What follows belongs to an exercise in optimizing a design on an open flow for small area; a production flow would make more cautious choices. At most, simulation tests tie the RTL to the original design; equivalence was not proved. The series may have gaps, and a smaller design here may also do less where the tests do not look. Function not checked in runs 8, 9 and 12 to 14: the RTL went through the layout flow alone.

==> design.v <==
module rst_synch(RST_n, clk, rst_n);
input RST_n, clk;
output reg rst_n;
logic q1;  
always_ff @(negedge clk, negedge RST_n) begin
	if(!RST_n) begin
		q1 <= 1'b0;
		rst_n <= 1'b0;
	end
	else	begin
	    q1 <= 1'b1;
		rst_n <= q1;
	end
end
endmodule
module UART_rx(clk, rst_n, RX, clr_rdy, is_67, is_73, rdy);
input clk, rst_n, RX, clr_rdy;
output reg is_67, is_73;
output reg rdy;
logic start, shft;
logic [3:0] bit_cnt;
logic [11:0] baud_cnt;	 
logic IM_1, IM_2;
logic recieving;
logic state;			 
localparam [7:0] B67 = 8'h67;
localparam [7:0] B73 = 8'h73;
assign shft = (baud_cnt == 12'h1B1);
always_ff @(posedge clk) begin
	IM_1 <= RX;
	IM_2 <= IM_1;
end
wire [2:0] bidx = bit_cnt[2:0] - 3'd1;
wire dbit = (bit_cnt != 0) && (bit_cnt <= 8);
always_ff @(posedge clk) begin
	if (start) begin
		is_67 <= 1'b1;
		is_73 <= 1'b1;
	end else if (shft && dbit) begin
		is_67 <= is_67 & (IM_2 == B67[bidx]);
		is_73 <= is_73 & (IM_2 == B73[bidx]);
	end
end
always_ff @(posedge clk) begin
	if(start)
		baud_cnt <= 12'hE77;
	else if(shft)
		baud_cnt <= 12'h000;
	else if(recieving)
		baud_cnt <= {baud_cnt[10:0], ~(baud_cnt[11] ^ baud_cnt[5] ^ baud_cnt[3] ^ baud_cnt[0])};
end
always_ff @(posedge clk) begin
	if(start)
		bit_cnt <= 0;
	else if(shft)
		bit_cnt <= bit_cnt + 1;
end
assign start = !state & !IM_2;
assign recieving = state;
wire set_rdy = state & (bit_cnt == 10);
always_ff @ (posedge clk, negedge rst_n) begin
	if(!rst_n)
		state <= 1'b0;
	else if (start)
		state <= 1'b1;
	else if (set_rdy)
		state <= 1'b0;
end
always_ff @ (posedge clk, negedge rst_n) begin
	if(!rst_n) 
		rdy <= 1'b0;
	else if(clr_rdy)
		rdy <= 1'b0;
	else if(start)
		rdy <= 1'b0;
	else if(set_rdy)
		rdy <= 1'b1;
end
endmodule
module Auth_blk(clk, rst_n, RX, rider_off, pwr_up);
input clk, rst_n, RX, rider_off;
output reg pwr_up;
logic clr_rx_rdy, rx_rdy;
logic is_67, is_73;
UART_rx iUART(.clk, .rst_n, .RX, .clr_rdy(clr_rx_rdy), .is_67, .is_73, .rdy(rx_rdy));
typedef enum reg[1:0] {OFF,PWR1,PWR2} state_t;
state_t state, nxt_state;
always_ff @ (posedge clk, negedge rst_n) begin
	if(!rst_n)
		state <= OFF;
	else
		state <= nxt_state;
end
always_comb begin
	pwr_up = 0;
	clr_rx_rdy = 0;
	nxt_state = state;
	case(state)
		OFF:begin
			if(rx_rdy) begin
				if(is_67) begin
				    pwr_up = 1;
					nxt_state = PWR1;
				end
				clr_rx_rdy = 1;
			end
		end
		PWR1:begin
			pwr_up = 1;
			if(rx_rdy) begin
				if(is_73) 
					if(rider_off) begin
						nxt_state = OFF;
						pwr_up = 0;
					end
					else begin
						pwr_up = 1;
						nxt_state = PWR2;
					end
				clr_rx_rdy = 1;
			end
		end
		PWR2: begin 
			pwr_up = 1;
			if(rider_off) begin
				pwr_up = 0;
				nxt_state = OFF;
			end
			else if(rx_rdy) begin
				if(is_67) begin
					pwr_up = 1;
					nxt_state = PWR1;
				end
				clr_rx_rdy = 1;
			end
		end
		default: nxt_state = OFF;
	endcase 
end
endmodule
module SPI_mnrch #(parameter RW = 16) (clk, rst_n, MISO, wrt, SS_n, SCLK, done, rd_data, bit_cntr, init, bw, bin, bl, bld);
input clk, rst_n;
input MISO;
input wrt;
input bw, bin;
input bl;
input [7:0] bld;
output reg SS_n;
output SCLK;
output reg done;
output reg [RW-1:0] rd_data;
output reg [3:0] bit_cntr;
output init;
logic shft, smpl, ld_SCLK, init, done15, set_done, shift_im;
logic [3:0] SCLK_div;
logic MISO_smpl;
typedef enum reg[1:0] {IDLE,FRONT_PORCH, WORKHORSE, BACK_PORCH} state_t;
state_t state, nxt_state;
always_ff @(posedge clk) begin
	if(ld_SCLK)
		SCLK_div <= 4'b1011;
	else
		SCLK_div <= SCLK_div + 1;
end
assign SCLK = SCLK_div[3];
assign smpl = (SCLK_div == 4'b0111);
assign shift_im = (SCLK_div == 4'b1111);
always_ff @(posedge clk) begin
	if(smpl)
		MISO_smpl <= MISO;
end
always_ff @(posedge clk)
	if(shft | bw)
		rd_data[7:0] <= {rd_data[6:0], bw ? bin : MISO_smpl};
generate if (RW > 8) begin : hi
	always_ff @(posedge clk)
		if(shft | bl)
			rd_data[RW-1:8] <= bl ? bld[RW-5:4] : rd_data[RW-2:7];
end endgenerate
always_ff @(posedge clk) begin
	if(init)
		bit_cntr <= 4'h0;
	else if(bl)
		bit_cntr <= bld[3:0];
	else if(shft)
		bit_cntr <= bit_cntr + 1;
end
assign done15 = &bit_cntr;
always_ff @ (posedge clk, negedge rst_n) begin
	if(!rst_n)
		state <= IDLE;
	else
		state <= nxt_state;
end
always_comb begin
	init = 1'b0;
	ld_SCLK = 1'b0;
	set_done = 1'b0;
	shft = 1'b0;
	nxt_state = state;
	case (state)
		IDLE: begin
		    ld_SCLK = 1'b1;
			if(wrt) begin
				init = 1'b1;
				nxt_state = FRONT_PORCH;
			end	
		end
		FRONT_PORCH: begin 
			if(shift_im)
				nxt_state = WORKHORSE;
		end
		WORKHORSE: begin
			shft = shift_im;
			if(done15) begin
				nxt_state = BACK_PORCH;
			end
		end
		BACK_PORCH: begin
			if(shift_im) begin
			    shft = 1'b1;
				ld_SCLK = 1'b1;
				set_done = 1'b1;
			    nxt_state = IDLE;
			end
		end
	endcase
end
always_ff @ (posedge clk, negedge rst_n) begin
	if(!rst_n)
		SS_n <= 1'b1;
	else if(init)
		SS_n <= 1'b0;
	else if(set_done)
		SS_n <= 1'b1;
end
always_ff @ (posedge clk, negedge rst_n) begin
	if(!rst_n)
		done <= 1'b0;
	else if(init)
		done <= 1'b0;
	else if(set_done)
		done <= 1'b1;
end
endmodule
module inertial_integrator(clk, rst_n, vld, ptch_rt, AZ, ptch, win, step, cur, dl);
input clk, rst_n, vld;
input signed [15:0]ptch_rt;
input signed [15:0]AZ;
output signed [15:0]ptch;
input win;			 
input [5:0] step;	 
output cur;			 
input [7:0] dl;		 
localparam [15:0] AZ_K = 16'hFF60;	 
reg signed [26:0]ptch_int;
assign ptch = ptch_int[26:11];
reg sc;				 
reg [2:0] cy;		 
reg ybit;			 
wire lo = (step < 6'd16);
wire az_b = AZ[step[3:0]];
wire k_b = AZ_K[step[3:0]];
wire d1 = dl[0];
wire d3 = dl[2] & ((|step[5:2]) | (step[1] & step[0]));
wire d6 = dl[5] & ((|step[5:3]) | (step[2] & step[1]));
wire d8 = dl[7] & (|step[5:3]);
assign cur = lo ? (az_b ^ k_b ^ sc) : d1;
wire [5:0] pidx = step - 6'd13;
wire pb = (step < 6'd13) ? 1'b0 : (step > 6'd28) ? ~ptch[15] : ~ptch[pidx[3:0]];
wire [3:0] col = !cur + d3 + d6 + d8 + pb + cy;
always_ff @(posedge clk) begin
	if (!win) begin
		sc <= 1'b0;
		cy <= 3'b001;
	end else begin
		sc <= (az_b & k_b) | (az_b & sc) | (k_b & sc);
		cy <= col[3:1];
	end
	ybit <= col[0];
end
wire fus_pos = ~ybit;
wire w = ptch_rt[15] & ~|ptch_rt[14:7] & (ptch_rt[6:0] < 7'h50);
wire [26:0] nb = ~{{11{ptch_rt[15]}}, ptch_rt};
wire [26:0] kk = {{10{~fus_pos | w}}, ~fus_pos ^ w, {5{~fus_pos}}, 11'h451};
always @(posedge clk, negedge rst_n)
	if(!rst_n)
		ptch_int <= 0;
	else if(vld)
		ptch_int <= ptch_int + nb + kk;
endmodule
module inert_intf(clk,rst_n,ptch,ptch_rt,vld,SS_n,SCLK,
                  MOSI,MISO,INT,boot,win,dl_in,dl,azl_ld,azl_d,azl_q);
  parameter fast_sim = 1;
  input clk, rst_n;
  input MISO;
  input INT;
  output win;				 
  output dl_in;			 
  input [7:0] dl;			 
  output azl_ld;			 
  output [7:0] azl_d;
  input [7:0] azl_q;		 
  input boot;				 
  output signed [15:0] ptch;
  output signed [15:0] ptch_rt;
  output reg vld;
  output SS_n,SCLK,MOSI;
  reg [9:0] timer;			 
  reg [7:0] ptch_rt_h,ptch_rt_l;
  reg INT_ff1,INT_ff2;
  reg [2:0] cmd_id;			 
  logic wrt;
  logic clr_tmr;
  logic capture_ptchl,capture_ptchh;
  logic capture_AZl;
  wire done, init;
  wire [7:0] inert_data;
  wire [3:0] bit_cntr;
  wire signed [15:0] AZ;
  typedef enum reg [3:0] {INIT1,INIT2,INIT3,INIT4,WAIT,PTCHL,PTCHH,
                          AZL,AZH} state_t;
  state_t state,nxt_state;
  SPI_mnrch #(8) iSPI(.clk(clk),.rst_n(rst_n),.SS_n(SS_n),.SCLK(SCLK),
                  .MISO(MISO),.wrt(wrt),.done(done),
				  .rd_data(inert_data),.bit_cntr(bit_cntr),.init(init),
				  .bw(1'b0),.bin(1'b0),.bl(1'b0),.bld(8'h00));
  logic [15:0] cmd;
  always_comb
    case (cmd_id)
      3'd0: cmd = 16'h0D02;
      3'd1: cmd = 16'h1053;
      3'd2: cmd = 16'h1150;
      3'd3: cmd = 16'h1460;
      3'd4: cmd = 16'hA200;
      3'd5: cmd = 16'hA300;
      3'd6: cmd = 16'hAC00;
      default: cmd = 16'hAD00;
    endcase
  assign MOSI = cmd[~bit_cntr];
  always_ff @(posedge clk)
    if (init)
      cmd_id <= state[2:0];
  assign win = (state == AZH) && (&timer[9:6]);
  inertial_integrator iINT(.clk(clk), .rst_n(rst_n), .vld(vld),
                           .ptch_rt(ptch_rt), .AZ(AZ), .ptch(ptch),
                           .win(win), .step(timer[5:0]), .cur(dl_in), .dl(dl));
  always_ff @(posedge clk) begin
	  INT_ff1 <= INT;
	  INT_ff2 <= INT_ff1;
	end
  always_ff @(posedge clk,negedge rst_n)
    if (!rst_n)
	  state <= INIT1;
	else
	  state <= nxt_state;
  always_ff @(posedge clk, negedge rst_n)
    if (!rst_n)
	   timer <= 0;
	 else if (clr_tmr)
	   timer <= 0;
	 else
	   timer <= timer + 1;
  always_comb begin
    clr_tmr = 0;
    wrt = 0;
	capture_ptchl = 0;
	capture_ptchh = 0;
	capture_AZl = 0;
	vld = 0;
	nxt_state = INIT1;
	 case (state)
	   INIT1 : begin
		  if (boot) begin
		    wrt = 1;
		    nxt_state = INIT2;
		  end
	   end
	   INIT2 : begin
		  if (&timer) begin
		    wrt = 1;
		    nxt_state = INIT3;
		  end else
		    nxt_state = INIT2;
	   end
	   INIT3 : begin
		  if (&timer) begin
		    wrt = 1;
		    nxt_state = INIT4;
		  end else
		    nxt_state = INIT3;
	   end
	   INIT4 : begin
		  if (&timer) begin
		    wrt = 1;
		    nxt_state = WAIT;
		  end else 
		    nxt_state = INIT4;
	   end
	   WAIT : begin
	     if (INT_ff2) begin
		    wrt = 1;
		    clr_tmr = 1;
		    nxt_state = PTCHL;
		  end else
		    nxt_state = WAIT;
	   end
	   PTCHL : begin
		  capture_ptchl = done;
		  if (&timer) begin
		    wrt = 1;
		    nxt_state = PTCHH;
		  end else
		    nxt_state = PTCHL;
      end
	   PTCHH : begin
		  capture_ptchh = done;
		  if (&timer) begin
		    wrt = 1;
		    nxt_state = AZL;
		  end else
		    nxt_state = PTCHH;
      end
	   AZL : begin
		  capture_AZl = done;
		  if (&timer) begin
		    wrt = 1;
		    nxt_state = AZH;
		  end else
		    nxt_state = AZL;
      end
	   AZH : begin
		  if (&timer) begin
		    vld = 1;
		    nxt_state = WAIT;
		  end else
		    nxt_state = AZH;
      end
	   default : begin
	  	  clr_tmr = 1;
	     nxt_state = INIT1;
	   end
	 endcase
  end
  always_ff @(posedge clk, negedge rst_n)
    if (!rst_n)
	  ptch_rt_l <= 8'h00;
    else if (capture_ptchl)
	  ptch_rt_l <= inert_data;
  always_ff @(posedge clk, negedge rst_n)
    if (!rst_n)
	  ptch_rt_h <= 8'h00;
    else if (capture_ptchh)
	  ptch_rt_h <= inert_data;
  assign azl_ld = capture_AZl;
  assign azl_d = inert_data;
  assign AZ = {inert_data,azl_q};
  assign ptch_rt = {ptch_rt_h,ptch_rt_l};
endmodule
module PID(clk, rst_n, vld, pwr_up, rider_off, ptch, ptch_rt, PID_cntrl, ss_tmr);
	parameter fast_sim = 1;
	input clk, rst_n, vld, pwr_up, rider_off;
	input logic signed [15:0]ptch, ptch_rt;
	output logic signed [11:0]PID_cntrl;
	output [7:0]ss_tmr;
	logic signed [9:0] ptch_err_sat;
	logic signed [14:0]I_term;
	reg signed [17:0] integrator;
	wire signed [17:0]ptch_err_sat_sext;
	wire signed [17:0]I_mux1_mux2;
	wire signed[17:0]ptch_err_sat_sext_sum;
	wire I_overflow;
	logic signed [12:0]D_term_temp;
	logic signed [12:0]D_term;
	logic signed [15:0] I_term_sext, D_term_sext, PID_sum;
	reg [11:0] ss_pre;
	reg [7:0] ss_cnt;
	wire pre_wrap = (ss_pre == 12'h23F);
	always_ff @(posedge clk)begin
		if(!pwr_up) begin
			ss_cnt <= 8'h00;
			ss_pre <= 12'h000;
		end else if(!(&ss_cnt)) begin
			ss_pre <= pre_wrap ? 12'h000 : {ss_pre[10:0], ~(ss_pre[11] ^ ss_pre[5] ^ ss_pre[3] ^ ss_pre[0])};
			if (pre_wrap)
				ss_cnt <= ss_cnt + 1'b1;
		end
	end
	assign ss_tmr = ss_cnt;
	assign ptch_err_sat = (~ptch[15] && (|ptch[14:9]))?10'h1ff:
								(ptch[15] && !(&ptch[14:9]))? 10'h200:
								{ptch[15], ptch[8:0]};
	assign ptch_err_sat_sext = {{8{ptch_err_sat[9]}},ptch_err_sat};
	assign ptch_err_sat_sext_sum = ptch_err_sat_sext + integrator;
	assign I_overflow = (ptch_err_sat_sext[17] == integrator[17] && ptch_err_sat_sext_sum[17] != integrator[17])? 1:0;
	always_ff @(posedge clk)begin
		if(rider_off)
			integrator <= 0;
		else if(vld && !I_overflow)
			integrator <= ptch_err_sat_sext_sum;
	end
	generate if(fast_sim)begin
		assign I_term = (~integrator[17] && (|integrator[17:15]))? 15'h3fff:
						(integrator[17] && ~&integrator[17:15])? 15'h4000:
						integrator[15:1];
	end
	else begin
		assign I_term = {{3{integrator[17]}}, integrator[17:6]};
	end
	endgenerate
	assign D_term_temp = {{3{ptch_rt[15]}} ,ptch_rt[15:6]};
	assign D_term = ~D_term_temp;
	assign I_term_sext = {I_term[14],I_term};
	assign D_term_sext = {{3{D_term[12]}},D_term};
	assign PID_sum = {{6{ptch_err_sat[9]}}, ptch_err_sat} * 16'sd12 + I_term_sext + D_term_sext;
	always_ff @(posedge clk)
		PID_cntrl <= (~PID_sum[15] && (|PID_sum[14:11]))? 12'h7ff:
							(PID_sum[15] && !(&PID_sum[14:11]))? 12'h800:
							{PID_sum[15],PID_sum[10:0]};
endmodule
module SegwayMath(clk, PID_cntrl, ss_tmr, steer_sc, en_steer, pwr_up, lft_mag, lft_sgn, rght_mag, rght_sgn, too_fast);
input clk;
input signed [11:0] PID_cntrl;
input [7:0] ss_tmr;
input signed [9:0] steer_sc;	 
input en_steer, pwr_up;
output [10:0] lft_mag, rght_mag;
output lft_sgn, rght_sgn;
output reg too_fast;
logic signed [19:0] prod_cntrl_ss;
logic signed [11:0] PID_ss;
logic signed [12:0] lft_torque, rght_torque;
logic lft_fast, rght_fast;
wire [10:0] bx = {2'b00, ss_tmr, 1'b0};
wire [12:0] a1 = {PID_cntrl[11], PID_cntrl};
wire [12:0] a2 = {PID_cntrl, 1'b0};
wire [19:0] pp [0:4];
wire [4:0] ng;
genvar k;
generate for (k = 0; k < 5; k = k + 1) begin : booth
	wire b2 = bx[2*k+2], b1 = bx[2*k+1], b0 = bx[2*k];
	wire one = b1 ^ b0;
	wire two = (b2 & ~b1 & ~b0) | (~b2 & b1 & b0);
	assign ng[k] = b2 & ~(b1 & b0);
	wire [12:0] m = ({13{one}} & a1) | ({13{two}} & a2);
	wire [12:0] x = m ^ {13{ng[k]}};
	assign pp[k] = {{7{x[12]}}, x} << (2*k);
end endgenerate
wire [19:0] negs = {11'd0, ng[4], 1'b0, ng[3], 1'b0, ng[2], 1'b0, ng[1], 1'b0, ng[0]};
assign prod_cntrl_ss = pp[0] + pp[1] + pp[2] + pp[3] + pp[4] + negs;
assign PID_ss = prod_cntrl_ss[19:8];
wire signed [9:0] sp = en_steer ? steer_sc : 10'sd0;
assign lft_torque = PID_ss + sp;
assign rght_torque = PID_ss - sp;
shape iSL(.t(lft_torque), .pwr_up(pwr_up), .mag(lft_mag), .sgn(lft_sgn), .fast(lft_fast));
shape iSR(.t(rght_torque), .pwr_up(pwr_up), .mag(rght_mag), .sgn(rght_sgn), .fast(rght_fast));
always_ff @(posedge clk)
	too_fast <= lft_fast | rght_fast;
endmodule
module shape(input signed [12:0] t, input pwr_up, output [10:0] mag, output sgn, output fast);
	wire neg = t[12];
	wire [11:0] u = t[11:0] ^ {12{neg}};
	wire big = (u[11:6] != 6'd0) | (u[5:0] > (neg ? 6'd59 : 6'd60));
	wire [5:0] hi = u[11:6] + 6'd15;
	wire [10:0] mbig = (u[11:6] >= 6'd17) ? 11'h7FF : {hi[4:0], u[5:0]};
	wire [10:0] msmall = {u[6:0], {4{neg}}};
	assign mag = !pwr_up ? 11'h000 : big ? mbig : msmall;
	assign sgn = pwr_up & neg;
	assign fast = pwr_up & ~neg & (u > 12'd832);
endmodule
module balance_cntrl(clk,rst_n,vld,ptch,ptch_rt,pwr_up,rider_off,steer_sc,en_steer,lft_mag,lft_sgn,rght_mag,rght_sgn,too_fast);
parameter fast_sim = 1'b1;
input clk,rst_n;   
input vld;   
input [15:0] ptch;   
input [15:0] ptch_rt;   
input pwr_up;   
input rider_off;   
input signed [9:0] steer_sc;   
input en_steer;  
output [10:0] lft_mag, rght_mag;   
output lft_sgn, rght_sgn;   
output too_fast;   
logic [11:0] PID_cntrl;
logic [7:0] ss_tmr;
PID #(fast_sim) iPID(.clk(clk),.rst_n(rst_n),.vld(vld),.ptch(ptch),.ptch_rt(ptch_rt), .pwr_up(pwr_up),
					.rider_off(rider_off),.PID_cntrl(PID_cntrl), .ss_tmr(ss_tmr));
SegwayMath iSegwayMath(.clk(clk), .PID_cntrl(PID_cntrl), .ss_tmr(ss_tmr),.steer_sc(steer_sc), .en_steer(en_steer), 
						.pwr_up(pwr_up), .lft_mag, .lft_sgn, .rght_mag, .rght_sgn, .too_fast(too_fast));
endmodule
module steer_en_SM(clk,rst_n,tmr_full,sum_gt_min,sum_lt_min,diff_gt_1_4,
                   diff_gt_15_16,clr_tmr,en_steer,rider_off,steer_st);
 input clk;				 
  input rst_n;				 
  input tmr_full;			 
  input sum_gt_min;			 
  input sum_lt_min;			 
  input diff_gt_1_4;		 
  input diff_gt_15_16;		 
  output logic clr_tmr;		 
  output logic en_steer;	 
  output logic rider_off;	 
  output logic steer_st;	 
  typedef enum reg[1:0] {IDLE, RIDER_ON, STEER_ENABLED} state_t;
	state_t state, nxt_state;
	assign steer_st = (state == STEER_ENABLED);
  always_ff @(posedge clk, negedge rst_n) begin  
		if(!rst_n)
			state <= IDLE;
		else
			state <= nxt_state;
	end
  always_comb begin  
	nxt_state = state;
	clr_tmr = 1'b0;
	en_steer = 1'b0;
	rider_off = 1'b1;
	case(state)
		IDLE: begin 
				if(sum_gt_min) begin  
					rider_off = 1'b0;
					nxt_state = RIDER_ON;
					clr_tmr = 1'b1;
				end
			end	
		RIDER_ON: begin 
					if(sum_lt_min) begin  
						nxt_state = IDLE;
					end
					else if(~diff_gt_1_4 && tmr_full) begin 
						nxt_state = STEER_ENABLED;
						rider_off = 1'b0;
						en_steer = 1'b1;
						clr_tmr = 1'b1;
					end
					else if(~diff_gt_1_4) begin
						rider_off = 1'b0;
					end
					else if(tmr_full) begin
						rider_off = 1'b0;
						clr_tmr = 1'b1;
					end
					else begin  
						clr_tmr = 1'b0;
						rider_off = 1'b0;
					end
				end	
		STEER_ENABLED: begin
				if(sum_lt_min) begin  
					nxt_state = IDLE;
				end
				else if(diff_gt_15_16) begin
					nxt_state = RIDER_ON;
					clr_tmr = 1'b1;
					rider_off = 1'b0;
				end
				else begin  
					en_steer = 1'b1;
					rider_off = 1'b0;
				end
			end
		endcase
	end
endmodule
module steer_en(clk, rst_n, lft_ld, rght_ld, en_steer, rider_off);
	parameter fast_sim = 1;
	input clk, rst_n;
	input [11:0] lft_ld, rght_ld;
	output en_steer, rider_off;
	localparam MIN_RIDER_WT = 12'h200;
	localparam WT_HYSTERESIS = 8'h40;
	logic [12:0]sum;
	logic [11:0]diff;
	logic [11:0]sum_15_16;
	logic [11:0]thr;
	logic clr, full, steer_st, diff_gt;
	logic sum_lt_min, sum_gt_min;
	reg [15:0]tmr;		 
	assign sum = lft_ld + rght_ld;
	assign diff = lft_ld - rght_ld;
	assign sum_lt_min = (sum < MIN_RIDER_WT - WT_HYSTERESIS);
	assign sum_gt_min = (sum > MIN_RIDER_WT + WT_HYSTERESIS);
	wire [3:0] g = sum[3:1] + sum[3:2] + sum[3];
	assign sum_15_16 = {sum[11:4], g} - {3'b000, sum[12:4]};
	assign thr = steer_st ? sum_15_16 : {1'b0, sum[12:2]};
	wire neg = diff[11];
	wire [11:0] x = diff ^ {12{neg}};
	wire [12:0] cmp = {1'b0, x} + {1'b0, ~thr} + neg;
	assign diff_gt = cmp[12];
	always @(posedge clk)
		if(clr)
			tmr <= '0;
		else
			tmr <= {tmr[14:0], ~(tmr[15] ^ tmr[14] ^ tmr[12] ^ tmr[3])};
	assign full = (tmr == 16'hD577);
	steer_en_SM SM(.clk, .rst_n, .clr_tmr(clr), .tmr_full(full), .sum_gt_min, .sum_lt_min,
	               .diff_gt_1_4(diff_gt), .diff_gt_15_16(diff_gt), .rider_off, .en_steer, .steer_st);
endmodule
module PWM11(clk, rst_n, cnt, duty, en, PWM_sig);
input clk, rst_n;
input [10:0] cnt;
input [10:0] duty;
input en;			 
output reg PWM_sig;
always_ff @(posedge clk)
	PWM_sig <= en & (cnt < duty);
endmodule
module mtr_drv(clk,rst_n,lft_mag_in,lft_sgn_in,rght_mag_in,rght_sgn_in,OVR_I_lft,OVR_I_rght,PWM1_lft,
               PWM2_lft,PWM1_rght,PWM2_rght);
  input clk,rst_n;
  input [10:0] lft_mag_in, rght_mag_in;
  input lft_sgn_in, rght_sgn_in;
  input OVR_I_lft, OVR_I_rght;
  output PWM1_lft, PWM2_lft, PWM1_rght, PWM2_rght;
  reg [10:0] cnt;
  reg [10:0] lft_mag, rght_mag;
  reg lft_sgn, rght_sgn, lft_sgn_nxt, rght_sgn_nxt;
  reg spd_vld;
  reg OVR_I_ff1,OVR_I_ff2,OVR_I_ff3;
  reg OVR_I_shtdwn;
  reg [6:0] OVR_I_cnt;
  reg [3:0] PWM_cycle_cnt;
  reg OVR_I_inc_blank_n;
  wire PWM_lft,PWM_rght;
  wire PWM_synch, pre_synch;
  wire OVR_I_rise;
  wire OVR_I_blank_n;
  always_ff @(posedge clk, negedge rst_n)
    if(!rst_n) 
      cnt <= 11'h000;
    else 
      cnt <= cnt + 1;
  assign PWM_synch = &cnt;
  assign pre_synch = (cnt == 11'h7FE);
  assign OVR_I_blank_n = |cnt[10:8];
  always_ff @(posedge clk, negedge rst_n)
    if (!rst_n)
      spd_vld <= 1'b0;
    else if (pre_synch)
      spd_vld <= 1'b1;
  always_ff @(posedge clk)
    if (pre_synch) begin
	   lft_mag <= lft_mag_in;
	   rght_mag <= rght_mag_in;
      lft_sgn_nxt <= lft_sgn_in;
      rght_sgn_nxt <= rght_sgn_in;
    end
  always_ff @(posedge clk)
    if (PWM_synch) begin
	   lft_sgn <= lft_sgn_nxt;
	   rght_sgn <= rght_sgn_nxt;
	 end
  PWM11 iPWM_lft(.clk(clk), .rst_n(rst_n), .cnt(cnt), .duty(lft_mag), .en(spd_vld), .PWM_sig(PWM_lft)); 
  PWM11 iPWM_rght(.clk(clk), .rst_n(rst_n), .cnt(cnt), .duty(rght_mag), .en(spd_vld), .PWM_sig(PWM_rght));
  always_ff @(posedge clk, negedge rst_n)
    if (!rst_n) begin
	  OVR_I_ff1 <= 1'b0;
	  OVR_I_ff2 <= 1'b0;
	  OVR_I_ff3 <= 1'b0;
	end else begin
	  OVR_I_ff1 <= OVR_I_blank_n & (OVR_I_lft | OVR_I_rght);
	  OVR_I_ff2 <= OVR_I_ff1;
	  OVR_I_ff3 <= OVR_I_ff2;
	end
  assign OVR_I_rise = OVR_I_ff2 & ~OVR_I_ff3;
  always_ff @(posedge clk, negedge rst_n)
    if (!rst_n)
      OVR_I_cnt <= 7'h00;
    else if (OVR_I_rise & OVR_I_inc_blank_n)
      OVR_I_cnt <= OVR_I_cnt + 1;
    else if ((&PWM_cycle_cnt) & PWM_synch & (|OVR_I_cnt))
	  OVR_I_cnt <= OVR_I_cnt - 1;
  always_ff @(posedge clk)
    if (PWM_synch)
	  OVR_I_inc_blank_n <= 1'b1;
	else if (OVR_I_rise)
	  OVR_I_inc_blank_n <= 1'b0;
  always_ff @(posedge clk, negedge rst_n)
    if (!rst_n)
	  PWM_cycle_cnt <= 4'h0;
	else if (PWM_synch)
	  PWM_cycle_cnt <= PWM_cycle_cnt + 1;
  always_ff @(posedge clk, negedge rst_n)
    if (!rst_n)
	  OVR_I_shtdwn <= 1'b0;
	else if (&OVR_I_cnt)
	  OVR_I_shtdwn <= 1'b1;
  wire off = OVR_I_ff2 | ~OVR_I_inc_blank_n | OVR_I_shtdwn;
  assign PWM1_lft = ~off & ~lft_sgn & PWM_lft;
  assign PWM2_lft = ~off & lft_sgn & PWM_lft;
  assign PWM1_rght = ~off & ~rght_sgn & PWM_rght;
  assign PWM2_rght = ~off & rght_sgn & PWM_rght;
endmodule
module A2D_intf(input clk, rst_n, MISO, nxt, dl_en, dl_in, bl,
				input [7:0] bld,
				output [7:0] dl, bq,
				output reg[11:0] lft_ld, rght_ld,
				output reg signed [9:0] steer_sc,
				output reg batt11,
				output SS_n, SCLK, MOSI);
logic wrt, done, update, init;
logic [11:0] rd_data;
logic [3:0] bit_cntr;
logic[1:0] counter;
logic [11:0] steer_pot_limited, m;
logic signed [7:0] q;
logic signed [9:0] steer_scaled;
assign steer_pot_limited = (rd_data < 12'h200) ? 12'h200 :
                           (rd_data > 12'hE00) ? 12'hE00 :
                           rd_data;
assign m = steer_pot_limited + 12'd1;
assign q = {~m[11], m[10:4]};
assign steer_scaled = {q[7], q, 1'b0} + {{2{q[7]}}, q} + m[3];
SPI_mnrch #(12) iSPI(.clk, .rst_n, .MISO, .wrt, .SCLK, .SS_n, .done, .rd_data, .bit_cntr, .init,
                     .bw(dl_en), .bin(dl_in), .bl(bl), .bld(bld));
assign dl = rd_data[7:0];
assign bq = {rd_data[11:8], bit_cntr};
always_ff @(posedge clk, negedge rst_n) begin
	if(!rst_n) lft_ld <= 12'h000;
	else if(counter == 0 && update) lft_ld <= rd_data;
end
always_ff @(posedge clk, negedge rst_n) begin
	if(!rst_n) rght_ld <= 12'h000;
	else if(counter == 1 && update) rght_ld <= rd_data;
end
always_ff @(posedge clk, negedge rst_n) begin
	if(!rst_n) steer_sc <= -10'sd288;		 
	else if(counter == 2 && update) steer_sc <= steer_scaled;
end
always_ff @(posedge clk, negedge rst_n) begin
	if(!rst_n) batt11 <= 1'b0;
	else if(counter == 3 && update) batt11 <= rd_data[11];
end
always_ff @(posedge clk, negedge rst_n) begin
	if(!rst_n) counter <= 0;
	else if(update) counter <= counter + 1;
end
assign MOSI = (bit_cntr == 4'd2) ? (counter != 0) :
              (bit_cntr == 4'd3) ? (counter == 3) :
              (bit_cntr == 4'd4) ? (counter == 2) : 1'b0;
typedef enum reg[1:0] {IDLE, WRITE, READ, WAIT} state_t;
state_t state, nxt_state;
always_ff @(posedge clk, negedge rst_n) begin
	if(!rst_n) state <= IDLE;
	else state <= nxt_state;
end
always_comb begin
	wrt = 0;
	update = 0;
	nxt_state = state;
	case(state)
		IDLE: begin
			if(nxt) begin
				nxt_state = WRITE;
				wrt = 1;
			end
		end
		WRITE: begin
			if(done) begin
				nxt_state = WAIT;
			end
		end
		WAIT: begin
			wrt = 1;
			nxt_state = READ;
		end
		READ: begin
			if(done) begin
				update = 1;
				nxt_state = IDLE;
			end
		end
	endcase
end
endmodule
module piezo_drv(input clk, input rst_n, input en_steer, input too_fast, input batt_low, output piezo, output piezo_n, output boot);
parameter fast_sim = 1'b1;
logic [18:0] note_tmr;		 
logic [8:0] freq_tmr;		 
logic [21:0] repeat_tmr;	 
logic note_tmr_full, repeat_full, rst_note_dur;
logic freq_full;
logic [8:0] half;
typedef enum reg[2:0] {IDLE, NOTE1, NOTE2, NOTE3, NOTE4, NOTE5, NOTE6} state_nm;
state_nm state, nxt_state;
wire [21:0] repeat_nxt = {repeat_tmr[20:0], ~(repeat_tmr[21] ^ repeat_tmr[20])};
assign repeat_full = (repeat_tmr == 22'h38C82B);
assign boot = (repeat_tmr == 22'h3878F7);
always_ff @(posedge clk, negedge rst_n) begin
	if(!rst_n)
		repeat_tmr <= '0;
	else if(repeat_full)
		repeat_tmr <= '0; 
	else
		repeat_tmr <= repeat_nxt;
end
always_ff @(posedge clk) begin
	if(rst_note_dur | note_tmr_full)
		note_tmr <= '0;
	else
		note_tmr <= note_tmr + 1'b1;
end
always_ff @(posedge clk) begin
	if (freq_full || rst_note_dur)
		freq_tmr <= '0;
	else
		freq_tmr <= freq_tmr + 1'b1;	
end
assign piezo = (freq_tmr >= half);
assign piezo_n = ~piezo;
always_ff @(posedge clk, negedge rst_n) begin
	if(!rst_n) 
		state <= IDLE;
	else
		state <= nxt_state;
end
always_comb begin
	nxt_state = state;
	rst_note_dur = 1'b0;
	freq_full = (freq_tmr >= 9'd297);
	half = 9'd149;
	note_tmr_full = note_tmr[17];
	case(state)
		IDLE: begin
			if(too_fast)
				nxt_state = NOTE1;
			else if(repeat_full) begin
				if(batt_low)
					nxt_state = NOTE6;
				else if(en_steer)
					nxt_state = NOTE1;
			end
			rst_note_dur = 1'b1;
		end
		NOTE1: begin
			freq_full = (freq_tmr >= 9'd499);
			half = 9'd250;
			if(note_tmr_full) begin
				if(too_fast)
					nxt_state = NOTE2;
				else if(batt_low)
					nxt_state = IDLE;
				else if(en_steer)
					nxt_state = NOTE2;
				else 
					nxt_state = IDLE;
			end
		end
		NOTE2: begin
			freq_full = (freq_tmr >= 9'd374);
			half = 9'd187;
			if(note_tmr_full) begin
				if(too_fast)
					nxt_state = NOTE3;
				else if(batt_low)
					nxt_state = NOTE1;
				else if(en_steer)
					nxt_state = NOTE3;
				else 
					nxt_state = IDLE;
			end
		end
		NOTE3: begin
			if(note_tmr_full) begin
				if(too_fast)
					nxt_state = NOTE1;
				else if(batt_low)
					nxt_state = NOTE2;
				else if(en_steer)
					nxt_state = NOTE4;
				else 
					nxt_state = IDLE;
			end
		end
		NOTE4: begin
			freq_full = (freq_tmr >= 9'd250);
			half = 9'd125;
			note_tmr_full = note_tmr[17] & note_tmr[16];
			if(note_tmr_full) begin
				if(batt_low)
					nxt_state = NOTE3;
				else if(en_steer)
					nxt_state = NOTE5;
				else 
					nxt_state = IDLE;
			end
		end
		NOTE5: begin
			note_tmr_full = note_tmr[16];
			if(note_tmr_full) begin
				if(batt_low)
					nxt_state = NOTE4;
				else if(en_steer)
					nxt_state = NOTE6;
				else 
					nxt_state = IDLE;
			end
		end
		NOTE6: begin
			freq_full = (freq_tmr >= 9'd250);
			half = 9'd125;
			note_tmr_full = note_tmr[18];
			if(note_tmr_full) begin
				if(batt_low)
					nxt_state = NOTE5;
				else
					nxt_state = IDLE;
			end
		end
		default: ;
	endcase
end
endmodule
module Segway(clk,RST_n,INERT_SS_n,INERT_MOSI,INERT_SCLK,
              INERT_MISO,INERT_INT,A2D_SS_n,A2D_MOSI,A2D_SCLK,
			  A2D_MISO,PWM1_lft,PWM2_lft,PWM1_rght,PWM2_rght,
			  OVR_I_lft,OVR_I_rght,piezo_n,piezo,RX);
  input clk,RST_n;
  input INERT_MISO;						 
  input A2D_MISO;						 
  input INERT_INT;						 
  input OVR_I_lft,OVR_I_rght;			 
  input RX;								 
  output A2D_SS_n, INERT_SS_n;			 
  output A2D_MOSI, INERT_MOSI;			 
  output A2D_SCLK, INERT_SCLK;			 
  output PWM1_lft, PWM2_lft;  			 
  output PWM1_rght,PWM2_rght;			 
  output piezo_n,piezo;					 
  logic rst_n;							 
  logic vld;								 
  logic [15:0] ptch;						 
  logic [15:0] ptch_rt;
  logic [10:0] lft_mag, rght_mag;		 
  logic lft_sgn, rght_sgn;				 
  logic lft_rev, rght_rev;				 
  logic [11:0] lft_ld, rght_ld;		 
  logic batt11;							 
  logic signed [9:0] steer_sc;			 
  logic norm_mode;						 
  logic en_steer;						 
  logic rider_off;						 
  logic batt_low;
  logic too_fast;
  logic fus_win, fus_bit;				 
  logic [7:0] fus_dl;					 
  logic azl_ld;							 
  logic [7:0] azl_q;					 
  logic [7:0] inert_byte;				 
  logic boot;							 
  logic pwr_up;							 
  localparam BATT_THRES = 12'h800;
  localparam fast_sim = 1;
  Auth_blk iAuth(.clk(clk),.rst_n(rst_n),.RX(RX),.rider_off(rider_off),.pwr_up(pwr_up));
  inert_intf #(fast_sim) iNEMO(.clk(clk),.rst_n(rst_n),.ptch(ptch),.ptch_rt(ptch_rt),
                   .vld(vld),.SS_n(INERT_SS_n),.SCLK(INERT_SCLK),
				   .MOSI(INERT_MOSI),.MISO(INERT_MISO),
				   .INT(INERT_INT),.boot(boot),.win(fus_win),.dl_in(fus_bit),.dl(fus_dl),
				   .azl_ld(azl_ld),.azl_d(inert_byte),.azl_q(azl_q));
  balance_cntrl #(fast_sim) iBAL(.clk(clk),.rst_n(rst_n),.vld(vld),.ptch(ptch),
                     .ptch_rt(ptch_rt),.pwr_up(pwr_up),.rider_off(rider_off),
					 .steer_sc(steer_sc),.en_steer(en_steer),.lft_mag(lft_mag),.lft_sgn(lft_sgn),
					 .rght_mag(rght_mag),.rght_sgn(rght_sgn),.too_fast(too_fast));
  steer_en #(fast_sim) iSTR(.clk(clk),.rst_n(rst_n),.lft_ld(lft_ld),
                            .rght_ld(rght_ld),
							.en_steer(en_steer),.rider_off(rider_off));
  mtr_drv iDRV(.clk(clk),.rst_n(rst_n),.lft_mag_in(lft_mag),.lft_sgn_in(lft_sgn),
               .rght_mag_in(rght_mag),.rght_sgn_in(rght_sgn),.PWM1_lft(PWM1_lft),.PWM2_lft(PWM2_lft),
			   .PWM1_rght(PWM1_rght),.PWM2_rght(PWM2_rght),
			   .OVR_I_lft(OVR_I_lft),.OVR_I_rght(OVR_I_rght));
  A2D_intf iA2D(.clk(clk),.rst_n(rst_n),.nxt(vld),.dl_en(fus_win),.dl_in(fus_bit),.dl(fus_dl),
                .bl(azl_ld),.bld(inert_byte),.bq(azl_q),.lft_ld(lft_ld),.rght_ld(rght_ld),
                .batt11(batt11),.steer_sc(steer_sc),.SS_n(A2D_SS_n),.SCLK(A2D_SCLK),
				.MOSI(A2D_MOSI),.MISO(A2D_MISO));
  assign batt_low = ~batt11;		 
  piezo_drv #(fast_sim) iBUZZ(.clk(clk),.rst_n(rst_n),.en_steer(en_steer),.too_fast(too_fast),
              .batt_low(batt_low),.piezo(piezo),.piezo_n(piezo_n),.boot(boot));
  rst_synch iRST(.clk(clk),.RST_n(RST_n),.rst_n(rst_n));
endmodule
==> flow/run.sh <==
#!/bin/bash
set -euo pipefail
export FLOW_FLOW_DIR=$(cd "$(dirname "${BASH_SOURCE[0]}")" && pwd)
CTS_SIZE=${CTS_SIZE:-18}
CTS_DIAM=${CTS_DIAM:-70}
{ cat "$FLOW_FLOW_DIR/abc_override.tcl"; cat synth_recipe.tcl; } > my_synth.tcl
bash standard.sh SYNTH_SCRIPT=$PWD/my_synth.tcl \
  "SYNTH_OPERATIONS_ARGS=-extra-map $FLOW_FLOW_DIR/lcu_ripple.v" \
  ADDER_MAP_FILE= \
  "CTS_ARGS=-sink_clustering_enable -repair_clock_nets -sink_clustering_size $CTS_SIZE -sink_clustering_max_diameter $CTS_DIAM -buf_list sky130_fd_sc_hd__clkbuf_8 -dont_use_dummy_load" \
  "BUFFER_PORTS_ARGS=-buffer_cell sky130_fd_sc_hd__buf_1" \
  finish > flow.log 2>&1
==> flow/abc_override.tcl <==
# Map with an area-oriented ABC script instead of the flow's default one.
# Only the combinational mapping changes; the registers are mapped before.
proc abc {args} {
  set i [lsearch -exact $args -script]
  if { $i >= 0 } {
    set args [lreplace $args [expr {$i + 1}] [expr {$i + 1}] $::env(FLOW_FLOW_DIR)/area.abc]
  }
  yosys abc {*}$args
}
==> flow/area.abc <==
strash
dc2
dch -f
amap
strash
dc2
dch -f
amap
topo
==> flow/lcu_ripple.v <==
(* techmap_celltype = "$lcu" *)
module _80_lcu_ripple (P, G, CI, CO);
	parameter WIDTH = 2;
	(* force_downto *)
	input [WIDTH-1:0] P, G;
	input CI;
	(* force_downto *)
	output [WIDTH-1:0] CO;
	genvar i;
	generate for (i = 0; i < WIDTH; i = i + 1) begin : g
		if (i == 0)
			assign CO[i] = G[i] | (P[i] & CI);
		else
			assign CO[i] = G[i] | (P[i] & CO[i-1]);
	end endgenerate
endmodule
==> standard.sh <==
#!/bin/bash
# synth_recipe.tcl (not shown) runs the flow's synth.tcl, then flattens the netlist and writes it again
# the make line also repeats each setting of config.mk as NAME=value (left out here)
make -C /OpenROAD-flow-scripts/flow DESIGN_CONFIG=/design/flow/config.mk WORK_HOME=/design/flow/orfs CLKGATE_MAP_FILE= SYNTH_SCRIPT=/design/flow/synth_recipe.tcl "${@:-finish}"
==> config.mk <==
export PLATFORM = sky130hd
export DESIGN_NAME = Segway
export DESIGN_NICKNAME = Segway
export VERILOG_FILES = /design/flow/design.v
export SDC_FILE = /design/flow/constraint.sdc
export NUM_CORES = 4
export LEC_CHECK = 0
export ABC_AREA = 1
export CAP_MARGIN = 20
export CORE_MARGIN = 2
export CORE_UTILIZATION = 65
export SLEW_MARGIN = 20
==> constraint.sdc <==
create_clock -name core_clock -period 12.0 [get_ports {clk}]
set_input_delay 2.4000 -clock core_clock [delete_from_list [all_inputs] [get_ports {clk}]]
set_output_delay 2.4000 -clock core_clock [all_outputs]
set_load 0.01 [all_outputs]
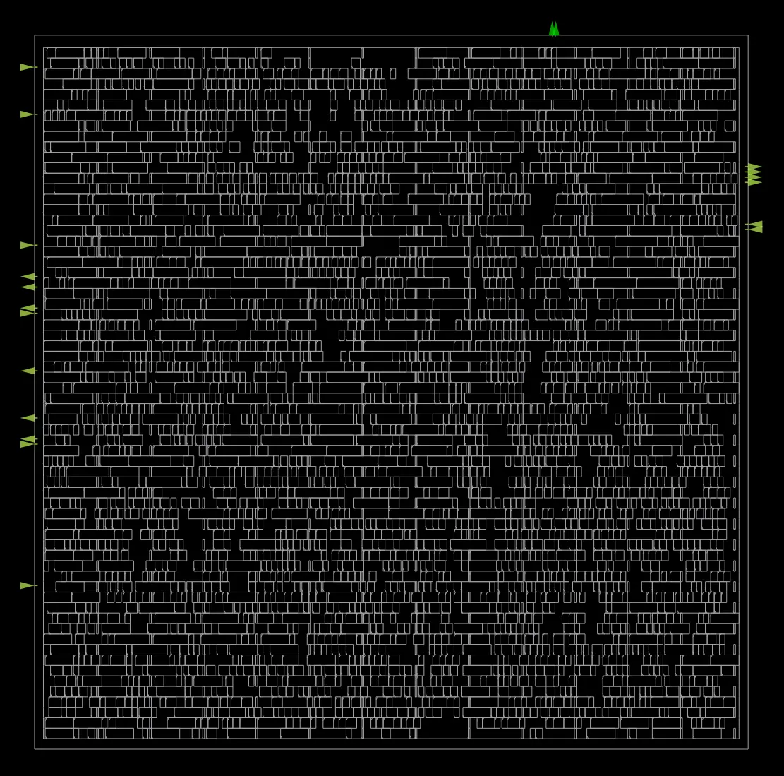
run_1/final_placement.png
Seq area share: 37.4%
Core Rows: 66
number of flip-flops and latches: 356
CORE AREA: 32500 µm²

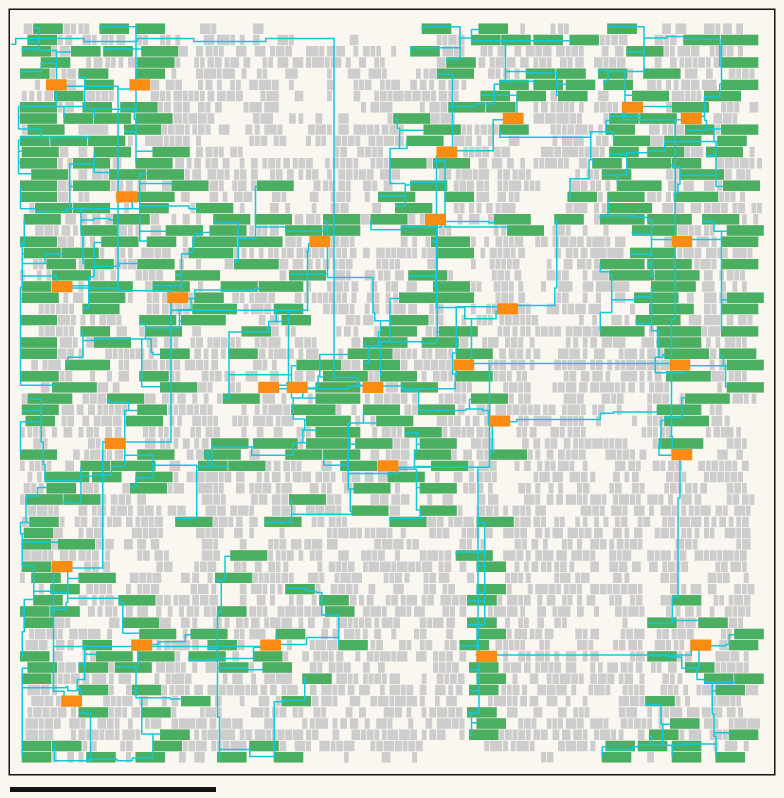
run_1/clock_map.png
Scale bar: 50 µm.
cells driving clock nets: marked orange, count 28. flip-flops: marked green, count 356. clock wires: marked cyan, length 3890 µm.
There are 29 routed clock nets.

==> run notes, run 1 <==
Crit. Startpoint - iA2D.lft_ld[1]$_DFFE_PN0P_
post_cts resized - 2
clock latency (worst-skew pair) - 600 ps
Worst Hold End - iRST.rst_n$_DFF_NN0_
GRT Total Usage - 29.2%
CTS tree - done
initial antenna violation count - 0
Mapped Area - 21400 µm²
Seq/Total Area, Yosys - 39.6%
# DRC - 0
Initial Utilization - 65.9%
Yosys reg bits - 356
Clock Pin Slew Worst Setup and Hold Paths - 80 ps
H-tree Lvls - 1
GR Util met1 - 38.3%
count of pins over their slew limit - 0
Longest Clk Path Bufs - 3
first-pass detailed-route iteration total - 5
grt met2 use - 51.5%
most frequent cells in the layout - nor2_1, nand2_1, clkinv_1, o21ai_0, a21oi_1
hold_sp - iRST.q1$_DFF_NN0_
most common cell after layout, fill and taps aside - nor2_1
met3 usage - 2.83%
status - finished clean
WS Path Type - register to register
IO Pins - 20
Die Y - 185 µm
fillers - 2780
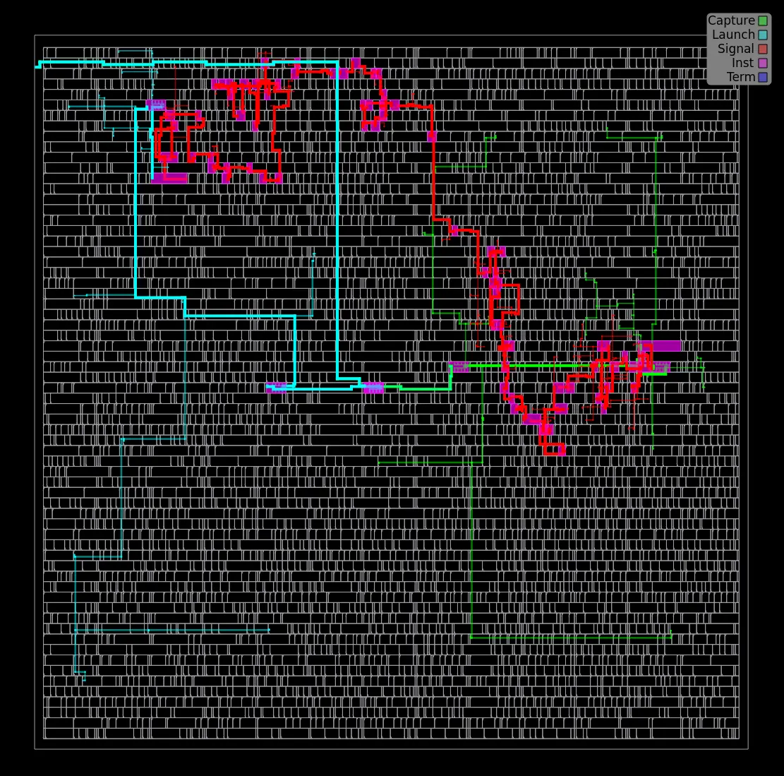
run_1/final_worst_path.png
Core Util, Final: 69.8%
fin crit period: 10690 ps

[run 1: state kept, by name, indices dropped and copies added (netlist names), 12 cells and up]
signal	flops
iBAL.iPID.ss_pre	12
iA2D.lft_ld	12
iBAL.iPID.integrator	18
iA2D.iSPI.rd_data	12
iAuth.iUART.baud_cnt	12
iBUZZ.note_tmr	19
iA2D.rght_ld	12
iBUZZ.repeat_tmr	22
iNEMO.iINT.ptch_int	27
iBAL.iPID.PID_cntrl	12
iSTR.tmr	16
[run 1: area by class of cell]
cell class / count / area, µm² / share of cell area (%)
multi-input combinational: 2239 / 11600 / 51.2
sequential: 356 / 8470 / 37.4
inverter: 355 / 1340 / 5.91
tap: 442 / 553 / 2.44
clock buffer: 28 / 385 / 1.70
timing repair buffer: 49 / 309 / 1.36
[run 1: per-layer routing]
metal,vias to the layer above,wire (µm)
met1,9584,22700
met3,102,2490
met5,-,0
met2,592,24200
li1,10800,-
met4,0,1170
[run 1: cell usage after synthesis, types with 8 or more instances]
library cell,instances,area (µm²)
edfxtp_1,51,1530
clkinv_1,355,1330
o221ai_1,9,78.8
a221oi_1,21,184
nor3_1,81,405
nand3_1,13,65.1
a21oi_1,233,1170
dfxtp_1,141,2820
nand2_1,351,1320
nor2_1,535,2010
dfrtp_1,156,3900
o32ai_1,13,114
nand4_1,12,75.1
a32oi_1,8,70.1
a22oi_1,46,345
or3_1,9,56.3
and3_1,14,87.6
a31oi_1,16,100
o21ai_0,356,1780
buf_1,12,45.0
and2_0,14,87.6
o221a_1,12,135
a211oi_1,27,203
or2_0,15,93.8
o21a_1,103,773
nor4_1,19,119
nor2b_1,18,113
a21o_1,36,270
o22ai_1,202,1260
[run 1: worst register-to-register path, delay by kind of cell (launching register included)]
kind                   cells  cell delay [ps]
AOI/OAI and AO/OA         31             4560
and+or+nand+nor           34             4320
buffers and inverters      8             1180
DFF                        1              390
[run 1: logic make-up after synthesis]
kind of cell	Yosys count	synth area share [%]
AOI/OAI and AO/OA	1135	32.5
xor gates and xnor gates	4	0.164
DFF	356	39.6
and+or+nand+nor	1099	21.3
other	1	0.0175
buffers and inverters	367	6.44
==> run 1 -> run 2 <==
==> flow/area.abc (replaced) <==
strash
dc2
dch -f
amap
strash
&get -n
&deepsyn -T 180
&put
dch -f
amap
topo
--- a/config.mk
+++ b/config.mk
@@ -8,5 +8,5 @@
 export ABC_AREA = 1
 export CAP_MARGIN = 20
 export CORE_MARGIN = 2
-export CORE_UTILIZATION = 65
+export CORE_UTILIZATION = 55
 export SLEW_MARGIN = 20
==> run 2 against run 1 <==
  * Critical path type unchanged
  * Critical path depth shrank 4
  * Register-to-register slack barely moved
  * First-iteration DRC count fell by 11%
  * Hold slack about the same
  * Core utilization is 11 points lower
  * Sequential share of layout area grew 1.0 points
  * Clock skew barely moved
  * Still clean on timing, DRC and antenna
  * Cell area decreased by 2.6%
  * Count of clock-buffer cells in the layout is 2 higher
  * Largest cell class unchanged
==> run notes, run 2 <==
via count of the routed design - 20000
count leader, synth - nor2_1
worst hold-check path type - register to register
first-pass GRT wire length - 85000 µm
largest area contributor in the netlist - dfrtp_1
Core Util, Final - 59.0%
Longest Clk Path Bufs - 3
vias in the first global route - 18000
Yosys top cell area share - 18.9%
GRT Total Usage - 26.1%
initial antenna violation count - 0
Mapped Area - 20700 µm²
clock latency (worst-skew pair) - 630 ps
Largest Register - iNEMO.iINT.ptch_int
Initial Utilization - 55.4%
IO Pins - 20
Yosys reg bits - 356
Synth top cells by count - nor2_1, clkinv_1, o21ai_0
most frequent cells in the layout - nor2_1, clkinv_1, o21ai_0, nand2_1, a21oi_1
Clock Pin Slew Worst Setup and Hold Paths - 110 ps
Regs by FF count - iNEMO.iINT.ptch_int x27, iBUZZ.repeat_tmr x22, iBUZZ.note_tmr x19
Die Y - 198 µm
# DRC - 0
H-tree Lvls - 1
CORE AREA - 37400 µm²
status - finished clean
crit path DAT - 11070 ps
Core Rows - 71
Synth cell types - 57
top cells by area, synth - dfrtp_1, dfxtp_1, nor2_1, edfxtp_1, clkinv_1
fin crit period - 10680 ps
CTS tree - done
WS Path Type - register to register
first-pass detailed-route iteration total - 5
Seq/Total Area, Yosys - 40.9%
most common cell after layout, fill and taps aside - nor2_1
RD Place Congestion - 0.941
Total Routed Length - 51500 µm
count of pins over their slew limit - 0
max FFs per register - 27
[run 2: metal layers]
layer / part of all wire, % / global-route usage [%]
met1: 47 / 35.8
met4: 2.2 / 6.18
met5: 0 / 0
met3: 4.7 / 2.78
met2: 46 / 44.2
[run 2: critical path: cells and delay by family (launching register included)]
| kind | cells | cell delay (ps) |
|---|---|---|
| AOI/OAI and AO/OA | 29 | 4620 |
| buffers and inverters | 13 | 1820 |
| and+or+nand+nor | 26 | 3320 |
| xor gates and xnor gates | 1 | 280 |
| DFF | 1 | 440 |
[run 2: kinds of logic after synthesis]
kind of cell    synth area share (%)
compound gates                  29.0
simple gates                    22.7
flops                           40.9
xor+xnor                      0.0846
buf+inv                         7.32
other cells                   0.0181
[run 2: layout make-up]
class	count	area, µm²
Inverter	392	1480
Fill cell	3542	15300
Multi-Input combinational cell	2073	10800
Timing Repair Buffer	44	272
Sequential cell	356	8470
Tap cell	511	639
Clock buffer	30	413
[run 2: repair_timing]
| item | 4_1_cts | 5_1_grt |
|---|---|---|
| setup buffers | 0 | 8 |
| setup endpoints to repair | 0 | 23 |
| resized for setup | 0 | 29 |
| hold buffers | 0 | 0 |
[run 2: worst paths after layout]
kind | startpoint | endpoint | slack (ps) | cells past startpoint
worst max-delay path | iA2D.lft_ld[1]$_DFFE_PN0P_ | iDRV.rght_mag[5]$_SDFFCE_PN0N_ | 1320 | 69
worst min-delay path | iRST.q1$_DFF_NN0_ | iRST.rst_n$_DFF_NN0_ | 310 | 0
worst max register to register | iA2D.lft_ld[1]$_DFFE_PN0P_ | iDRV.rght_mag[5]$_SDFFCE_PN0N_ | 1320 | 69
worst min register to register | iRST.q1$_DFF_NN0_ | iRST.rst_n$_DFF_NN0_ | 310 | 0
max in group asynchronous | RST_n | iRST.q1$_DFF_NN0_ | 4380 | 1
min in group asynchronous | iRST.rst_n$_DFF_NN0_ | iNEMO.iSPI.state[0]$_DFFE_PN0P_ | 6480 | 1
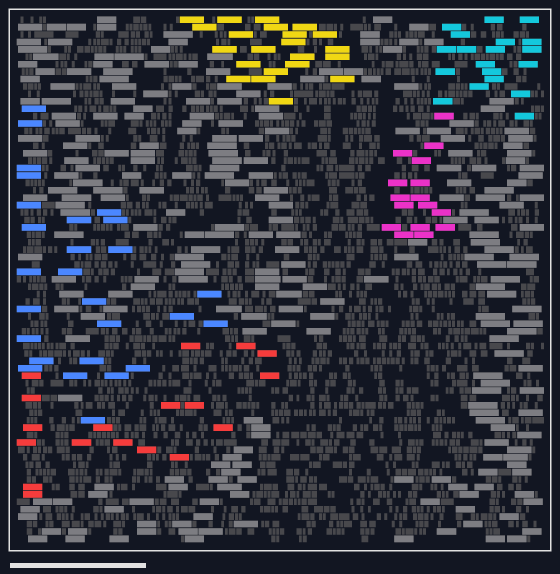
run_2/registers.png
Scale bar: 50 µm. Other sequential cells in the stronger gray, the rest of the logic in the fainter gray.
iBAL.iPID.integrator: marked red, sequential cells 18. iSTR.tmr: marked magenta, sequential cells 16. iBUZZ.repeat_tmr: marked yellow, sequential cells 22, where top center. iBUZZ.note_tmr: marked cyan, sequential cells 19, where upper right. iNEMO.iINT.ptch_int: marked blue, sequential cells 27, where middle left.
Another 254 sequential cells are not colored.

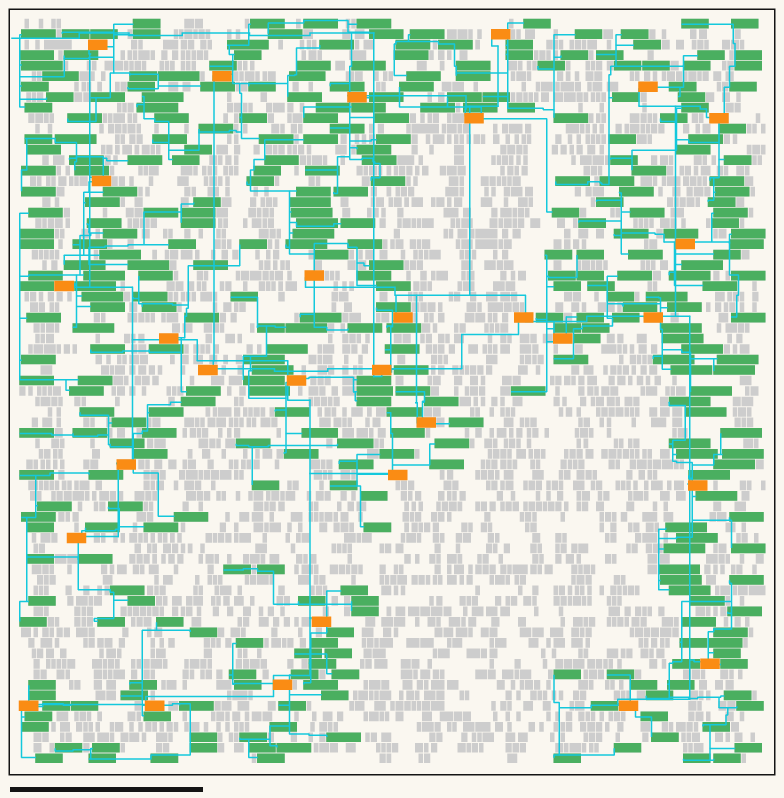
run_2/clock_map.png
Scale bar: 50 µm.
cells driving clock nets: marked orange, count 30. clock wires: marked cyan, length 4250 µm. flip-flops: marked green, count 356.
Position of the flops: all over the die.

==> run 2 -> run 3 <==
==> flow/area.abc (replaced) <==
strash
dc2
dch -f
amap
strash
dc2
dch -f
amap
topo
==> run 3 against run 2 <==
  * Cell count increased by 4.2%
  * Worst setup slack got worse by 99 ps
  * First-iteration DRC count decreased by 6.3%
  * Core utilization about the same
  * Global-route usage decreased by 1.0 points
  * Highest routed layer unchanged
  * Die area increased by 3.3%
  * Largest cell class unchanged
  * Register-to-register slack got worse by 99 ps
  * Flip-flop and latch count unchanged
==> run notes, run 3 <==
max FFs per register - 27
Max Used Layer - met4
clock latency (worst-skew pair) - 630 ps
Register-to-Register Setup Slack - 1220 ps
Mapped Area - 21400 µm²
Longest Clk Path Bufs - 3
most frequent cells in the layout - nor2_1, clkinv_1, nand2_1, o21ai_0, a21oi_1
count leader, synth - nor2_1
Worst Hold End - iRST.rst_n$_DFF_NN0_
Regs by FF count - iNEMO.iINT.ptch_int x27, iBUZZ.repeat_tmr x22, iBUZZ.note_tmr x19
met3 usage - 2.77%
H-tree Lvls - 1
CORE AREA - 38600 µm²
Initial Utilization - 55.5%
status - finished clean
via count of the routed design - 20700
Worst Reg-to-Reg Cells - 74
CTS tree - done
Synth cell types - 58
first-pass GRT wire length - 87000 µm
main combinational cell family by area after synthesis - compound AO/OA/AOI/OAI gates
Synth Area in Compound Gates - 32.5%
Core Rows - 72
Die Y - 201 µm
Met3 Routed Length - 2270 µm
fillers - 3706
GRT Total Usage - 25.1%
hold_buf cts - 0
Yosys reg bits - 356
grt met2 use - 43.3%
worst hold-check path type - register to register
Post-Synth Adder-Cell Area - 0%
postcts setup bufs - 0
first-pass detailed-route iteration total - 8
FF-to-FF Start - iA2D.rght_ld[1]$_DFFE_PN0P_
Seq/Total Area, Yosys - 39.6%
Crit path max-delay family - compound AO/OA/AOI/OAI gates
WP buf/inv - 8
Yosys top cell area share - 18.2%
Total Routed Length - 51500 µm
[run 3: cell types whose count changed in the layout (fill, tap and decap cells not counted), moves of 14 or more]
cell | before | now
nor2_1 | 592 | 532
nand3_1 | 27 | 13
o21ai_0 | 256 | 351
o221ai_1 | 28 | 9
a21o_1 | 14 | 36
nand2_1 | 241 | 351
nor2b_1 | 36 | 18
a211oi_1 | 57 | 27
o22ai_1 | 146 | 200
clkinv_1 | 388 | 352
nor3_1 | 97 | 80
o21a_1 | 37 | 103
a22oi_1 | 32 | 46
[run 3: worst max-delay path by stage]
stage | startpoint | end | slack (ps) | cells past startpoint
after CTS | iA2D.rght_ld[1]$_DFFE_PN0P_ | iDRV.rght_mag[3]$_SDFFCE_PN0N_ | 250 | 71
final | iA2D.rght_ld[1]$_DFFE_PN0P_ | iDRV.rght_mag[4]$_SDFFCE_PN0N_ | 1220 | 74
after floorplan | iRST.rst_n$_DFF_NN0_ | iA2D.batt11$_DFFE_PN0P_ | 1030 | 0
after detailed placement | iA2D.rght_ld[1]$_DFFE_PN0P_ | iDRV.rght_mag[3]$_SDFFCE_PN0N_ | 5 | 71
after global placement | iA2D.lft_ld[1]$_DFFE_PN0P_ | iDRV.rght_mag[3]$_SDFFCE_PN0N_ | 630 | 71
after global routing | iA2D.lft_ld[1]$_DFFE_PN0P_ | iDRV.rght_mag[4]$_SDFFCE_PN0N_ | -70 | 74
[run 3: final cells by class]
| type | instances | area, µm² | share of cell area [%] |
|---|---|---|---|
| Multi-Input combinational cell | 2239 | 11600 | 50.9 |
| Sequential cell | 356 | 8470 | 37.2 |
| Inverter | 355 | 1340 | 5.89 |
| Tap cell | 518 | 648 | 2.85 |
| Clock buffer | 28 | 385 | 1.69 |
| Timing Repair Buffer | 52 | 332 | 1.46 |
| Timing Repair inverter | 1 | 5.00 | 0.0220 |
[run 3: per-stage QoR]
step | cell area, µm² | setup slack [ps] | setup TNS, ps | utilization (%) | std cells
floorplan | 21400 | 1030 | 0 | - | 2962
global placement | 22300 | 631 | 0 | 57.9 | 3515
detailed placement | 22300 | 4.55 | 0 | 57.9 | 3515
CTS | 22700 | 248 | 0 | 58.9 | 3543
global route | 22800 | -69.6 | -213 | 59.1 | 3549
finish | 22800 | 1220 | 0 | 59.1 | 3549
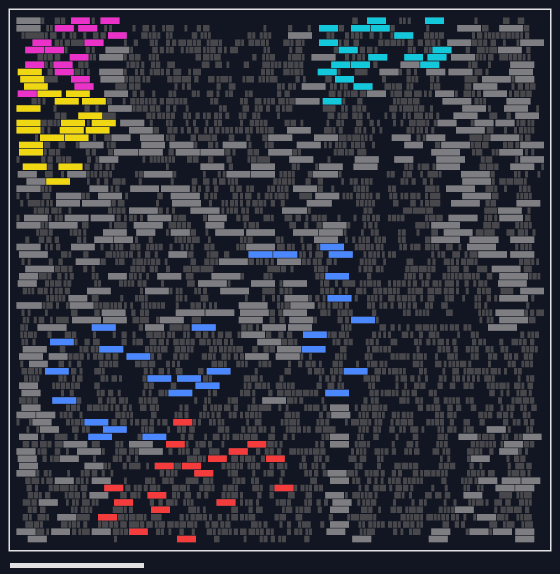
run_3/registers.png
Scale bar: 50 µm. Other sequential cells in the stronger gray, the rest of the logic in the fainter gray.
iSTR.tmr: marked magenta, sequential cells 16, where upper left. iNEMO.iINT.ptch_int: marked blue, sequential cells 27. iBUZZ.note_tmr: marked cyan, sequential cells 19. iBUZZ.repeat_tmr: marked yellow, sequential cells 22, where upper left. iBAL.iPID.integrator: marked red, sequential cells 18.
Another 254 sequential cells are not colored.

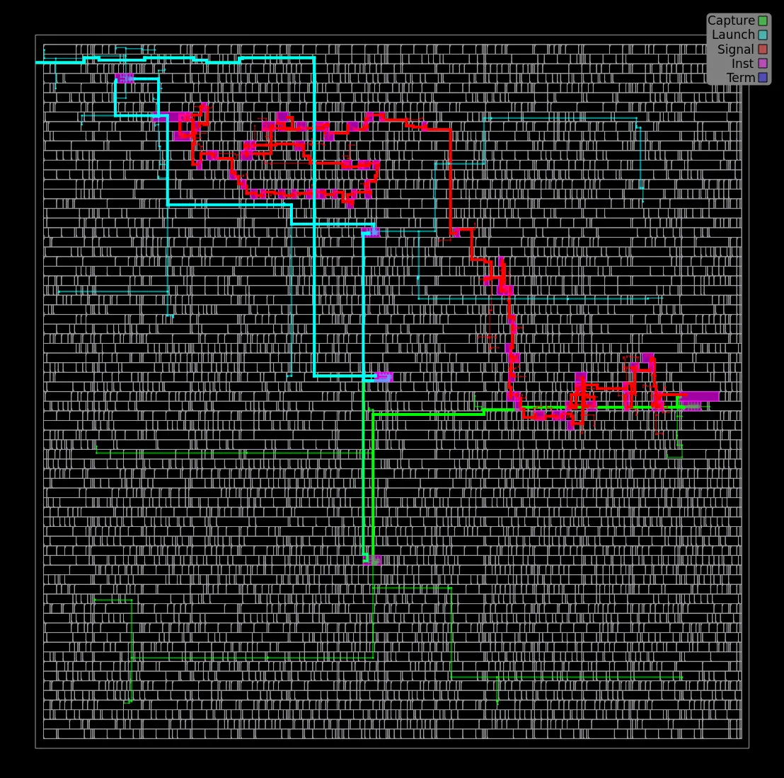
run_3/final_worst_path.png
final setup margin: 1220 ps
fin crit period: 10780 ps
non-filler cells, final: 3549
Core Util, Final: 59.1%
final setup TNS: 0 ps

==> run 3 -> run 4 <==
==> flow/area.abc (replaced) <==
strash
dc2
dch -f
amap
strash
&get -n
&deepsyn -T 60
&put
dch -f
amap
topo
==> run 4 against run 3 <==
  * Register-to-register slack better by 50 ps
  * Non-clock buffer count down 12
  * Core utilization down 0.22 points
  * Clock skew up 51 ps
  * Die area down 3.1%
  * Critical path depth down 6
  * Cell area down 3.4%
  * Via count down 4.9%
==> run notes, run 4 <==
clock latency (worst-skew pair) - 640 ps
Synth top cells by count - nor2_1, clkinv_1, o21ai_0
Synth cell types - 57
multi-input logic area - 11000 µm²
Seq/Total Area, Yosys - 40.8%
Die Y - 198 µm
Yosys top cell area share - 18.8%
Clock Pin Slew Worst Setup and Hold Paths - 100 ps
largest area contributor in the netlist - dfrtp_1
CORE AREA - 37400 µm²
most common cell after layout, fill and taps aside - nor2_1
first-pass GRT wire length - 83400 µm
WHS Path Cells - 0
H-tree Lvls - 1
vias in the first global route - 17600
Initial Utilization - 55.4%
status - finished clean
fin crit period - 10730 ps
Worst Reg-to-Reg Cells - 68
WS Path Type - register to register
Regs by FF count - iNEMO.iINT.ptch_int x27, iBUZZ.repeat_tmr x22, iBUZZ.note_tmr x19
final setup TNS - 0 ps
initial antenna violation count - 0
max FFs per register - 27
Register-to-Register Setup Slack - 1270 ps
hold_buf cts - 0
Largest Register - iNEMO.iINT.ptch_int
run 4: cell types whose count changed after synthesis, moves of 26 or more:
cell and change:
o21a_1 -64, nor2_1 +114, o21ai_0 -63, a21oi_1 +27
nand2_1 -97, o22ai_1 -81, clkinv_1 -26
run 4: worst max-delay path: cells and delay by family, from the launching register on:
| kind | cells | cell delay, ps |
|---|---|---|
| AOI/OAI and AO/OA | 28 | 4480 |
| buffers and inverters | 7 | 1190 |
| DFF | 1 | 360 |
| and+or+nand+nor | 33 | 4370 |
run 4: timing repair:
action	in CTS	in global routing
setup endpoints to repair	0	23
gates resized for setup	0	21
hold endpoints to repair	0	0
setup buffers	0	3
run 4: worst paths after layout:
kind,from,end
min in group asynchronous,iRST.rst_n$_DFF_NN0_,iNEMO.iSPI.state[0]$_DFFE_PN0P_
worst min register to register,iRST.q1$_DFF_NN0_,iRST.rst_n$_DFF_NN0_
worst max register to register,iA2D.rght_ld[1]$_DFFE_PN0P_,iDRV.rght_mag[4]$_SDFFCE_PN0N_
worst max-delay path,iA2D.rght_ld[1]$_DFFE_PN0P_,iDRV.rght_mag[4]$_SDFFCE_PN0N_
max in group asynchronous,RST_n,iRST.q1$_DFF_NN0_
worst min-delay path,iRST.q1$_DFF_NN0_,iRST.rst_n$_DFF_NN0_
run 4: final cells by class:
| class | count | area share (%) |
|---|---|---|
| inverters | 329 | 5.65 |
| clock buffers | 27 | 1.69 |
| flip-flops and latches | 356 | 38.5 |
| repair buffers | 40 | 1.10 |
| multi-input cells | 2159 | 50.2 |
| well taps | 511 | 2.91 |
run 4: cells by family after synthesis:
logic type / synth area share, %
DFF: 40.8
buffers and inverters: 6.17
other: 0.0181
AOI/OAI and AO/OA: 28.7
and+or+nand+nor: 24.1
xor gates and xnor gates: 0.127
run 4: layer usage:
| metal | part of all wire [%] | track usage [%] |
|---|---|---|
| met4 | 2.2 | 6.24 |
| met3 | 4.5 | 2.73 |
| met1 | 46 | 34.2 |
| met2 | 47 | 44.2 |
| met5 | 0 | 0 |
run 4: stage by stage:
step	cells	setup slack, ps	cell area (µm²)	hold slack, ps
after floorplan	2856	1030	20700	292
after global placement	3392	1230	21600	299
after detailed placement	3392	635	21600	308
after CTS	3419	450	21900	309
after global routing	3422	36.6	22000	309
final	3422	1270	22000	307
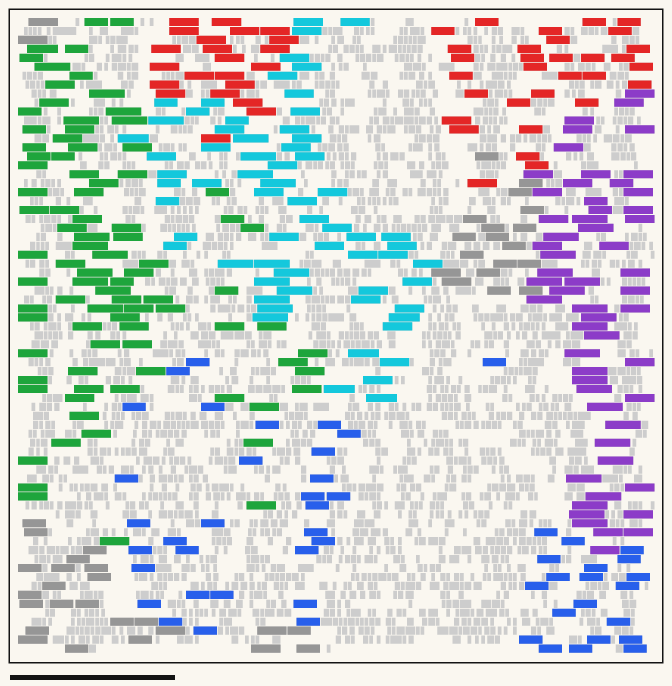
run_4/hierarchy.png
Scale bar: 50 µm. Other sequential cells in the stronger gray, the rest of the logic in the fainter gray.
iBAL: marked blue, sequential cells 51. iNEMO: marked green, sequential cells 88. iBUZZ: marked red, sequential cells 53, where a horizontal strip, top. iDRV: marked purple, sequential cells 56. iA2D: marked cyan, sequential cells 64.
Another 44 sequential cells are not colored.

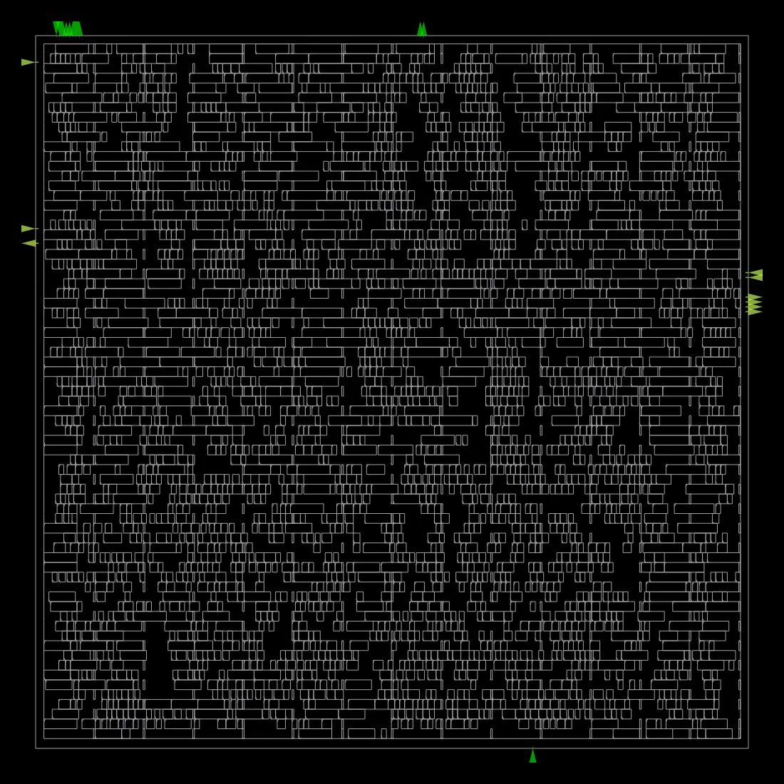
run_4/final_placement.png
Core Rows: 71
num tapcells: 511
Core Util, Final: 58.8%
Seq area share: 38.5%
fillers: 3497

==> run 4 -> run 5 <==
--- a/config.mk
+++ b/config.mk
@@ -9,4 +9,5 @@
 export CAP_MARGIN = 20
 export CORE_MARGIN = 2
 export CORE_UTILIZATION = 55
+export GPL_TIMING_DRIVEN = 0
 export SLEW_MARGIN = 20
==> run 5 against run 4 <==
  * Register-to-register slack barely moved
  * Flip-flop and latch count did not move
  * Clock skew increased by 7.2 ps
  * Cell count rose by 0.67%
  * Largest cell class unchanged
==> run notes, run 5 <==
Crit. Startpoint - iA2D.rght_ld[1]$_DFFE_PN0P_
Final Instance Area - 22300 µm²
top cells by area, synth - dfrtp_1, dfxtp_1, nor2_1, edfxtp_1, o21ai_0
# DRC - 0
Regs by FF count - iNEMO.iINT.ptch_int x27, iBUZZ.repeat_tmr x22, iBUZZ.note_tmr x19
Largest Register - iNEMO.iINT.ptch_int
Placed Area - 21700 µm²
initial antenna violation count - 0
Yosys reg bits - 356
fillers - 3506
first-pass detailed-route iteration total - 8
FF-to-FF Start - iA2D.rght_ld[1]$_DFFE_PN0P_
clock latency (worst-skew pair) - 660 ps
Synth top cells by count - nor2_1, clkinv_1, o21ai_0
Mapped Area - 20700 µm²
largest area contributor in the netlist - dfrtp_1
CORE AREA - 37400 µm²
RD Place Congestion - 0.911
Final Cycle Share - 89.4%
crit path DAT - 11080 ps
Die Y - 198 µm
WS Path Type - register to register
status - finished clean
hold_buf cts - 0
most common cell after layout, fill and taps aside - nor2_1
H-tree Lvls - 1
count of pins over their slew limit - 0
Initial Utilization - 55.4%
CTS tree - done
via count of the routed design - 19900
Crit path max-delay family - compound AO/OA/AOI/OAI gates
vias in the first global route - 18100
Seq/Total Area, Yosys - 40.8%
Yosys top cell area share - 18.8%
GRT Total Usage - 25.8%
WP buf/inv - 7
Longest Clk Path Bufs - 3
Total Routed Length - 50500 µm
Die Footprint - 39300 µm²
Synth cell types - 57
count leader, synth - nor2_1
Clock Pin Slew Worst Setup and Hold Paths - 110 ps
IO Pins - 20
worst hold-check path type - register to register
hold_sp - iRST.q1$_DFF_NN0_
==> run 5: kinds of logic after synthesis <==
kind of cell           after synthesis  synth area share [%]
flip-flops                         356                  40.8
AO/OA/AOI/OAI                      974                  28.7
other                                1                0.0181
buffers and inverters              341                  6.17
AND/OR/NAND/NOR                   1181                  24.1
XOR/XNOR                             3                 0.127
==> run 5: path summary, 6_finish.rpt <==
| check | to | slack (ps) | cells past startpoint |
|---|---|---|---|
| worst min-delay path | iRST.rst_n$_DFF_NN0_ | 300 | 0 |
| worst min register to register | iRST.rst_n$_DFF_NN0_ | 300 | 0 |
| worst max-delay path | iDRV.lft_mag[5]$_SDFFCE_PN0N_ | 1270 | 65 |
| max in group asynchronous | iRST.rst_n$_DFF_NN0_ | 4390 | 1 |
| min in group asynchronous | iBUZZ.repeat_tmr[0]$_DFF_PN0_ | 6250 | 1 |
| worst max register to register | iDRV.lft_mag[5]$_SDFFCE_PN0N_ | 1270 | 65 |
==> run 5: layout make-up <==
class                           instances  area, µm²  share of cell area, %
Timing Repair inverter                  1       5.00                 0.0225
Buffer                                 12       45.0                  0.202
Clock buffer                           27        372                   1.67
Inverter                              329       1240                   5.59
Sequential cell                       356       8470                   38.0
Timing Repair Buffer                   50        414                   1.86
Multi-Input combinational cell       2159      11100                   49.8
Tap cell                              511        639                   2.87
==> run 5: repair_timing <==
item / CTS / global route
resized for setup: 3 / 34
setup endpoints to repair: 18 / 23
buffers inserted: 0 / 14
cloned: 0 / 1
pin swaps: 0 / 3
==> run 5: metal layers <==
layer | global-route usage (%) | vias up | part of all wire, %
li1 | - | 10300 | -
met1 | 34.5 | 9070 | 46
met2 | 45.2 | 434 | 47
met3 | 2.62 | 72 | 4.4
met4 | 5.99 | 0 | 2.2
met5 | 0 | - | 0
==> run 5: through the flow <==
step | utilization, % | TNS, ps | setup WS (ps) | cells
2_1_floorplan | - | 0 | 1030 | 2856
3_3_place_gp | 57.3 | -161660 | -1040 | 3386
3_5_place_dp | 58.0 | -4880 | -700 | 3403
4_1_cts | 59.1 | 0 | 62.3 | 3430
5_1_grt | 59.5 | -0.347 | -0.347 | 3445
6_report | 59.5 | 0 | 1270 | 3445
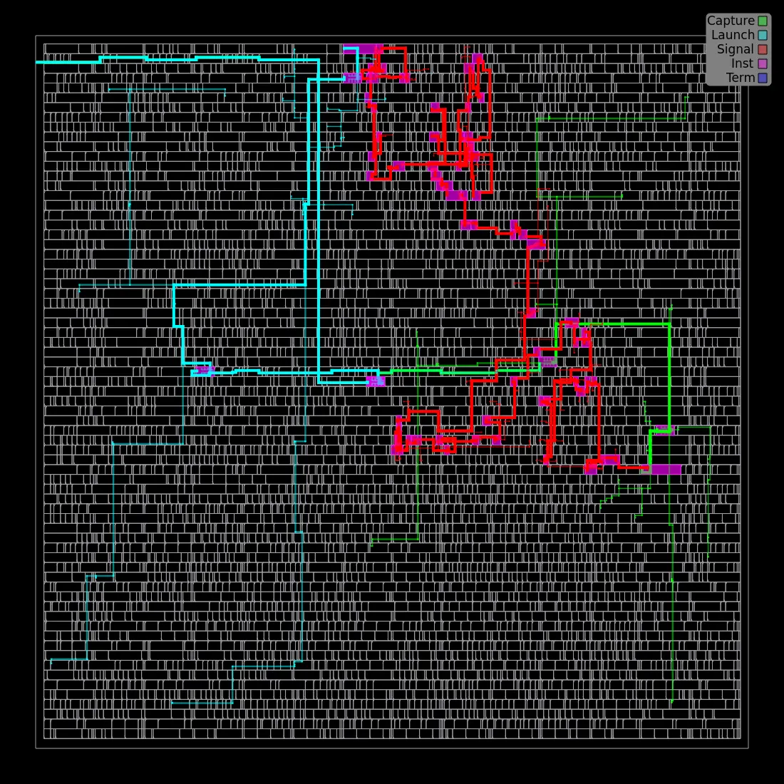
run_5/final_worst_path.png
final setup margin: 1270 ps
Core Util, Final: 59.5%
fin crit period: 10730 ps
non-filler cells, final: 3445

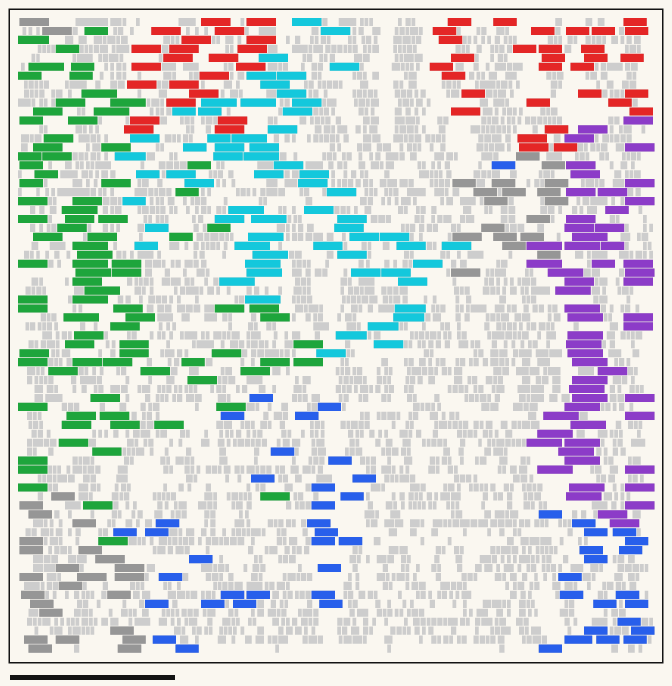
run_5/hierarchy.png
Scale bar: 50 µm. Other sequential cells in the stronger gray, the rest of the logic in the fainter gray.
iBUZZ: marked red, sequential cells 53, where a horizontal strip, top. iBAL: marked blue, sequential cells 51. iDRV: marked purple, sequential cells 56. iNEMO: marked green, sequential cells 88. iA2D: marked cyan, sequential cells 64.
Another 44 sequential cells are not colored.

==> run 5 -> run 6 <==
--- a/config.mk
+++ b/config.mk
@@ -9,5 +9,5 @@
 export CAP_MARGIN = 20
 export CORE_MARGIN = 2
 export CORE_UTILIZATION = 55
-export GPL_TIMING_DRIVEN = 0
+export GPL_ROUTABILITY_DRIVEN = 0
 export SLEW_MARGIN = 20
==> run 6 against run 5 <==
  * Maximum frequency decreased by 0.35%
  * Non-clock buffer count decreased by 22
  * Cell area decreased by 1.2%
  * Clock skew decreased by 30 ps
  * Cell count decreased by 0.67%
  * First-iteration DRC count increased by 33%
  * Synthesized cell count unchanged
  * Hold slack improved by 12 ps
  * Register-to-register slack got worse by 40 ps
  * Critical endpoint is now iDRV.rght_mag[1]$_SDFFCE_PN0N_
  * Largest cell class unchanged
==> run notes, run 6 <==
status - finished clean
initial antenna violation count - 0
WS Path Type - register to register
Total Routed Length - 49900 µm
main combinational cell family by area after synthesis - compound AO/OA/AOI/OAI gates
Synth cell types - 57
multi-input logic area - 11000 µm²
Synth Area in Compound Gates - 28.7%
CORE AREA - 37400 µm²
Die Footprint - 39300 µm²
GRT Total Usage - 25.9%
Synth top cells by count - nor2_1, clkinv_1, o21ai_0
via count of the routed design - 19600
Seq/Total Area, Yosys - 40.8%
IO Pins - 20
Final Cycle Share - 89.7%
worst hold-check path type - register to register
Core Rows - 71
mux contribution to synthesized area - 0%
crit path DAT - 11140 ps
CTS tree - done
Mapped Area - 20700 µm²
H-tree Lvls - 1
Longest Clk Path Bufs - 3
largest area contributor in the netlist - dfrtp_1
max FFs per register - 27
top cells by area, synth - dfrtp_1, dfxtp_1, nor2_1, edfxtp_1, o21ai_0
# DRC - 0
count of pins over their slew limit - 0
count leader, synth - nor2_1
post-synthesis xor/xnor area fraction - 0.127%
vias in the first global route - 17700
Yosys top cell area share - 18.8%
Initial Utilization - 55.4%
hold_buf cts - 0
simple-gate area share of the yosys netlist - 24.1%
Yosys reg bits - 356
WP buf/inv - 9
final setup TNS - 0 ps
Crit path max-delay family - compound AO/OA/AOI/OAI gates
fillers - 3474
## run 6: changes by cell type in the layout (fill, tap and decap cells not counted), sizes merged
| cell | delta |
|---|---|
| clkinvlp | -1 |
| inv | -2 |
| clkinv | +2 |
| buf | -22 |
## run 6: final timing paths
kind | start | to | slack [ps] | cells past startpoint
max in group asynchronous | RST_n | iRST.rst_n$_DFF_NN0_ | 4380 | 1
min reg2reg | iRST.q1$_DFF_NN0_ | iRST.rst_n$_DFF_NN0_ | 310 | 0
max | iA2D.rght_ld[1]$_DFFE_PN0P_ | iDRV.rght_mag[1]$_SDFFCE_PN0N_ | 1230 | 70
min in group asynchronous | iRST.rst_n$_DFF_NN0_ | iNEMO.iSPI.state[1]$_DFFE_PN0P_ | 6330 | 1
min | iRST.q1$_DFF_NN0_ | iRST.rst_n$_DFF_NN0_ | 310 | 0
max reg2reg | iA2D.rght_ld[1]$_DFFE_PN0P_ | iDRV.rght_mag[1]$_SDFFCE_PN0N_ | 1230 | 70
## run 6: metal layers
layer  track usage (%)  vias up  wire (µm)
met1              35.9     8817      23400
met4              5.88        0        863
met5                 0        -          0
li1                  -    10300          -
met2              43.8      454      23200
met3              2.52       59       2410
## run 6: repair_timing
action	4_1_cts	5_1_grt
gates resized for setup	0	18
endpoints found under the setup margin	0	23
buffers inserted	0	3
## run 6: per-stage QoR
| stage | area [µm²] | setup slack [ps] | hold WS (ps) | instances |
|---|---|---|---|---|
| floorplan | 20700 | 1030 | 292 | 2856 |
| global placement | 21600 | 1220 | 297 | 3392 |
| detailed placement | 21600 | 681 | 310 | 3392 |
| CTS | 21900 | 594 | 311 | 3419 |
| global route | 22000 | 6.69 | 317 | 3422 |
| finish | 22000 | 1230 | 308 | 3422 |
## run 6: logic make-up (layout without fill, tap and decap cells)
kind of cell           Yosys count  after routing
AND/OR/NAND/NOR               1181           1181
buffers and inverters          341            396
XOR/XNOR                         3              3
AO/OA/AOI/OAI                  974            974
other                            1              1
flip-flops                     356            356
## run 6: area by class of cell
| class | instances | share of cell area (%) |
|---|---|---|
| multi-input cells | 2159 | 50.2 |
| flip-flops and latches | 356 | 38.5 |
| inverters | 329 | 5.65 |
| repair buffers | 40 | 1.10 |
| well taps | 511 | 2.91 |
| clock buffers | 27 | 1.69 |
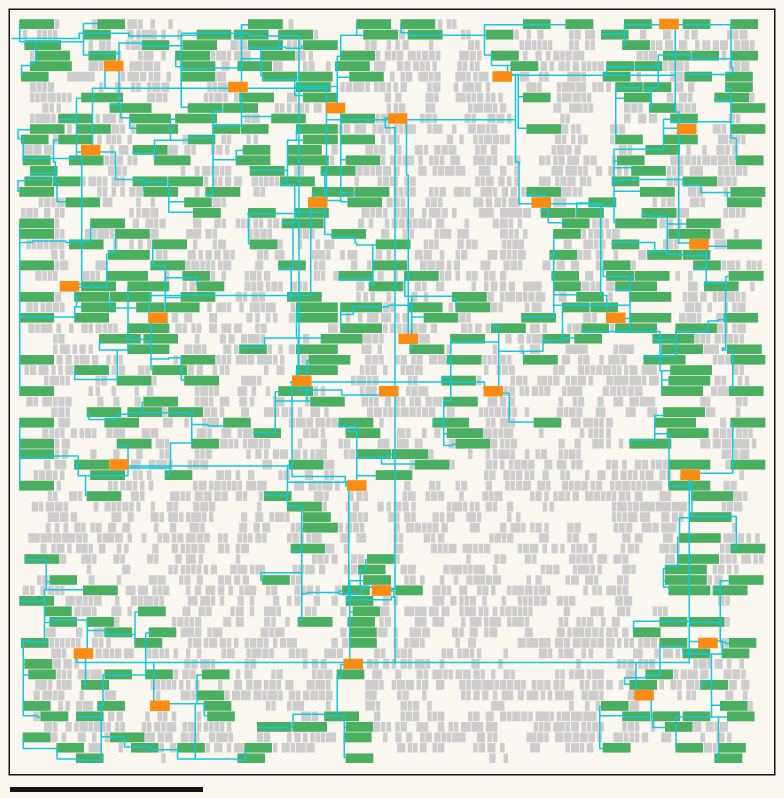
run_6/clock_map.png
Scale bar: 50 µm.
cells driving clock nets: marked orange, count 27. clock wires: marked cyan, length 4230 µm. flip-flops: marked green, count 356.
There are 28 routed clock nets. Position of the flops: all over the die.

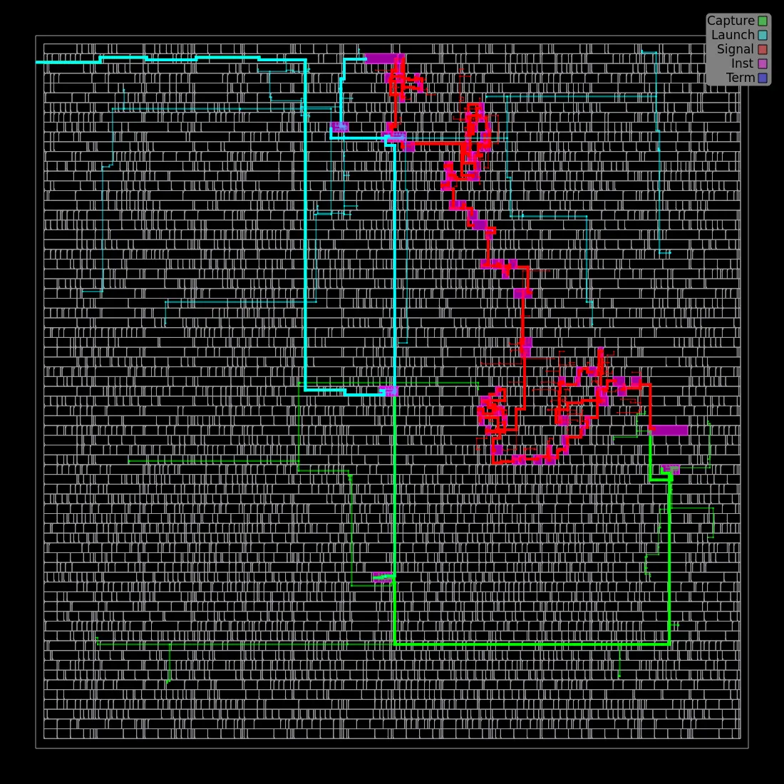
run_6/final_worst_path.png
Core Util, Final: 58.8%
fin crit period: 10770 ps
final setup margin: 1230 ps
non-filler cells, final: 3422

==> run 6 -> run 7 <==
--- a/flow/run.sh
+++ b/flow/run.sh
@@ -1,8 +1,8 @@
 #!/bin/bash
 set -euo pipefail
 export FLOW_FLOW_DIR=$(cd "$(dirname "${BASH_SOURCE[0]}")" && pwd)
-CTS_SIZE=${CTS_SIZE:-18}
-CTS_DIAM=${CTS_DIAM:-70}
+CTS_SIZE=${CTS_SIZE:-16}
+CTS_DIAM=${CTS_DIAM:-60}
 { cat "$FLOW_FLOW_DIR/abc_override.tcl"; cat synth_recipe.tcl; } > my_synth.tcl
 bash standard.sh SYNTH_SCRIPT=$PWD/my_synth.tcl \
   "SYNTH_OPERATIONS_ARGS=-extra-map $FLOW_FLOW_DIR/lcu_ripple.v" \
--- a/config.mk
+++ b/config.mk
@@ -9,5 +9,4 @@
 export CAP_MARGIN = 20
 export CORE_MARGIN = 2
 export CORE_UTILIZATION = 55
-export GPL_ROUTABILITY_DRIVEN = 0
 export SLEW_MARGIN = 20
==> run 7 against run 6 <==
  * Still clean on timing, DRC and antenna
  * Cell count rose by 0.20%
  * Via count increased by 0.69%
  * Hold slack worse by 2.4 ps
  * Sequential share of layout area is 0.17 points lower
  * Maximum frequency increased by 1.3%
  * Non-clock buffer count stayed put
  * Register-to-register slack improved by 140 ps
  * Largest cell class unchanged
==> run notes, run 7 <==
FF-to-FF Start - iA2D.rght_ld[1]$_DFFE_PN0P_
clock latency (worst-skew pair) - 600 ps
max FFs per register - 27
layer with the highest usage - met2
Die Y - 198 µm
WS Path Type - register to register
Yosys reg bits - 356
# DRC - 0
largest area contributor in the netlist - dfrtp_1
Seq/Total Area, Yosys - 40.8%
pre-CTS setup slack - 635 ps
Largest Register - iNEMO.iINT.ptch_int
Clock Pin Slew Worst Setup and Hold Paths - 90 ps
most common cell after layout, fill and taps aside - nor2_1
status - finished clean
Initial Utilization - 55.4%
crit path DAT - 10910 ps
count leader, synth - nor2_1
GR Util met1 - 34.1%
Yosys top cell area share - 18.8%
hold_sp - iRST.q1$_DFF_NN0_
Register-to-Register Setup Slack - 1370 ps
most frequent cells in the layout - nor2_1, clkinv_1, o21ai_0, a21oi_1, nand2_1
Fin Hold WS - 305 ps
GRT Total Usage - 25.8%
-- run 7: repair_timing --
action	in CTS	in global routing
hold buffers	0	0
setup endpoints to repair	0	23
resized for setup	0	20
buffers inserted	0	3
-- run 7: metal layers --
layer  vias to the layer above  wire, µm  part of all wire [%]
met5                         -         0                     0
met4                         0      1140                   2.3
met3                        75      2570                   5.1
met2                       467     23700                    47
met1                      8896     23200                    46
li1                      10300         -                     -
-- run 7: worst max-delay path by stage --
stage          slack (ps)  cells after the start                        endpoint
2_1_floorplan        1030                      0         iA2D.batt11$_DFFE_PN0P_
5_1_grt               -10                     75   iDRV.lft_mag[5]$_SDFFCE_PN0N_
4_1_cts               520                     68  iDRV.rght_mag[1]$_SDFFCE_PN0N_
3_5_place_dp          640                     68  iDRV.rght_mag[4]$_SDFFCE_PN0N_
3_3_place_gp         1230                     77  iDRV.rght_mag[5]$_SDFFCE_PN0N_
6_report             1370                     68  iDRV.rght_mag[1]$_SDFFCE_PN0N_
-- run 7: kinds of logic after synthesis --
family	share of synthesized area [%]
flip-flops	40.8
other	0.0181
XOR/XNOR	0.127
buffers and inverters	6.17
AND/OR/NAND/NOR	24.1
AO/OA/AOI/OAI	28.7
-- run 7: area by class of cell --
class	count	area (µm²)
fill	3493	15300
tap	511	639
sequential	356	8470
clock buffer	34	468
inverter	329	1240
multi-input combinational	2159	11000
timing repair buffer	40	241
-- run 7: through the flow --
step / setup TNS (ps) / cell area, µm²
after floorplan: 0 / 20700
final: 0 / 22100
after CTS: 0 / 22000
after global placement: 0 / 21600
after global routing: -10.4 / 22100
after detailed placement: 0 / 21600
-- run 7: worst max-delay path: cells and delay by family, from the launching register on --
| family | cells | cell delay (ps) |
|---|---|---|
| simple gates | 33 | 4380 |
| compound gates | 29 | 4530 |
| buf+inv | 6 | 1060 |
| flops | 1 | 360 |
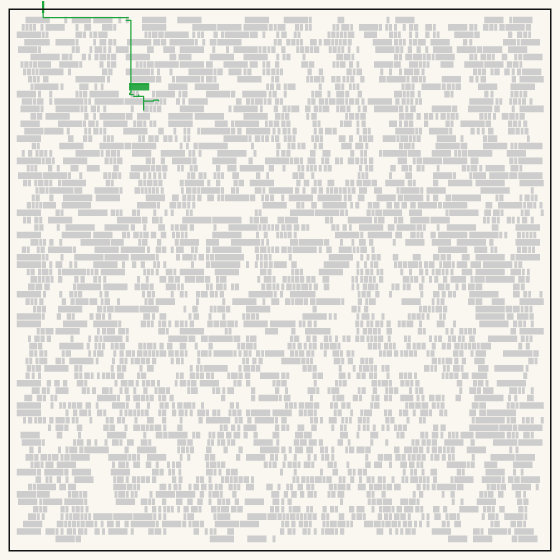
run_7/port_nets.png
A2D_SCLK: marked green, bits 1, direction output, edge top, end cells 1, buffers 1, wire 86.8 µm.

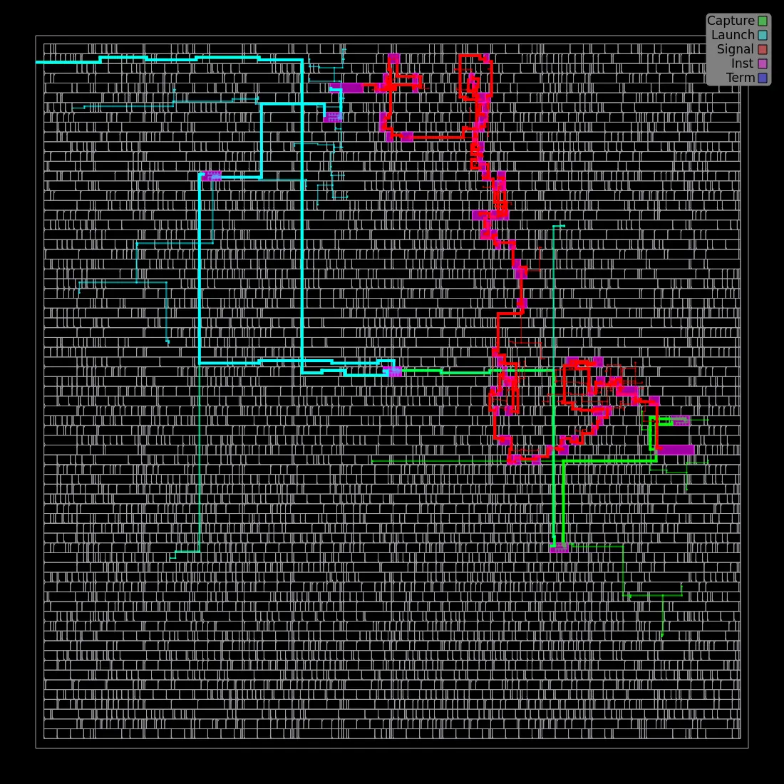
run_7/final_worst_path.png
final setup margin: 1370 ps
fin crit period: 10630 ps
Core Util, Final: 59.1%

==> run 7 -> run 8 <==
--- a/design.v
+++ b/design.v
@@ -309,7 +309,7 @@
   reg [9:0] timer;			 
   reg [7:0] ptch_rt_h,ptch_rt_l;
   reg INT_ff1,INT_ff2;
-  reg [2:0] cmd_id;			 
+  reg race;					 
   logic wrt;
   logic clr_tmr;
   logic capture_ptchl,capture_ptchh;
@@ -327,20 +327,22 @@
 				  .bw(1'b0),.bin(1'b0),.bl(1'b0),.bld(8'h00));
   logic [15:0] cmd;
   always_comb
-    case (cmd_id)
-      3'd0: cmd = 16'h0D02;
-      3'd1: cmd = 16'h1053;
-      3'd2: cmd = 16'h1150;
-      3'd3: cmd = 16'h1460;
-      3'd4: cmd = 16'hA200;
-      3'd5: cmd = 16'hA300;
-      3'd6: cmd = 16'hAC00;
+    case (race ? WAIT : state)
+      INIT2: cmd = 16'h0D02;
+      INIT3: cmd = 16'h1053;
+      INIT4: cmd = 16'h1150;
+      WAIT:  cmd = 16'h1460;
+      PTCHL: cmd = 16'hA200;
+      PTCHH: cmd = 16'hA300;
+      AZL:   cmd = 16'hAC00;
       default: cmd = 16'hAD00;
     endcase
   assign MOSI = cmd[~bit_cntr];
   always_ff @(posedge clk)
     if (init)
-      cmd_id <= state[2:0];
+      race <= 1'b0;
+    else if (wrt)
+      race <= 1'b1;
   assign win = (state == AZH) && (&timer[9:6]);
   inertial_integrator iINT(.clk(clk), .rst_n(rst_n), .vld(vld),
                            .ptch_rt(ptch_rt), .AZ(AZ), .ptch(ptch),
--- a/flow/run.sh
+++ b/flow/run.sh
@@ -1,8 +1,8 @@
 #!/bin/bash
 set -euo pipefail
 export FLOW_FLOW_DIR=$(cd "$(dirname "${BASH_SOURCE[0]}")" && pwd)
-CTS_SIZE=${CTS_SIZE:-16}
-CTS_DIAM=${CTS_DIAM:-60}
+CTS_SIZE=${CTS_SIZE:-18}
+CTS_DIAM=${CTS_DIAM:-70}
 { cat "$FLOW_FLOW_DIR/abc_override.tcl"; cat synth_recipe.tcl; } > my_synth.tcl
 bash standard.sh SYNTH_SCRIPT=$PWD/my_synth.tcl \
   "SYNTH_OPERATIONS_ARGS=-extra-map $FLOW_FLOW_DIR/lcu_ripple.v" \
==> run 8 against run 7 <==
  * Wire length is 10% higher
  * Critical endpoint is now iDRV.rght_mag[5]$_SDFFCE_PN0N_
  * Hold slack better by 18 ps
  * First-iteration DRC count increased by 19%
  * Synthesized cell count rose by 2.2%
  * Via count rose by 5.2%
==> run notes, run 8 <==
status - finished clean
register area - 8400 µm²
vias in the first global route - 18900
IO Pins - 20
main combinational cell family by area after synthesis - compound AO/OA/AOI/OAI gates
clock latency (worst-skew pair) - 650 ps
Mapped Area - 21000 µm²
first-pass detailed-route iteration total - 6
Synth top cells by count - nor2_1, clkinv_1, o21ai_0
via count of the routed design - 20800
WS Path Type - register to register
Regs by FF count - iNEMO.iINT.ptch_int x27, iBUZZ.repeat_tmr x22, iBUZZ.note_tmr x19
GRT Total Usage - 28.0%
Post-Synth Adder-Cell Area - 0%
FF-to-FF Start - iA2D.lft_ld[0]$_DFFE_PN0P_
Core Rows - 71
Register-to-Register Setup Slack - 1200 ps
Fin Hold WS - 323 ps
Final Cycle Share - 90.0%
simple-gate area share of the yosys netlist - 23.6%
crit path DAT - 11220 ps
hold_buf cts - 0
CTS tree - done
most common cell after layout, fill and taps aside - nor2_1
mux contribution to synthesized area - 0%
post-synthesis xor/xnor area fraction - 0.0835%
Placed Cells - 3460
# DRC - 0
Initial Utilization - 55.8%
Longest Clk Path Bufs - 3
Clock Pin Slew Worst Setup and Hold Paths - 100 ps
Synth cell types - 57
largest area contributor in the netlist - dfrtp_1
worst hold-check path type - register to register
RD Place Congestion - 0.956
hold_sp - iRST.q1$_DFF_NN0_
H-tree Lvls - 1
-- run 8: what timing repair did --
item | 4_1_cts | 5_1_grt
setup endpoints to repair | 9 | 23
resized for setup | 7 | 45
buffers inserted | 0 | 4
pin swaps | 0 | 2
-- run 8: critical path: cells and delay by family, from the launching register on --
family,cells,cell delay [ps]
AOI/OAI and AO/OA,28,4810
xor gates and xnor gates,1,180
buffers and inverters,12,1370
DFF,1,400
and+or+nand+nor,32,3780
-- run 8: through the flow --
step / util (%) / setup slack [ps] / TNS, ps / cell area, µm²
final: 59.6 / 1200 / 0 / 22400
after global routing: 59.6 / -19.9 / -59.4 / 22400
after CTS: 59.1 / 76.3 / 0 / 22200
after detailed placement: 58.0 / -476 / -3020 / 21800
after global placement: 58.0 / 143 / 0 / 21800
after floorplan: - / 1030 / 0 / 21000
-- run 8: kinds of logic (layout without fill, tap and decap cells) --
logic type / after synthesis / count (layout)
AND/OR/NAND/NOR: 1172 / 1172
AO/OA/AOI/OAI: 982 / 982
buffers and inverters: 409 / 472
flip-flops: 354 / 354
XOR/XNOR: 2 / 2
other: 1 / 1
-- run 8: layer usage --
layer,up-vias,share of wire (%),track usage (%)
li1,10500,-,-
met1,9479,45,37.9
met2,619,46,46.9
met3,142,5.2,2.95
met4,0,3.7,9.43
met5,-,0,0
-- run 8: area by class of cell --
| class | count | share of cell area, % |
|---|---|---|
| Timing Repair Buffer | 46 | 1.26 |
| Inverter | 397 | 6.69 |
| Multi-Input combinational cell | 2157 | 49.9 |
| Tap cell | 511 | 2.85 |
| Sequential cell | 354 | 37.5 |
| Clock buffer | 29 | 1.78 |
-- run 8: final timing paths --
path	end	depth (start not counted)
worst max-delay path	iDRV.rght_mag[5]$_SDFFCE_PN0N_	73
worst min-delay path	iRST.rst_n$_DFF_NN0_	0
worst max register to register	iDRV.rght_mag[5]$_SDFFCE_PN0N_	73
worst min register to register	iRST.rst_n$_DFF_NN0_	0
max in group asynchronous	iRST.q1$_DFF_NN0_	1
min in group asynchronous	iAuth.state[0]$_DFFE_PN0P_	0
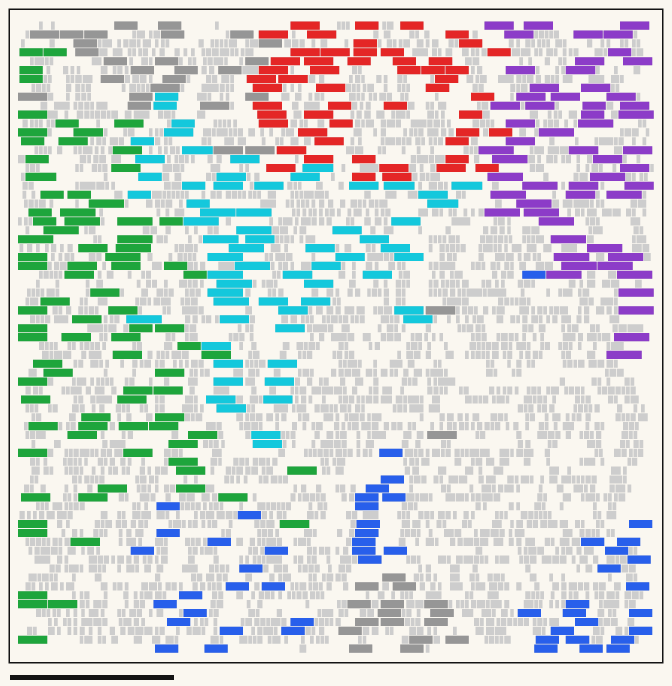
run_8/hierarchy.png
Scale bar: 50 µm. Other sequential cells in the stronger gray, the rest of the logic in the fainter gray.
iDRV: marked purple, sequential cells 56, where upper right. iBAL: marked blue, sequential cells 51, where a horizontal strip, bottom. iBUZZ: marked red, sequential cells 53, where top center. iNEMO: marked green, sequential cells 86. iA2D: marked cyan, sequential cells 64.

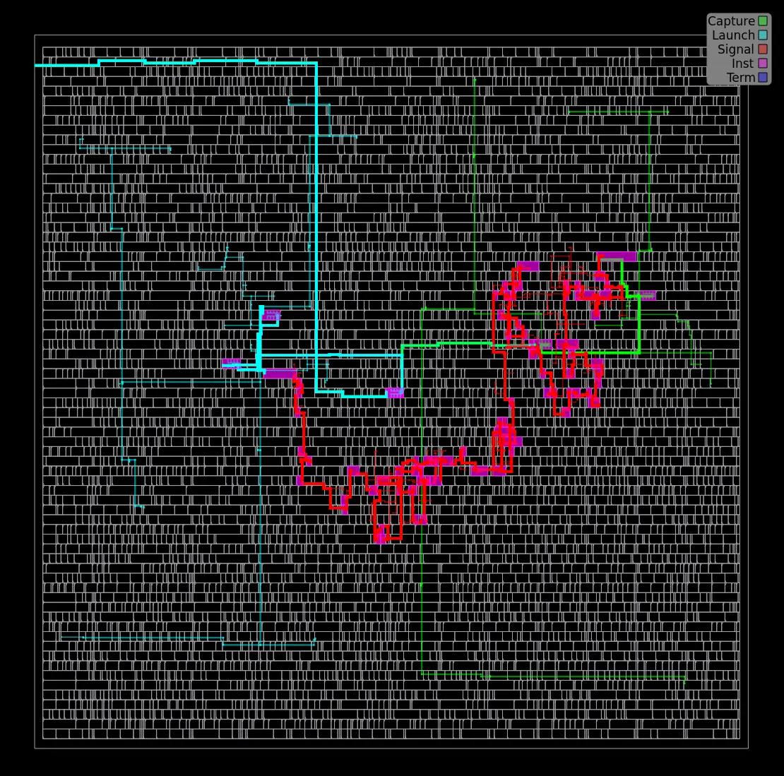
run_8/final_worst_path.png
fin crit period: 10800 ps
non-filler cells, final: 3494
Core Util, Final: 59.6%

==> run 8 -> run 9 <==
--- a/design.v
+++ b/design.v
@@ -512,13 +512,13 @@
 	endgenerate
 	assign D_term_temp = {{3{ptch_rt[15]}} ,ptch_rt[15:6]};
 	assign D_term = ~D_term_temp;
-	assign I_term_sext = {I_term[14],I_term};
-	assign D_term_sext = {{3{D_term[12]}},D_term};
-	assign PID_sum = {{6{ptch_err_sat[9]}}, ptch_err_sat} * 16'sd12 + I_term_sext + D_term_sext;
+	wire signed [17:0] PID_sum18 = {{8{ptch_err_sat[9]}}, ptch_err_sat} * 18'sd12 +
+	                               {integrator[17], integrator[17:1]} +
+	                               {{5{D_term[12]}}, D_term};
 	always_ff @(posedge clk)
-		PID_cntrl <= (~PID_sum[15] && (|PID_sum[14:11]))? 12'h7ff:
-							(PID_sum[15] && !(&PID_sum[14:11]))? 12'h800:
-							{PID_sum[15],PID_sum[10:0]};
+		PID_cntrl <= (~PID_sum18[17] && (|PID_sum18[16:11]))? 12'h7ff:
+							(PID_sum18[17] && !(&PID_sum18[16:11]))? 12'h800:
+							{PID_sum18[17],PID_sum18[10:0]};
 endmodule
 module SegwayMath(clk, PID_cntrl, ss_tmr, steer_sc, en_steer, pwr_up, lft_mag, lft_sgn, rght_mag, rght_sgn, too_fast);
 input clk;
==> run 9 against run 8 <==
  * Clock skew increased by 19 ps
  * Area after synthesis is 0.16% lower
  * Global-route usage down 0.15 points
  * Sequential share of layout area is 0.19 points higher
  * Flip-flop and latch count is the same
  * Die area shrank 0.16%
  * Largest cell class unchanged
==> run notes, run 9 <==
CORE AREA - 37600 µm²
worst r2r dst - iDRV.lft_mag[5]$_SDFFCE_PN0N_
largest area contributor in the netlist - dfrtp_1
Yosys reg bits - 354
H-tree Lvls - 1
Mapped Area - 20900 µm²
Largest Register - iNEMO.iINT.ptch_int
Die Footprint - 39600 µm²
Synth Area in Compound Gates - 29.6%
Clock Pin Slew Worst Setup and Hold Paths - 110 ps
top cells by area, synth - dfrtp_1, dfxtp_1, nor2_1, o21ai_0, edfxtp_1
clock latency (worst-skew pair) - 660 ps
most common cell after layout, fill and taps aside - nor2_1
main combinational cell family by area after synthesis - compound AO/OA/AOI/OAI gates
WS Path Type - register to register
Die Y - 199 µm
max FFs per register - 27
GRT Total Usage - 27.9%
initial antenna violation count - 0
Fin Hold WS - 311 ps
post-synthesis xor/xnor area fraction - 0.0418%
hold_sp - iRST.q1$_DFF_NN0_
status - finished clean
first-pass GRT wire length - 90500 µm
Longest Clk Path Bufs - 3
## run 9: cell types whose count changed after synthesis, sizes merged, moves of 7 or more
cell and change:
nand4 +7, a21oi +22, and3 +8, o21bai +7, nor2 +10, a21o -7, clkinv -45, o21a +14
o21ai -8, nor4 -9, o22ai -22
## run 9: worst max-delay path by stage
stage | slack (ps) | endpoint | depth (start not counted) | startpoint
after floorplan | 1030 | iA2D.batt11$_DFFE_PN0P_ | 0 | iRST.rst_n$_DFF_NN0_
after global placement | 820 | iDRV.lft_mag[5]$_SDFFCE_PN0N_ | 72 | iA2D.rght_ld[0]$_DFFE_PN0P_
after detailed placement | 390 | iDRV.lft_mag[5]$_SDFFCE_PN0N_ | 67 | iA2D.rght_ld[1]$_DFFE_PN0P_
after CTS | 280 | iDRV.lft_mag[5]$_SDFFCE_PN0N_ | 67 | iA2D.rght_ld[1]$_DFFE_PN0P_
after global routing | -9 | iDRV.lft_mag[5]$_SDFFCE_PN0N_ | 69 | iA2D.rght_ld[1]$_DFFE_PN0P_
final | 1360 | iDRV.lft_mag[5]$_SDFFCE_PN0N_ | 66 | iA2D.rght_ld[1]$_DFFE_PN0P_
## run 9: layer usage
| metal | share of wire [%] | GRT usage [%] |
|---|---|---|
| met5 | 0 | 0 |
| met4 | 3.5 | 9.92 |
| met3 | 4.5 | 2.51 |
| met2 | 46 | 47.2 |
| met1 | 46 | 37.4 |
## run 9: what timing repair did
item,in CTS,in global routing
hold buffers,0,0
setup endpoints to repair,0,23
setup buffers,0,4
gates resized for setup,0,32
## run 9: stage by stage
stage / setup TNS (ps) / utilization [%]
global placement: 0 / 57.9
floorplan: 0 / -
CTS: 0 / 59.0
detailed placement: 0 / 57.9
global route: -8.70 / 59.3
finish: 0 / 59.3
## run 9: layout make-up
type	count	area [µm²]
clock buffers	30	413
well taps	511	639
inverters	352	1330
flip-flops and latches	354	8400
repair buffers	43	262
fillers	3487	15300
multi-input cells	2177	11200
## run 9: worst register-to-register path: cells and delay by family (launching register included)
family | cells | cell delay [ps]
AO/OA/AOI/OAI | 28 | 4830
flip-flops | 1 | 380
AND/OR/NAND/NOR | 28 | 3690
buffers and inverters | 10 | 1480
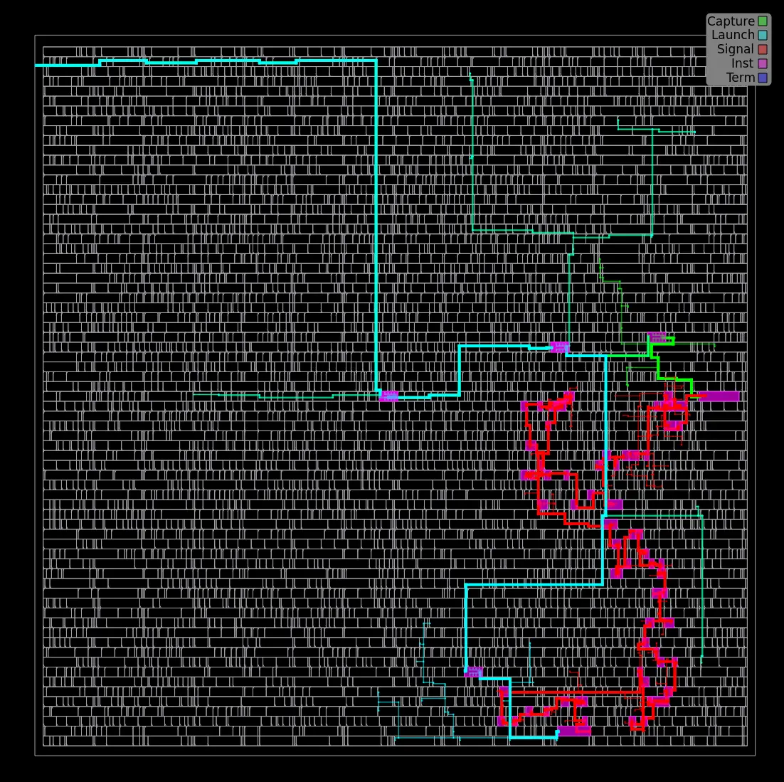
run_9/final_worst_path.png
final setup margin: 1360 ps
fin crit period: 10640 ps
non-filler cells, final: 3467

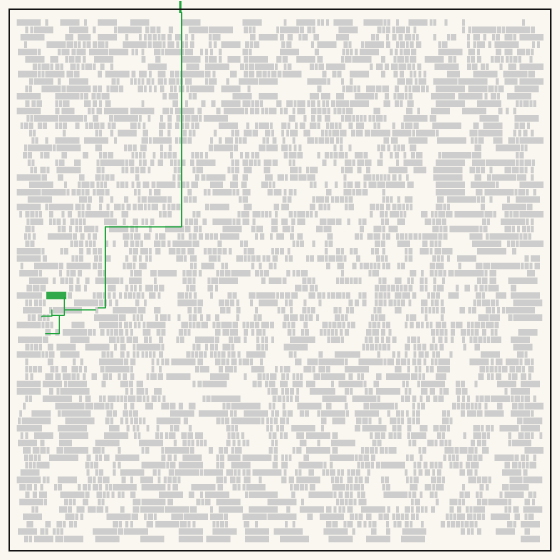
run_9/port_nets.png
A2D_SCLK: marked green, bits 1, direction output, edge top, end cells 1, buffers 1, wire 182 µm.

==> run 9 -> run 10 <==
--- a/design.v
+++ b/design.v
@@ -309,7 +309,7 @@
   reg [9:0] timer;			 
   reg [7:0] ptch_rt_h,ptch_rt_l;
   reg INT_ff1,INT_ff2;
-  reg race;					 
+  reg [2:0] cmd_id;			 
   logic wrt;
   logic clr_tmr;
   logic capture_ptchl,capture_ptchh;
@@ -327,22 +327,20 @@
 				  .bw(1'b0),.bin(1'b0),.bl(1'b0),.bld(8'h00));
   logic [15:0] cmd;
   always_comb
-    case (race ? WAIT : state)
-      INIT2: cmd = 16'h0D02;
-      INIT3: cmd = 16'h1053;
-      INIT4: cmd = 16'h1150;
-      WAIT:  cmd = 16'h1460;
-      PTCHL: cmd = 16'hA200;
-      PTCHH: cmd = 16'hA300;
-      AZL:   cmd = 16'hAC00;
+    case (cmd_id)
+      3'd0: cmd = 16'h0D02;
+      3'd1: cmd = 16'h1053;
+      3'd2: cmd = 16'h1150;
+      3'd3: cmd = 16'h1460;
+      3'd4: cmd = 16'hA200;
+      3'd5: cmd = 16'hA300;
+      3'd6: cmd = 16'hAC00;
       default: cmd = 16'hAD00;
     endcase
   assign MOSI = cmd[~bit_cntr];
   always_ff @(posedge clk)
     if (init)
-      race <= 1'b0;
-    else if (wrt)
-      race <= 1'b1;
+      cmd_id <= state[2:0];
   assign win = (state == AZH) && (&timer[9:6]);
   inertial_integrator iINT(.clk(clk), .rst_n(rst_n), .vld(vld),
                            .ptch_rt(ptch_rt), .AZ(AZ), .ptch(ptch),
@@ -512,13 +510,13 @@
 	endgenerate
 	assign D_term_temp = {{3{ptch_rt[15]}} ,ptch_rt[15:6]};
 	assign D_term = ~D_term_temp;
-	wire signed [17:0] PID_sum18 = {{8{ptch_err_sat[9]}}, ptch_err_sat} * 18'sd12 +
-	                               {integrator[17], integrator[17:1]} +
-	                               {{5{D_term[12]}}, D_term};
+	assign I_term_sext = {I_term[14],I_term};
+	assign D_term_sext = {{3{D_term[12]}},D_term};
+	assign PID_sum = {{6{ptch_err_sat[9]}}, ptch_err_sat} * 16'sd12 + I_term_sext + D_term_sext;
 	always_ff @(posedge clk)
-		PID_cntrl <= (~PID_sum18[17] && (|PID_sum18[16:11]))? 12'h7ff:
-							(PID_sum18[17] && !(&PID_sum18[16:11]))? 12'h800:
-							{PID_sum18[17],PID_sum18[10:0]};
+		PID_cntrl <= (~PID_sum[15] && (|PID_sum[14:11]))? 12'h7ff:
+							(PID_sum[15] && !(&PID_sum[14:11]))? 12'h800:
+							{PID_sum[15],PID_sum[10:0]};
 endmodule
 module SegwayMath(clk, PID_cntrl, ss_tmr, steer_sc, en_steer, pwr_up, lft_mag, lft_sgn, rght_mag, rght_sgn, too_fast);
 input clk;
==> flow/run.sh (replaced) <==
#!/bin/bash
set -euo pipefail
export FLOW_FLOW_DIR=$(cd "$(dirname "${BASH_SOURCE[0]}")" && pwd)
CTS_SIZE=${CTS_SIZE:-32}
CTS_DIAM=${CTS_DIAM:-90}
{ cat "$FLOW_FLOW_DIR/abc_override.tcl"; cat synth_recipe.tcl; } > my_synth.tcl
bash standard.sh SYNTH_SCRIPT=$PWD/my_synth.tcl \
  "SYNTH_OPERATIONS_ARGS=-extra-map $FLOW_FLOW_DIR/lcu_ripple.v" \
  ADDER_MAP_FILE= \
  "CTS_ARGS=-sink_clustering_enable -repair_clock_nets -sink_clustering_size $CTS_SIZE -sink_clustering_max_diameter $CTS_DIAM -buf_list sky130_fd_sc_hd__clkbuf_16 -dont_use_dummy_load" \
  "BUFFER_PORTS_ARGS=-buffer_cell sky130_fd_sc_hd__buf_1" \
  finish > flow.log 2>&1
==> run 10 against run 9 <==
  * Critical path depth increased by 2
  * Core utilization shrank 0.30 points
  * Still clean on timing, DRC and antenna
  * Maximum frequency is 0.64% lower
==> run notes, run 10 <==
Initial Utilization - 55.4%
count of pins over their slew limit - 0
Final Cycle Share - 89.2%
grt met2 use - 44.5%
Seq/Total Area, Yosys - 40.8%
largest area contributor in the netlist - dfrtp_1
Non-CTS inverters - 329
Largest Register - iNEMO.iINT.ptch_int
CORE AREA - 37400 µm²
IO Pins - 20
initial antenna violation count - 0
met3 usage - 2.83%
layer with the highest usage - met2
Longest Clk Path Bufs - 3
top cells by area, synth - dfrtp_1, dfxtp_1, nor2_1, edfxtp_1, o21ai_0
via count of the routed design - 19600
status - finished clean
RD Place Congestion - 0.932
hold_buf cts - 0
clk_buf instances - 18
max FFs per register - 27
worst hold-check path type - register to register
number of flip-flops and latches - 356
Core Rows - 71
multi-input combinational area share - 50.0%
Mapped Area - 20700 µm²
first-pass detailed-route iteration total - 6
most common cell after layout, fill and taps aside - nor2_1
Seq area share - 38.4%
WS Path Type - register to register
num tapcells - 511
# DRC - 0
most frequent cells in the layout - nor2_1, clkinv_1, o21ai_0, a21oi_1, nand2_1
Synth cell types - 57
Die Y - 198 µm
fillers - 3484
run 10: changes by cell type in the layout (fill, tap and decap cells not counted), sizes merged, moves of 7 or more:
cell,before,now
nor2,621,649
and2,9,19
a221oi,27,15
nand4,25,18
nor3,104,93
clkinv,347,326
o21a,48,39
o221ai,21,10
clkbuf,30,18
a22oi,26,33
nand2,273,254
run 10: repair_timing:
action | CTS | global route
setup endpoints to repair | 0 | 23
setup buffers | 0 | 3
gates resized for setup | 0 | 18
run 10: cells by family (layout without fill, tap and decap cells):
kind of cell    after synthesis  count (layout)  synth area share (%)
compound gates              974             974                  28.7
xor+xnor                      3               3                 0.127
flops                       356             356                  40.8
simple gates               1181            1181                  24.1
other cells                   1               1                0.0181
buf+inv                     341             387                  6.17
run 10: path summary, 6_finish.rpt:
path	startpoint	end	slack, ps	cells after the start
max in group asynchronous	RST_n	iRST.q1$_DFF_NN0_	4370	1
max	iA2D.rght_ld[1]$_DFFE_PN0P_	iDRV.rght_mag[4]$_SDFFCE_PN0N_	1290	68
min in group asynchronous	iRST.rst_n$_DFF_NN0_	iNEMO.iSPI.state[0]$_DFFE_PN0P_	6490	1
min	iRST.q1$_DFF_NN0_	iRST.rst_n$_DFF_NN0_	310	0
max reg2reg	iA2D.rght_ld[1]$_DFFE_PN0P_	iDRV.rght_mag[4]$_SDFFCE_PN0N_	1290	68
min reg2reg	iRST.q1$_DFF_NN0_	iRST.rst_n$_DFF_NN0_	310	0
run 10: per-stage QoR:
step	setup WS (ps)	hold slack (ps)	util [%]	std cells	instance area, µm²
after floorplan	1030	292	-	2856	20700
after global placement	1230	299	57.6	3392	21600
after detailed placement	635	308	57.6	3392	21600
after CTS	487	309	58.9	3410	22000
after global routing	26.6	309	59.0	3413	22100
final	1290	309	59.0	3413	22100
run 10: worst max-delay path: cells and delay by family, from the launching register on:
kind,cells,cell delay (ps)
AOI/OAI and AO/OA,28,4500
DFF,1,360
buffers and inverters,7,1190
and+or+nand+nor,33,4370
run 10: metal layers:
metal	routed length [µm]	part of all wire, %
met1	23200	46
met2	23700	47
met3	2310	4.6
met4	1130	2.3
met5	0	0
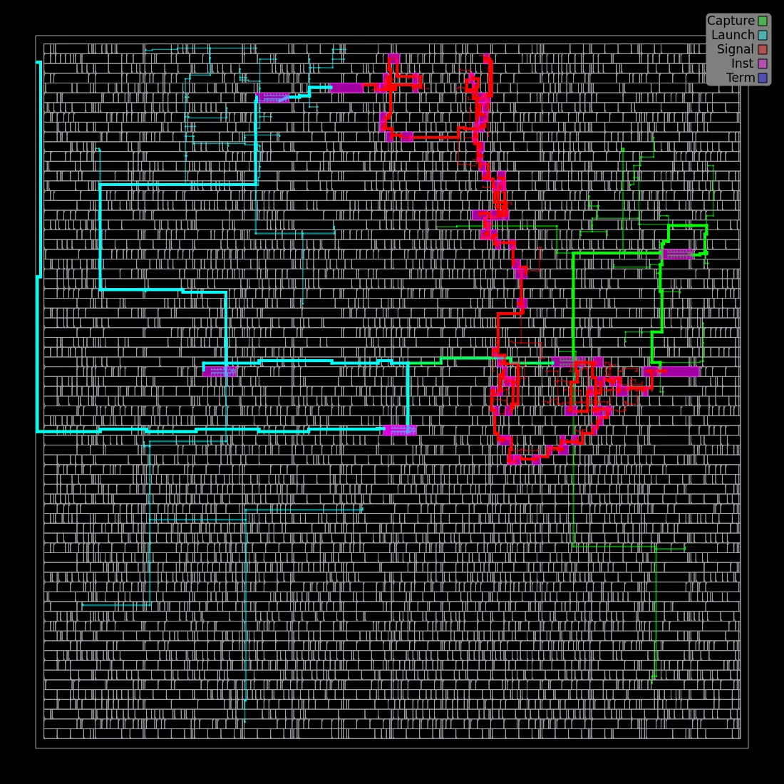
run_10/final_worst_path.png
fin crit period: 10710 ps
non-filler cells, final: 3413
final setup margin: 1290 ps

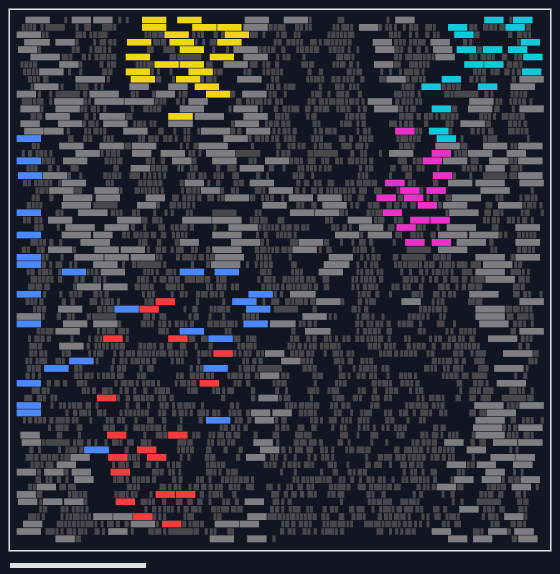
run_10/registers.png
Scale bar: 50 µm. Other sequential cells in the stronger gray, the rest of the logic in the fainter gray.
iNEMO.iINT.ptch_int: marked blue, sequential cells 27. iSTR.tmr: marked magenta, sequential cells 16. iBUZZ.repeat_tmr: marked yellow, sequential cells 22. iBUZZ.note_tmr: marked cyan, sequential cells 19, where upper right. iBAL.iPID.integrator: marked red, sequential cells 18, where lower left.
Another 254 sequential cells are not colored.

==> run 10 -> run 11 <==
--- a/flow/run.sh
+++ b/flow/run.sh
@@ -1,8 +1,8 @@
 #!/bin/bash
 set -euo pipefail
 export FLOW_FLOW_DIR=$(cd "$(dirname "${BASH_SOURCE[0]}")" && pwd)
-CTS_SIZE=${CTS_SIZE:-32}
-CTS_DIAM=${CTS_DIAM:-90}
+CTS_SIZE=${CTS_SIZE:-25}
+CTS_DIAM=${CTS_DIAM:-80}
 { cat "$FLOW_FLOW_DIR/abc_override.tcl"; cat synth_recipe.tcl; } > my_synth.tcl
 bash standard.sh SYNTH_SCRIPT=$PWD/my_synth.tcl \
   "SYNTH_OPERATIONS_ARGS=-extra-map $FLOW_FLOW_DIR/lcu_ripple.v" \
==> run 11 against run 10 <==
  * Hold slack worse by 2.0 ps
  * Sequential share of layout area down 0.23 points
  * Cell count up 0.15%
  * First-iteration DRC count down 12%
  * Die area unchanged
  * Critical path type unchanged
  * Highest routed layer unchanged
==> run notes, run 11 <==
Placed Area - 21600 µm²
worst hold-check path type - register to register
layer with the highest usage - met2
GR Util met1 - 34.4%
count leader, synth - nor2_1
mux contribution to synthesized area - 0%
Synth Area in Compound Gates - 28.7%
Die Y - 198 µm
final setup margin - 1350 ps
vias in the first global route - 17600
max FFs per register - 27
simple-gate area share of the yosys netlist - 24.1%
pre-CTS setup slack - 635 ps
RD Place Congestion - 0.932
Longest Clk Path Bufs - 3
Synth top cells by count - nor2_1, clkinv_1, o21ai_0
Max Used Layer - met4
# DRC - 0
WS Path Type - register to register
Final Instance Area - 22200 µm²
Post-Synth Adder-Cell Area - 0%
Fin Hold WS - 307 ps
Initial Utilization - 55.4%
Placed Cells - 3392
Die Footprint - 39300 µm²
Core Rows - 71
CORE AREA - 37400 µm²
met2 routed WL - 23800 µm
Regs by FF count - iNEMO.iINT.ptch_int x27, iBUZZ.repeat_tmr x22, iBUZZ.note_tmr x19
first-pass GRT wire length - 83600 µm
main combinational cell family by area after synthesis - compound AO/OA/AOI/OAI gates
Core Util, Final - 59.4%
final setup TNS - 0 ps
Mapped Area - 20700 µm²
initial antenna violation count - 0
largest area contributor in the netlist - dfrtp_1
most common cell after layout, fill and taps aside - nor2_1
met3 usage - 2.45%
status - finished clean
via count of the routed design - 19700
Synth cell types - 57
Yosys top cell area share - 18.8%
GRT Total Usage - 25.6%
post-synthesis xor/xnor area fraction - 0.127%
==> run 11: cell count changes in the layout (fill, tap and decap cells not counted) <==
cell	previous run	this run
or2_1	2	1
a41oi_2	1	2
a41oi_1	1	0
clkbuf_16	18	23
or2_4	0	1
==> run 11: kinds of logic (layout without fill, tap and decap cells) <==
logic type / after synthesis / in the layout
flops: 356 / 356
simple gates: 1181 / 1181
buf+inv: 341 / 392
xor+xnor: 3 / 3
compound gates: 974 / 974
other cells: 1 / 1
==> run 11: worst max-delay path, delay by kind of cell (launching register included) <==
| family | cells | cell delay (ps) |
|---|---|---|
| AND/OR/NAND/NOR | 33 | 4390 |
| AO/OA/AOI/OAI | 29 | 4540 |
| buffers and inverters | 6 | 1060 |
| flip-flops | 1 | 360 |
==> run 11: cell type report <==
cell class                      instances  area (µm²)  area share, %
Sequential cell                       356        8470           38.1
Timing Repair Buffer                   40         241           1.09
Multi-Input combinational cell       2159       11000           49.7
Clock buffer                           23         576           2.59
Tap cell                              511         639           2.88
Inverter                              329        1240           5.59
==> run 11: final timing paths <==
check / start / end / slack, ps / depth (start not counted)
max: iA2D.rght_ld[1]$_DFFE_PN0P_ / iDRV.rght_mag[1]$_SDFFCE_PN0N_ / 1350 / 68
min: iRST.q1$_DFF_NN0_ / iRST.rst_n$_DFF_NN0_ / 310 / 0
max reg2reg: iA2D.rght_ld[1]$_DFFE_PN0P_ / iDRV.rght_mag[1]$_SDFFCE_PN0N_ / 1350 / 68
min reg2reg: iRST.q1$_DFF_NN0_ / iRST.rst_n$_DFF_NN0_ / 310 / 0
max in group asynchronous: RST_n / iRST.rst_n$_DFF_NN0_ / 4350 / 1
min in group asynchronous: iRST.rst_n$_DFF_NN0_ / iNEMO.iSPI.state[0]$_DFFE_PN0P_ / 6470 / 1
==> run 11: what timing repair did <==
item	CTS	global route
endpoints found under the setup margin	0	23
buffers inserted	0	3
resized for setup	0	20
hold endpoints to repair	0	0
hold buffers	0	0
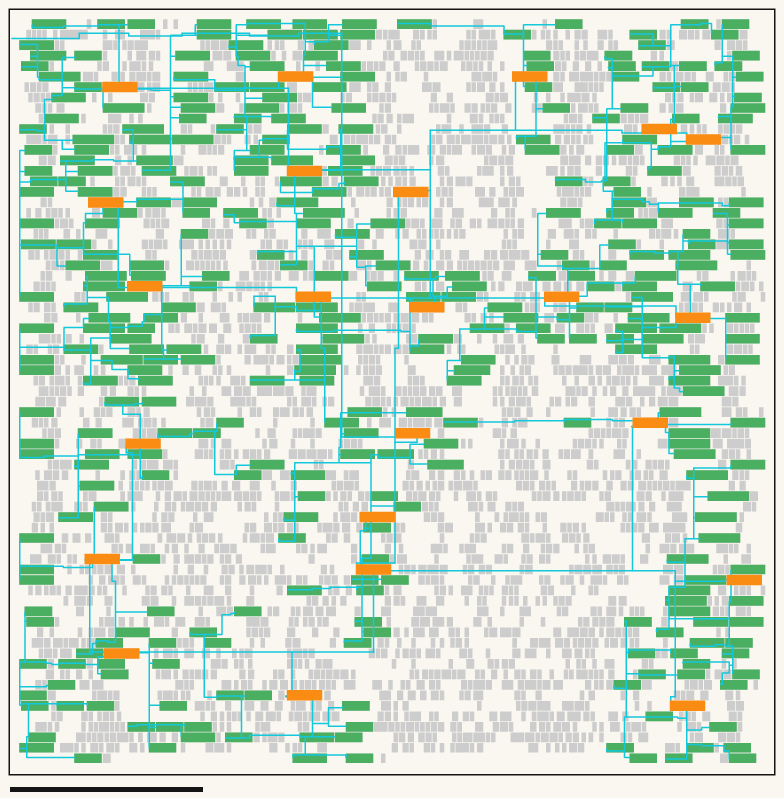
run_11/clock_map.png
Scale bar: 50 µm.
flip-flops: marked green, count 356. clock wires: marked cyan, length 4180 µm. cells driving clock nets: marked orange, count 23.
Position of the flops: all over the die. There are 24 routed clock nets.

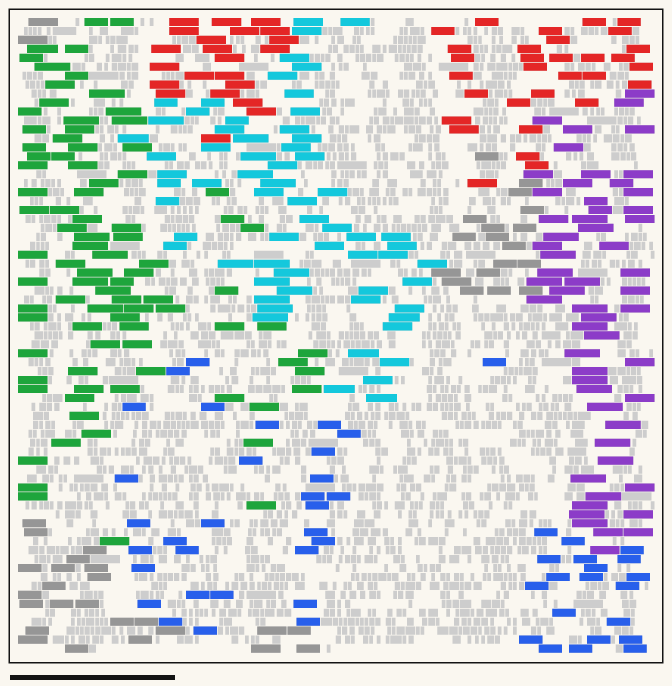
run_11/hierarchy.png
Scale bar: 50 µm. Other sequential cells in the stronger gray, the rest of the logic in the fainter gray.
iDRV: marked purple, sequential cells 56. iNEMO: marked green, sequential cells 88. iA2D: marked cyan, sequential cells 64. iBUZZ: marked red, sequential cells 53, where a horizontal strip, top. iBAL: marked blue, sequential cells 51.
Another 44 sequential cells are not colored.

==> run 11 -> run 12 <==
--- a/design.v
+++ b/design.v
@@ -253,7 +253,8 @@
 output cur;			 
 input [7:0] dl;		 
 localparam [15:0] AZ_K = 16'hFF60;	 
-reg signed [26:0]ptch_int;
+reg [26:0]ptch_int_n;
+wire [26:0]ptch_int = ~ptch_int_n;
 assign ptch = ptch_int[26:11];
 reg sc;				 
 reg [2:0] cy;		 
@@ -285,9 +286,9 @@
 wire [26:0] kk = {{10{~fus_pos | w}}, ~fus_pos ^ w, {5{~fus_pos}}, 11'h451};
 always @(posedge clk, negedge rst_n)
 	if(!rst_n)
-		ptch_int <= 0;
+		ptch_int_n <= 27'h7FFFFFF;
 	else if(vld)
-		ptch_int <= ptch_int + nb + kk;
+		ptch_int_n <= ~(ptch_int + nb + kk);
 endmodule
 module inert_intf(clk,rst_n,ptch,ptch_rt,vld,SS_n,SCLK,
                   MOSI,MISO,INT,boot,win,dl_in,dl,azl_ld,azl_d,azl_q);
@@ -461,11 +462,14 @@
 	parameter fast_sim = 1;
 	input clk, rst_n, vld, pwr_up, rider_off;
 	input logic signed [15:0]ptch, ptch_rt;
-	output logic signed [11:0]PID_cntrl;
+	output signed [11:0]PID_cntrl;
+	reg [11:0] PID_cntrl_n;
+	assign PID_cntrl = ~PID_cntrl_n;
 	output [7:0]ss_tmr;
 	logic signed [9:0] ptch_err_sat;
 	logic signed [14:0]I_term;
-	reg signed [17:0] integrator;
+	reg [17:0] integrator_n;
+	wire signed [17:0] integrator = ~integrator_n;
 	wire signed [17:0]ptch_err_sat_sext;
 	wire signed [17:0]I_mux1_mux2;
 	wire signed[17:0]ptch_err_sat_sext_sum;
@@ -473,17 +477,19 @@
 	logic signed [12:0]D_term_temp;
 	logic signed [12:0]D_term;
 	logic signed [15:0] I_term_sext, D_term_sext, PID_sum;
-	reg [11:0] ss_pre;
-	reg [7:0] ss_cnt;
+	reg [11:0] ss_pre_n;
+	reg [7:0] ss_cnt_n;
+	wire [11:0] ss_pre = ~ss_pre_n;
+	wire [7:0] ss_cnt = ~ss_cnt_n;
 	wire pre_wrap = (ss_pre == 12'h23F);
 	always_ff @(posedge clk)begin
 		if(!pwr_up) begin
-			ss_cnt <= 8'h00;
-			ss_pre <= 12'h000;
+			ss_cnt_n <= 8'hFF;
+			ss_pre_n <= 12'hFFF;
 		end else if(!(&ss_cnt)) begin
-			ss_pre <= pre_wrap ? 12'h000 : {ss_pre[10:0], ~(ss_pre[11] ^ ss_pre[5] ^ ss_pre[3] ^ ss_pre[0])};
+			ss_pre_n <= ~(pre_wrap ? 12'h000 : {ss_pre[10:0], ~(ss_pre[11] ^ ss_pre[5] ^ ss_pre[3] ^ ss_pre[0])});
 			if (pre_wrap)
-				ss_cnt <= ss_cnt + 1'b1;
+				ss_cnt_n <= ~(ss_cnt + 1'b1);
 		end
 	end
 	assign ss_tmr = ss_cnt;
@@ -495,9 +501,9 @@
 	assign I_overflow = (ptch_err_sat_sext[17] == integrator[17] && ptch_err_sat_sext_sum[17] != integrator[17])? 1:0;
 	always_ff @(posedge clk)begin
 		if(rider_off)
-			integrator <= 0;
+			integrator_n <= 18'h3FFFF;
 		else if(vld && !I_overflow)
-			integrator <= ptch_err_sat_sext_sum;
+			integrator_n <= ~ptch_err_sat_sext_sum;
 	end
 	generate if(fast_sim)begin
 		assign I_term = (~integrator[17] && (|integrator[17:15]))? 15'h3fff:
@@ -514,9 +520,9 @@
 	assign D_term_sext = {{3{D_term[12]}},D_term};
 	assign PID_sum = {{6{ptch_err_sat[9]}}, ptch_err_sat} * 16'sd12 + I_term_sext + D_term_sext;
 	always_ff @(posedge clk)
-		PID_cntrl <= (~PID_sum[15] && (|PID_sum[14:11]))? 12'h7ff:
+		PID_cntrl_n <= ~((~PID_sum[15] && (|PID_sum[14:11]))? 12'h7ff:
 							(PID_sum[15] && !(&PID_sum[14:11]))? 12'h800:
-							{PID_sum[15],PID_sum[10:0]};
+							{PID_sum[15],PID_sum[10:0]});
 endmodule
 module SegwayMath(clk, PID_cntrl, ss_tmr, steer_sc, en_steer, pwr_up, lft_mag, lft_sgn, rght_mag, rght_sgn, too_fast);
 input clk;
@@ -712,7 +718,7 @@
   input lft_sgn_in, rght_sgn_in;
   input OVR_I_lft, OVR_I_rght;
   output PWM1_lft, PWM2_lft, PWM1_rght, PWM2_rght;
-  reg [10:0] cnt;
+  wire [10:0] cnt;
   reg [10:0] lft_mag, rght_mag;
   reg lft_sgn, rght_sgn, lft_sgn_nxt, rght_sgn_nxt;
   reg spd_vld;
@@ -725,11 +731,13 @@
   wire PWM_synch, pre_synch;
   wire OVR_I_rise;
   wire OVR_I_blank_n;
+  reg [10:0] cnt_n;
   always_ff @(posedge clk, negedge rst_n)
     if(!rst_n) 
-      cnt <= 11'h000;
+      cnt_n <= 11'h7FF;
     else 
-      cnt <= cnt + 1;
+      cnt_n <= ~(cnt + 1'b1);
+  assign cnt = ~cnt_n;
   assign PWM_synch = &cnt;
   assign pre_synch = (cnt == 11'h7FE);
   assign OVR_I_blank_n = |cnt[10:8];
==> flow/run.sh (replaced) <==
#!/bin/bash
set -euo pipefail
export FLOW_FLOW_DIR=$(cd "$(dirname "${BASH_SOURCE[0]}")" && pwd)
CTS_SIZE=${CTS_SIZE:-18}
CTS_DIAM=${CTS_DIAM:-70}
{ cat "$FLOW_FLOW_DIR/abc_override.tcl"; cat synth_recipe.tcl; } > my_synth.tcl
bash standard.sh SYNTH_SCRIPT=$PWD/my_synth.tcl \
  "SYNTH_OPERATIONS_ARGS=-extra-map $FLOW_FLOW_DIR/lcu_ripple.v" \
  ADDER_MAP_FILE= \
  "CTS_ARGS=-sink_clustering_enable -repair_clock_nets -sink_clustering_size $CTS_SIZE -sink_clustering_max_diameter $CTS_DIAM -buf_list sky130_fd_sc_hd__clkbuf_8 -dont_use_dummy_load" \
  "BUFFER_PORTS_ARGS=-buffer_cell sky130_fd_sc_hd__buf_1" \
  finish > flow.log 2>&1
==> run 12 against run 11 <==
  * Still clean on timing, DRC and antenna
  * Critical path depth increased by 9
  * Flip-flop and latch count unchanged
  * Die area increased by 1.1%
  * Synthesized cell count increased by 0.46%
  * Area after synthesis increased by 1.1%
  * Clock skew decreased by 2.5 ps
  * Worst setup slack got worse by 230 ps
  * Cell count increased by 1.2%
  * Highest routed layer unchanged
==> run notes, run 12 <==
status - finished clean
GR Util met1 - 34.3%
Yosys top cell area share - 14.1%
Mapped Area - 21000 µm²
worst hold-check path type - register to register
Final Cycle Share - 90.6%
Die Y - 199 µm
GRT Total Usage - 25.6%
CTS tree - done
Post-Synth Adder-Cell Area - 0%
clock latency (worst-skew pair) - 650 ps
layer with the highest usage - met2
Crit path max-delay family - compound AO/OA/AOI/OAI gates
Synth Area in Compound Gates - 30.9%
first-pass detailed-route iteration total - 5
IO Pins - 20
WP buf/inv - 5
top cells by area, synth - dfrtp_1, dfxtp_1, nor2_1, o21ai_0, edfxtp_1
WHS Path Cells - 0
CORE AREA - 37600 µm²
H-tree Lvls - 1
RD Place Congestion - 0.903
max FFs per register - 27
Core Rows - 71
via count of the routed design - 19900
count leader, synth - nor2_1
Worst Reg-to-Reg Cells - 77
Synth cell types - 59
grt met2 use - 44.6%
met3 usage - 2.31%
Initial Utilization - 55.8%
main combinational cell family by area after synthesis - compound AO/OA/AOI/OAI gates
post-synthesis xor/xnor area fraction - 0.0418%
Die Footprint - 39700 µm²
## run 12: changes by cell type after synthesis, moves of 22 or more
cell,previous run,this run
clkinv_1,329,300
dfrtp_1,156,118
dfstp_2,6,44
nand2_1,254,330
nor2_1,649,550
nor3_1,93,66
o21a_1,39,85
o21ai_0,293,361
o221ai_1,10,32
## run 12: worst paths after layout
| path | slack [ps] | start | endpoint |
|---|---|---|---|
| worst max-delay path | 1130 | iBAL.iPID.ss_cnt_n[1]$_SDFFE_PN1P_ | iDRV.rght_mag[4]$_SDFFCE_PN0N_ |
| worst min-delay path | 310 | iRST.q1$_DFF_NN0_ | iRST.rst_n$_DFF_NN0_ |
| worst max register to register | 1130 | iBAL.iPID.ss_cnt_n[1]$_SDFFE_PN1P_ | iDRV.rght_mag[4]$_SDFFCE_PN0N_ |
| worst min register to register | 310 | iRST.q1$_DFF_NN0_ | iRST.rst_n$_DFF_NN0_ |
| max in group asynchronous | 4380 | RST_n | iRST.q1$_DFF_NN0_ |
| min in group asynchronous | 6440 | iRST.rst_n$_DFF_NN0_ | iNEMO.iSPI.state[0]$_DFFE_PN0P_ |
## run 12: per-layer routing
metal / share of wire [%] / wire [µm]
met1: 47 / 23900
met2: 47 / 23600
met3: 3.3 / 1670
met4: 2.3 / 1170
met5: 0 / 0
## run 12: metrics by stage
step                      worst slack (ps)  hold WS [ps]  std cells  instance area, µm²  setup TNS (ps)
after floorplan                        184           292       2869               21000               0
after global placement                 567           298       3415               21900               0
after detailed placement              79.7           307       3415               21900               0
after CTS                             11.2           308       3445               22300               0
after global routing                 -56.4           307       3458               22500            -150
final                                 1130           305       3458               22500               0
## run 12: what timing repair did
item,CTS,global route
setup buffers,0,12
endpoints found under the setup margin,0,24
hold buffers,0,0
endpoints found under the hold margin,0,0
gates resized for setup,0,54
## run 12: final cells by class
type,instances,area [µm²]
clock buffers,30,413
fillers,3567,15100
inverters,300,1130
multi-input cells,2201,11400
flip-flops and latches,356,8520
well taps,511,639
repair buffers,59,384
repair inverters,1,5.00
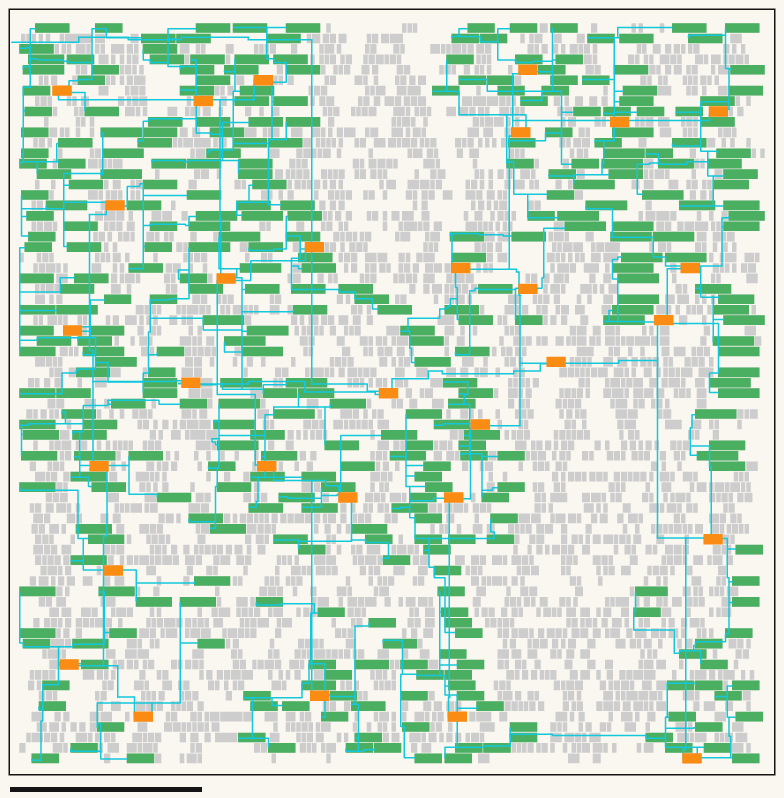
run_12/clock_map.png
Scale bar: 50 µm.
flip-flops: marked green, count 356. clock wires: marked cyan, length 4410 µm. cells driving clock nets: marked orange, count 30.
Position of the flops: all over the die. There are 31 routed clock nets.

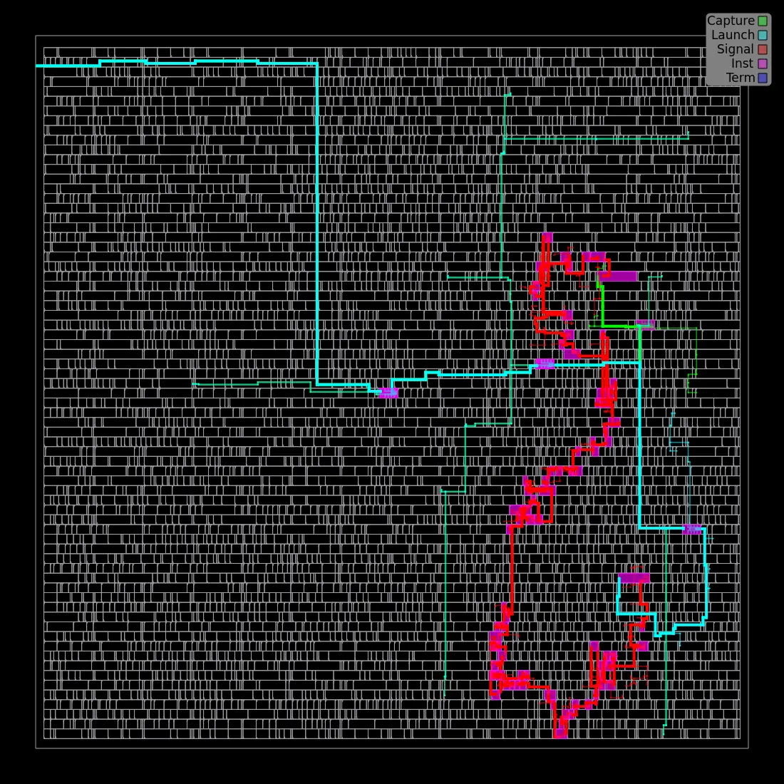
run_12/final_worst_path.png
final setup margin: 1130 ps
Core Util, Final: 59.9%
non-filler cells, final: 3458
fin crit period: 10870 ps

==> run 13: a larger rewrite; changed files in full <==
removed: flow/run.sh
removed: flow/abc_override.tcl
removed: flow/area.abc
removed: flow/lcu_ripple.v
removed: standard.sh
==> design.v <==
module rst_synch(RST_n, clk, rst_n);
input RST_n, clk;
output reg rst_n;
logic q1;  
always_ff @(negedge clk, negedge RST_n) begin
	if(!RST_n) begin
		q1 <= 1'b0;
		rst_n <= 1'b0;
	end
	else	begin
	    q1 <= 1'b1;
		rst_n <= q1;
	end
end
endmodule
module UART_rx(clk, rst_n, RX, clr_rdy, rx_data, rdy);
input clk, rst_n, RX, clr_rdy;
output reg [7:0] rx_data;
output reg rdy;
logic start,shft;  
logic [3:0] bit_cnt;
logic [11:0] baud_cnt;
logic [8:0] rx_shft_reg;  
logic set_rdy;
logic IM_1, IM_2;  
logic recieving;
typedef enum reg[1:0] {IDLE,RECIEVE} state_t;
state_t state, nxt_state;
assign shft = (baud_cnt == 0);
always_ff @(posedge clk) begin
	IM_1 <= RX;
	IM_2 <= IM_1;
end
always_ff @(posedge clk) begin
	if(shft)
		rx_shft_reg <= {IM_2, rx_shft_reg[8:1]};
end
assign rx_data = rx_shft_reg[8:0];
always_ff @(posedge clk) begin
	if(start)
		baud_cnt <= 1303;
	else if(shft)
		baud_cnt <= 2604;
	else if(recieving)
		baud_cnt <= baud_cnt -1;
end
always_ff @(posedge clk) begin
	if(start)
		bit_cnt <= 0;
	else if(shft)
		bit_cnt <= bit_cnt + 1;
end
always_comb begin
	start = 1'b0;
	nxt_state = state;
	set_rdy = 1'b0;
	recieving = 1'b0;
	case (state)
		IDLE: begin
			if(!IM_2) begin
				start = 1'b1;
				nxt_state = RECIEVE;
			end
		end
		RECIEVE: begin
			recieving = 1'b1;
			if(bit_cnt == 10) begin
				set_rdy = 1'b1;
				nxt_state = IDLE;
			end
		end
	endcase
end
always_ff @ (posedge clk, negedge rst_n) begin
	if(!rst_n)
		state <= IDLE;
	else
		state <= nxt_state;
end
always_ff @ (posedge clk, negedge rst_n) begin
	if(!rst_n) 
		rdy <= 1'b0;
	else if(clr_rdy)
		rdy <= 1'b0;
	else if(start)
		rdy <= 1'b0;
	else if(set_rdy)
		rdy <= 1'b1;
end
endmodule
module Auth_blk(clk, rst_n, RX, rider_off, pwr_up);
input clk, rst_n, RX, rider_off;
output reg pwr_up;
logic clr_rx_rdy, rx_rdy;
logic [7:0] rx_data;
UART_rx iUART(.clk, .rst_n, .RX, .clr_rdy(clr_rx_rdy), .rx_data, .rdy(rx_rdy));
typedef enum reg[1:0] {OFF,PWR1,PWR2} state_t;
state_t state, nxt_state;
always_ff @ (posedge clk, negedge rst_n) begin
	if(!rst_n)
		state <= OFF;
	else
		state <= nxt_state;
end
always_comb begin
	pwr_up = 0;
	clr_rx_rdy = 0;
	nxt_state = state;
	case(state)
		OFF:begin
			if(rx_rdy) begin
				if(rx_data == 8'h67) begin
				    pwr_up = 1;
					nxt_state = PWR1;
				end
				clr_rx_rdy = 1;
			end
		end
		PWR1:begin
			pwr_up = 1;
			if(rx_rdy) begin
				if(rx_data == 8'h73) 
					if(rider_off) begin
						nxt_state = OFF;
						pwr_up = 0;
					end
					else begin
						pwr_up = 1;
						nxt_state = PWR2;
					end
				clr_rx_rdy = 1;
			end
		end
		PWR2: begin 
			pwr_up = 1;
			if(rider_off) begin
				pwr_up = 0;
				nxt_state = OFF;
			end
			else if(rx_rdy) begin
				if(rx_data == 8'h67) begin
					pwr_up = 1;
					nxt_state = PWR1;
				end
				clr_rx_rdy = 1;
			end
		end
		default: nxt_state = OFF;
	endcase 
end
endmodule
module SPI_mnrch(clk, rst_n, MISO, wrt, wt_data, SS_n, SCLK, MOSI, done, rd_data);
input clk, rst_n;  
input MISO;
input wrt;  
input [15:0] wt_data;  
output reg SS_n, SCLK, MOSI;
output reg done;  
output [15:0]  rd_data;  
logic shft, smpl, ld_SCLK, init, done15, set_done, shift_im;
logic [3:0] SCLK_div, bit_cntr;
logic MISO_smpl;
logic [15:0] shft_reg;
typedef enum reg[1:0] {IDLE,FRONT_PORCH, WORKHORSE, BACK_PORCH} state_t;
state_t state, nxt_state;
always_ff @(posedge clk) begin
	if(ld_SCLK)
		SCLK_div <= 4'b1011;
	else
		SCLK_div <= SCLK_div + 1;
end
assign SCLK = SCLK_div[3];
assign smpl = (SCLK_div == 4'b0111);
assign shift_im = (SCLK_div == 4'b1111);
always_ff @(posedge clk) begin
	if(smpl)
		MISO_smpl <= MISO;
end
always_ff @(posedge clk) begin	
	if(init)
		shft_reg <= wt_data;
	else if(shft)
		shft_reg <= {shft_reg[14:0], MISO_smpl};
end
assign MOSI = shft_reg[15];
always_ff @(posedge clk) begin
	if(init)
		bit_cntr <= 4'h0;
	else if(shft)
		bit_cntr <= bit_cntr + 1;
end
assign done15 = &bit_cntr;
always_ff @ (posedge clk, negedge rst_n) begin
	if(!rst_n)
		state <= IDLE;
	else
		state <= nxt_state;
end
always_comb begin
	init = 1'b0;
	ld_SCLK = 1'b0;
	set_done = 1'b0;
	shft = 1'b0;
	nxt_state = state;
	case (state)
		IDLE: begin
		    ld_SCLK = 1'b1;
			if(wrt) begin
				init = 1'b1;
				nxt_state = FRONT_PORCH;
			end	
		end
		FRONT_PORCH: begin 
			if(shift_im)
				nxt_state = WORKHORSE;
		end
		WORKHORSE: begin
			shft = shift_im;
			if(done15) begin
				nxt_state = BACK_PORCH;
			end
		end
		BACK_PORCH: begin
			if(shift_im) begin
			    shft = 1'b1;
				ld_SCLK = 1'b1;
				set_done = 1'b1;
			    nxt_state = IDLE;
			end
		end
	endcase
end
always_ff @ (posedge clk, negedge rst_n) begin
	if(!rst_n)
		SS_n <= 1'b1;
	else if(init)
		SS_n <= 1'b0;
	else if(set_done)
		SS_n <= 1'b1;
end
always_ff @ (posedge clk, negedge rst_n) begin
	if(!rst_n)
		done <= 1'b0;
	else if(init)
		done <= 1'b0;
	else if(set_done)
		done <= 1'b1;
end
assign rd_data = shft_reg;
endmodule
module inertial_integrator(clk, rst_n, vld, ptch_rt, AZ, ptch);
input clk, rst_n, vld;
input signed [15:0]ptch_rt;
input signed [15:0]AZ;  
output signed [15:0]ptch;
localparam PTCH_RT_OFFSET = 16'h0050;
localparam AZ_OFFSET = 16'h00A0;
reg signed [26:0]ptch_int;  
logic signed [15:0]ptch_rt_comp;  
logic signed [25:0]ptch_acc_product;
logic signed [15:0]ptch_acc;
logic signed [26:0]fusion_ptch_offset;
logic signed [15:0] AZ_comp;
assign ptch = ptch_int[26:11];
assign ptch_rt_comp = ptch_rt - PTCH_RT_OFFSET;
assign AZ_comp = AZ - AZ_OFFSET;  
assign ptch_acc_product = AZ_comp * $signed(327);  
assign ptch_acc = {{3{ptch_acc_product[25]}}, ptch_acc_product[25:13]};  
always_comb begin  
	if(ptch_acc > ptch)  
		fusion_ptch_offset = 1024;
	else 
		fusion_ptch_offset = -1024;
end
always @(posedge clk, negedge rst_n)
	if(!rst_n)
		ptch_int <= 0;
	else if(vld)
		ptch_int <= ptch_int - {{11{ptch_rt_comp[15]}},ptch_rt_comp} + fusion_ptch_offset;
endmodule
module inert_intf(clk,rst_n,ptch,ptch_rt,vld,SS_n,SCLK,
                  MOSI,MISO,INT);
  parameter fast_sim = 1;
  input clk, rst_n;
  input MISO;					 
  input INT;					 
  output signed [15:0] ptch;	 
  output signed [15:0] ptch_rt;
  output reg vld;				 
  output SS_n,SCLK,MOSI;		 
  reg [15:0] timer;
  reg [7:0] AZh,AZl;
  reg [7:0] ptch_rt_h,ptch_rt_l;
  reg INT_ff1,INT_ff2;
  logic [15:0] cmd;				 
  logic wrt;					 
  logic clr_tmr;
  logic capture_ptchl,capture_ptchh;
  logic capture_AZl,capture_AZh;
  wire done;
  wire [15:0] inert_data;
  wire signed [15:0] ptch_rt_raw;	 
  wire signed [15:0] AZ;
  typedef enum reg [3:0] {INIT1,INIT2,INIT3,INIT4,WAIT,PTCHL,PTCHH,
                          AZL,AZH} state_t;
  state_t state,nxt_state;
  SPI_mnrch iSPI(.clk(clk),.rst_n(rst_n),.SS_n(SS_n),.SCLK(SCLK),
                  .MISO(MISO),.MOSI(MOSI),.wrt(wrt),.done(done),
				  .rd_data(inert_data),.wt_data(cmd));
  inertial_integrator iINT(.clk(clk), .rst_n(rst_n), .vld(vld),
                           .ptch_rt(ptch_rt), .AZ(AZ), .ptch(ptch));
  always_ff @(posedge clk,negedge rst_n)
    if (!rst_n) begin
	  INT_ff1 <= 1'b0;
	  INT_ff2 <= 1'b0;
	end else begin
	  INT_ff1 <= INT;
	  INT_ff2 <= INT_ff1;
	end
  always_ff @(posedge clk,negedge rst_n)
    if (!rst_n)
	  state <= INIT1;
	else
	  state <= nxt_state;
  always_ff @(posedge clk, negedge rst_n)
    if (!rst_n)
	   timer <= 0;
	 else if (clr_tmr)
	   timer <= 0;
	 else
	   timer <= timer + 1;
  always_comb begin
    clr_tmr = 0;
    cmd = 16'hxxxx;
    wrt = 0;				 
	capture_ptchl = 0;
	capture_ptchh = 0;
	capture_AZl = 0;
	capture_AZh = 0;
	vld = 0;
	nxt_state = INIT1;
	 case (state)
	   INIT1 : begin
	     cmd = 16'h0D02;		 
		  if (&timer) begin
		    wrt = 1;
		    nxt_state = INIT2;
		  end
	   end
	   INIT2 : begin
	     cmd = 16'h1053;		 
		  if (&timer[9:0]) begin
		    wrt = 1;
		    nxt_state = INIT3;
		  end else
		    nxt_state = INIT2;
	   end
	   INIT3 : begin
	     cmd = 16'h1150;		 
		  if (&timer[9:0]) begin
		    wrt = 1;
		    nxt_state = INIT4;
		  end else
		    nxt_state = INIT3;
	   end
	   INIT4 : begin
	     cmd = 16'h1460;		 
		  if (&timer[9:0]) begin
		    wrt = 1;
		    nxt_state = WAIT;
		  end else 
		    nxt_state = INIT4;
	   end
	   WAIT : begin			 
	     cmd = 16'hA200;		 
	     if (INT_ff2) begin
		    wrt = 1;
		    clr_tmr = 1;
		    nxt_state = PTCHL;
		  end else
		    nxt_state = WAIT;
	   end
	   PTCHL : begin
	     cmd = 16'hA300;		 
		  capture_ptchl = done;
		  if (&timer[9:0]) begin
		    wrt = 1;
		    nxt_state = PTCHH;
		  end else
		    nxt_state = PTCHL;
      end
	   PTCHH : begin
	     cmd = 16'hAC00;		 
		  capture_ptchh = done;
		  if (&timer[9:0]) begin
		    wrt = 1;
		    nxt_state = AZL;
		  end else
		    nxt_state = PTCHH;
      end
	   AZL : begin
	     cmd = 16'hAD00;		 
		  capture_AZl = done;
		  if (&timer[9:0]) begin
		    wrt = 1;
		    nxt_state = AZH;
		  end else
		    nxt_state = AZL;
      end
	   AZH : begin
		  capture_AZh = done;
		  if (&timer[9:0]) begin
		    vld = 1;
		    nxt_state = WAIT;
		  end else
		    nxt_state = AZH;
      end
	   default : begin
	  	  clr_tmr = 1;
	     nxt_state = INIT1;
	   end
	 endcase
  end
  always_ff @(posedge clk, negedge rst_n)
    if (!rst_n)
	  ptch_rt_l <= 8'h00;
    else if (capture_ptchl)
	  ptch_rt_l <= inert_data[7:0];
  always_ff @(posedge clk, negedge rst_n)
    if (!rst_n)
	  ptch_rt_h <= 8'h00;
    else if (capture_ptchh)
	  ptch_rt_h <= inert_data[7:0];
  always_ff @(posedge clk, negedge rst_n)
    if (!rst_n)
	  AZl <= 8'h00;
    else if (capture_AZl)
	  AZl <= inert_data[7:0];
  always_ff @(posedge clk, negedge rst_n)
    if (!rst_n)
	  AZh <= 8'h00;
    else if (capture_AZh)
	  AZh <= inert_data[7:0];	  
  assign AZ = {AZh,AZl};
  assign ptch_rt_raw = {ptch_rt_h,ptch_rt_l};
  generate if (fast_sim)
    assign ptch_rt = ptch_rt_raw;		 
  else
    assign ptch_rt = (ptch_rt_raw>$signed(16'h1F00)) ? 16'h0000 :
                     (ptch_rt_raw<$signed(-16'h1F00)) ? -16'h0000 :
				     ptch_rt_raw;
  endgenerate
endmodule
module PID(clk, rst_n, vld, pwr_up, rider_off, ptch, ptch_rt, PID_cntrl, ss_tmr);
	parameter fast_sim = 1;
	input clk, rst_n, vld, pwr_up, rider_off;
	input logic signed [15:0]ptch, ptch_rt;
	output logic signed [11:0]PID_cntrl;
	output [7:0]ss_tmr;
	logic signed [9:0] ptch_err_sat;
	localparam P_COEFF = 5'h0C; 
	logic signed [14:0] P_term;
	logic signed [14:0]I_term;
	reg signed [17:0] integrator;
	wire signed [17:0]ptch_err_sat_sext;
	wire signed [17:0]I_mux1_mux2;
	wire signed[17:0]ptch_err_sat_sext_sum;
	wire I_overflow;
	logic signed [12:0]D_term_temp;
	logic signed [12:0]D_term;
	reg [26:0]ss_tmr_27;
	logic [8:0] incrementor;
	logic signed [15:0] P_term_sext, I_term_sext, D_term_sext, PID_sum;
	always_ff @(posedge clk, negedge rst_n)begin
		if(!rst_n)
			ss_tmr_27 <= 27'h0000000;
		else if(!pwr_up)
			ss_tmr_27 <= 27'h0000000;
		else if(!(&ss_tmr_27[26:8]))
			ss_tmr_27 <= ss_tmr_27 + incrementor;
	end
	assign ss_tmr = ss_tmr_27[26:19];
	assign ptch_err_sat = (~ptch[15] && (|ptch[14:9]))?10'h1ff:
								(ptch[15] && !(&ptch[14:9]))? 10'h200:
								{ptch[15], ptch[8:0]};
	assign P_term = ptch_err_sat * $signed(P_COEFF);
	assign ptch_err_sat_sext = {{8{ptch_err_sat[9]}},ptch_err_sat};
	assign ptch_err_sat_sext_sum = ptch_err_sat_sext + integrator;
	assign I_overflow = (ptch_err_sat_sext[17] == integrator[17] && ptch_err_sat_sext_sum[17] != integrator[17])? 1:0;
	always_ff @(posedge clk, negedge rst_n)begin
		if(!rst_n)
			integrator <= 0;
		else if(rider_off)
			integrator <= 0;
		else if(vld && !I_overflow)
			integrator <= ptch_err_sat_sext_sum;
	end
	generate if(fast_sim)begin
		assign incrementor = 256;
		assign I_term = (~integrator[17] && (|integrator[17:15]))? 15'h3fff:
						(integrator[17] && ~&integrator[17:15])? 15'h4000:
						integrator[15:1];
	end
	else begin
		assign incrementor = 1;
		assign I_term = {{3{integrator[17]}}, integrator[17:6]};
	end
	endgenerate
	assign D_term_temp = {{3{ptch_rt[15]}} ,ptch_rt[15:6]};
	assign D_term = ~D_term_temp;
	assign P_term_sext = {P_term[14],P_term};
	assign I_term_sext = {I_term[14],I_term};
	assign D_term_sext = {{3{D_term[12]}},D_term};
	assign PID_sum = P_term_sext + I_term_sext + D_term_sext;
	always_ff @(posedge clk)
		PID_cntrl <= (~PID_sum[15] && (|PID_sum[14:11]))? 12'h7ff:
							(PID_sum[15] && !(&PID_sum[14:11]))? 12'h800:
							{PID_sum[15],PID_sum[10:0]};
endmodule
module SegwayMath(clk, PID_cntrl, ss_tmr,  steer_pot, en_steer, pwr_up, lft_spd, rght_spd, too_fast);
input clk;
input signed [11:0] PID_cntrl;
input [7:0] ss_tmr;
input [11:0] steer_pot;
input en_steer, pwr_up;
output reg signed [11:0]  lft_spd, rght_spd;
output reg too_fast;
localparam MIN_DUTY = 13'h3C0;
localparam LOW_TORQUE_BAND = 8'h3C;
localparam GAIN_MULT = 6'h10;
logic signed [19:0] prod_cntrl_ss;
logic signed [11:0] PID_ss;
logic [11:0] steer_pot_limited;
logic signed [11:0] steer_pot_signed;
logic signed [12:0] steer_pot_signed_eighth;
logic signed [12:0] steer_pot_signed_sixteenth;
logic signed [12:0] steer_pot_scaled;
logic signed [12:0] PID_ss_extended;
logic signed [12:0]  lft_torque, rght_torque;
logic signed [12:0] lft_torque_comp, rght_torque_comp;
logic signed [12:0]  abs_lft_torque, abs_rght_torque;
logic signed [12:0]  lft_torque_adj, rght_torque_adj;
logic signed [12:0]  lft_shaped, rght_shaped;
assign prod_cntrl_ss = PID_cntrl * $signed({1'b0,ss_tmr});
assign PID_ss = prod_cntrl_ss[19:8];
assign PID_ss_extended = {PID_ss[11], PID_ss};
assign steer_pot_limited = (steer_pot < 12'h200) ? 12'h200: 
							(steer_pot > 12'hE00) ? 12'hE00:
							 steer_pot;
assign steer_pot_signed = steer_pot_limited - 12'h7FF;
assign steer_pot_signed_eighth = {{4{steer_pot_signed[11]}}, steer_pot_signed[11:3]};
assign steer_pot_signed_sixteenth = {{5{steer_pot_signed[11]}}, steer_pot_signed[11:4]};
assign steer_pot_scaled = steer_pot_signed_eighth + steer_pot_signed_sixteenth;
assign lft_torque = (en_steer) ? (PID_ss_extended + steer_pot_scaled):
								 PID_ss_extended;
assign rght_torque = (en_steer) ? (PID_ss_extended - steer_pot_scaled):
								  PID_ss_extended;
assign lft_torque_comp = (lft_torque[12]) ? (lft_torque - MIN_DUTY):
											lft_torque + MIN_DUTY;
assign rght_torque_comp = (rght_torque[12]) ? (rght_torque - MIN_DUTY):
											rght_torque + MIN_DUTY;
assign abs_lft_torque = (lft_torque[12]) ? ~lft_torque + 1:
                         lft_torque;
assign abs_rght_torque = (rght_torque[12]) ? ~rght_torque + 1:
                         rght_torque;
assign lft_torque_adj = (abs_lft_torque > LOW_TORQUE_BAND) ? lft_torque_comp:
															  ( lft_torque*$signed(GAIN_MULT));
assign rght_torque_adj = (abs_rght_torque > LOW_TORQUE_BAND) ? rght_torque_comp:
															  ( rght_torque*$signed(GAIN_MULT));
always_ff @(posedge clk) begin
	lft_shaped <= (pwr_up) ? lft_torque_adj:
						13'h0000;
	rght_shaped <= (pwr_up) ? rght_torque_adj:
						13'h0000;
end
assign too_fast = (lft_shaped > $signed(12'd1792) || rght_shaped > $signed(12'd1792)) ? 1'b1:
																						1'b0;
assign lft_spd = (~lft_shaped[12] && (lft_shaped[11])) ? 12'h7FF: 
                              (lft_shaped[12] && !(lft_shaped[11])) ? 12'h800:
						      {lft_shaped[12], lft_shaped[10:0]};
assign rght_spd = (~rght_shaped[12] && (rght_shaped[11])) ? 12'h7FF: 
                              (rght_shaped[12] && !(rght_shaped[11])) ? 12'h800:
						      {rght_shaped[12], rght_shaped[10:0]};
endmodule
module balance_cntrl(clk,rst_n,vld,ptch,ptch_rt,pwr_up,rider_off,steer_pot,en_steer,lft_spd,rght_spd,too_fast);
parameter fast_sim = 1'b1;
input clk,rst_n;   
input vld;   
input [15:0] ptch;   
input [15:0] ptch_rt;   
input pwr_up;   
input rider_off;   
input [11:0] steer_pot;   
input en_steer;  
output signed [11:0] lft_spd;   
output signed [11:0] rght_spd;   
output too_fast;   
logic [11:0] PID_cntrl;
logic [7:0] ss_tmr;
PID #(fast_sim) iPID(.clk(clk),.rst_n(rst_n),.vld(vld),.ptch(ptch),.ptch_rt(ptch_rt), .pwr_up(pwr_up),
					.rider_off(rider_off),.PID_cntrl(PID_cntrl), .ss_tmr(ss_tmr));
SegwayMath iSegwayMath(.clk(clk), .PID_cntrl(PID_cntrl), .ss_tmr(ss_tmr),.steer_pot(steer_pot), .en_steer(en_steer), 
						.pwr_up(pwr_up), .lft_spd(lft_spd), .rght_spd(rght_spd), .too_fast(too_fast));
endmodule
module steer_en_SM(clk,rst_n,tmr_full,sum_gt_min,sum_lt_min,diff_gt_1_4,
                   diff_gt_15_16,clr_tmr,en_steer,rider_off);
 input clk;				 
  input rst_n;				 
  input tmr_full;			 
  input sum_gt_min;			 
  input sum_lt_min;			 
  input diff_gt_1_4;		 
  input diff_gt_15_16;		 
  output logic clr_tmr;		 
  output logic en_steer;	 
  output logic rider_off;	 
  typedef enum reg[1:0] {IDLE, RIDER_ON, STEER_ENABLED} state_t;
	state_t state, nxt_state;
  always_ff @(posedge clk, negedge rst_n) begin  
		if(!rst_n)
			state <= IDLE;
		else
			state <= nxt_state;
	end
  always_comb begin  
	nxt_state = state;
	clr_tmr = 1'b0;
	en_steer = 1'b0;
	rider_off = 1'b1;
	case(state)
		IDLE: begin 
				if(sum_gt_min) begin  
					rider_off = 1'b0;
					nxt_state = RIDER_ON;
					clr_tmr = 1'b1;
				end
			end	
		RIDER_ON: begin 
					if(sum_lt_min) begin  
						nxt_state = IDLE;
					end
					else if(~diff_gt_1_4 && tmr_full) begin 
						nxt_state = STEER_ENABLED;
						rider_off = 1'b0;
						en_steer = 1'b1;
						clr_tmr = 1'b1;
					end
					else if(~diff_gt_1_4) begin
						rider_off = 1'b0;
					end
					else if(tmr_full) begin
						rider_off = 1'b0;
						clr_tmr = 1'b1;
					end
					else begin  
						clr_tmr = 1'b0;
						rider_off = 1'b0;
					end
				end	
		STEER_ENABLED: begin
				if(sum_lt_min) begin  
					nxt_state = IDLE;
				end
				else if(diff_gt_15_16) begin
					nxt_state = RIDER_ON;
					clr_tmr = 1'b1;
					rider_off = 1'b0;
				end
				else begin  
					en_steer = 1'b1;
					rider_off = 1'b0;
				end
			end
		endcase
	end
endmodule
module steer_en(clk, rst_n, lft_ld, rght_ld, en_steer, rider_off);
	parameter fast_sim = 1;
	input clk, rst_n;
	input [11:0] lft_ld, rght_ld;
	output en_steer, rider_off;
	localparam MIN_RIDER_WT = 12'h200;
	localparam WT_HYSTERESIS = 8'h40;
	logic [12:0]sum;
	logic [11:0]diff;
	logic [11:0]abs_diff;
	logic [11:0]sum_15_16;
	logic [10:0]sum_1_4;
	logic clr, full;
	reg [25:0]tmr;
	reg rider_off;
	reg en_steer;
	assign sum = lft_ld + rght_ld;
	assign diff = lft_ld - rght_ld;
	assign abs_diff = (diff[11] == 1)? 1 + ~diff : diff;
	assign sum_lt_min = (sum < MIN_RIDER_WT - WT_HYSTERESIS);
	assign sum_gt_min = (sum > MIN_RIDER_WT + WT_HYSTERESIS);
	assign sum_15_16 = (sum[12:1]  + sum[12:2]   + sum[12:3]   + sum[12:4]  );
	assign sum_1_4 = sum[12:2];
	assign diff_gt_1_4 = (abs_diff > sum_1_4);
	assign diff_gt_15_16 = (abs_diff > sum_15_16);
	always @(posedge clk)
		if(clr)
			tmr <= '0;
		else
			tmr <= tmr + 1;
	generate if(fast_sim)
		assign full = &tmr[14:0];
		else
			assign full = &tmr;
	endgenerate
	steer_en_SM SM(.clk, .rst_n, .clr_tmr(clr), .tmr_full(full), .sum_gt_min, .sum_lt_min, .diff_gt_1_4, .diff_gt_15_16, .rider_off, .en_steer);
endmodule
module PWM11(clk, rst_n, duty, PWM_sig, PWM_synch, OVR_I_blank_n);
input clk, rst_n;
input [10:0] duty;
output reg PWM_sig;
output PWM_synch, OVR_I_blank_n;
logic [10:0] cnt;
logic reset, set;
always_ff @(posedge clk, negedge rst_n) begin
	if(!rst_n) 
		cnt <= 11'h000;
	else 
	    cnt <= cnt + 1;
end
assign reset = (cnt >= duty);
assign set = !(|cnt);
always_ff @(posedge clk, negedge rst_n) begin
	if(!rst_n)
		PWM_sig <= 1'b0;
	else if (reset)
		PWM_sig <= 1'b0;
	else if (set)
		PWM_sig <= 1'b1;
end
assign PWM_synch = &cnt;
assign OVR_I_blank_n = (cnt > 255);
endmodule
module mtr_drv(clk,rst_n,lft_spd,rght_spd,OVR_I_lft,OVR_I_rght,PWM1_lft,
               PWM2_lft,PWM1_rght,PWM2_rght,LED);
  input clk,rst_n;
  input [11:0] lft_spd, rght_spd;	 
  input OVR_I_lft, OVR_I_rght;
  output PWM1_lft, PWM2_lft, PWM1_rght, PWM2_rght;
  output [7:0] LED;
  reg [11:0] lft_spd_synch,rght_spd_synch;
  reg OVR_I_ff1,OVR_I_ff2,OVR_I_ff3;
  reg OVR_I_shtdwn;
  reg [6:0] OVR_I_cnt;
  reg [3:0] PWM_cycle_cnt;
  reg OVR_I_inc_blank_n;
  wire [10:0] lft_mag, rght_mag;	 
  wire PWM_lft,PWM_rght;
  wire PWM_synch;						 
  wire OVR_I_rise;
  assign LED = {OVR_I_shtdwn,7'h00};
  always_ff @(posedge clk, negedge rst_n)
    if (!rst_n) begin
	   lft_spd_synch <= 12'h000;
	   rght_spd_synch <= 12'h000;
	 end else if (PWM_synch) begin
	   lft_spd_synch <= lft_spd;
	   rght_spd_synch <= rght_spd;
	 end
  assign lft_mag = (lft_spd_synch[11]) ? ~lft_spd_synch : lft_spd_synch[10:0];		 
  assign rght_mag = (rght_spd_synch[11]) ? ~rght_spd_synch : rght_spd_synch[10:0];	 
  PWM11 iPWM_lft(.clk(clk), .rst_n(rst_n), .duty(lft_mag), .PWM_synch(PWM_synch), .OVR_I_blank_n(OVR_I_blank_n), .PWM_sig(PWM_lft)); 
  PWM11 iPWM_rght(.clk(clk), .rst_n(rst_n), .duty(rght_mag), .PWM_synch(), .OVR_I_blank_n(), .PWM_sig(PWM_rght));
  always_ff @(posedge clk, negedge rst_n)
    if (!rst_n) begin
	  OVR_I_ff1 <= 1'b0;
	  OVR_I_ff2 <= 1'b0;
	  OVR_I_ff3 <= 1'b0;
	end else begin
	  OVR_I_ff1 <= OVR_I_blank_n & (OVR_I_lft | OVR_I_rght);
	  OVR_I_ff2 <= OVR_I_ff1;
	  OVR_I_ff3 <= OVR_I_ff2;
	end
  assign OVR_I_rise = OVR_I_ff2 & ~OVR_I_ff3;
  always_ff @(posedge clk, negedge rst_n)
    if (!rst_n)
      OVR_I_cnt <= 7'h00;
    else if (OVR_I_rise & OVR_I_inc_blank_n)
      OVR_I_cnt <= OVR_I_cnt + 1;
    else if ((&PWM_cycle_cnt) & PWM_synch & (|OVR_I_cnt))
	  OVR_I_cnt <= OVR_I_cnt - 1;
  always_ff @(posedge clk)
    if (PWM_synch)
	  OVR_I_inc_blank_n <= 1'b1;		 
	else if (OVR_I_rise)
	  OVR_I_inc_blank_n <= 1'b0;
  always_ff @(posedge clk, negedge rst_n)
    if (!rst_n)
	  PWM_cycle_cnt <= 4'h0;
	else if (PWM_synch)
	  PWM_cycle_cnt <= PWM_cycle_cnt + 1;
  always_ff @(posedge clk, negedge rst_n)
    if (!rst_n)
	  OVR_I_shtdwn <= 1'b0;
	else if (&OVR_I_cnt)
	  OVR_I_shtdwn <= 1'b1;
  assign PWM1_lft = (OVR_I_ff2 | ~OVR_I_inc_blank_n | OVR_I_shtdwn) ? 1'b0 :
                    (lft_spd_synch[11]) ? 1'b0 : PWM_lft;
  assign PWM2_lft = (OVR_I_ff2 | ~OVR_I_inc_blank_n | OVR_I_shtdwn) ? 1'b0 :
                    (lft_spd_synch[11]) ? PWM_lft : 1'b0;
  assign PWM1_rght = (OVR_I_ff2 | ~OVR_I_inc_blank_n | OVR_I_shtdwn) ? 1'b0 :
                     (rght_spd_synch[11]) ? 1'b0 : PWM_rght;
  assign PWM2_rght = (OVR_I_ff2 | ~OVR_I_inc_blank_n | OVR_I_shtdwn) ? 1'b0 :
                     (rght_spd_synch[11]) ? PWM_rght : 1'b0; 
endmodule
module A2D_intf(input clk, rst_n, MISO, nxt, 
				output reg[11:0] lft_ld, rght_ld, steer_pot, batt, 
				output SS_n, SCLK, MOSI);
logic wrt, done, update;
logic[15:0] cmd, rd_data;
logic[1:0] counter;
logic en_lft, en_rght, en_steer, en_batt;
SPI_mnrch iSPI(.clk, .rst_n, .MISO, .wrt, .wt_data(cmd), .SCLK, .SS_n, .MOSI, .done, .rd_data);
always_ff @(posedge clk, negedge rst_n) begin
	if(!rst_n) lft_ld <= 12'h000;
	else if(en_lft && update) lft_ld <= rd_data[11:0];
end
always_ff @(posedge clk, negedge rst_n) begin
	if(!rst_n) rght_ld <= 12'h000;
	else if(en_rght && update) rght_ld <= rd_data[11:0];
end
always_ff @(posedge clk, negedge rst_n) begin
	if(!rst_n) steer_pot <= 12'h000;
	else if(en_steer && update) steer_pot <= rd_data[11:0];
end
always_ff @(posedge clk, negedge rst_n) begin
	if(!rst_n) batt <= 12'h000;
	else if(en_batt && update) batt <= rd_data[11:0];
end
always_ff @(posedge clk, negedge rst_n) begin
	if(!rst_n) counter <= 0;
	else if(update) counter <= counter + 1;
end
assign en_lft = (counter == 0);
assign en_rght = (counter == 1);
assign en_steer = (counter == 2);
assign en_batt = (counter == 3);
assign cmd = (counter == 0) ? {2'b0, 3'b000, 11'b0} : 
			 (counter == 1) ? {2'b0, 3'b100, 11'b0} :
			 (counter == 2) ? {2'b0, 3'b101, 11'b0} : 
			 {2'b0, 3'b110, 11'b0};
typedef enum reg[1:0] {IDLE, WRITE, READ, WAIT} state_t;
state_t state, nxt_state;
always_ff @(posedge clk, negedge rst_n) begin
	if(!rst_n) state <= IDLE;
	else state <= nxt_state;
end
always_comb begin
	wrt = 0;
	update = 0;
	nxt_state = state;
	case(state)
		IDLE: begin
			if(nxt) begin
				nxt_state = WRITE;
				wrt = 1;
			end
		end
		WRITE: begin
			if(done) begin
				nxt_state = WAIT;
			end
		end
		WAIT: begin
			wrt = 1;
			nxt_state = READ;
		end
		READ: begin
			if(done) begin
				update = 1;
				nxt_state = IDLE;
			end
		end
	endcase
end
endmodule
module piezo_drv(input clk, input rst_n, input en_steer, input too_fast, input batt_low, output piezo, output piezo_n);
parameter fast_sim = 1'b1;
logic [24:0] note_tmr, note_dur;  
logic [14:0] freq_tmr, freq;  
logic [27:0] repeat_tmr;  
logic note_tmr_full, repeat_full, rst_note_dur;  
logic[6:0] increment; 
typedef enum reg[2:0] {IDLE, NOTE1, NOTE2, NOTE3, NOTE4, NOTE5, NOTE6} state_nm;
state_nm state, nxt_state;
generate  
if(fast_sim) 
	assign increment = 7'h40;
else
	assign increment = 7'h01;
endgenerate
assign repeat_full = (repeat_tmr >= 28'h8F0D180);  
assign note_tmr_full = (note_tmr >= note_dur);
always_ff @(posedge clk, negedge rst_n) begin  
	if(!rst_n)
		repeat_tmr <= '0;
	else if(repeat_full)  
		repeat_tmr <= '0; 
	else
		repeat_tmr <= repeat_tmr + increment;
end
always_ff @(posedge clk, negedge rst_n) begin
	if(!rst_n)
		note_tmr <= '0;
	else if(rst_note_dur)  
		note_tmr <= '0;
	else if(note_tmr_full)
		note_tmr <= '0;
	else
		note_tmr <= note_tmr + increment;
end
always_ff @(posedge clk, negedge rst_n) begin
	if(!rst_n)
		freq_tmr <= '0;
	else if (freq_tmr >= freq || rst_note_dur)  
		freq_tmr <= '0;
	else
		freq_tmr <= freq_tmr + increment;	
end
assign piezo = (freq_tmr > freq[14:1])? 1:0;
assign piezo_n = ~piezo;
always_ff @(posedge clk, negedge rst_n) begin
	if(!rst_n) 
		state <= IDLE;
	else
		state <= nxt_state;
end
always_comb begin
	note_dur = 25'h0800000;
	freq = 15'h4A11;
	nxt_state = state;
	rst_note_dur = 1'b0;  
	case(state)
		IDLE: begin
			if(too_fast)
				nxt_state = NOTE1;
			else if(repeat_full) begin  
				if(batt_low)
					nxt_state = NOTE6;
				else if(en_steer)
					nxt_state = NOTE1;
			end
			rst_note_dur = 1'b1;  
		end
		NOTE1: begin
			freq = 15'h7C90;
			if(note_tmr_full) begin
				if(too_fast)
					nxt_state = NOTE2;
				else if(batt_low)
					nxt_state = IDLE;
				else if(en_steer)
					nxt_state = NOTE2;
				else 
					nxt_state = IDLE;
			end
		end
		NOTE2: begin
			freq = 15'h5D51;
			if(note_tmr_full) begin
				if(too_fast)
					nxt_state = NOTE3;
				else if(batt_low)
					nxt_state = NOTE1;
				else if(en_steer)
					nxt_state = NOTE3;
				else 
					nxt_state = IDLE;
			end
		end
		NOTE3: begin
			if(note_tmr_full) begin
				if(too_fast)
					nxt_state = NOTE1;
				else if(batt_low)
					nxt_state = NOTE2;
				else if(en_steer)
					nxt_state = NOTE4;
				else 
					nxt_state = IDLE;
			end
		end
		NOTE4: begin
			freq = 15'h3E48;
			note_dur = 25'h0C00000;
			if(note_tmr_full) begin
				if(batt_low)
					nxt_state = NOTE3;
				else if(en_steer)
					nxt_state = NOTE5;
				else 
					nxt_state = IDLE;
			end
		end
		NOTE5: begin
			note_dur = 25'h0400000;
			if(note_tmr_full) begin
				if(batt_low)
					nxt_state = NOTE4;
				else if(en_steer)
					nxt_state = NOTE6;
				else 
					nxt_state = IDLE;
			end
		end
		NOTE6: begin
			note_dur = 25'h1000000;
			freq = 15'h3E48;
			if(note_tmr_full) begin
				if(batt_low)
					nxt_state = NOTE5;
				else
					nxt_state = IDLE;
			end
		end
	endcase
end
endmodule
module Segway(clk,RST_n,INERT_SS_n,INERT_MOSI,INERT_SCLK,
              INERT_MISO,INERT_INT,A2D_SS_n,A2D_MOSI,A2D_SCLK,
			  A2D_MISO,PWM1_lft,PWM2_lft,PWM1_rght,PWM2_rght,
			  OVR_I_lft,OVR_I_rght,piezo_n,piezo,RX);
  input clk,RST_n;
  input INERT_MISO;						 
  input A2D_MISO;						 
  input INERT_INT;						 
  input OVR_I_lft,OVR_I_rght;			 
  input RX;								 
  output A2D_SS_n, INERT_SS_n;			 
  output A2D_MOSI, INERT_MOSI;			 
  output A2D_SCLK, INERT_SCLK;			 
  output PWM1_lft, PWM2_lft;  			 
  output PWM1_rght,PWM2_rght;			 
  output piezo_n,piezo;					 
  logic rst_n;							 
  logic vld;								 
  logic [15:0] ptch;						 
  logic [15:0] ptch_rt;
  logic signed [11:0] lft_spd, rght_spd;	 
  logic lft_rev, rght_rev;				 
  logic [11:0] lft_ld, rght_ld;		 
  logic [11:0] batt;						 
  logic [11:0] steer_pot;
  logic norm_mode;						 
  logic en_steer;						 
  logic rider_off;						 
  logic batt_low;
  logic too_fast;
  logic pwr_up;							 
  logic OVR_I_lft,OVR_I_rght;
  localparam BATT_THRES = 12'h800;
  localparam fast_sim = 1;
  Auth_blk iAuth(.clk(clk),.rst_n(rst_n),.RX(RX),.rider_off(rider_off),.pwr_up(pwr_up));
  inert_intf #(fast_sim) iNEMO(.clk(clk),.rst_n(rst_n),.ptch(ptch),.ptch_rt(ptch_rt),
                   .vld(vld),.SS_n(INERT_SS_n),.SCLK(INERT_SCLK),
				   .MOSI(INERT_MOSI),.MISO(INERT_MISO),
				   .INT(INERT_INT));
  balance_cntrl #(fast_sim) iBAL(.clk(clk),.rst_n(rst_n),.vld(vld),.ptch(ptch),
                     .ptch_rt(ptch_rt),.pwr_up(pwr_up),.rider_off(rider_off),
					 .steer_pot(steer_pot),.en_steer(en_steer),.lft_spd(lft_spd),
					 .rght_spd(rght_spd),.too_fast(too_fast));
  steer_en #(fast_sim) iSTR(.clk(clk),.rst_n(rst_n),.lft_ld(lft_ld),
                            .rght_ld(rght_ld),
							.en_steer(en_steer),.rider_off(rider_off));
  mtr_drv iDRV(.clk(clk),.rst_n(rst_n),.lft_spd(lft_spd),
               .rght_spd(rght_spd),.PWM1_lft(PWM1_lft),.PWM2_lft(PWM2_lft),
			   .PWM1_rght(PWM1_rght),.PWM2_rght(PWM2_rght),
			   .OVR_I_lft(OVR_I_lft),.OVR_I_rght(OVR_I_rght));
  A2D_intf iA2D(.clk(clk),.rst_n(rst_n),.nxt(vld),.lft_ld(lft_ld),.rght_ld(rght_ld),
                .batt(batt),.steer_pot(steer_pot),.SS_n(A2D_SS_n),.SCLK(A2D_SCLK),
				.MOSI(A2D_MOSI),.MISO(A2D_MISO));
  assign batt_low = (batt<BATT_THRES) ? 1'b1 : 1'b0;
  piezo_drv #(fast_sim) iBUZZ(.clk(clk),.rst_n(rst_n),.en_steer(en_steer),.too_fast(too_fast),
              .batt_low(batt_low),.piezo(piezo),.piezo_n(piezo_n));
  rst_synch iRST(.clk(clk),.RST_n(RST_n),.rst_n(rst_n));
endmodule
==> run.sh <==
#!/bin/bash
# synth_recipe.tcl (not shown) runs the flow's synth.tcl, then flattens the netlist and writes it again
# the make line also repeats each setting of config.mk as NAME=value (left out here)
make -C /OpenROAD-flow-scripts/flow DESIGN_CONFIG=/design/flow/config.mk WORK_HOME=/design/flow/orfs CLKGATE_MAP_FILE= SYNTH_SCRIPT=/design/flow/synth_recipe.tcl finish
==> config.mk <==
export PLATFORM = sky130hd
export DESIGN_NAME = Segway
export DESIGN_NICKNAME = Segway
export VERILOG_FILES = /design/flow/design.v
export SDC_FILE = /design/flow/constraint.sdc
export NUM_CORES = 4
export LEC_CHECK = 0
export CAP_MARGIN = 20
export CORE_MARGIN = 2
export CORE_UTILIZATION = 40
export SLEW_MARGIN = 20
==> run 13 against run 12 <==
  * Still clean
  * Hold slack got worse by 5.6 ps
  * Count of clock-buffer cells in the layout grew 39
  * Via count rose by 31%
  * Die area up 130%
  * Core utilization shrank 16 points
  * Critical path depth fell by 33
  * Cell count increased by 49%
  * Global-route usage is 9.5 points lower
  * Register-to-register slack worse by 250 ps
  * Sequential share of layout area down 11 points
==> run notes, run 13 <==
Regs by FF count - iNEMO.iINT.ptch_int x27, iBUZZ.repeat_tmr x22
most frequent cells in the layout - inv_1, ha_1, nor2_1, nand2_1, dfrtp_1
count of pins over their slew limit - 0
Core Rows - 109
worst hold-check path type - register to register
FF-to-FF Start - iNEMO.AZl[5]$_DFFE_PN0P_
Worst Hold End - iRST.rst_n$_DFF_NN0_
crit path DAT - 11610 ps
pre-CTS setup slack - 513 ps
first-pass GRT wire length - 125000 µm
hold_sp - iRST.q1$_DFF_NN0_
Die Y - 304 µm
Die Footprint - 92100 µm²
Yosys top cell area share - 20.0%
worst r2r dst - iNEMO.iINT.ptch_int[26]$_DFFE_PN0P_
GR Overflow Total - 0
Placed Area - 37300 µm²
top cells by area, synth - dfrtp_1, ha_1, fa_1, xnor2_1, dfxtp_1
vias in the first global route - 25500
CP endpoint - iNEMO.iINT.ptch_int[26]$_DFFE_PN0P_
via count of the routed design - 26200
Register-to-Register Setup Slack - 870 ps
Largest Register - iNEMO.iINT.ptch_int
first-pass detailed-route iteration total - 5
Initial Utilization - 40.5%
Final Instance Area - 38900 µm²
Yosys reg bits - 422
CTS tree - done
fin crit period - 11130 ps
Final Cycle Share - 92.7%
final setup TNS - 0 ps
initial antenna violation count - 0
IO Pins - 20
count leader, synth - inv_1
skew final - 36.5 ps
H-tree Lvls - 2
Clock Pin Slew Worst Setup and Hold Paths - 60 ps
Crit. Startpoint - iNEMO.AZl[5]$_DFFE_PN0P_
postcts setup bufs - 0
Synth top cells by count - inv_1, ha_1, nor2_1
Synth cell types - 109
WS Path Type - register to register
WHS Path Cells - 0
RD Place Congestion - 0.846
max FFs per register - 27
most common cell after layout, fill and taps aside - inv_1
Seq/Total Area, Yosys - 28.8%
clock latency (worst-skew pair) - 620 ps
status - finished clean
Total Routed Length - 72600 µm
final setup margin - 872 ps
top_reg_cell synth - dfrtp_1
Mapped Area - 35900 µm²
CORE AREA - 88600 µm²
largest area contributor in the netlist - dfrtp_1
# DRC - 0
-- run 13: cells by family (layout without fill, tap and decap cells) --
logic type	count (synthesis)	in the layout	synth area share, %
AO/OA/AOI/OAI	691	691	12.5
buffers and inverters	558	586	6.04
AND/OR/NAND/NOR	1255	1255	16.7
XOR/XNOR	350	350	8.54
flip-flops	422	422	28.8
other	1	2	0.0105
adder cells (fa/ha/maj)	594	594	24.4
multiplexers	98	98	2.99
-- run 13: cell type report --
class | instances | area (µm²)
fillers | 8623 | 49700
clock inverters | 27 | 277
repair buffers | 41 | 380
multi-input cells | 2989 | 23400
flip-flops and latches | 422 | 10300
clock buffers | 69 | 1360
well taps | 1165 | 1460
inverters | 449 | 1690
diodes | 1 | 2.50
-- run 13: layer usage --
metal | track usage (%) | wire length, µm | vias up
li1 | - | - | 13400
met1 | 23.2 | 37000 | 12400
met2 | 26.0 | 32200 | 276
met3 | 2.00 | 2090 | 86
met4 | 3.42 | 1270 | 0
met5 | 0 | 0 | -
-- run 13: through the flow --
| stage | hold slack, ps | std cells | utilization, % |
|---|---|---|---|
| after floorplan | 292 | 3969 | - |
| after global placement | 298 | 5065 | 42.0 |
| after detailed placement | 300 | 5065 | 42.0 |
| after CTS | 302 | 5161 | 43.9 |
| after global routing | 312 | 5162 | 43.9 |
| final | 300 | 5163 | 43.9 |
-- run 13: worst max-delay path, delay by kind of cell (launching register included) --
kind,cells,cell delay [ps]
simple gates,6,1380
fa+ha+maj,10,3730
xor+xnor,4,640
flops,1,430
buf+inv,7,910
compound gates,17,3900
-- run 13: timing repair --
item | in CTS | in global routing
hold buffers | 0 | 0
endpoints found under the setup margin | 0 | 4
resized for setup | 0 | 5
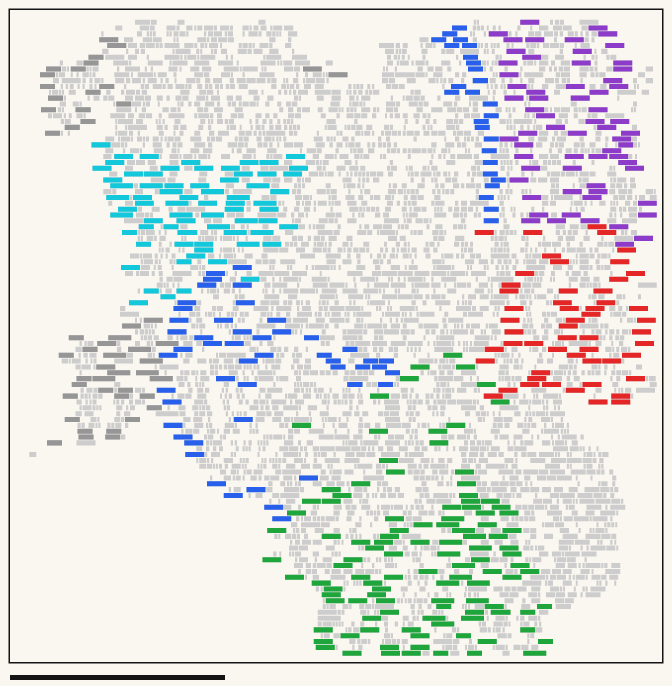
run_13/hierarchy.png
Scale bar: 100 µm. Other sequential cells in the stronger gray, the rest of the logic in the fainter gray.
iBUZZ: marked red, sequential cells 53, where middle right. iNEMO: marked green, sequential cells 110. iA2D: marked cyan, sequential cells 70. iBAL: marked blue, sequential cells 75. iDRV: marked purple, sequential cells 64, where upper right.
Another 50 sequential cells are not colored.

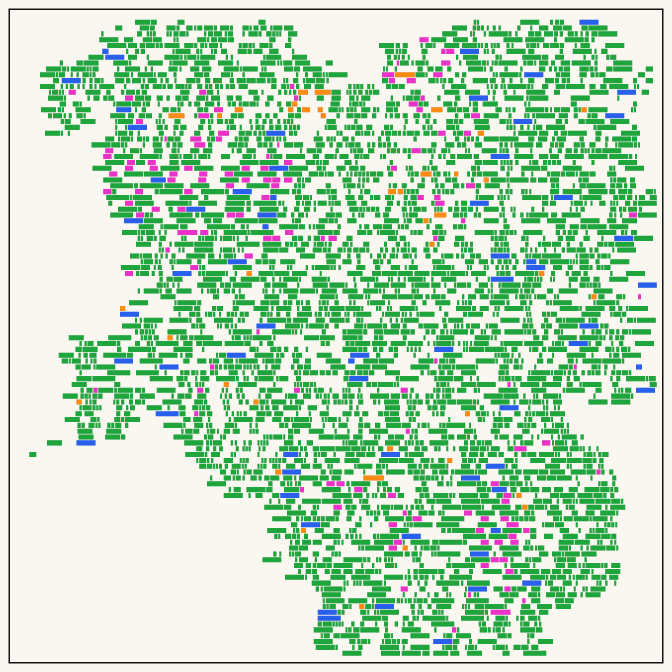
run_13/drive_strength.png
drive 1 or less: marked green, cells 3761, share 94%, most used inv_1. drive 3 to 4: marked orange, cells 40, share 1.0%, most used buf_4. drive 6 and up: marked blue, cells 65, share 1.6%, most used clkbuf_16. drive 2: marked magenta, cells 131, share 3.3%, most used mux2_2.

==> run 13 -> run 14 <==
--- a/config.mk
+++ b/config.mk
@@ -5,6 +5,7 @@
 export SDC_FILE = /design/flow/constraint.sdc
 export NUM_CORES = 4
 export LEC_CHECK = 0
+export ABC_AREA = 1
 export CAP_MARGIN = 20
 export CORE_MARGIN = 2
 export CORE_UTILIZATION = 40
==> run 14 against run 13 <==
  * Hold slack lost 0.70 ps
  * Still clean
  * Count of clock-buffer cells in the layout decreased by 7
  * Cell area is 0.29% lower
  * Highest routed layer unchanged
==> run notes, run 14 <==
vias in the first global route - 27300
most frequent cells in the layout - nand2_1, inv_1, ha_1, nor2_1, dfrtp_1
I/O Buffers - 19
top cells by area, synth - dfrtp_1, ha_1, fa_1, nand2_1, inv_1
Initial Utilization - 40.4%
FF-to-FF Start - iNEMO.AZl[5]$_DFFE_PN0P_
Synth cell types - 67
RD Place Congestion - 0.851
CTS tree - done
fin crit period - 10780 ps
Yosys reg bits - 422
Placed Area - 37200 µm²
Final Cycle Share - 89.8%
first-pass detailed-route iteration total - 5
Longest Clk Path Bufs - 3
pre-CTS setup slack - 1330 ps
Clock Pin Slew Worst Setup and Hold Paths - 60 ps
H-tree Lvls - 2
CORE AREA - 88500 µm²
Core Rows - 109
final setup TNS - 0 ps
Largest Register - iNEMO.iINT.ptch_int
hold_sp - iRST.q1$_DFF_NN0_
# DRC - 0
Die Footprint - 91900 µm²
postcts setup bufs - 0
asr flop ratio synth - 69.0%
Synth top cells by count - nand2_1, inv_1, ha_1
crit path DAT - 11320 ps
final setup margin - 1220 ps
Mapped Area - 35800 µm²
Seq/Total Area, Yosys - 28.9%
post_cts resized - 0
count leader, synth - nand2_1
Die Y - 303 µm
GRT Total Usage - 16.7%
most common cell after layout, fill and taps aside - nand2_1
WS Path Type - register to register
max FFs per register - 27
top_reg_cell synth - dfrtp_1
skew final - 32.1 ps
Total Routed Length - 74400 µm
GR Overflow Total - 0
clock latency (worst-skew pair) - 620 ps
Regs by FF count - iNEMO.iINT.ptch_int x27, iBUZZ.repeat_tmr x22
antenna fix cells - 0
count of pins over their slew limit - 0
Yosys top cell area share - 20.1%
initial antenna violation count - 0
worst hold-check path type - register to register
status - finished clean
==> run 14: changes by cell type after synthesis, moves of 64 or more <==
cell	delta
nand2_1	+526
inv_1	+386
xnor2_1	-149
and2_1	-91
a21oi_1	+85
nand3_1	+76
o21ai_0	+76
mux2_2	-64
==> run 14: metal layers <==
metal / vias up / GRT usage, % / part of all wire, %
met5: - / 0 / 0
met4: 0 / 3.64 / 1.6
met3: 68 / 1.91 / 2.5
met2: 234 / 28.8 / 47
met1: 12900 / 22.5 / 49
li1: 14600 / - / -
==> run 14: cell families (layout without fill, tap and decap cells) <==
family	Yosys count	count (layout)	synth area share, %
and+or+nand+nor	1681	1681	20.1
buffers and inverters	931	965	9.97
AOI/OAI and AO/OA	677	677	10.6
adders and majority gates	594	594	24.5
DFF	422	422	28.9
xor gates and xnor gates	244	244	6.01
other	1	1	0.0105
muxes	1	1	0.0315
==> run 14: worst paths after layout <==
kind	to	slack, ps	cells past startpoint
worst max-delay path	iNEMO.iINT.ptch_int[26]$_DFFE_PN0P_	1220	52
min in group asynchronous	iNEMO.timer[1]$_DFF_PN0_	6340	0
worst min-delay path	iRST.rst_n$_DFF_NN0_	300	0
worst min register to register	iRST.rst_n$_DFF_NN0_	300	0
max in group asynchronous	iRST.q1$_DFF_NN0_	4000	1
worst max register to register	iNEMO.iINT.ptch_int[26]$_DFFE_PN0P_	1220	52
==> run 14: final cells by class <==
cell class	instances	area, µm²	area share (%)
Multi-Input combinational cell	3198	21900	56.5
Sequential cell	422	10300	26.6
Timing Repair Buffer	37	338	0.870
Clock inverter	26	298	0.767
Clock buffer	62	1310	3.38
Tap cell	1165	1460	3.75
Inverter	840	3150	8.12
==> run 14: critical path: cells and delay by family, from the launching register on <==
kind	cells	cell delay [ps]
compound gates	16	3270
fa+ha+maj	10	3780
xor+xnor	1	320
buf+inv	12	1390
simple gates	13	1480
flops	1	430
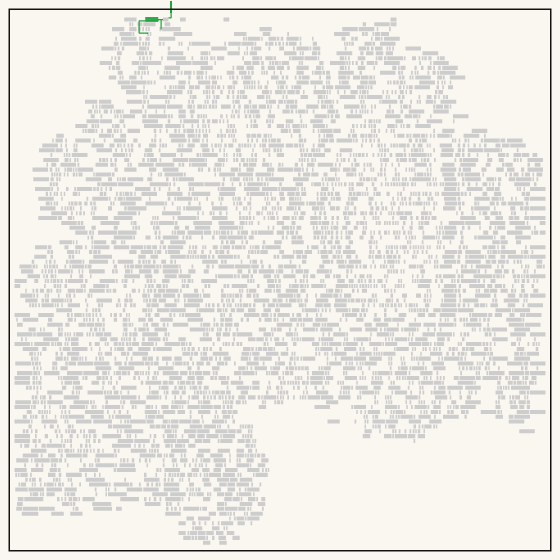
run_14/port_nets.png
A2D_SCLK: marked green, bits 1, direction output, edge top, end cells 1, buffers 1, wire 36.8 µm.

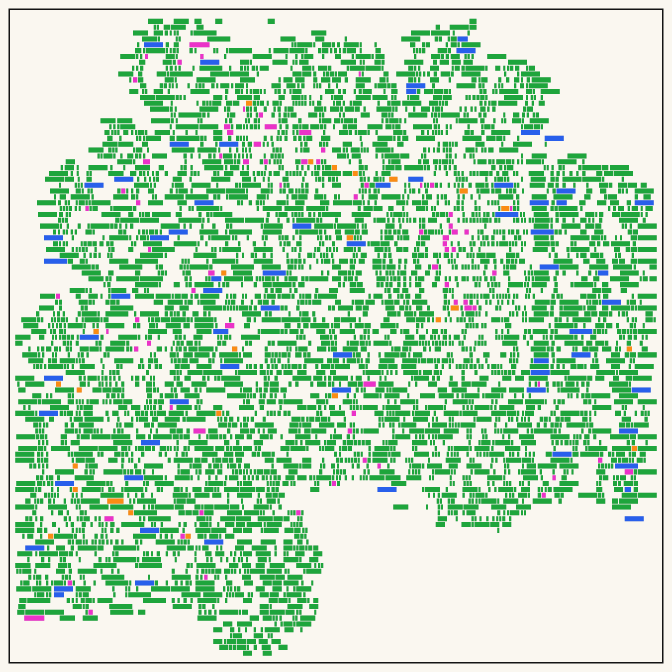
run_14/drive_strength.png
drive 1 or less: marked green, cells 4420, share 96%, most used nand2_1. drive 2: marked magenta, cells 75, share 1.6%, most used or2_2. drive 3 to 4: marked orange, cells 25, share 0.55%, most used buf_4. drive 6 and up: marked blue, cells 65, share 1.4%, most used clkbuf_16.

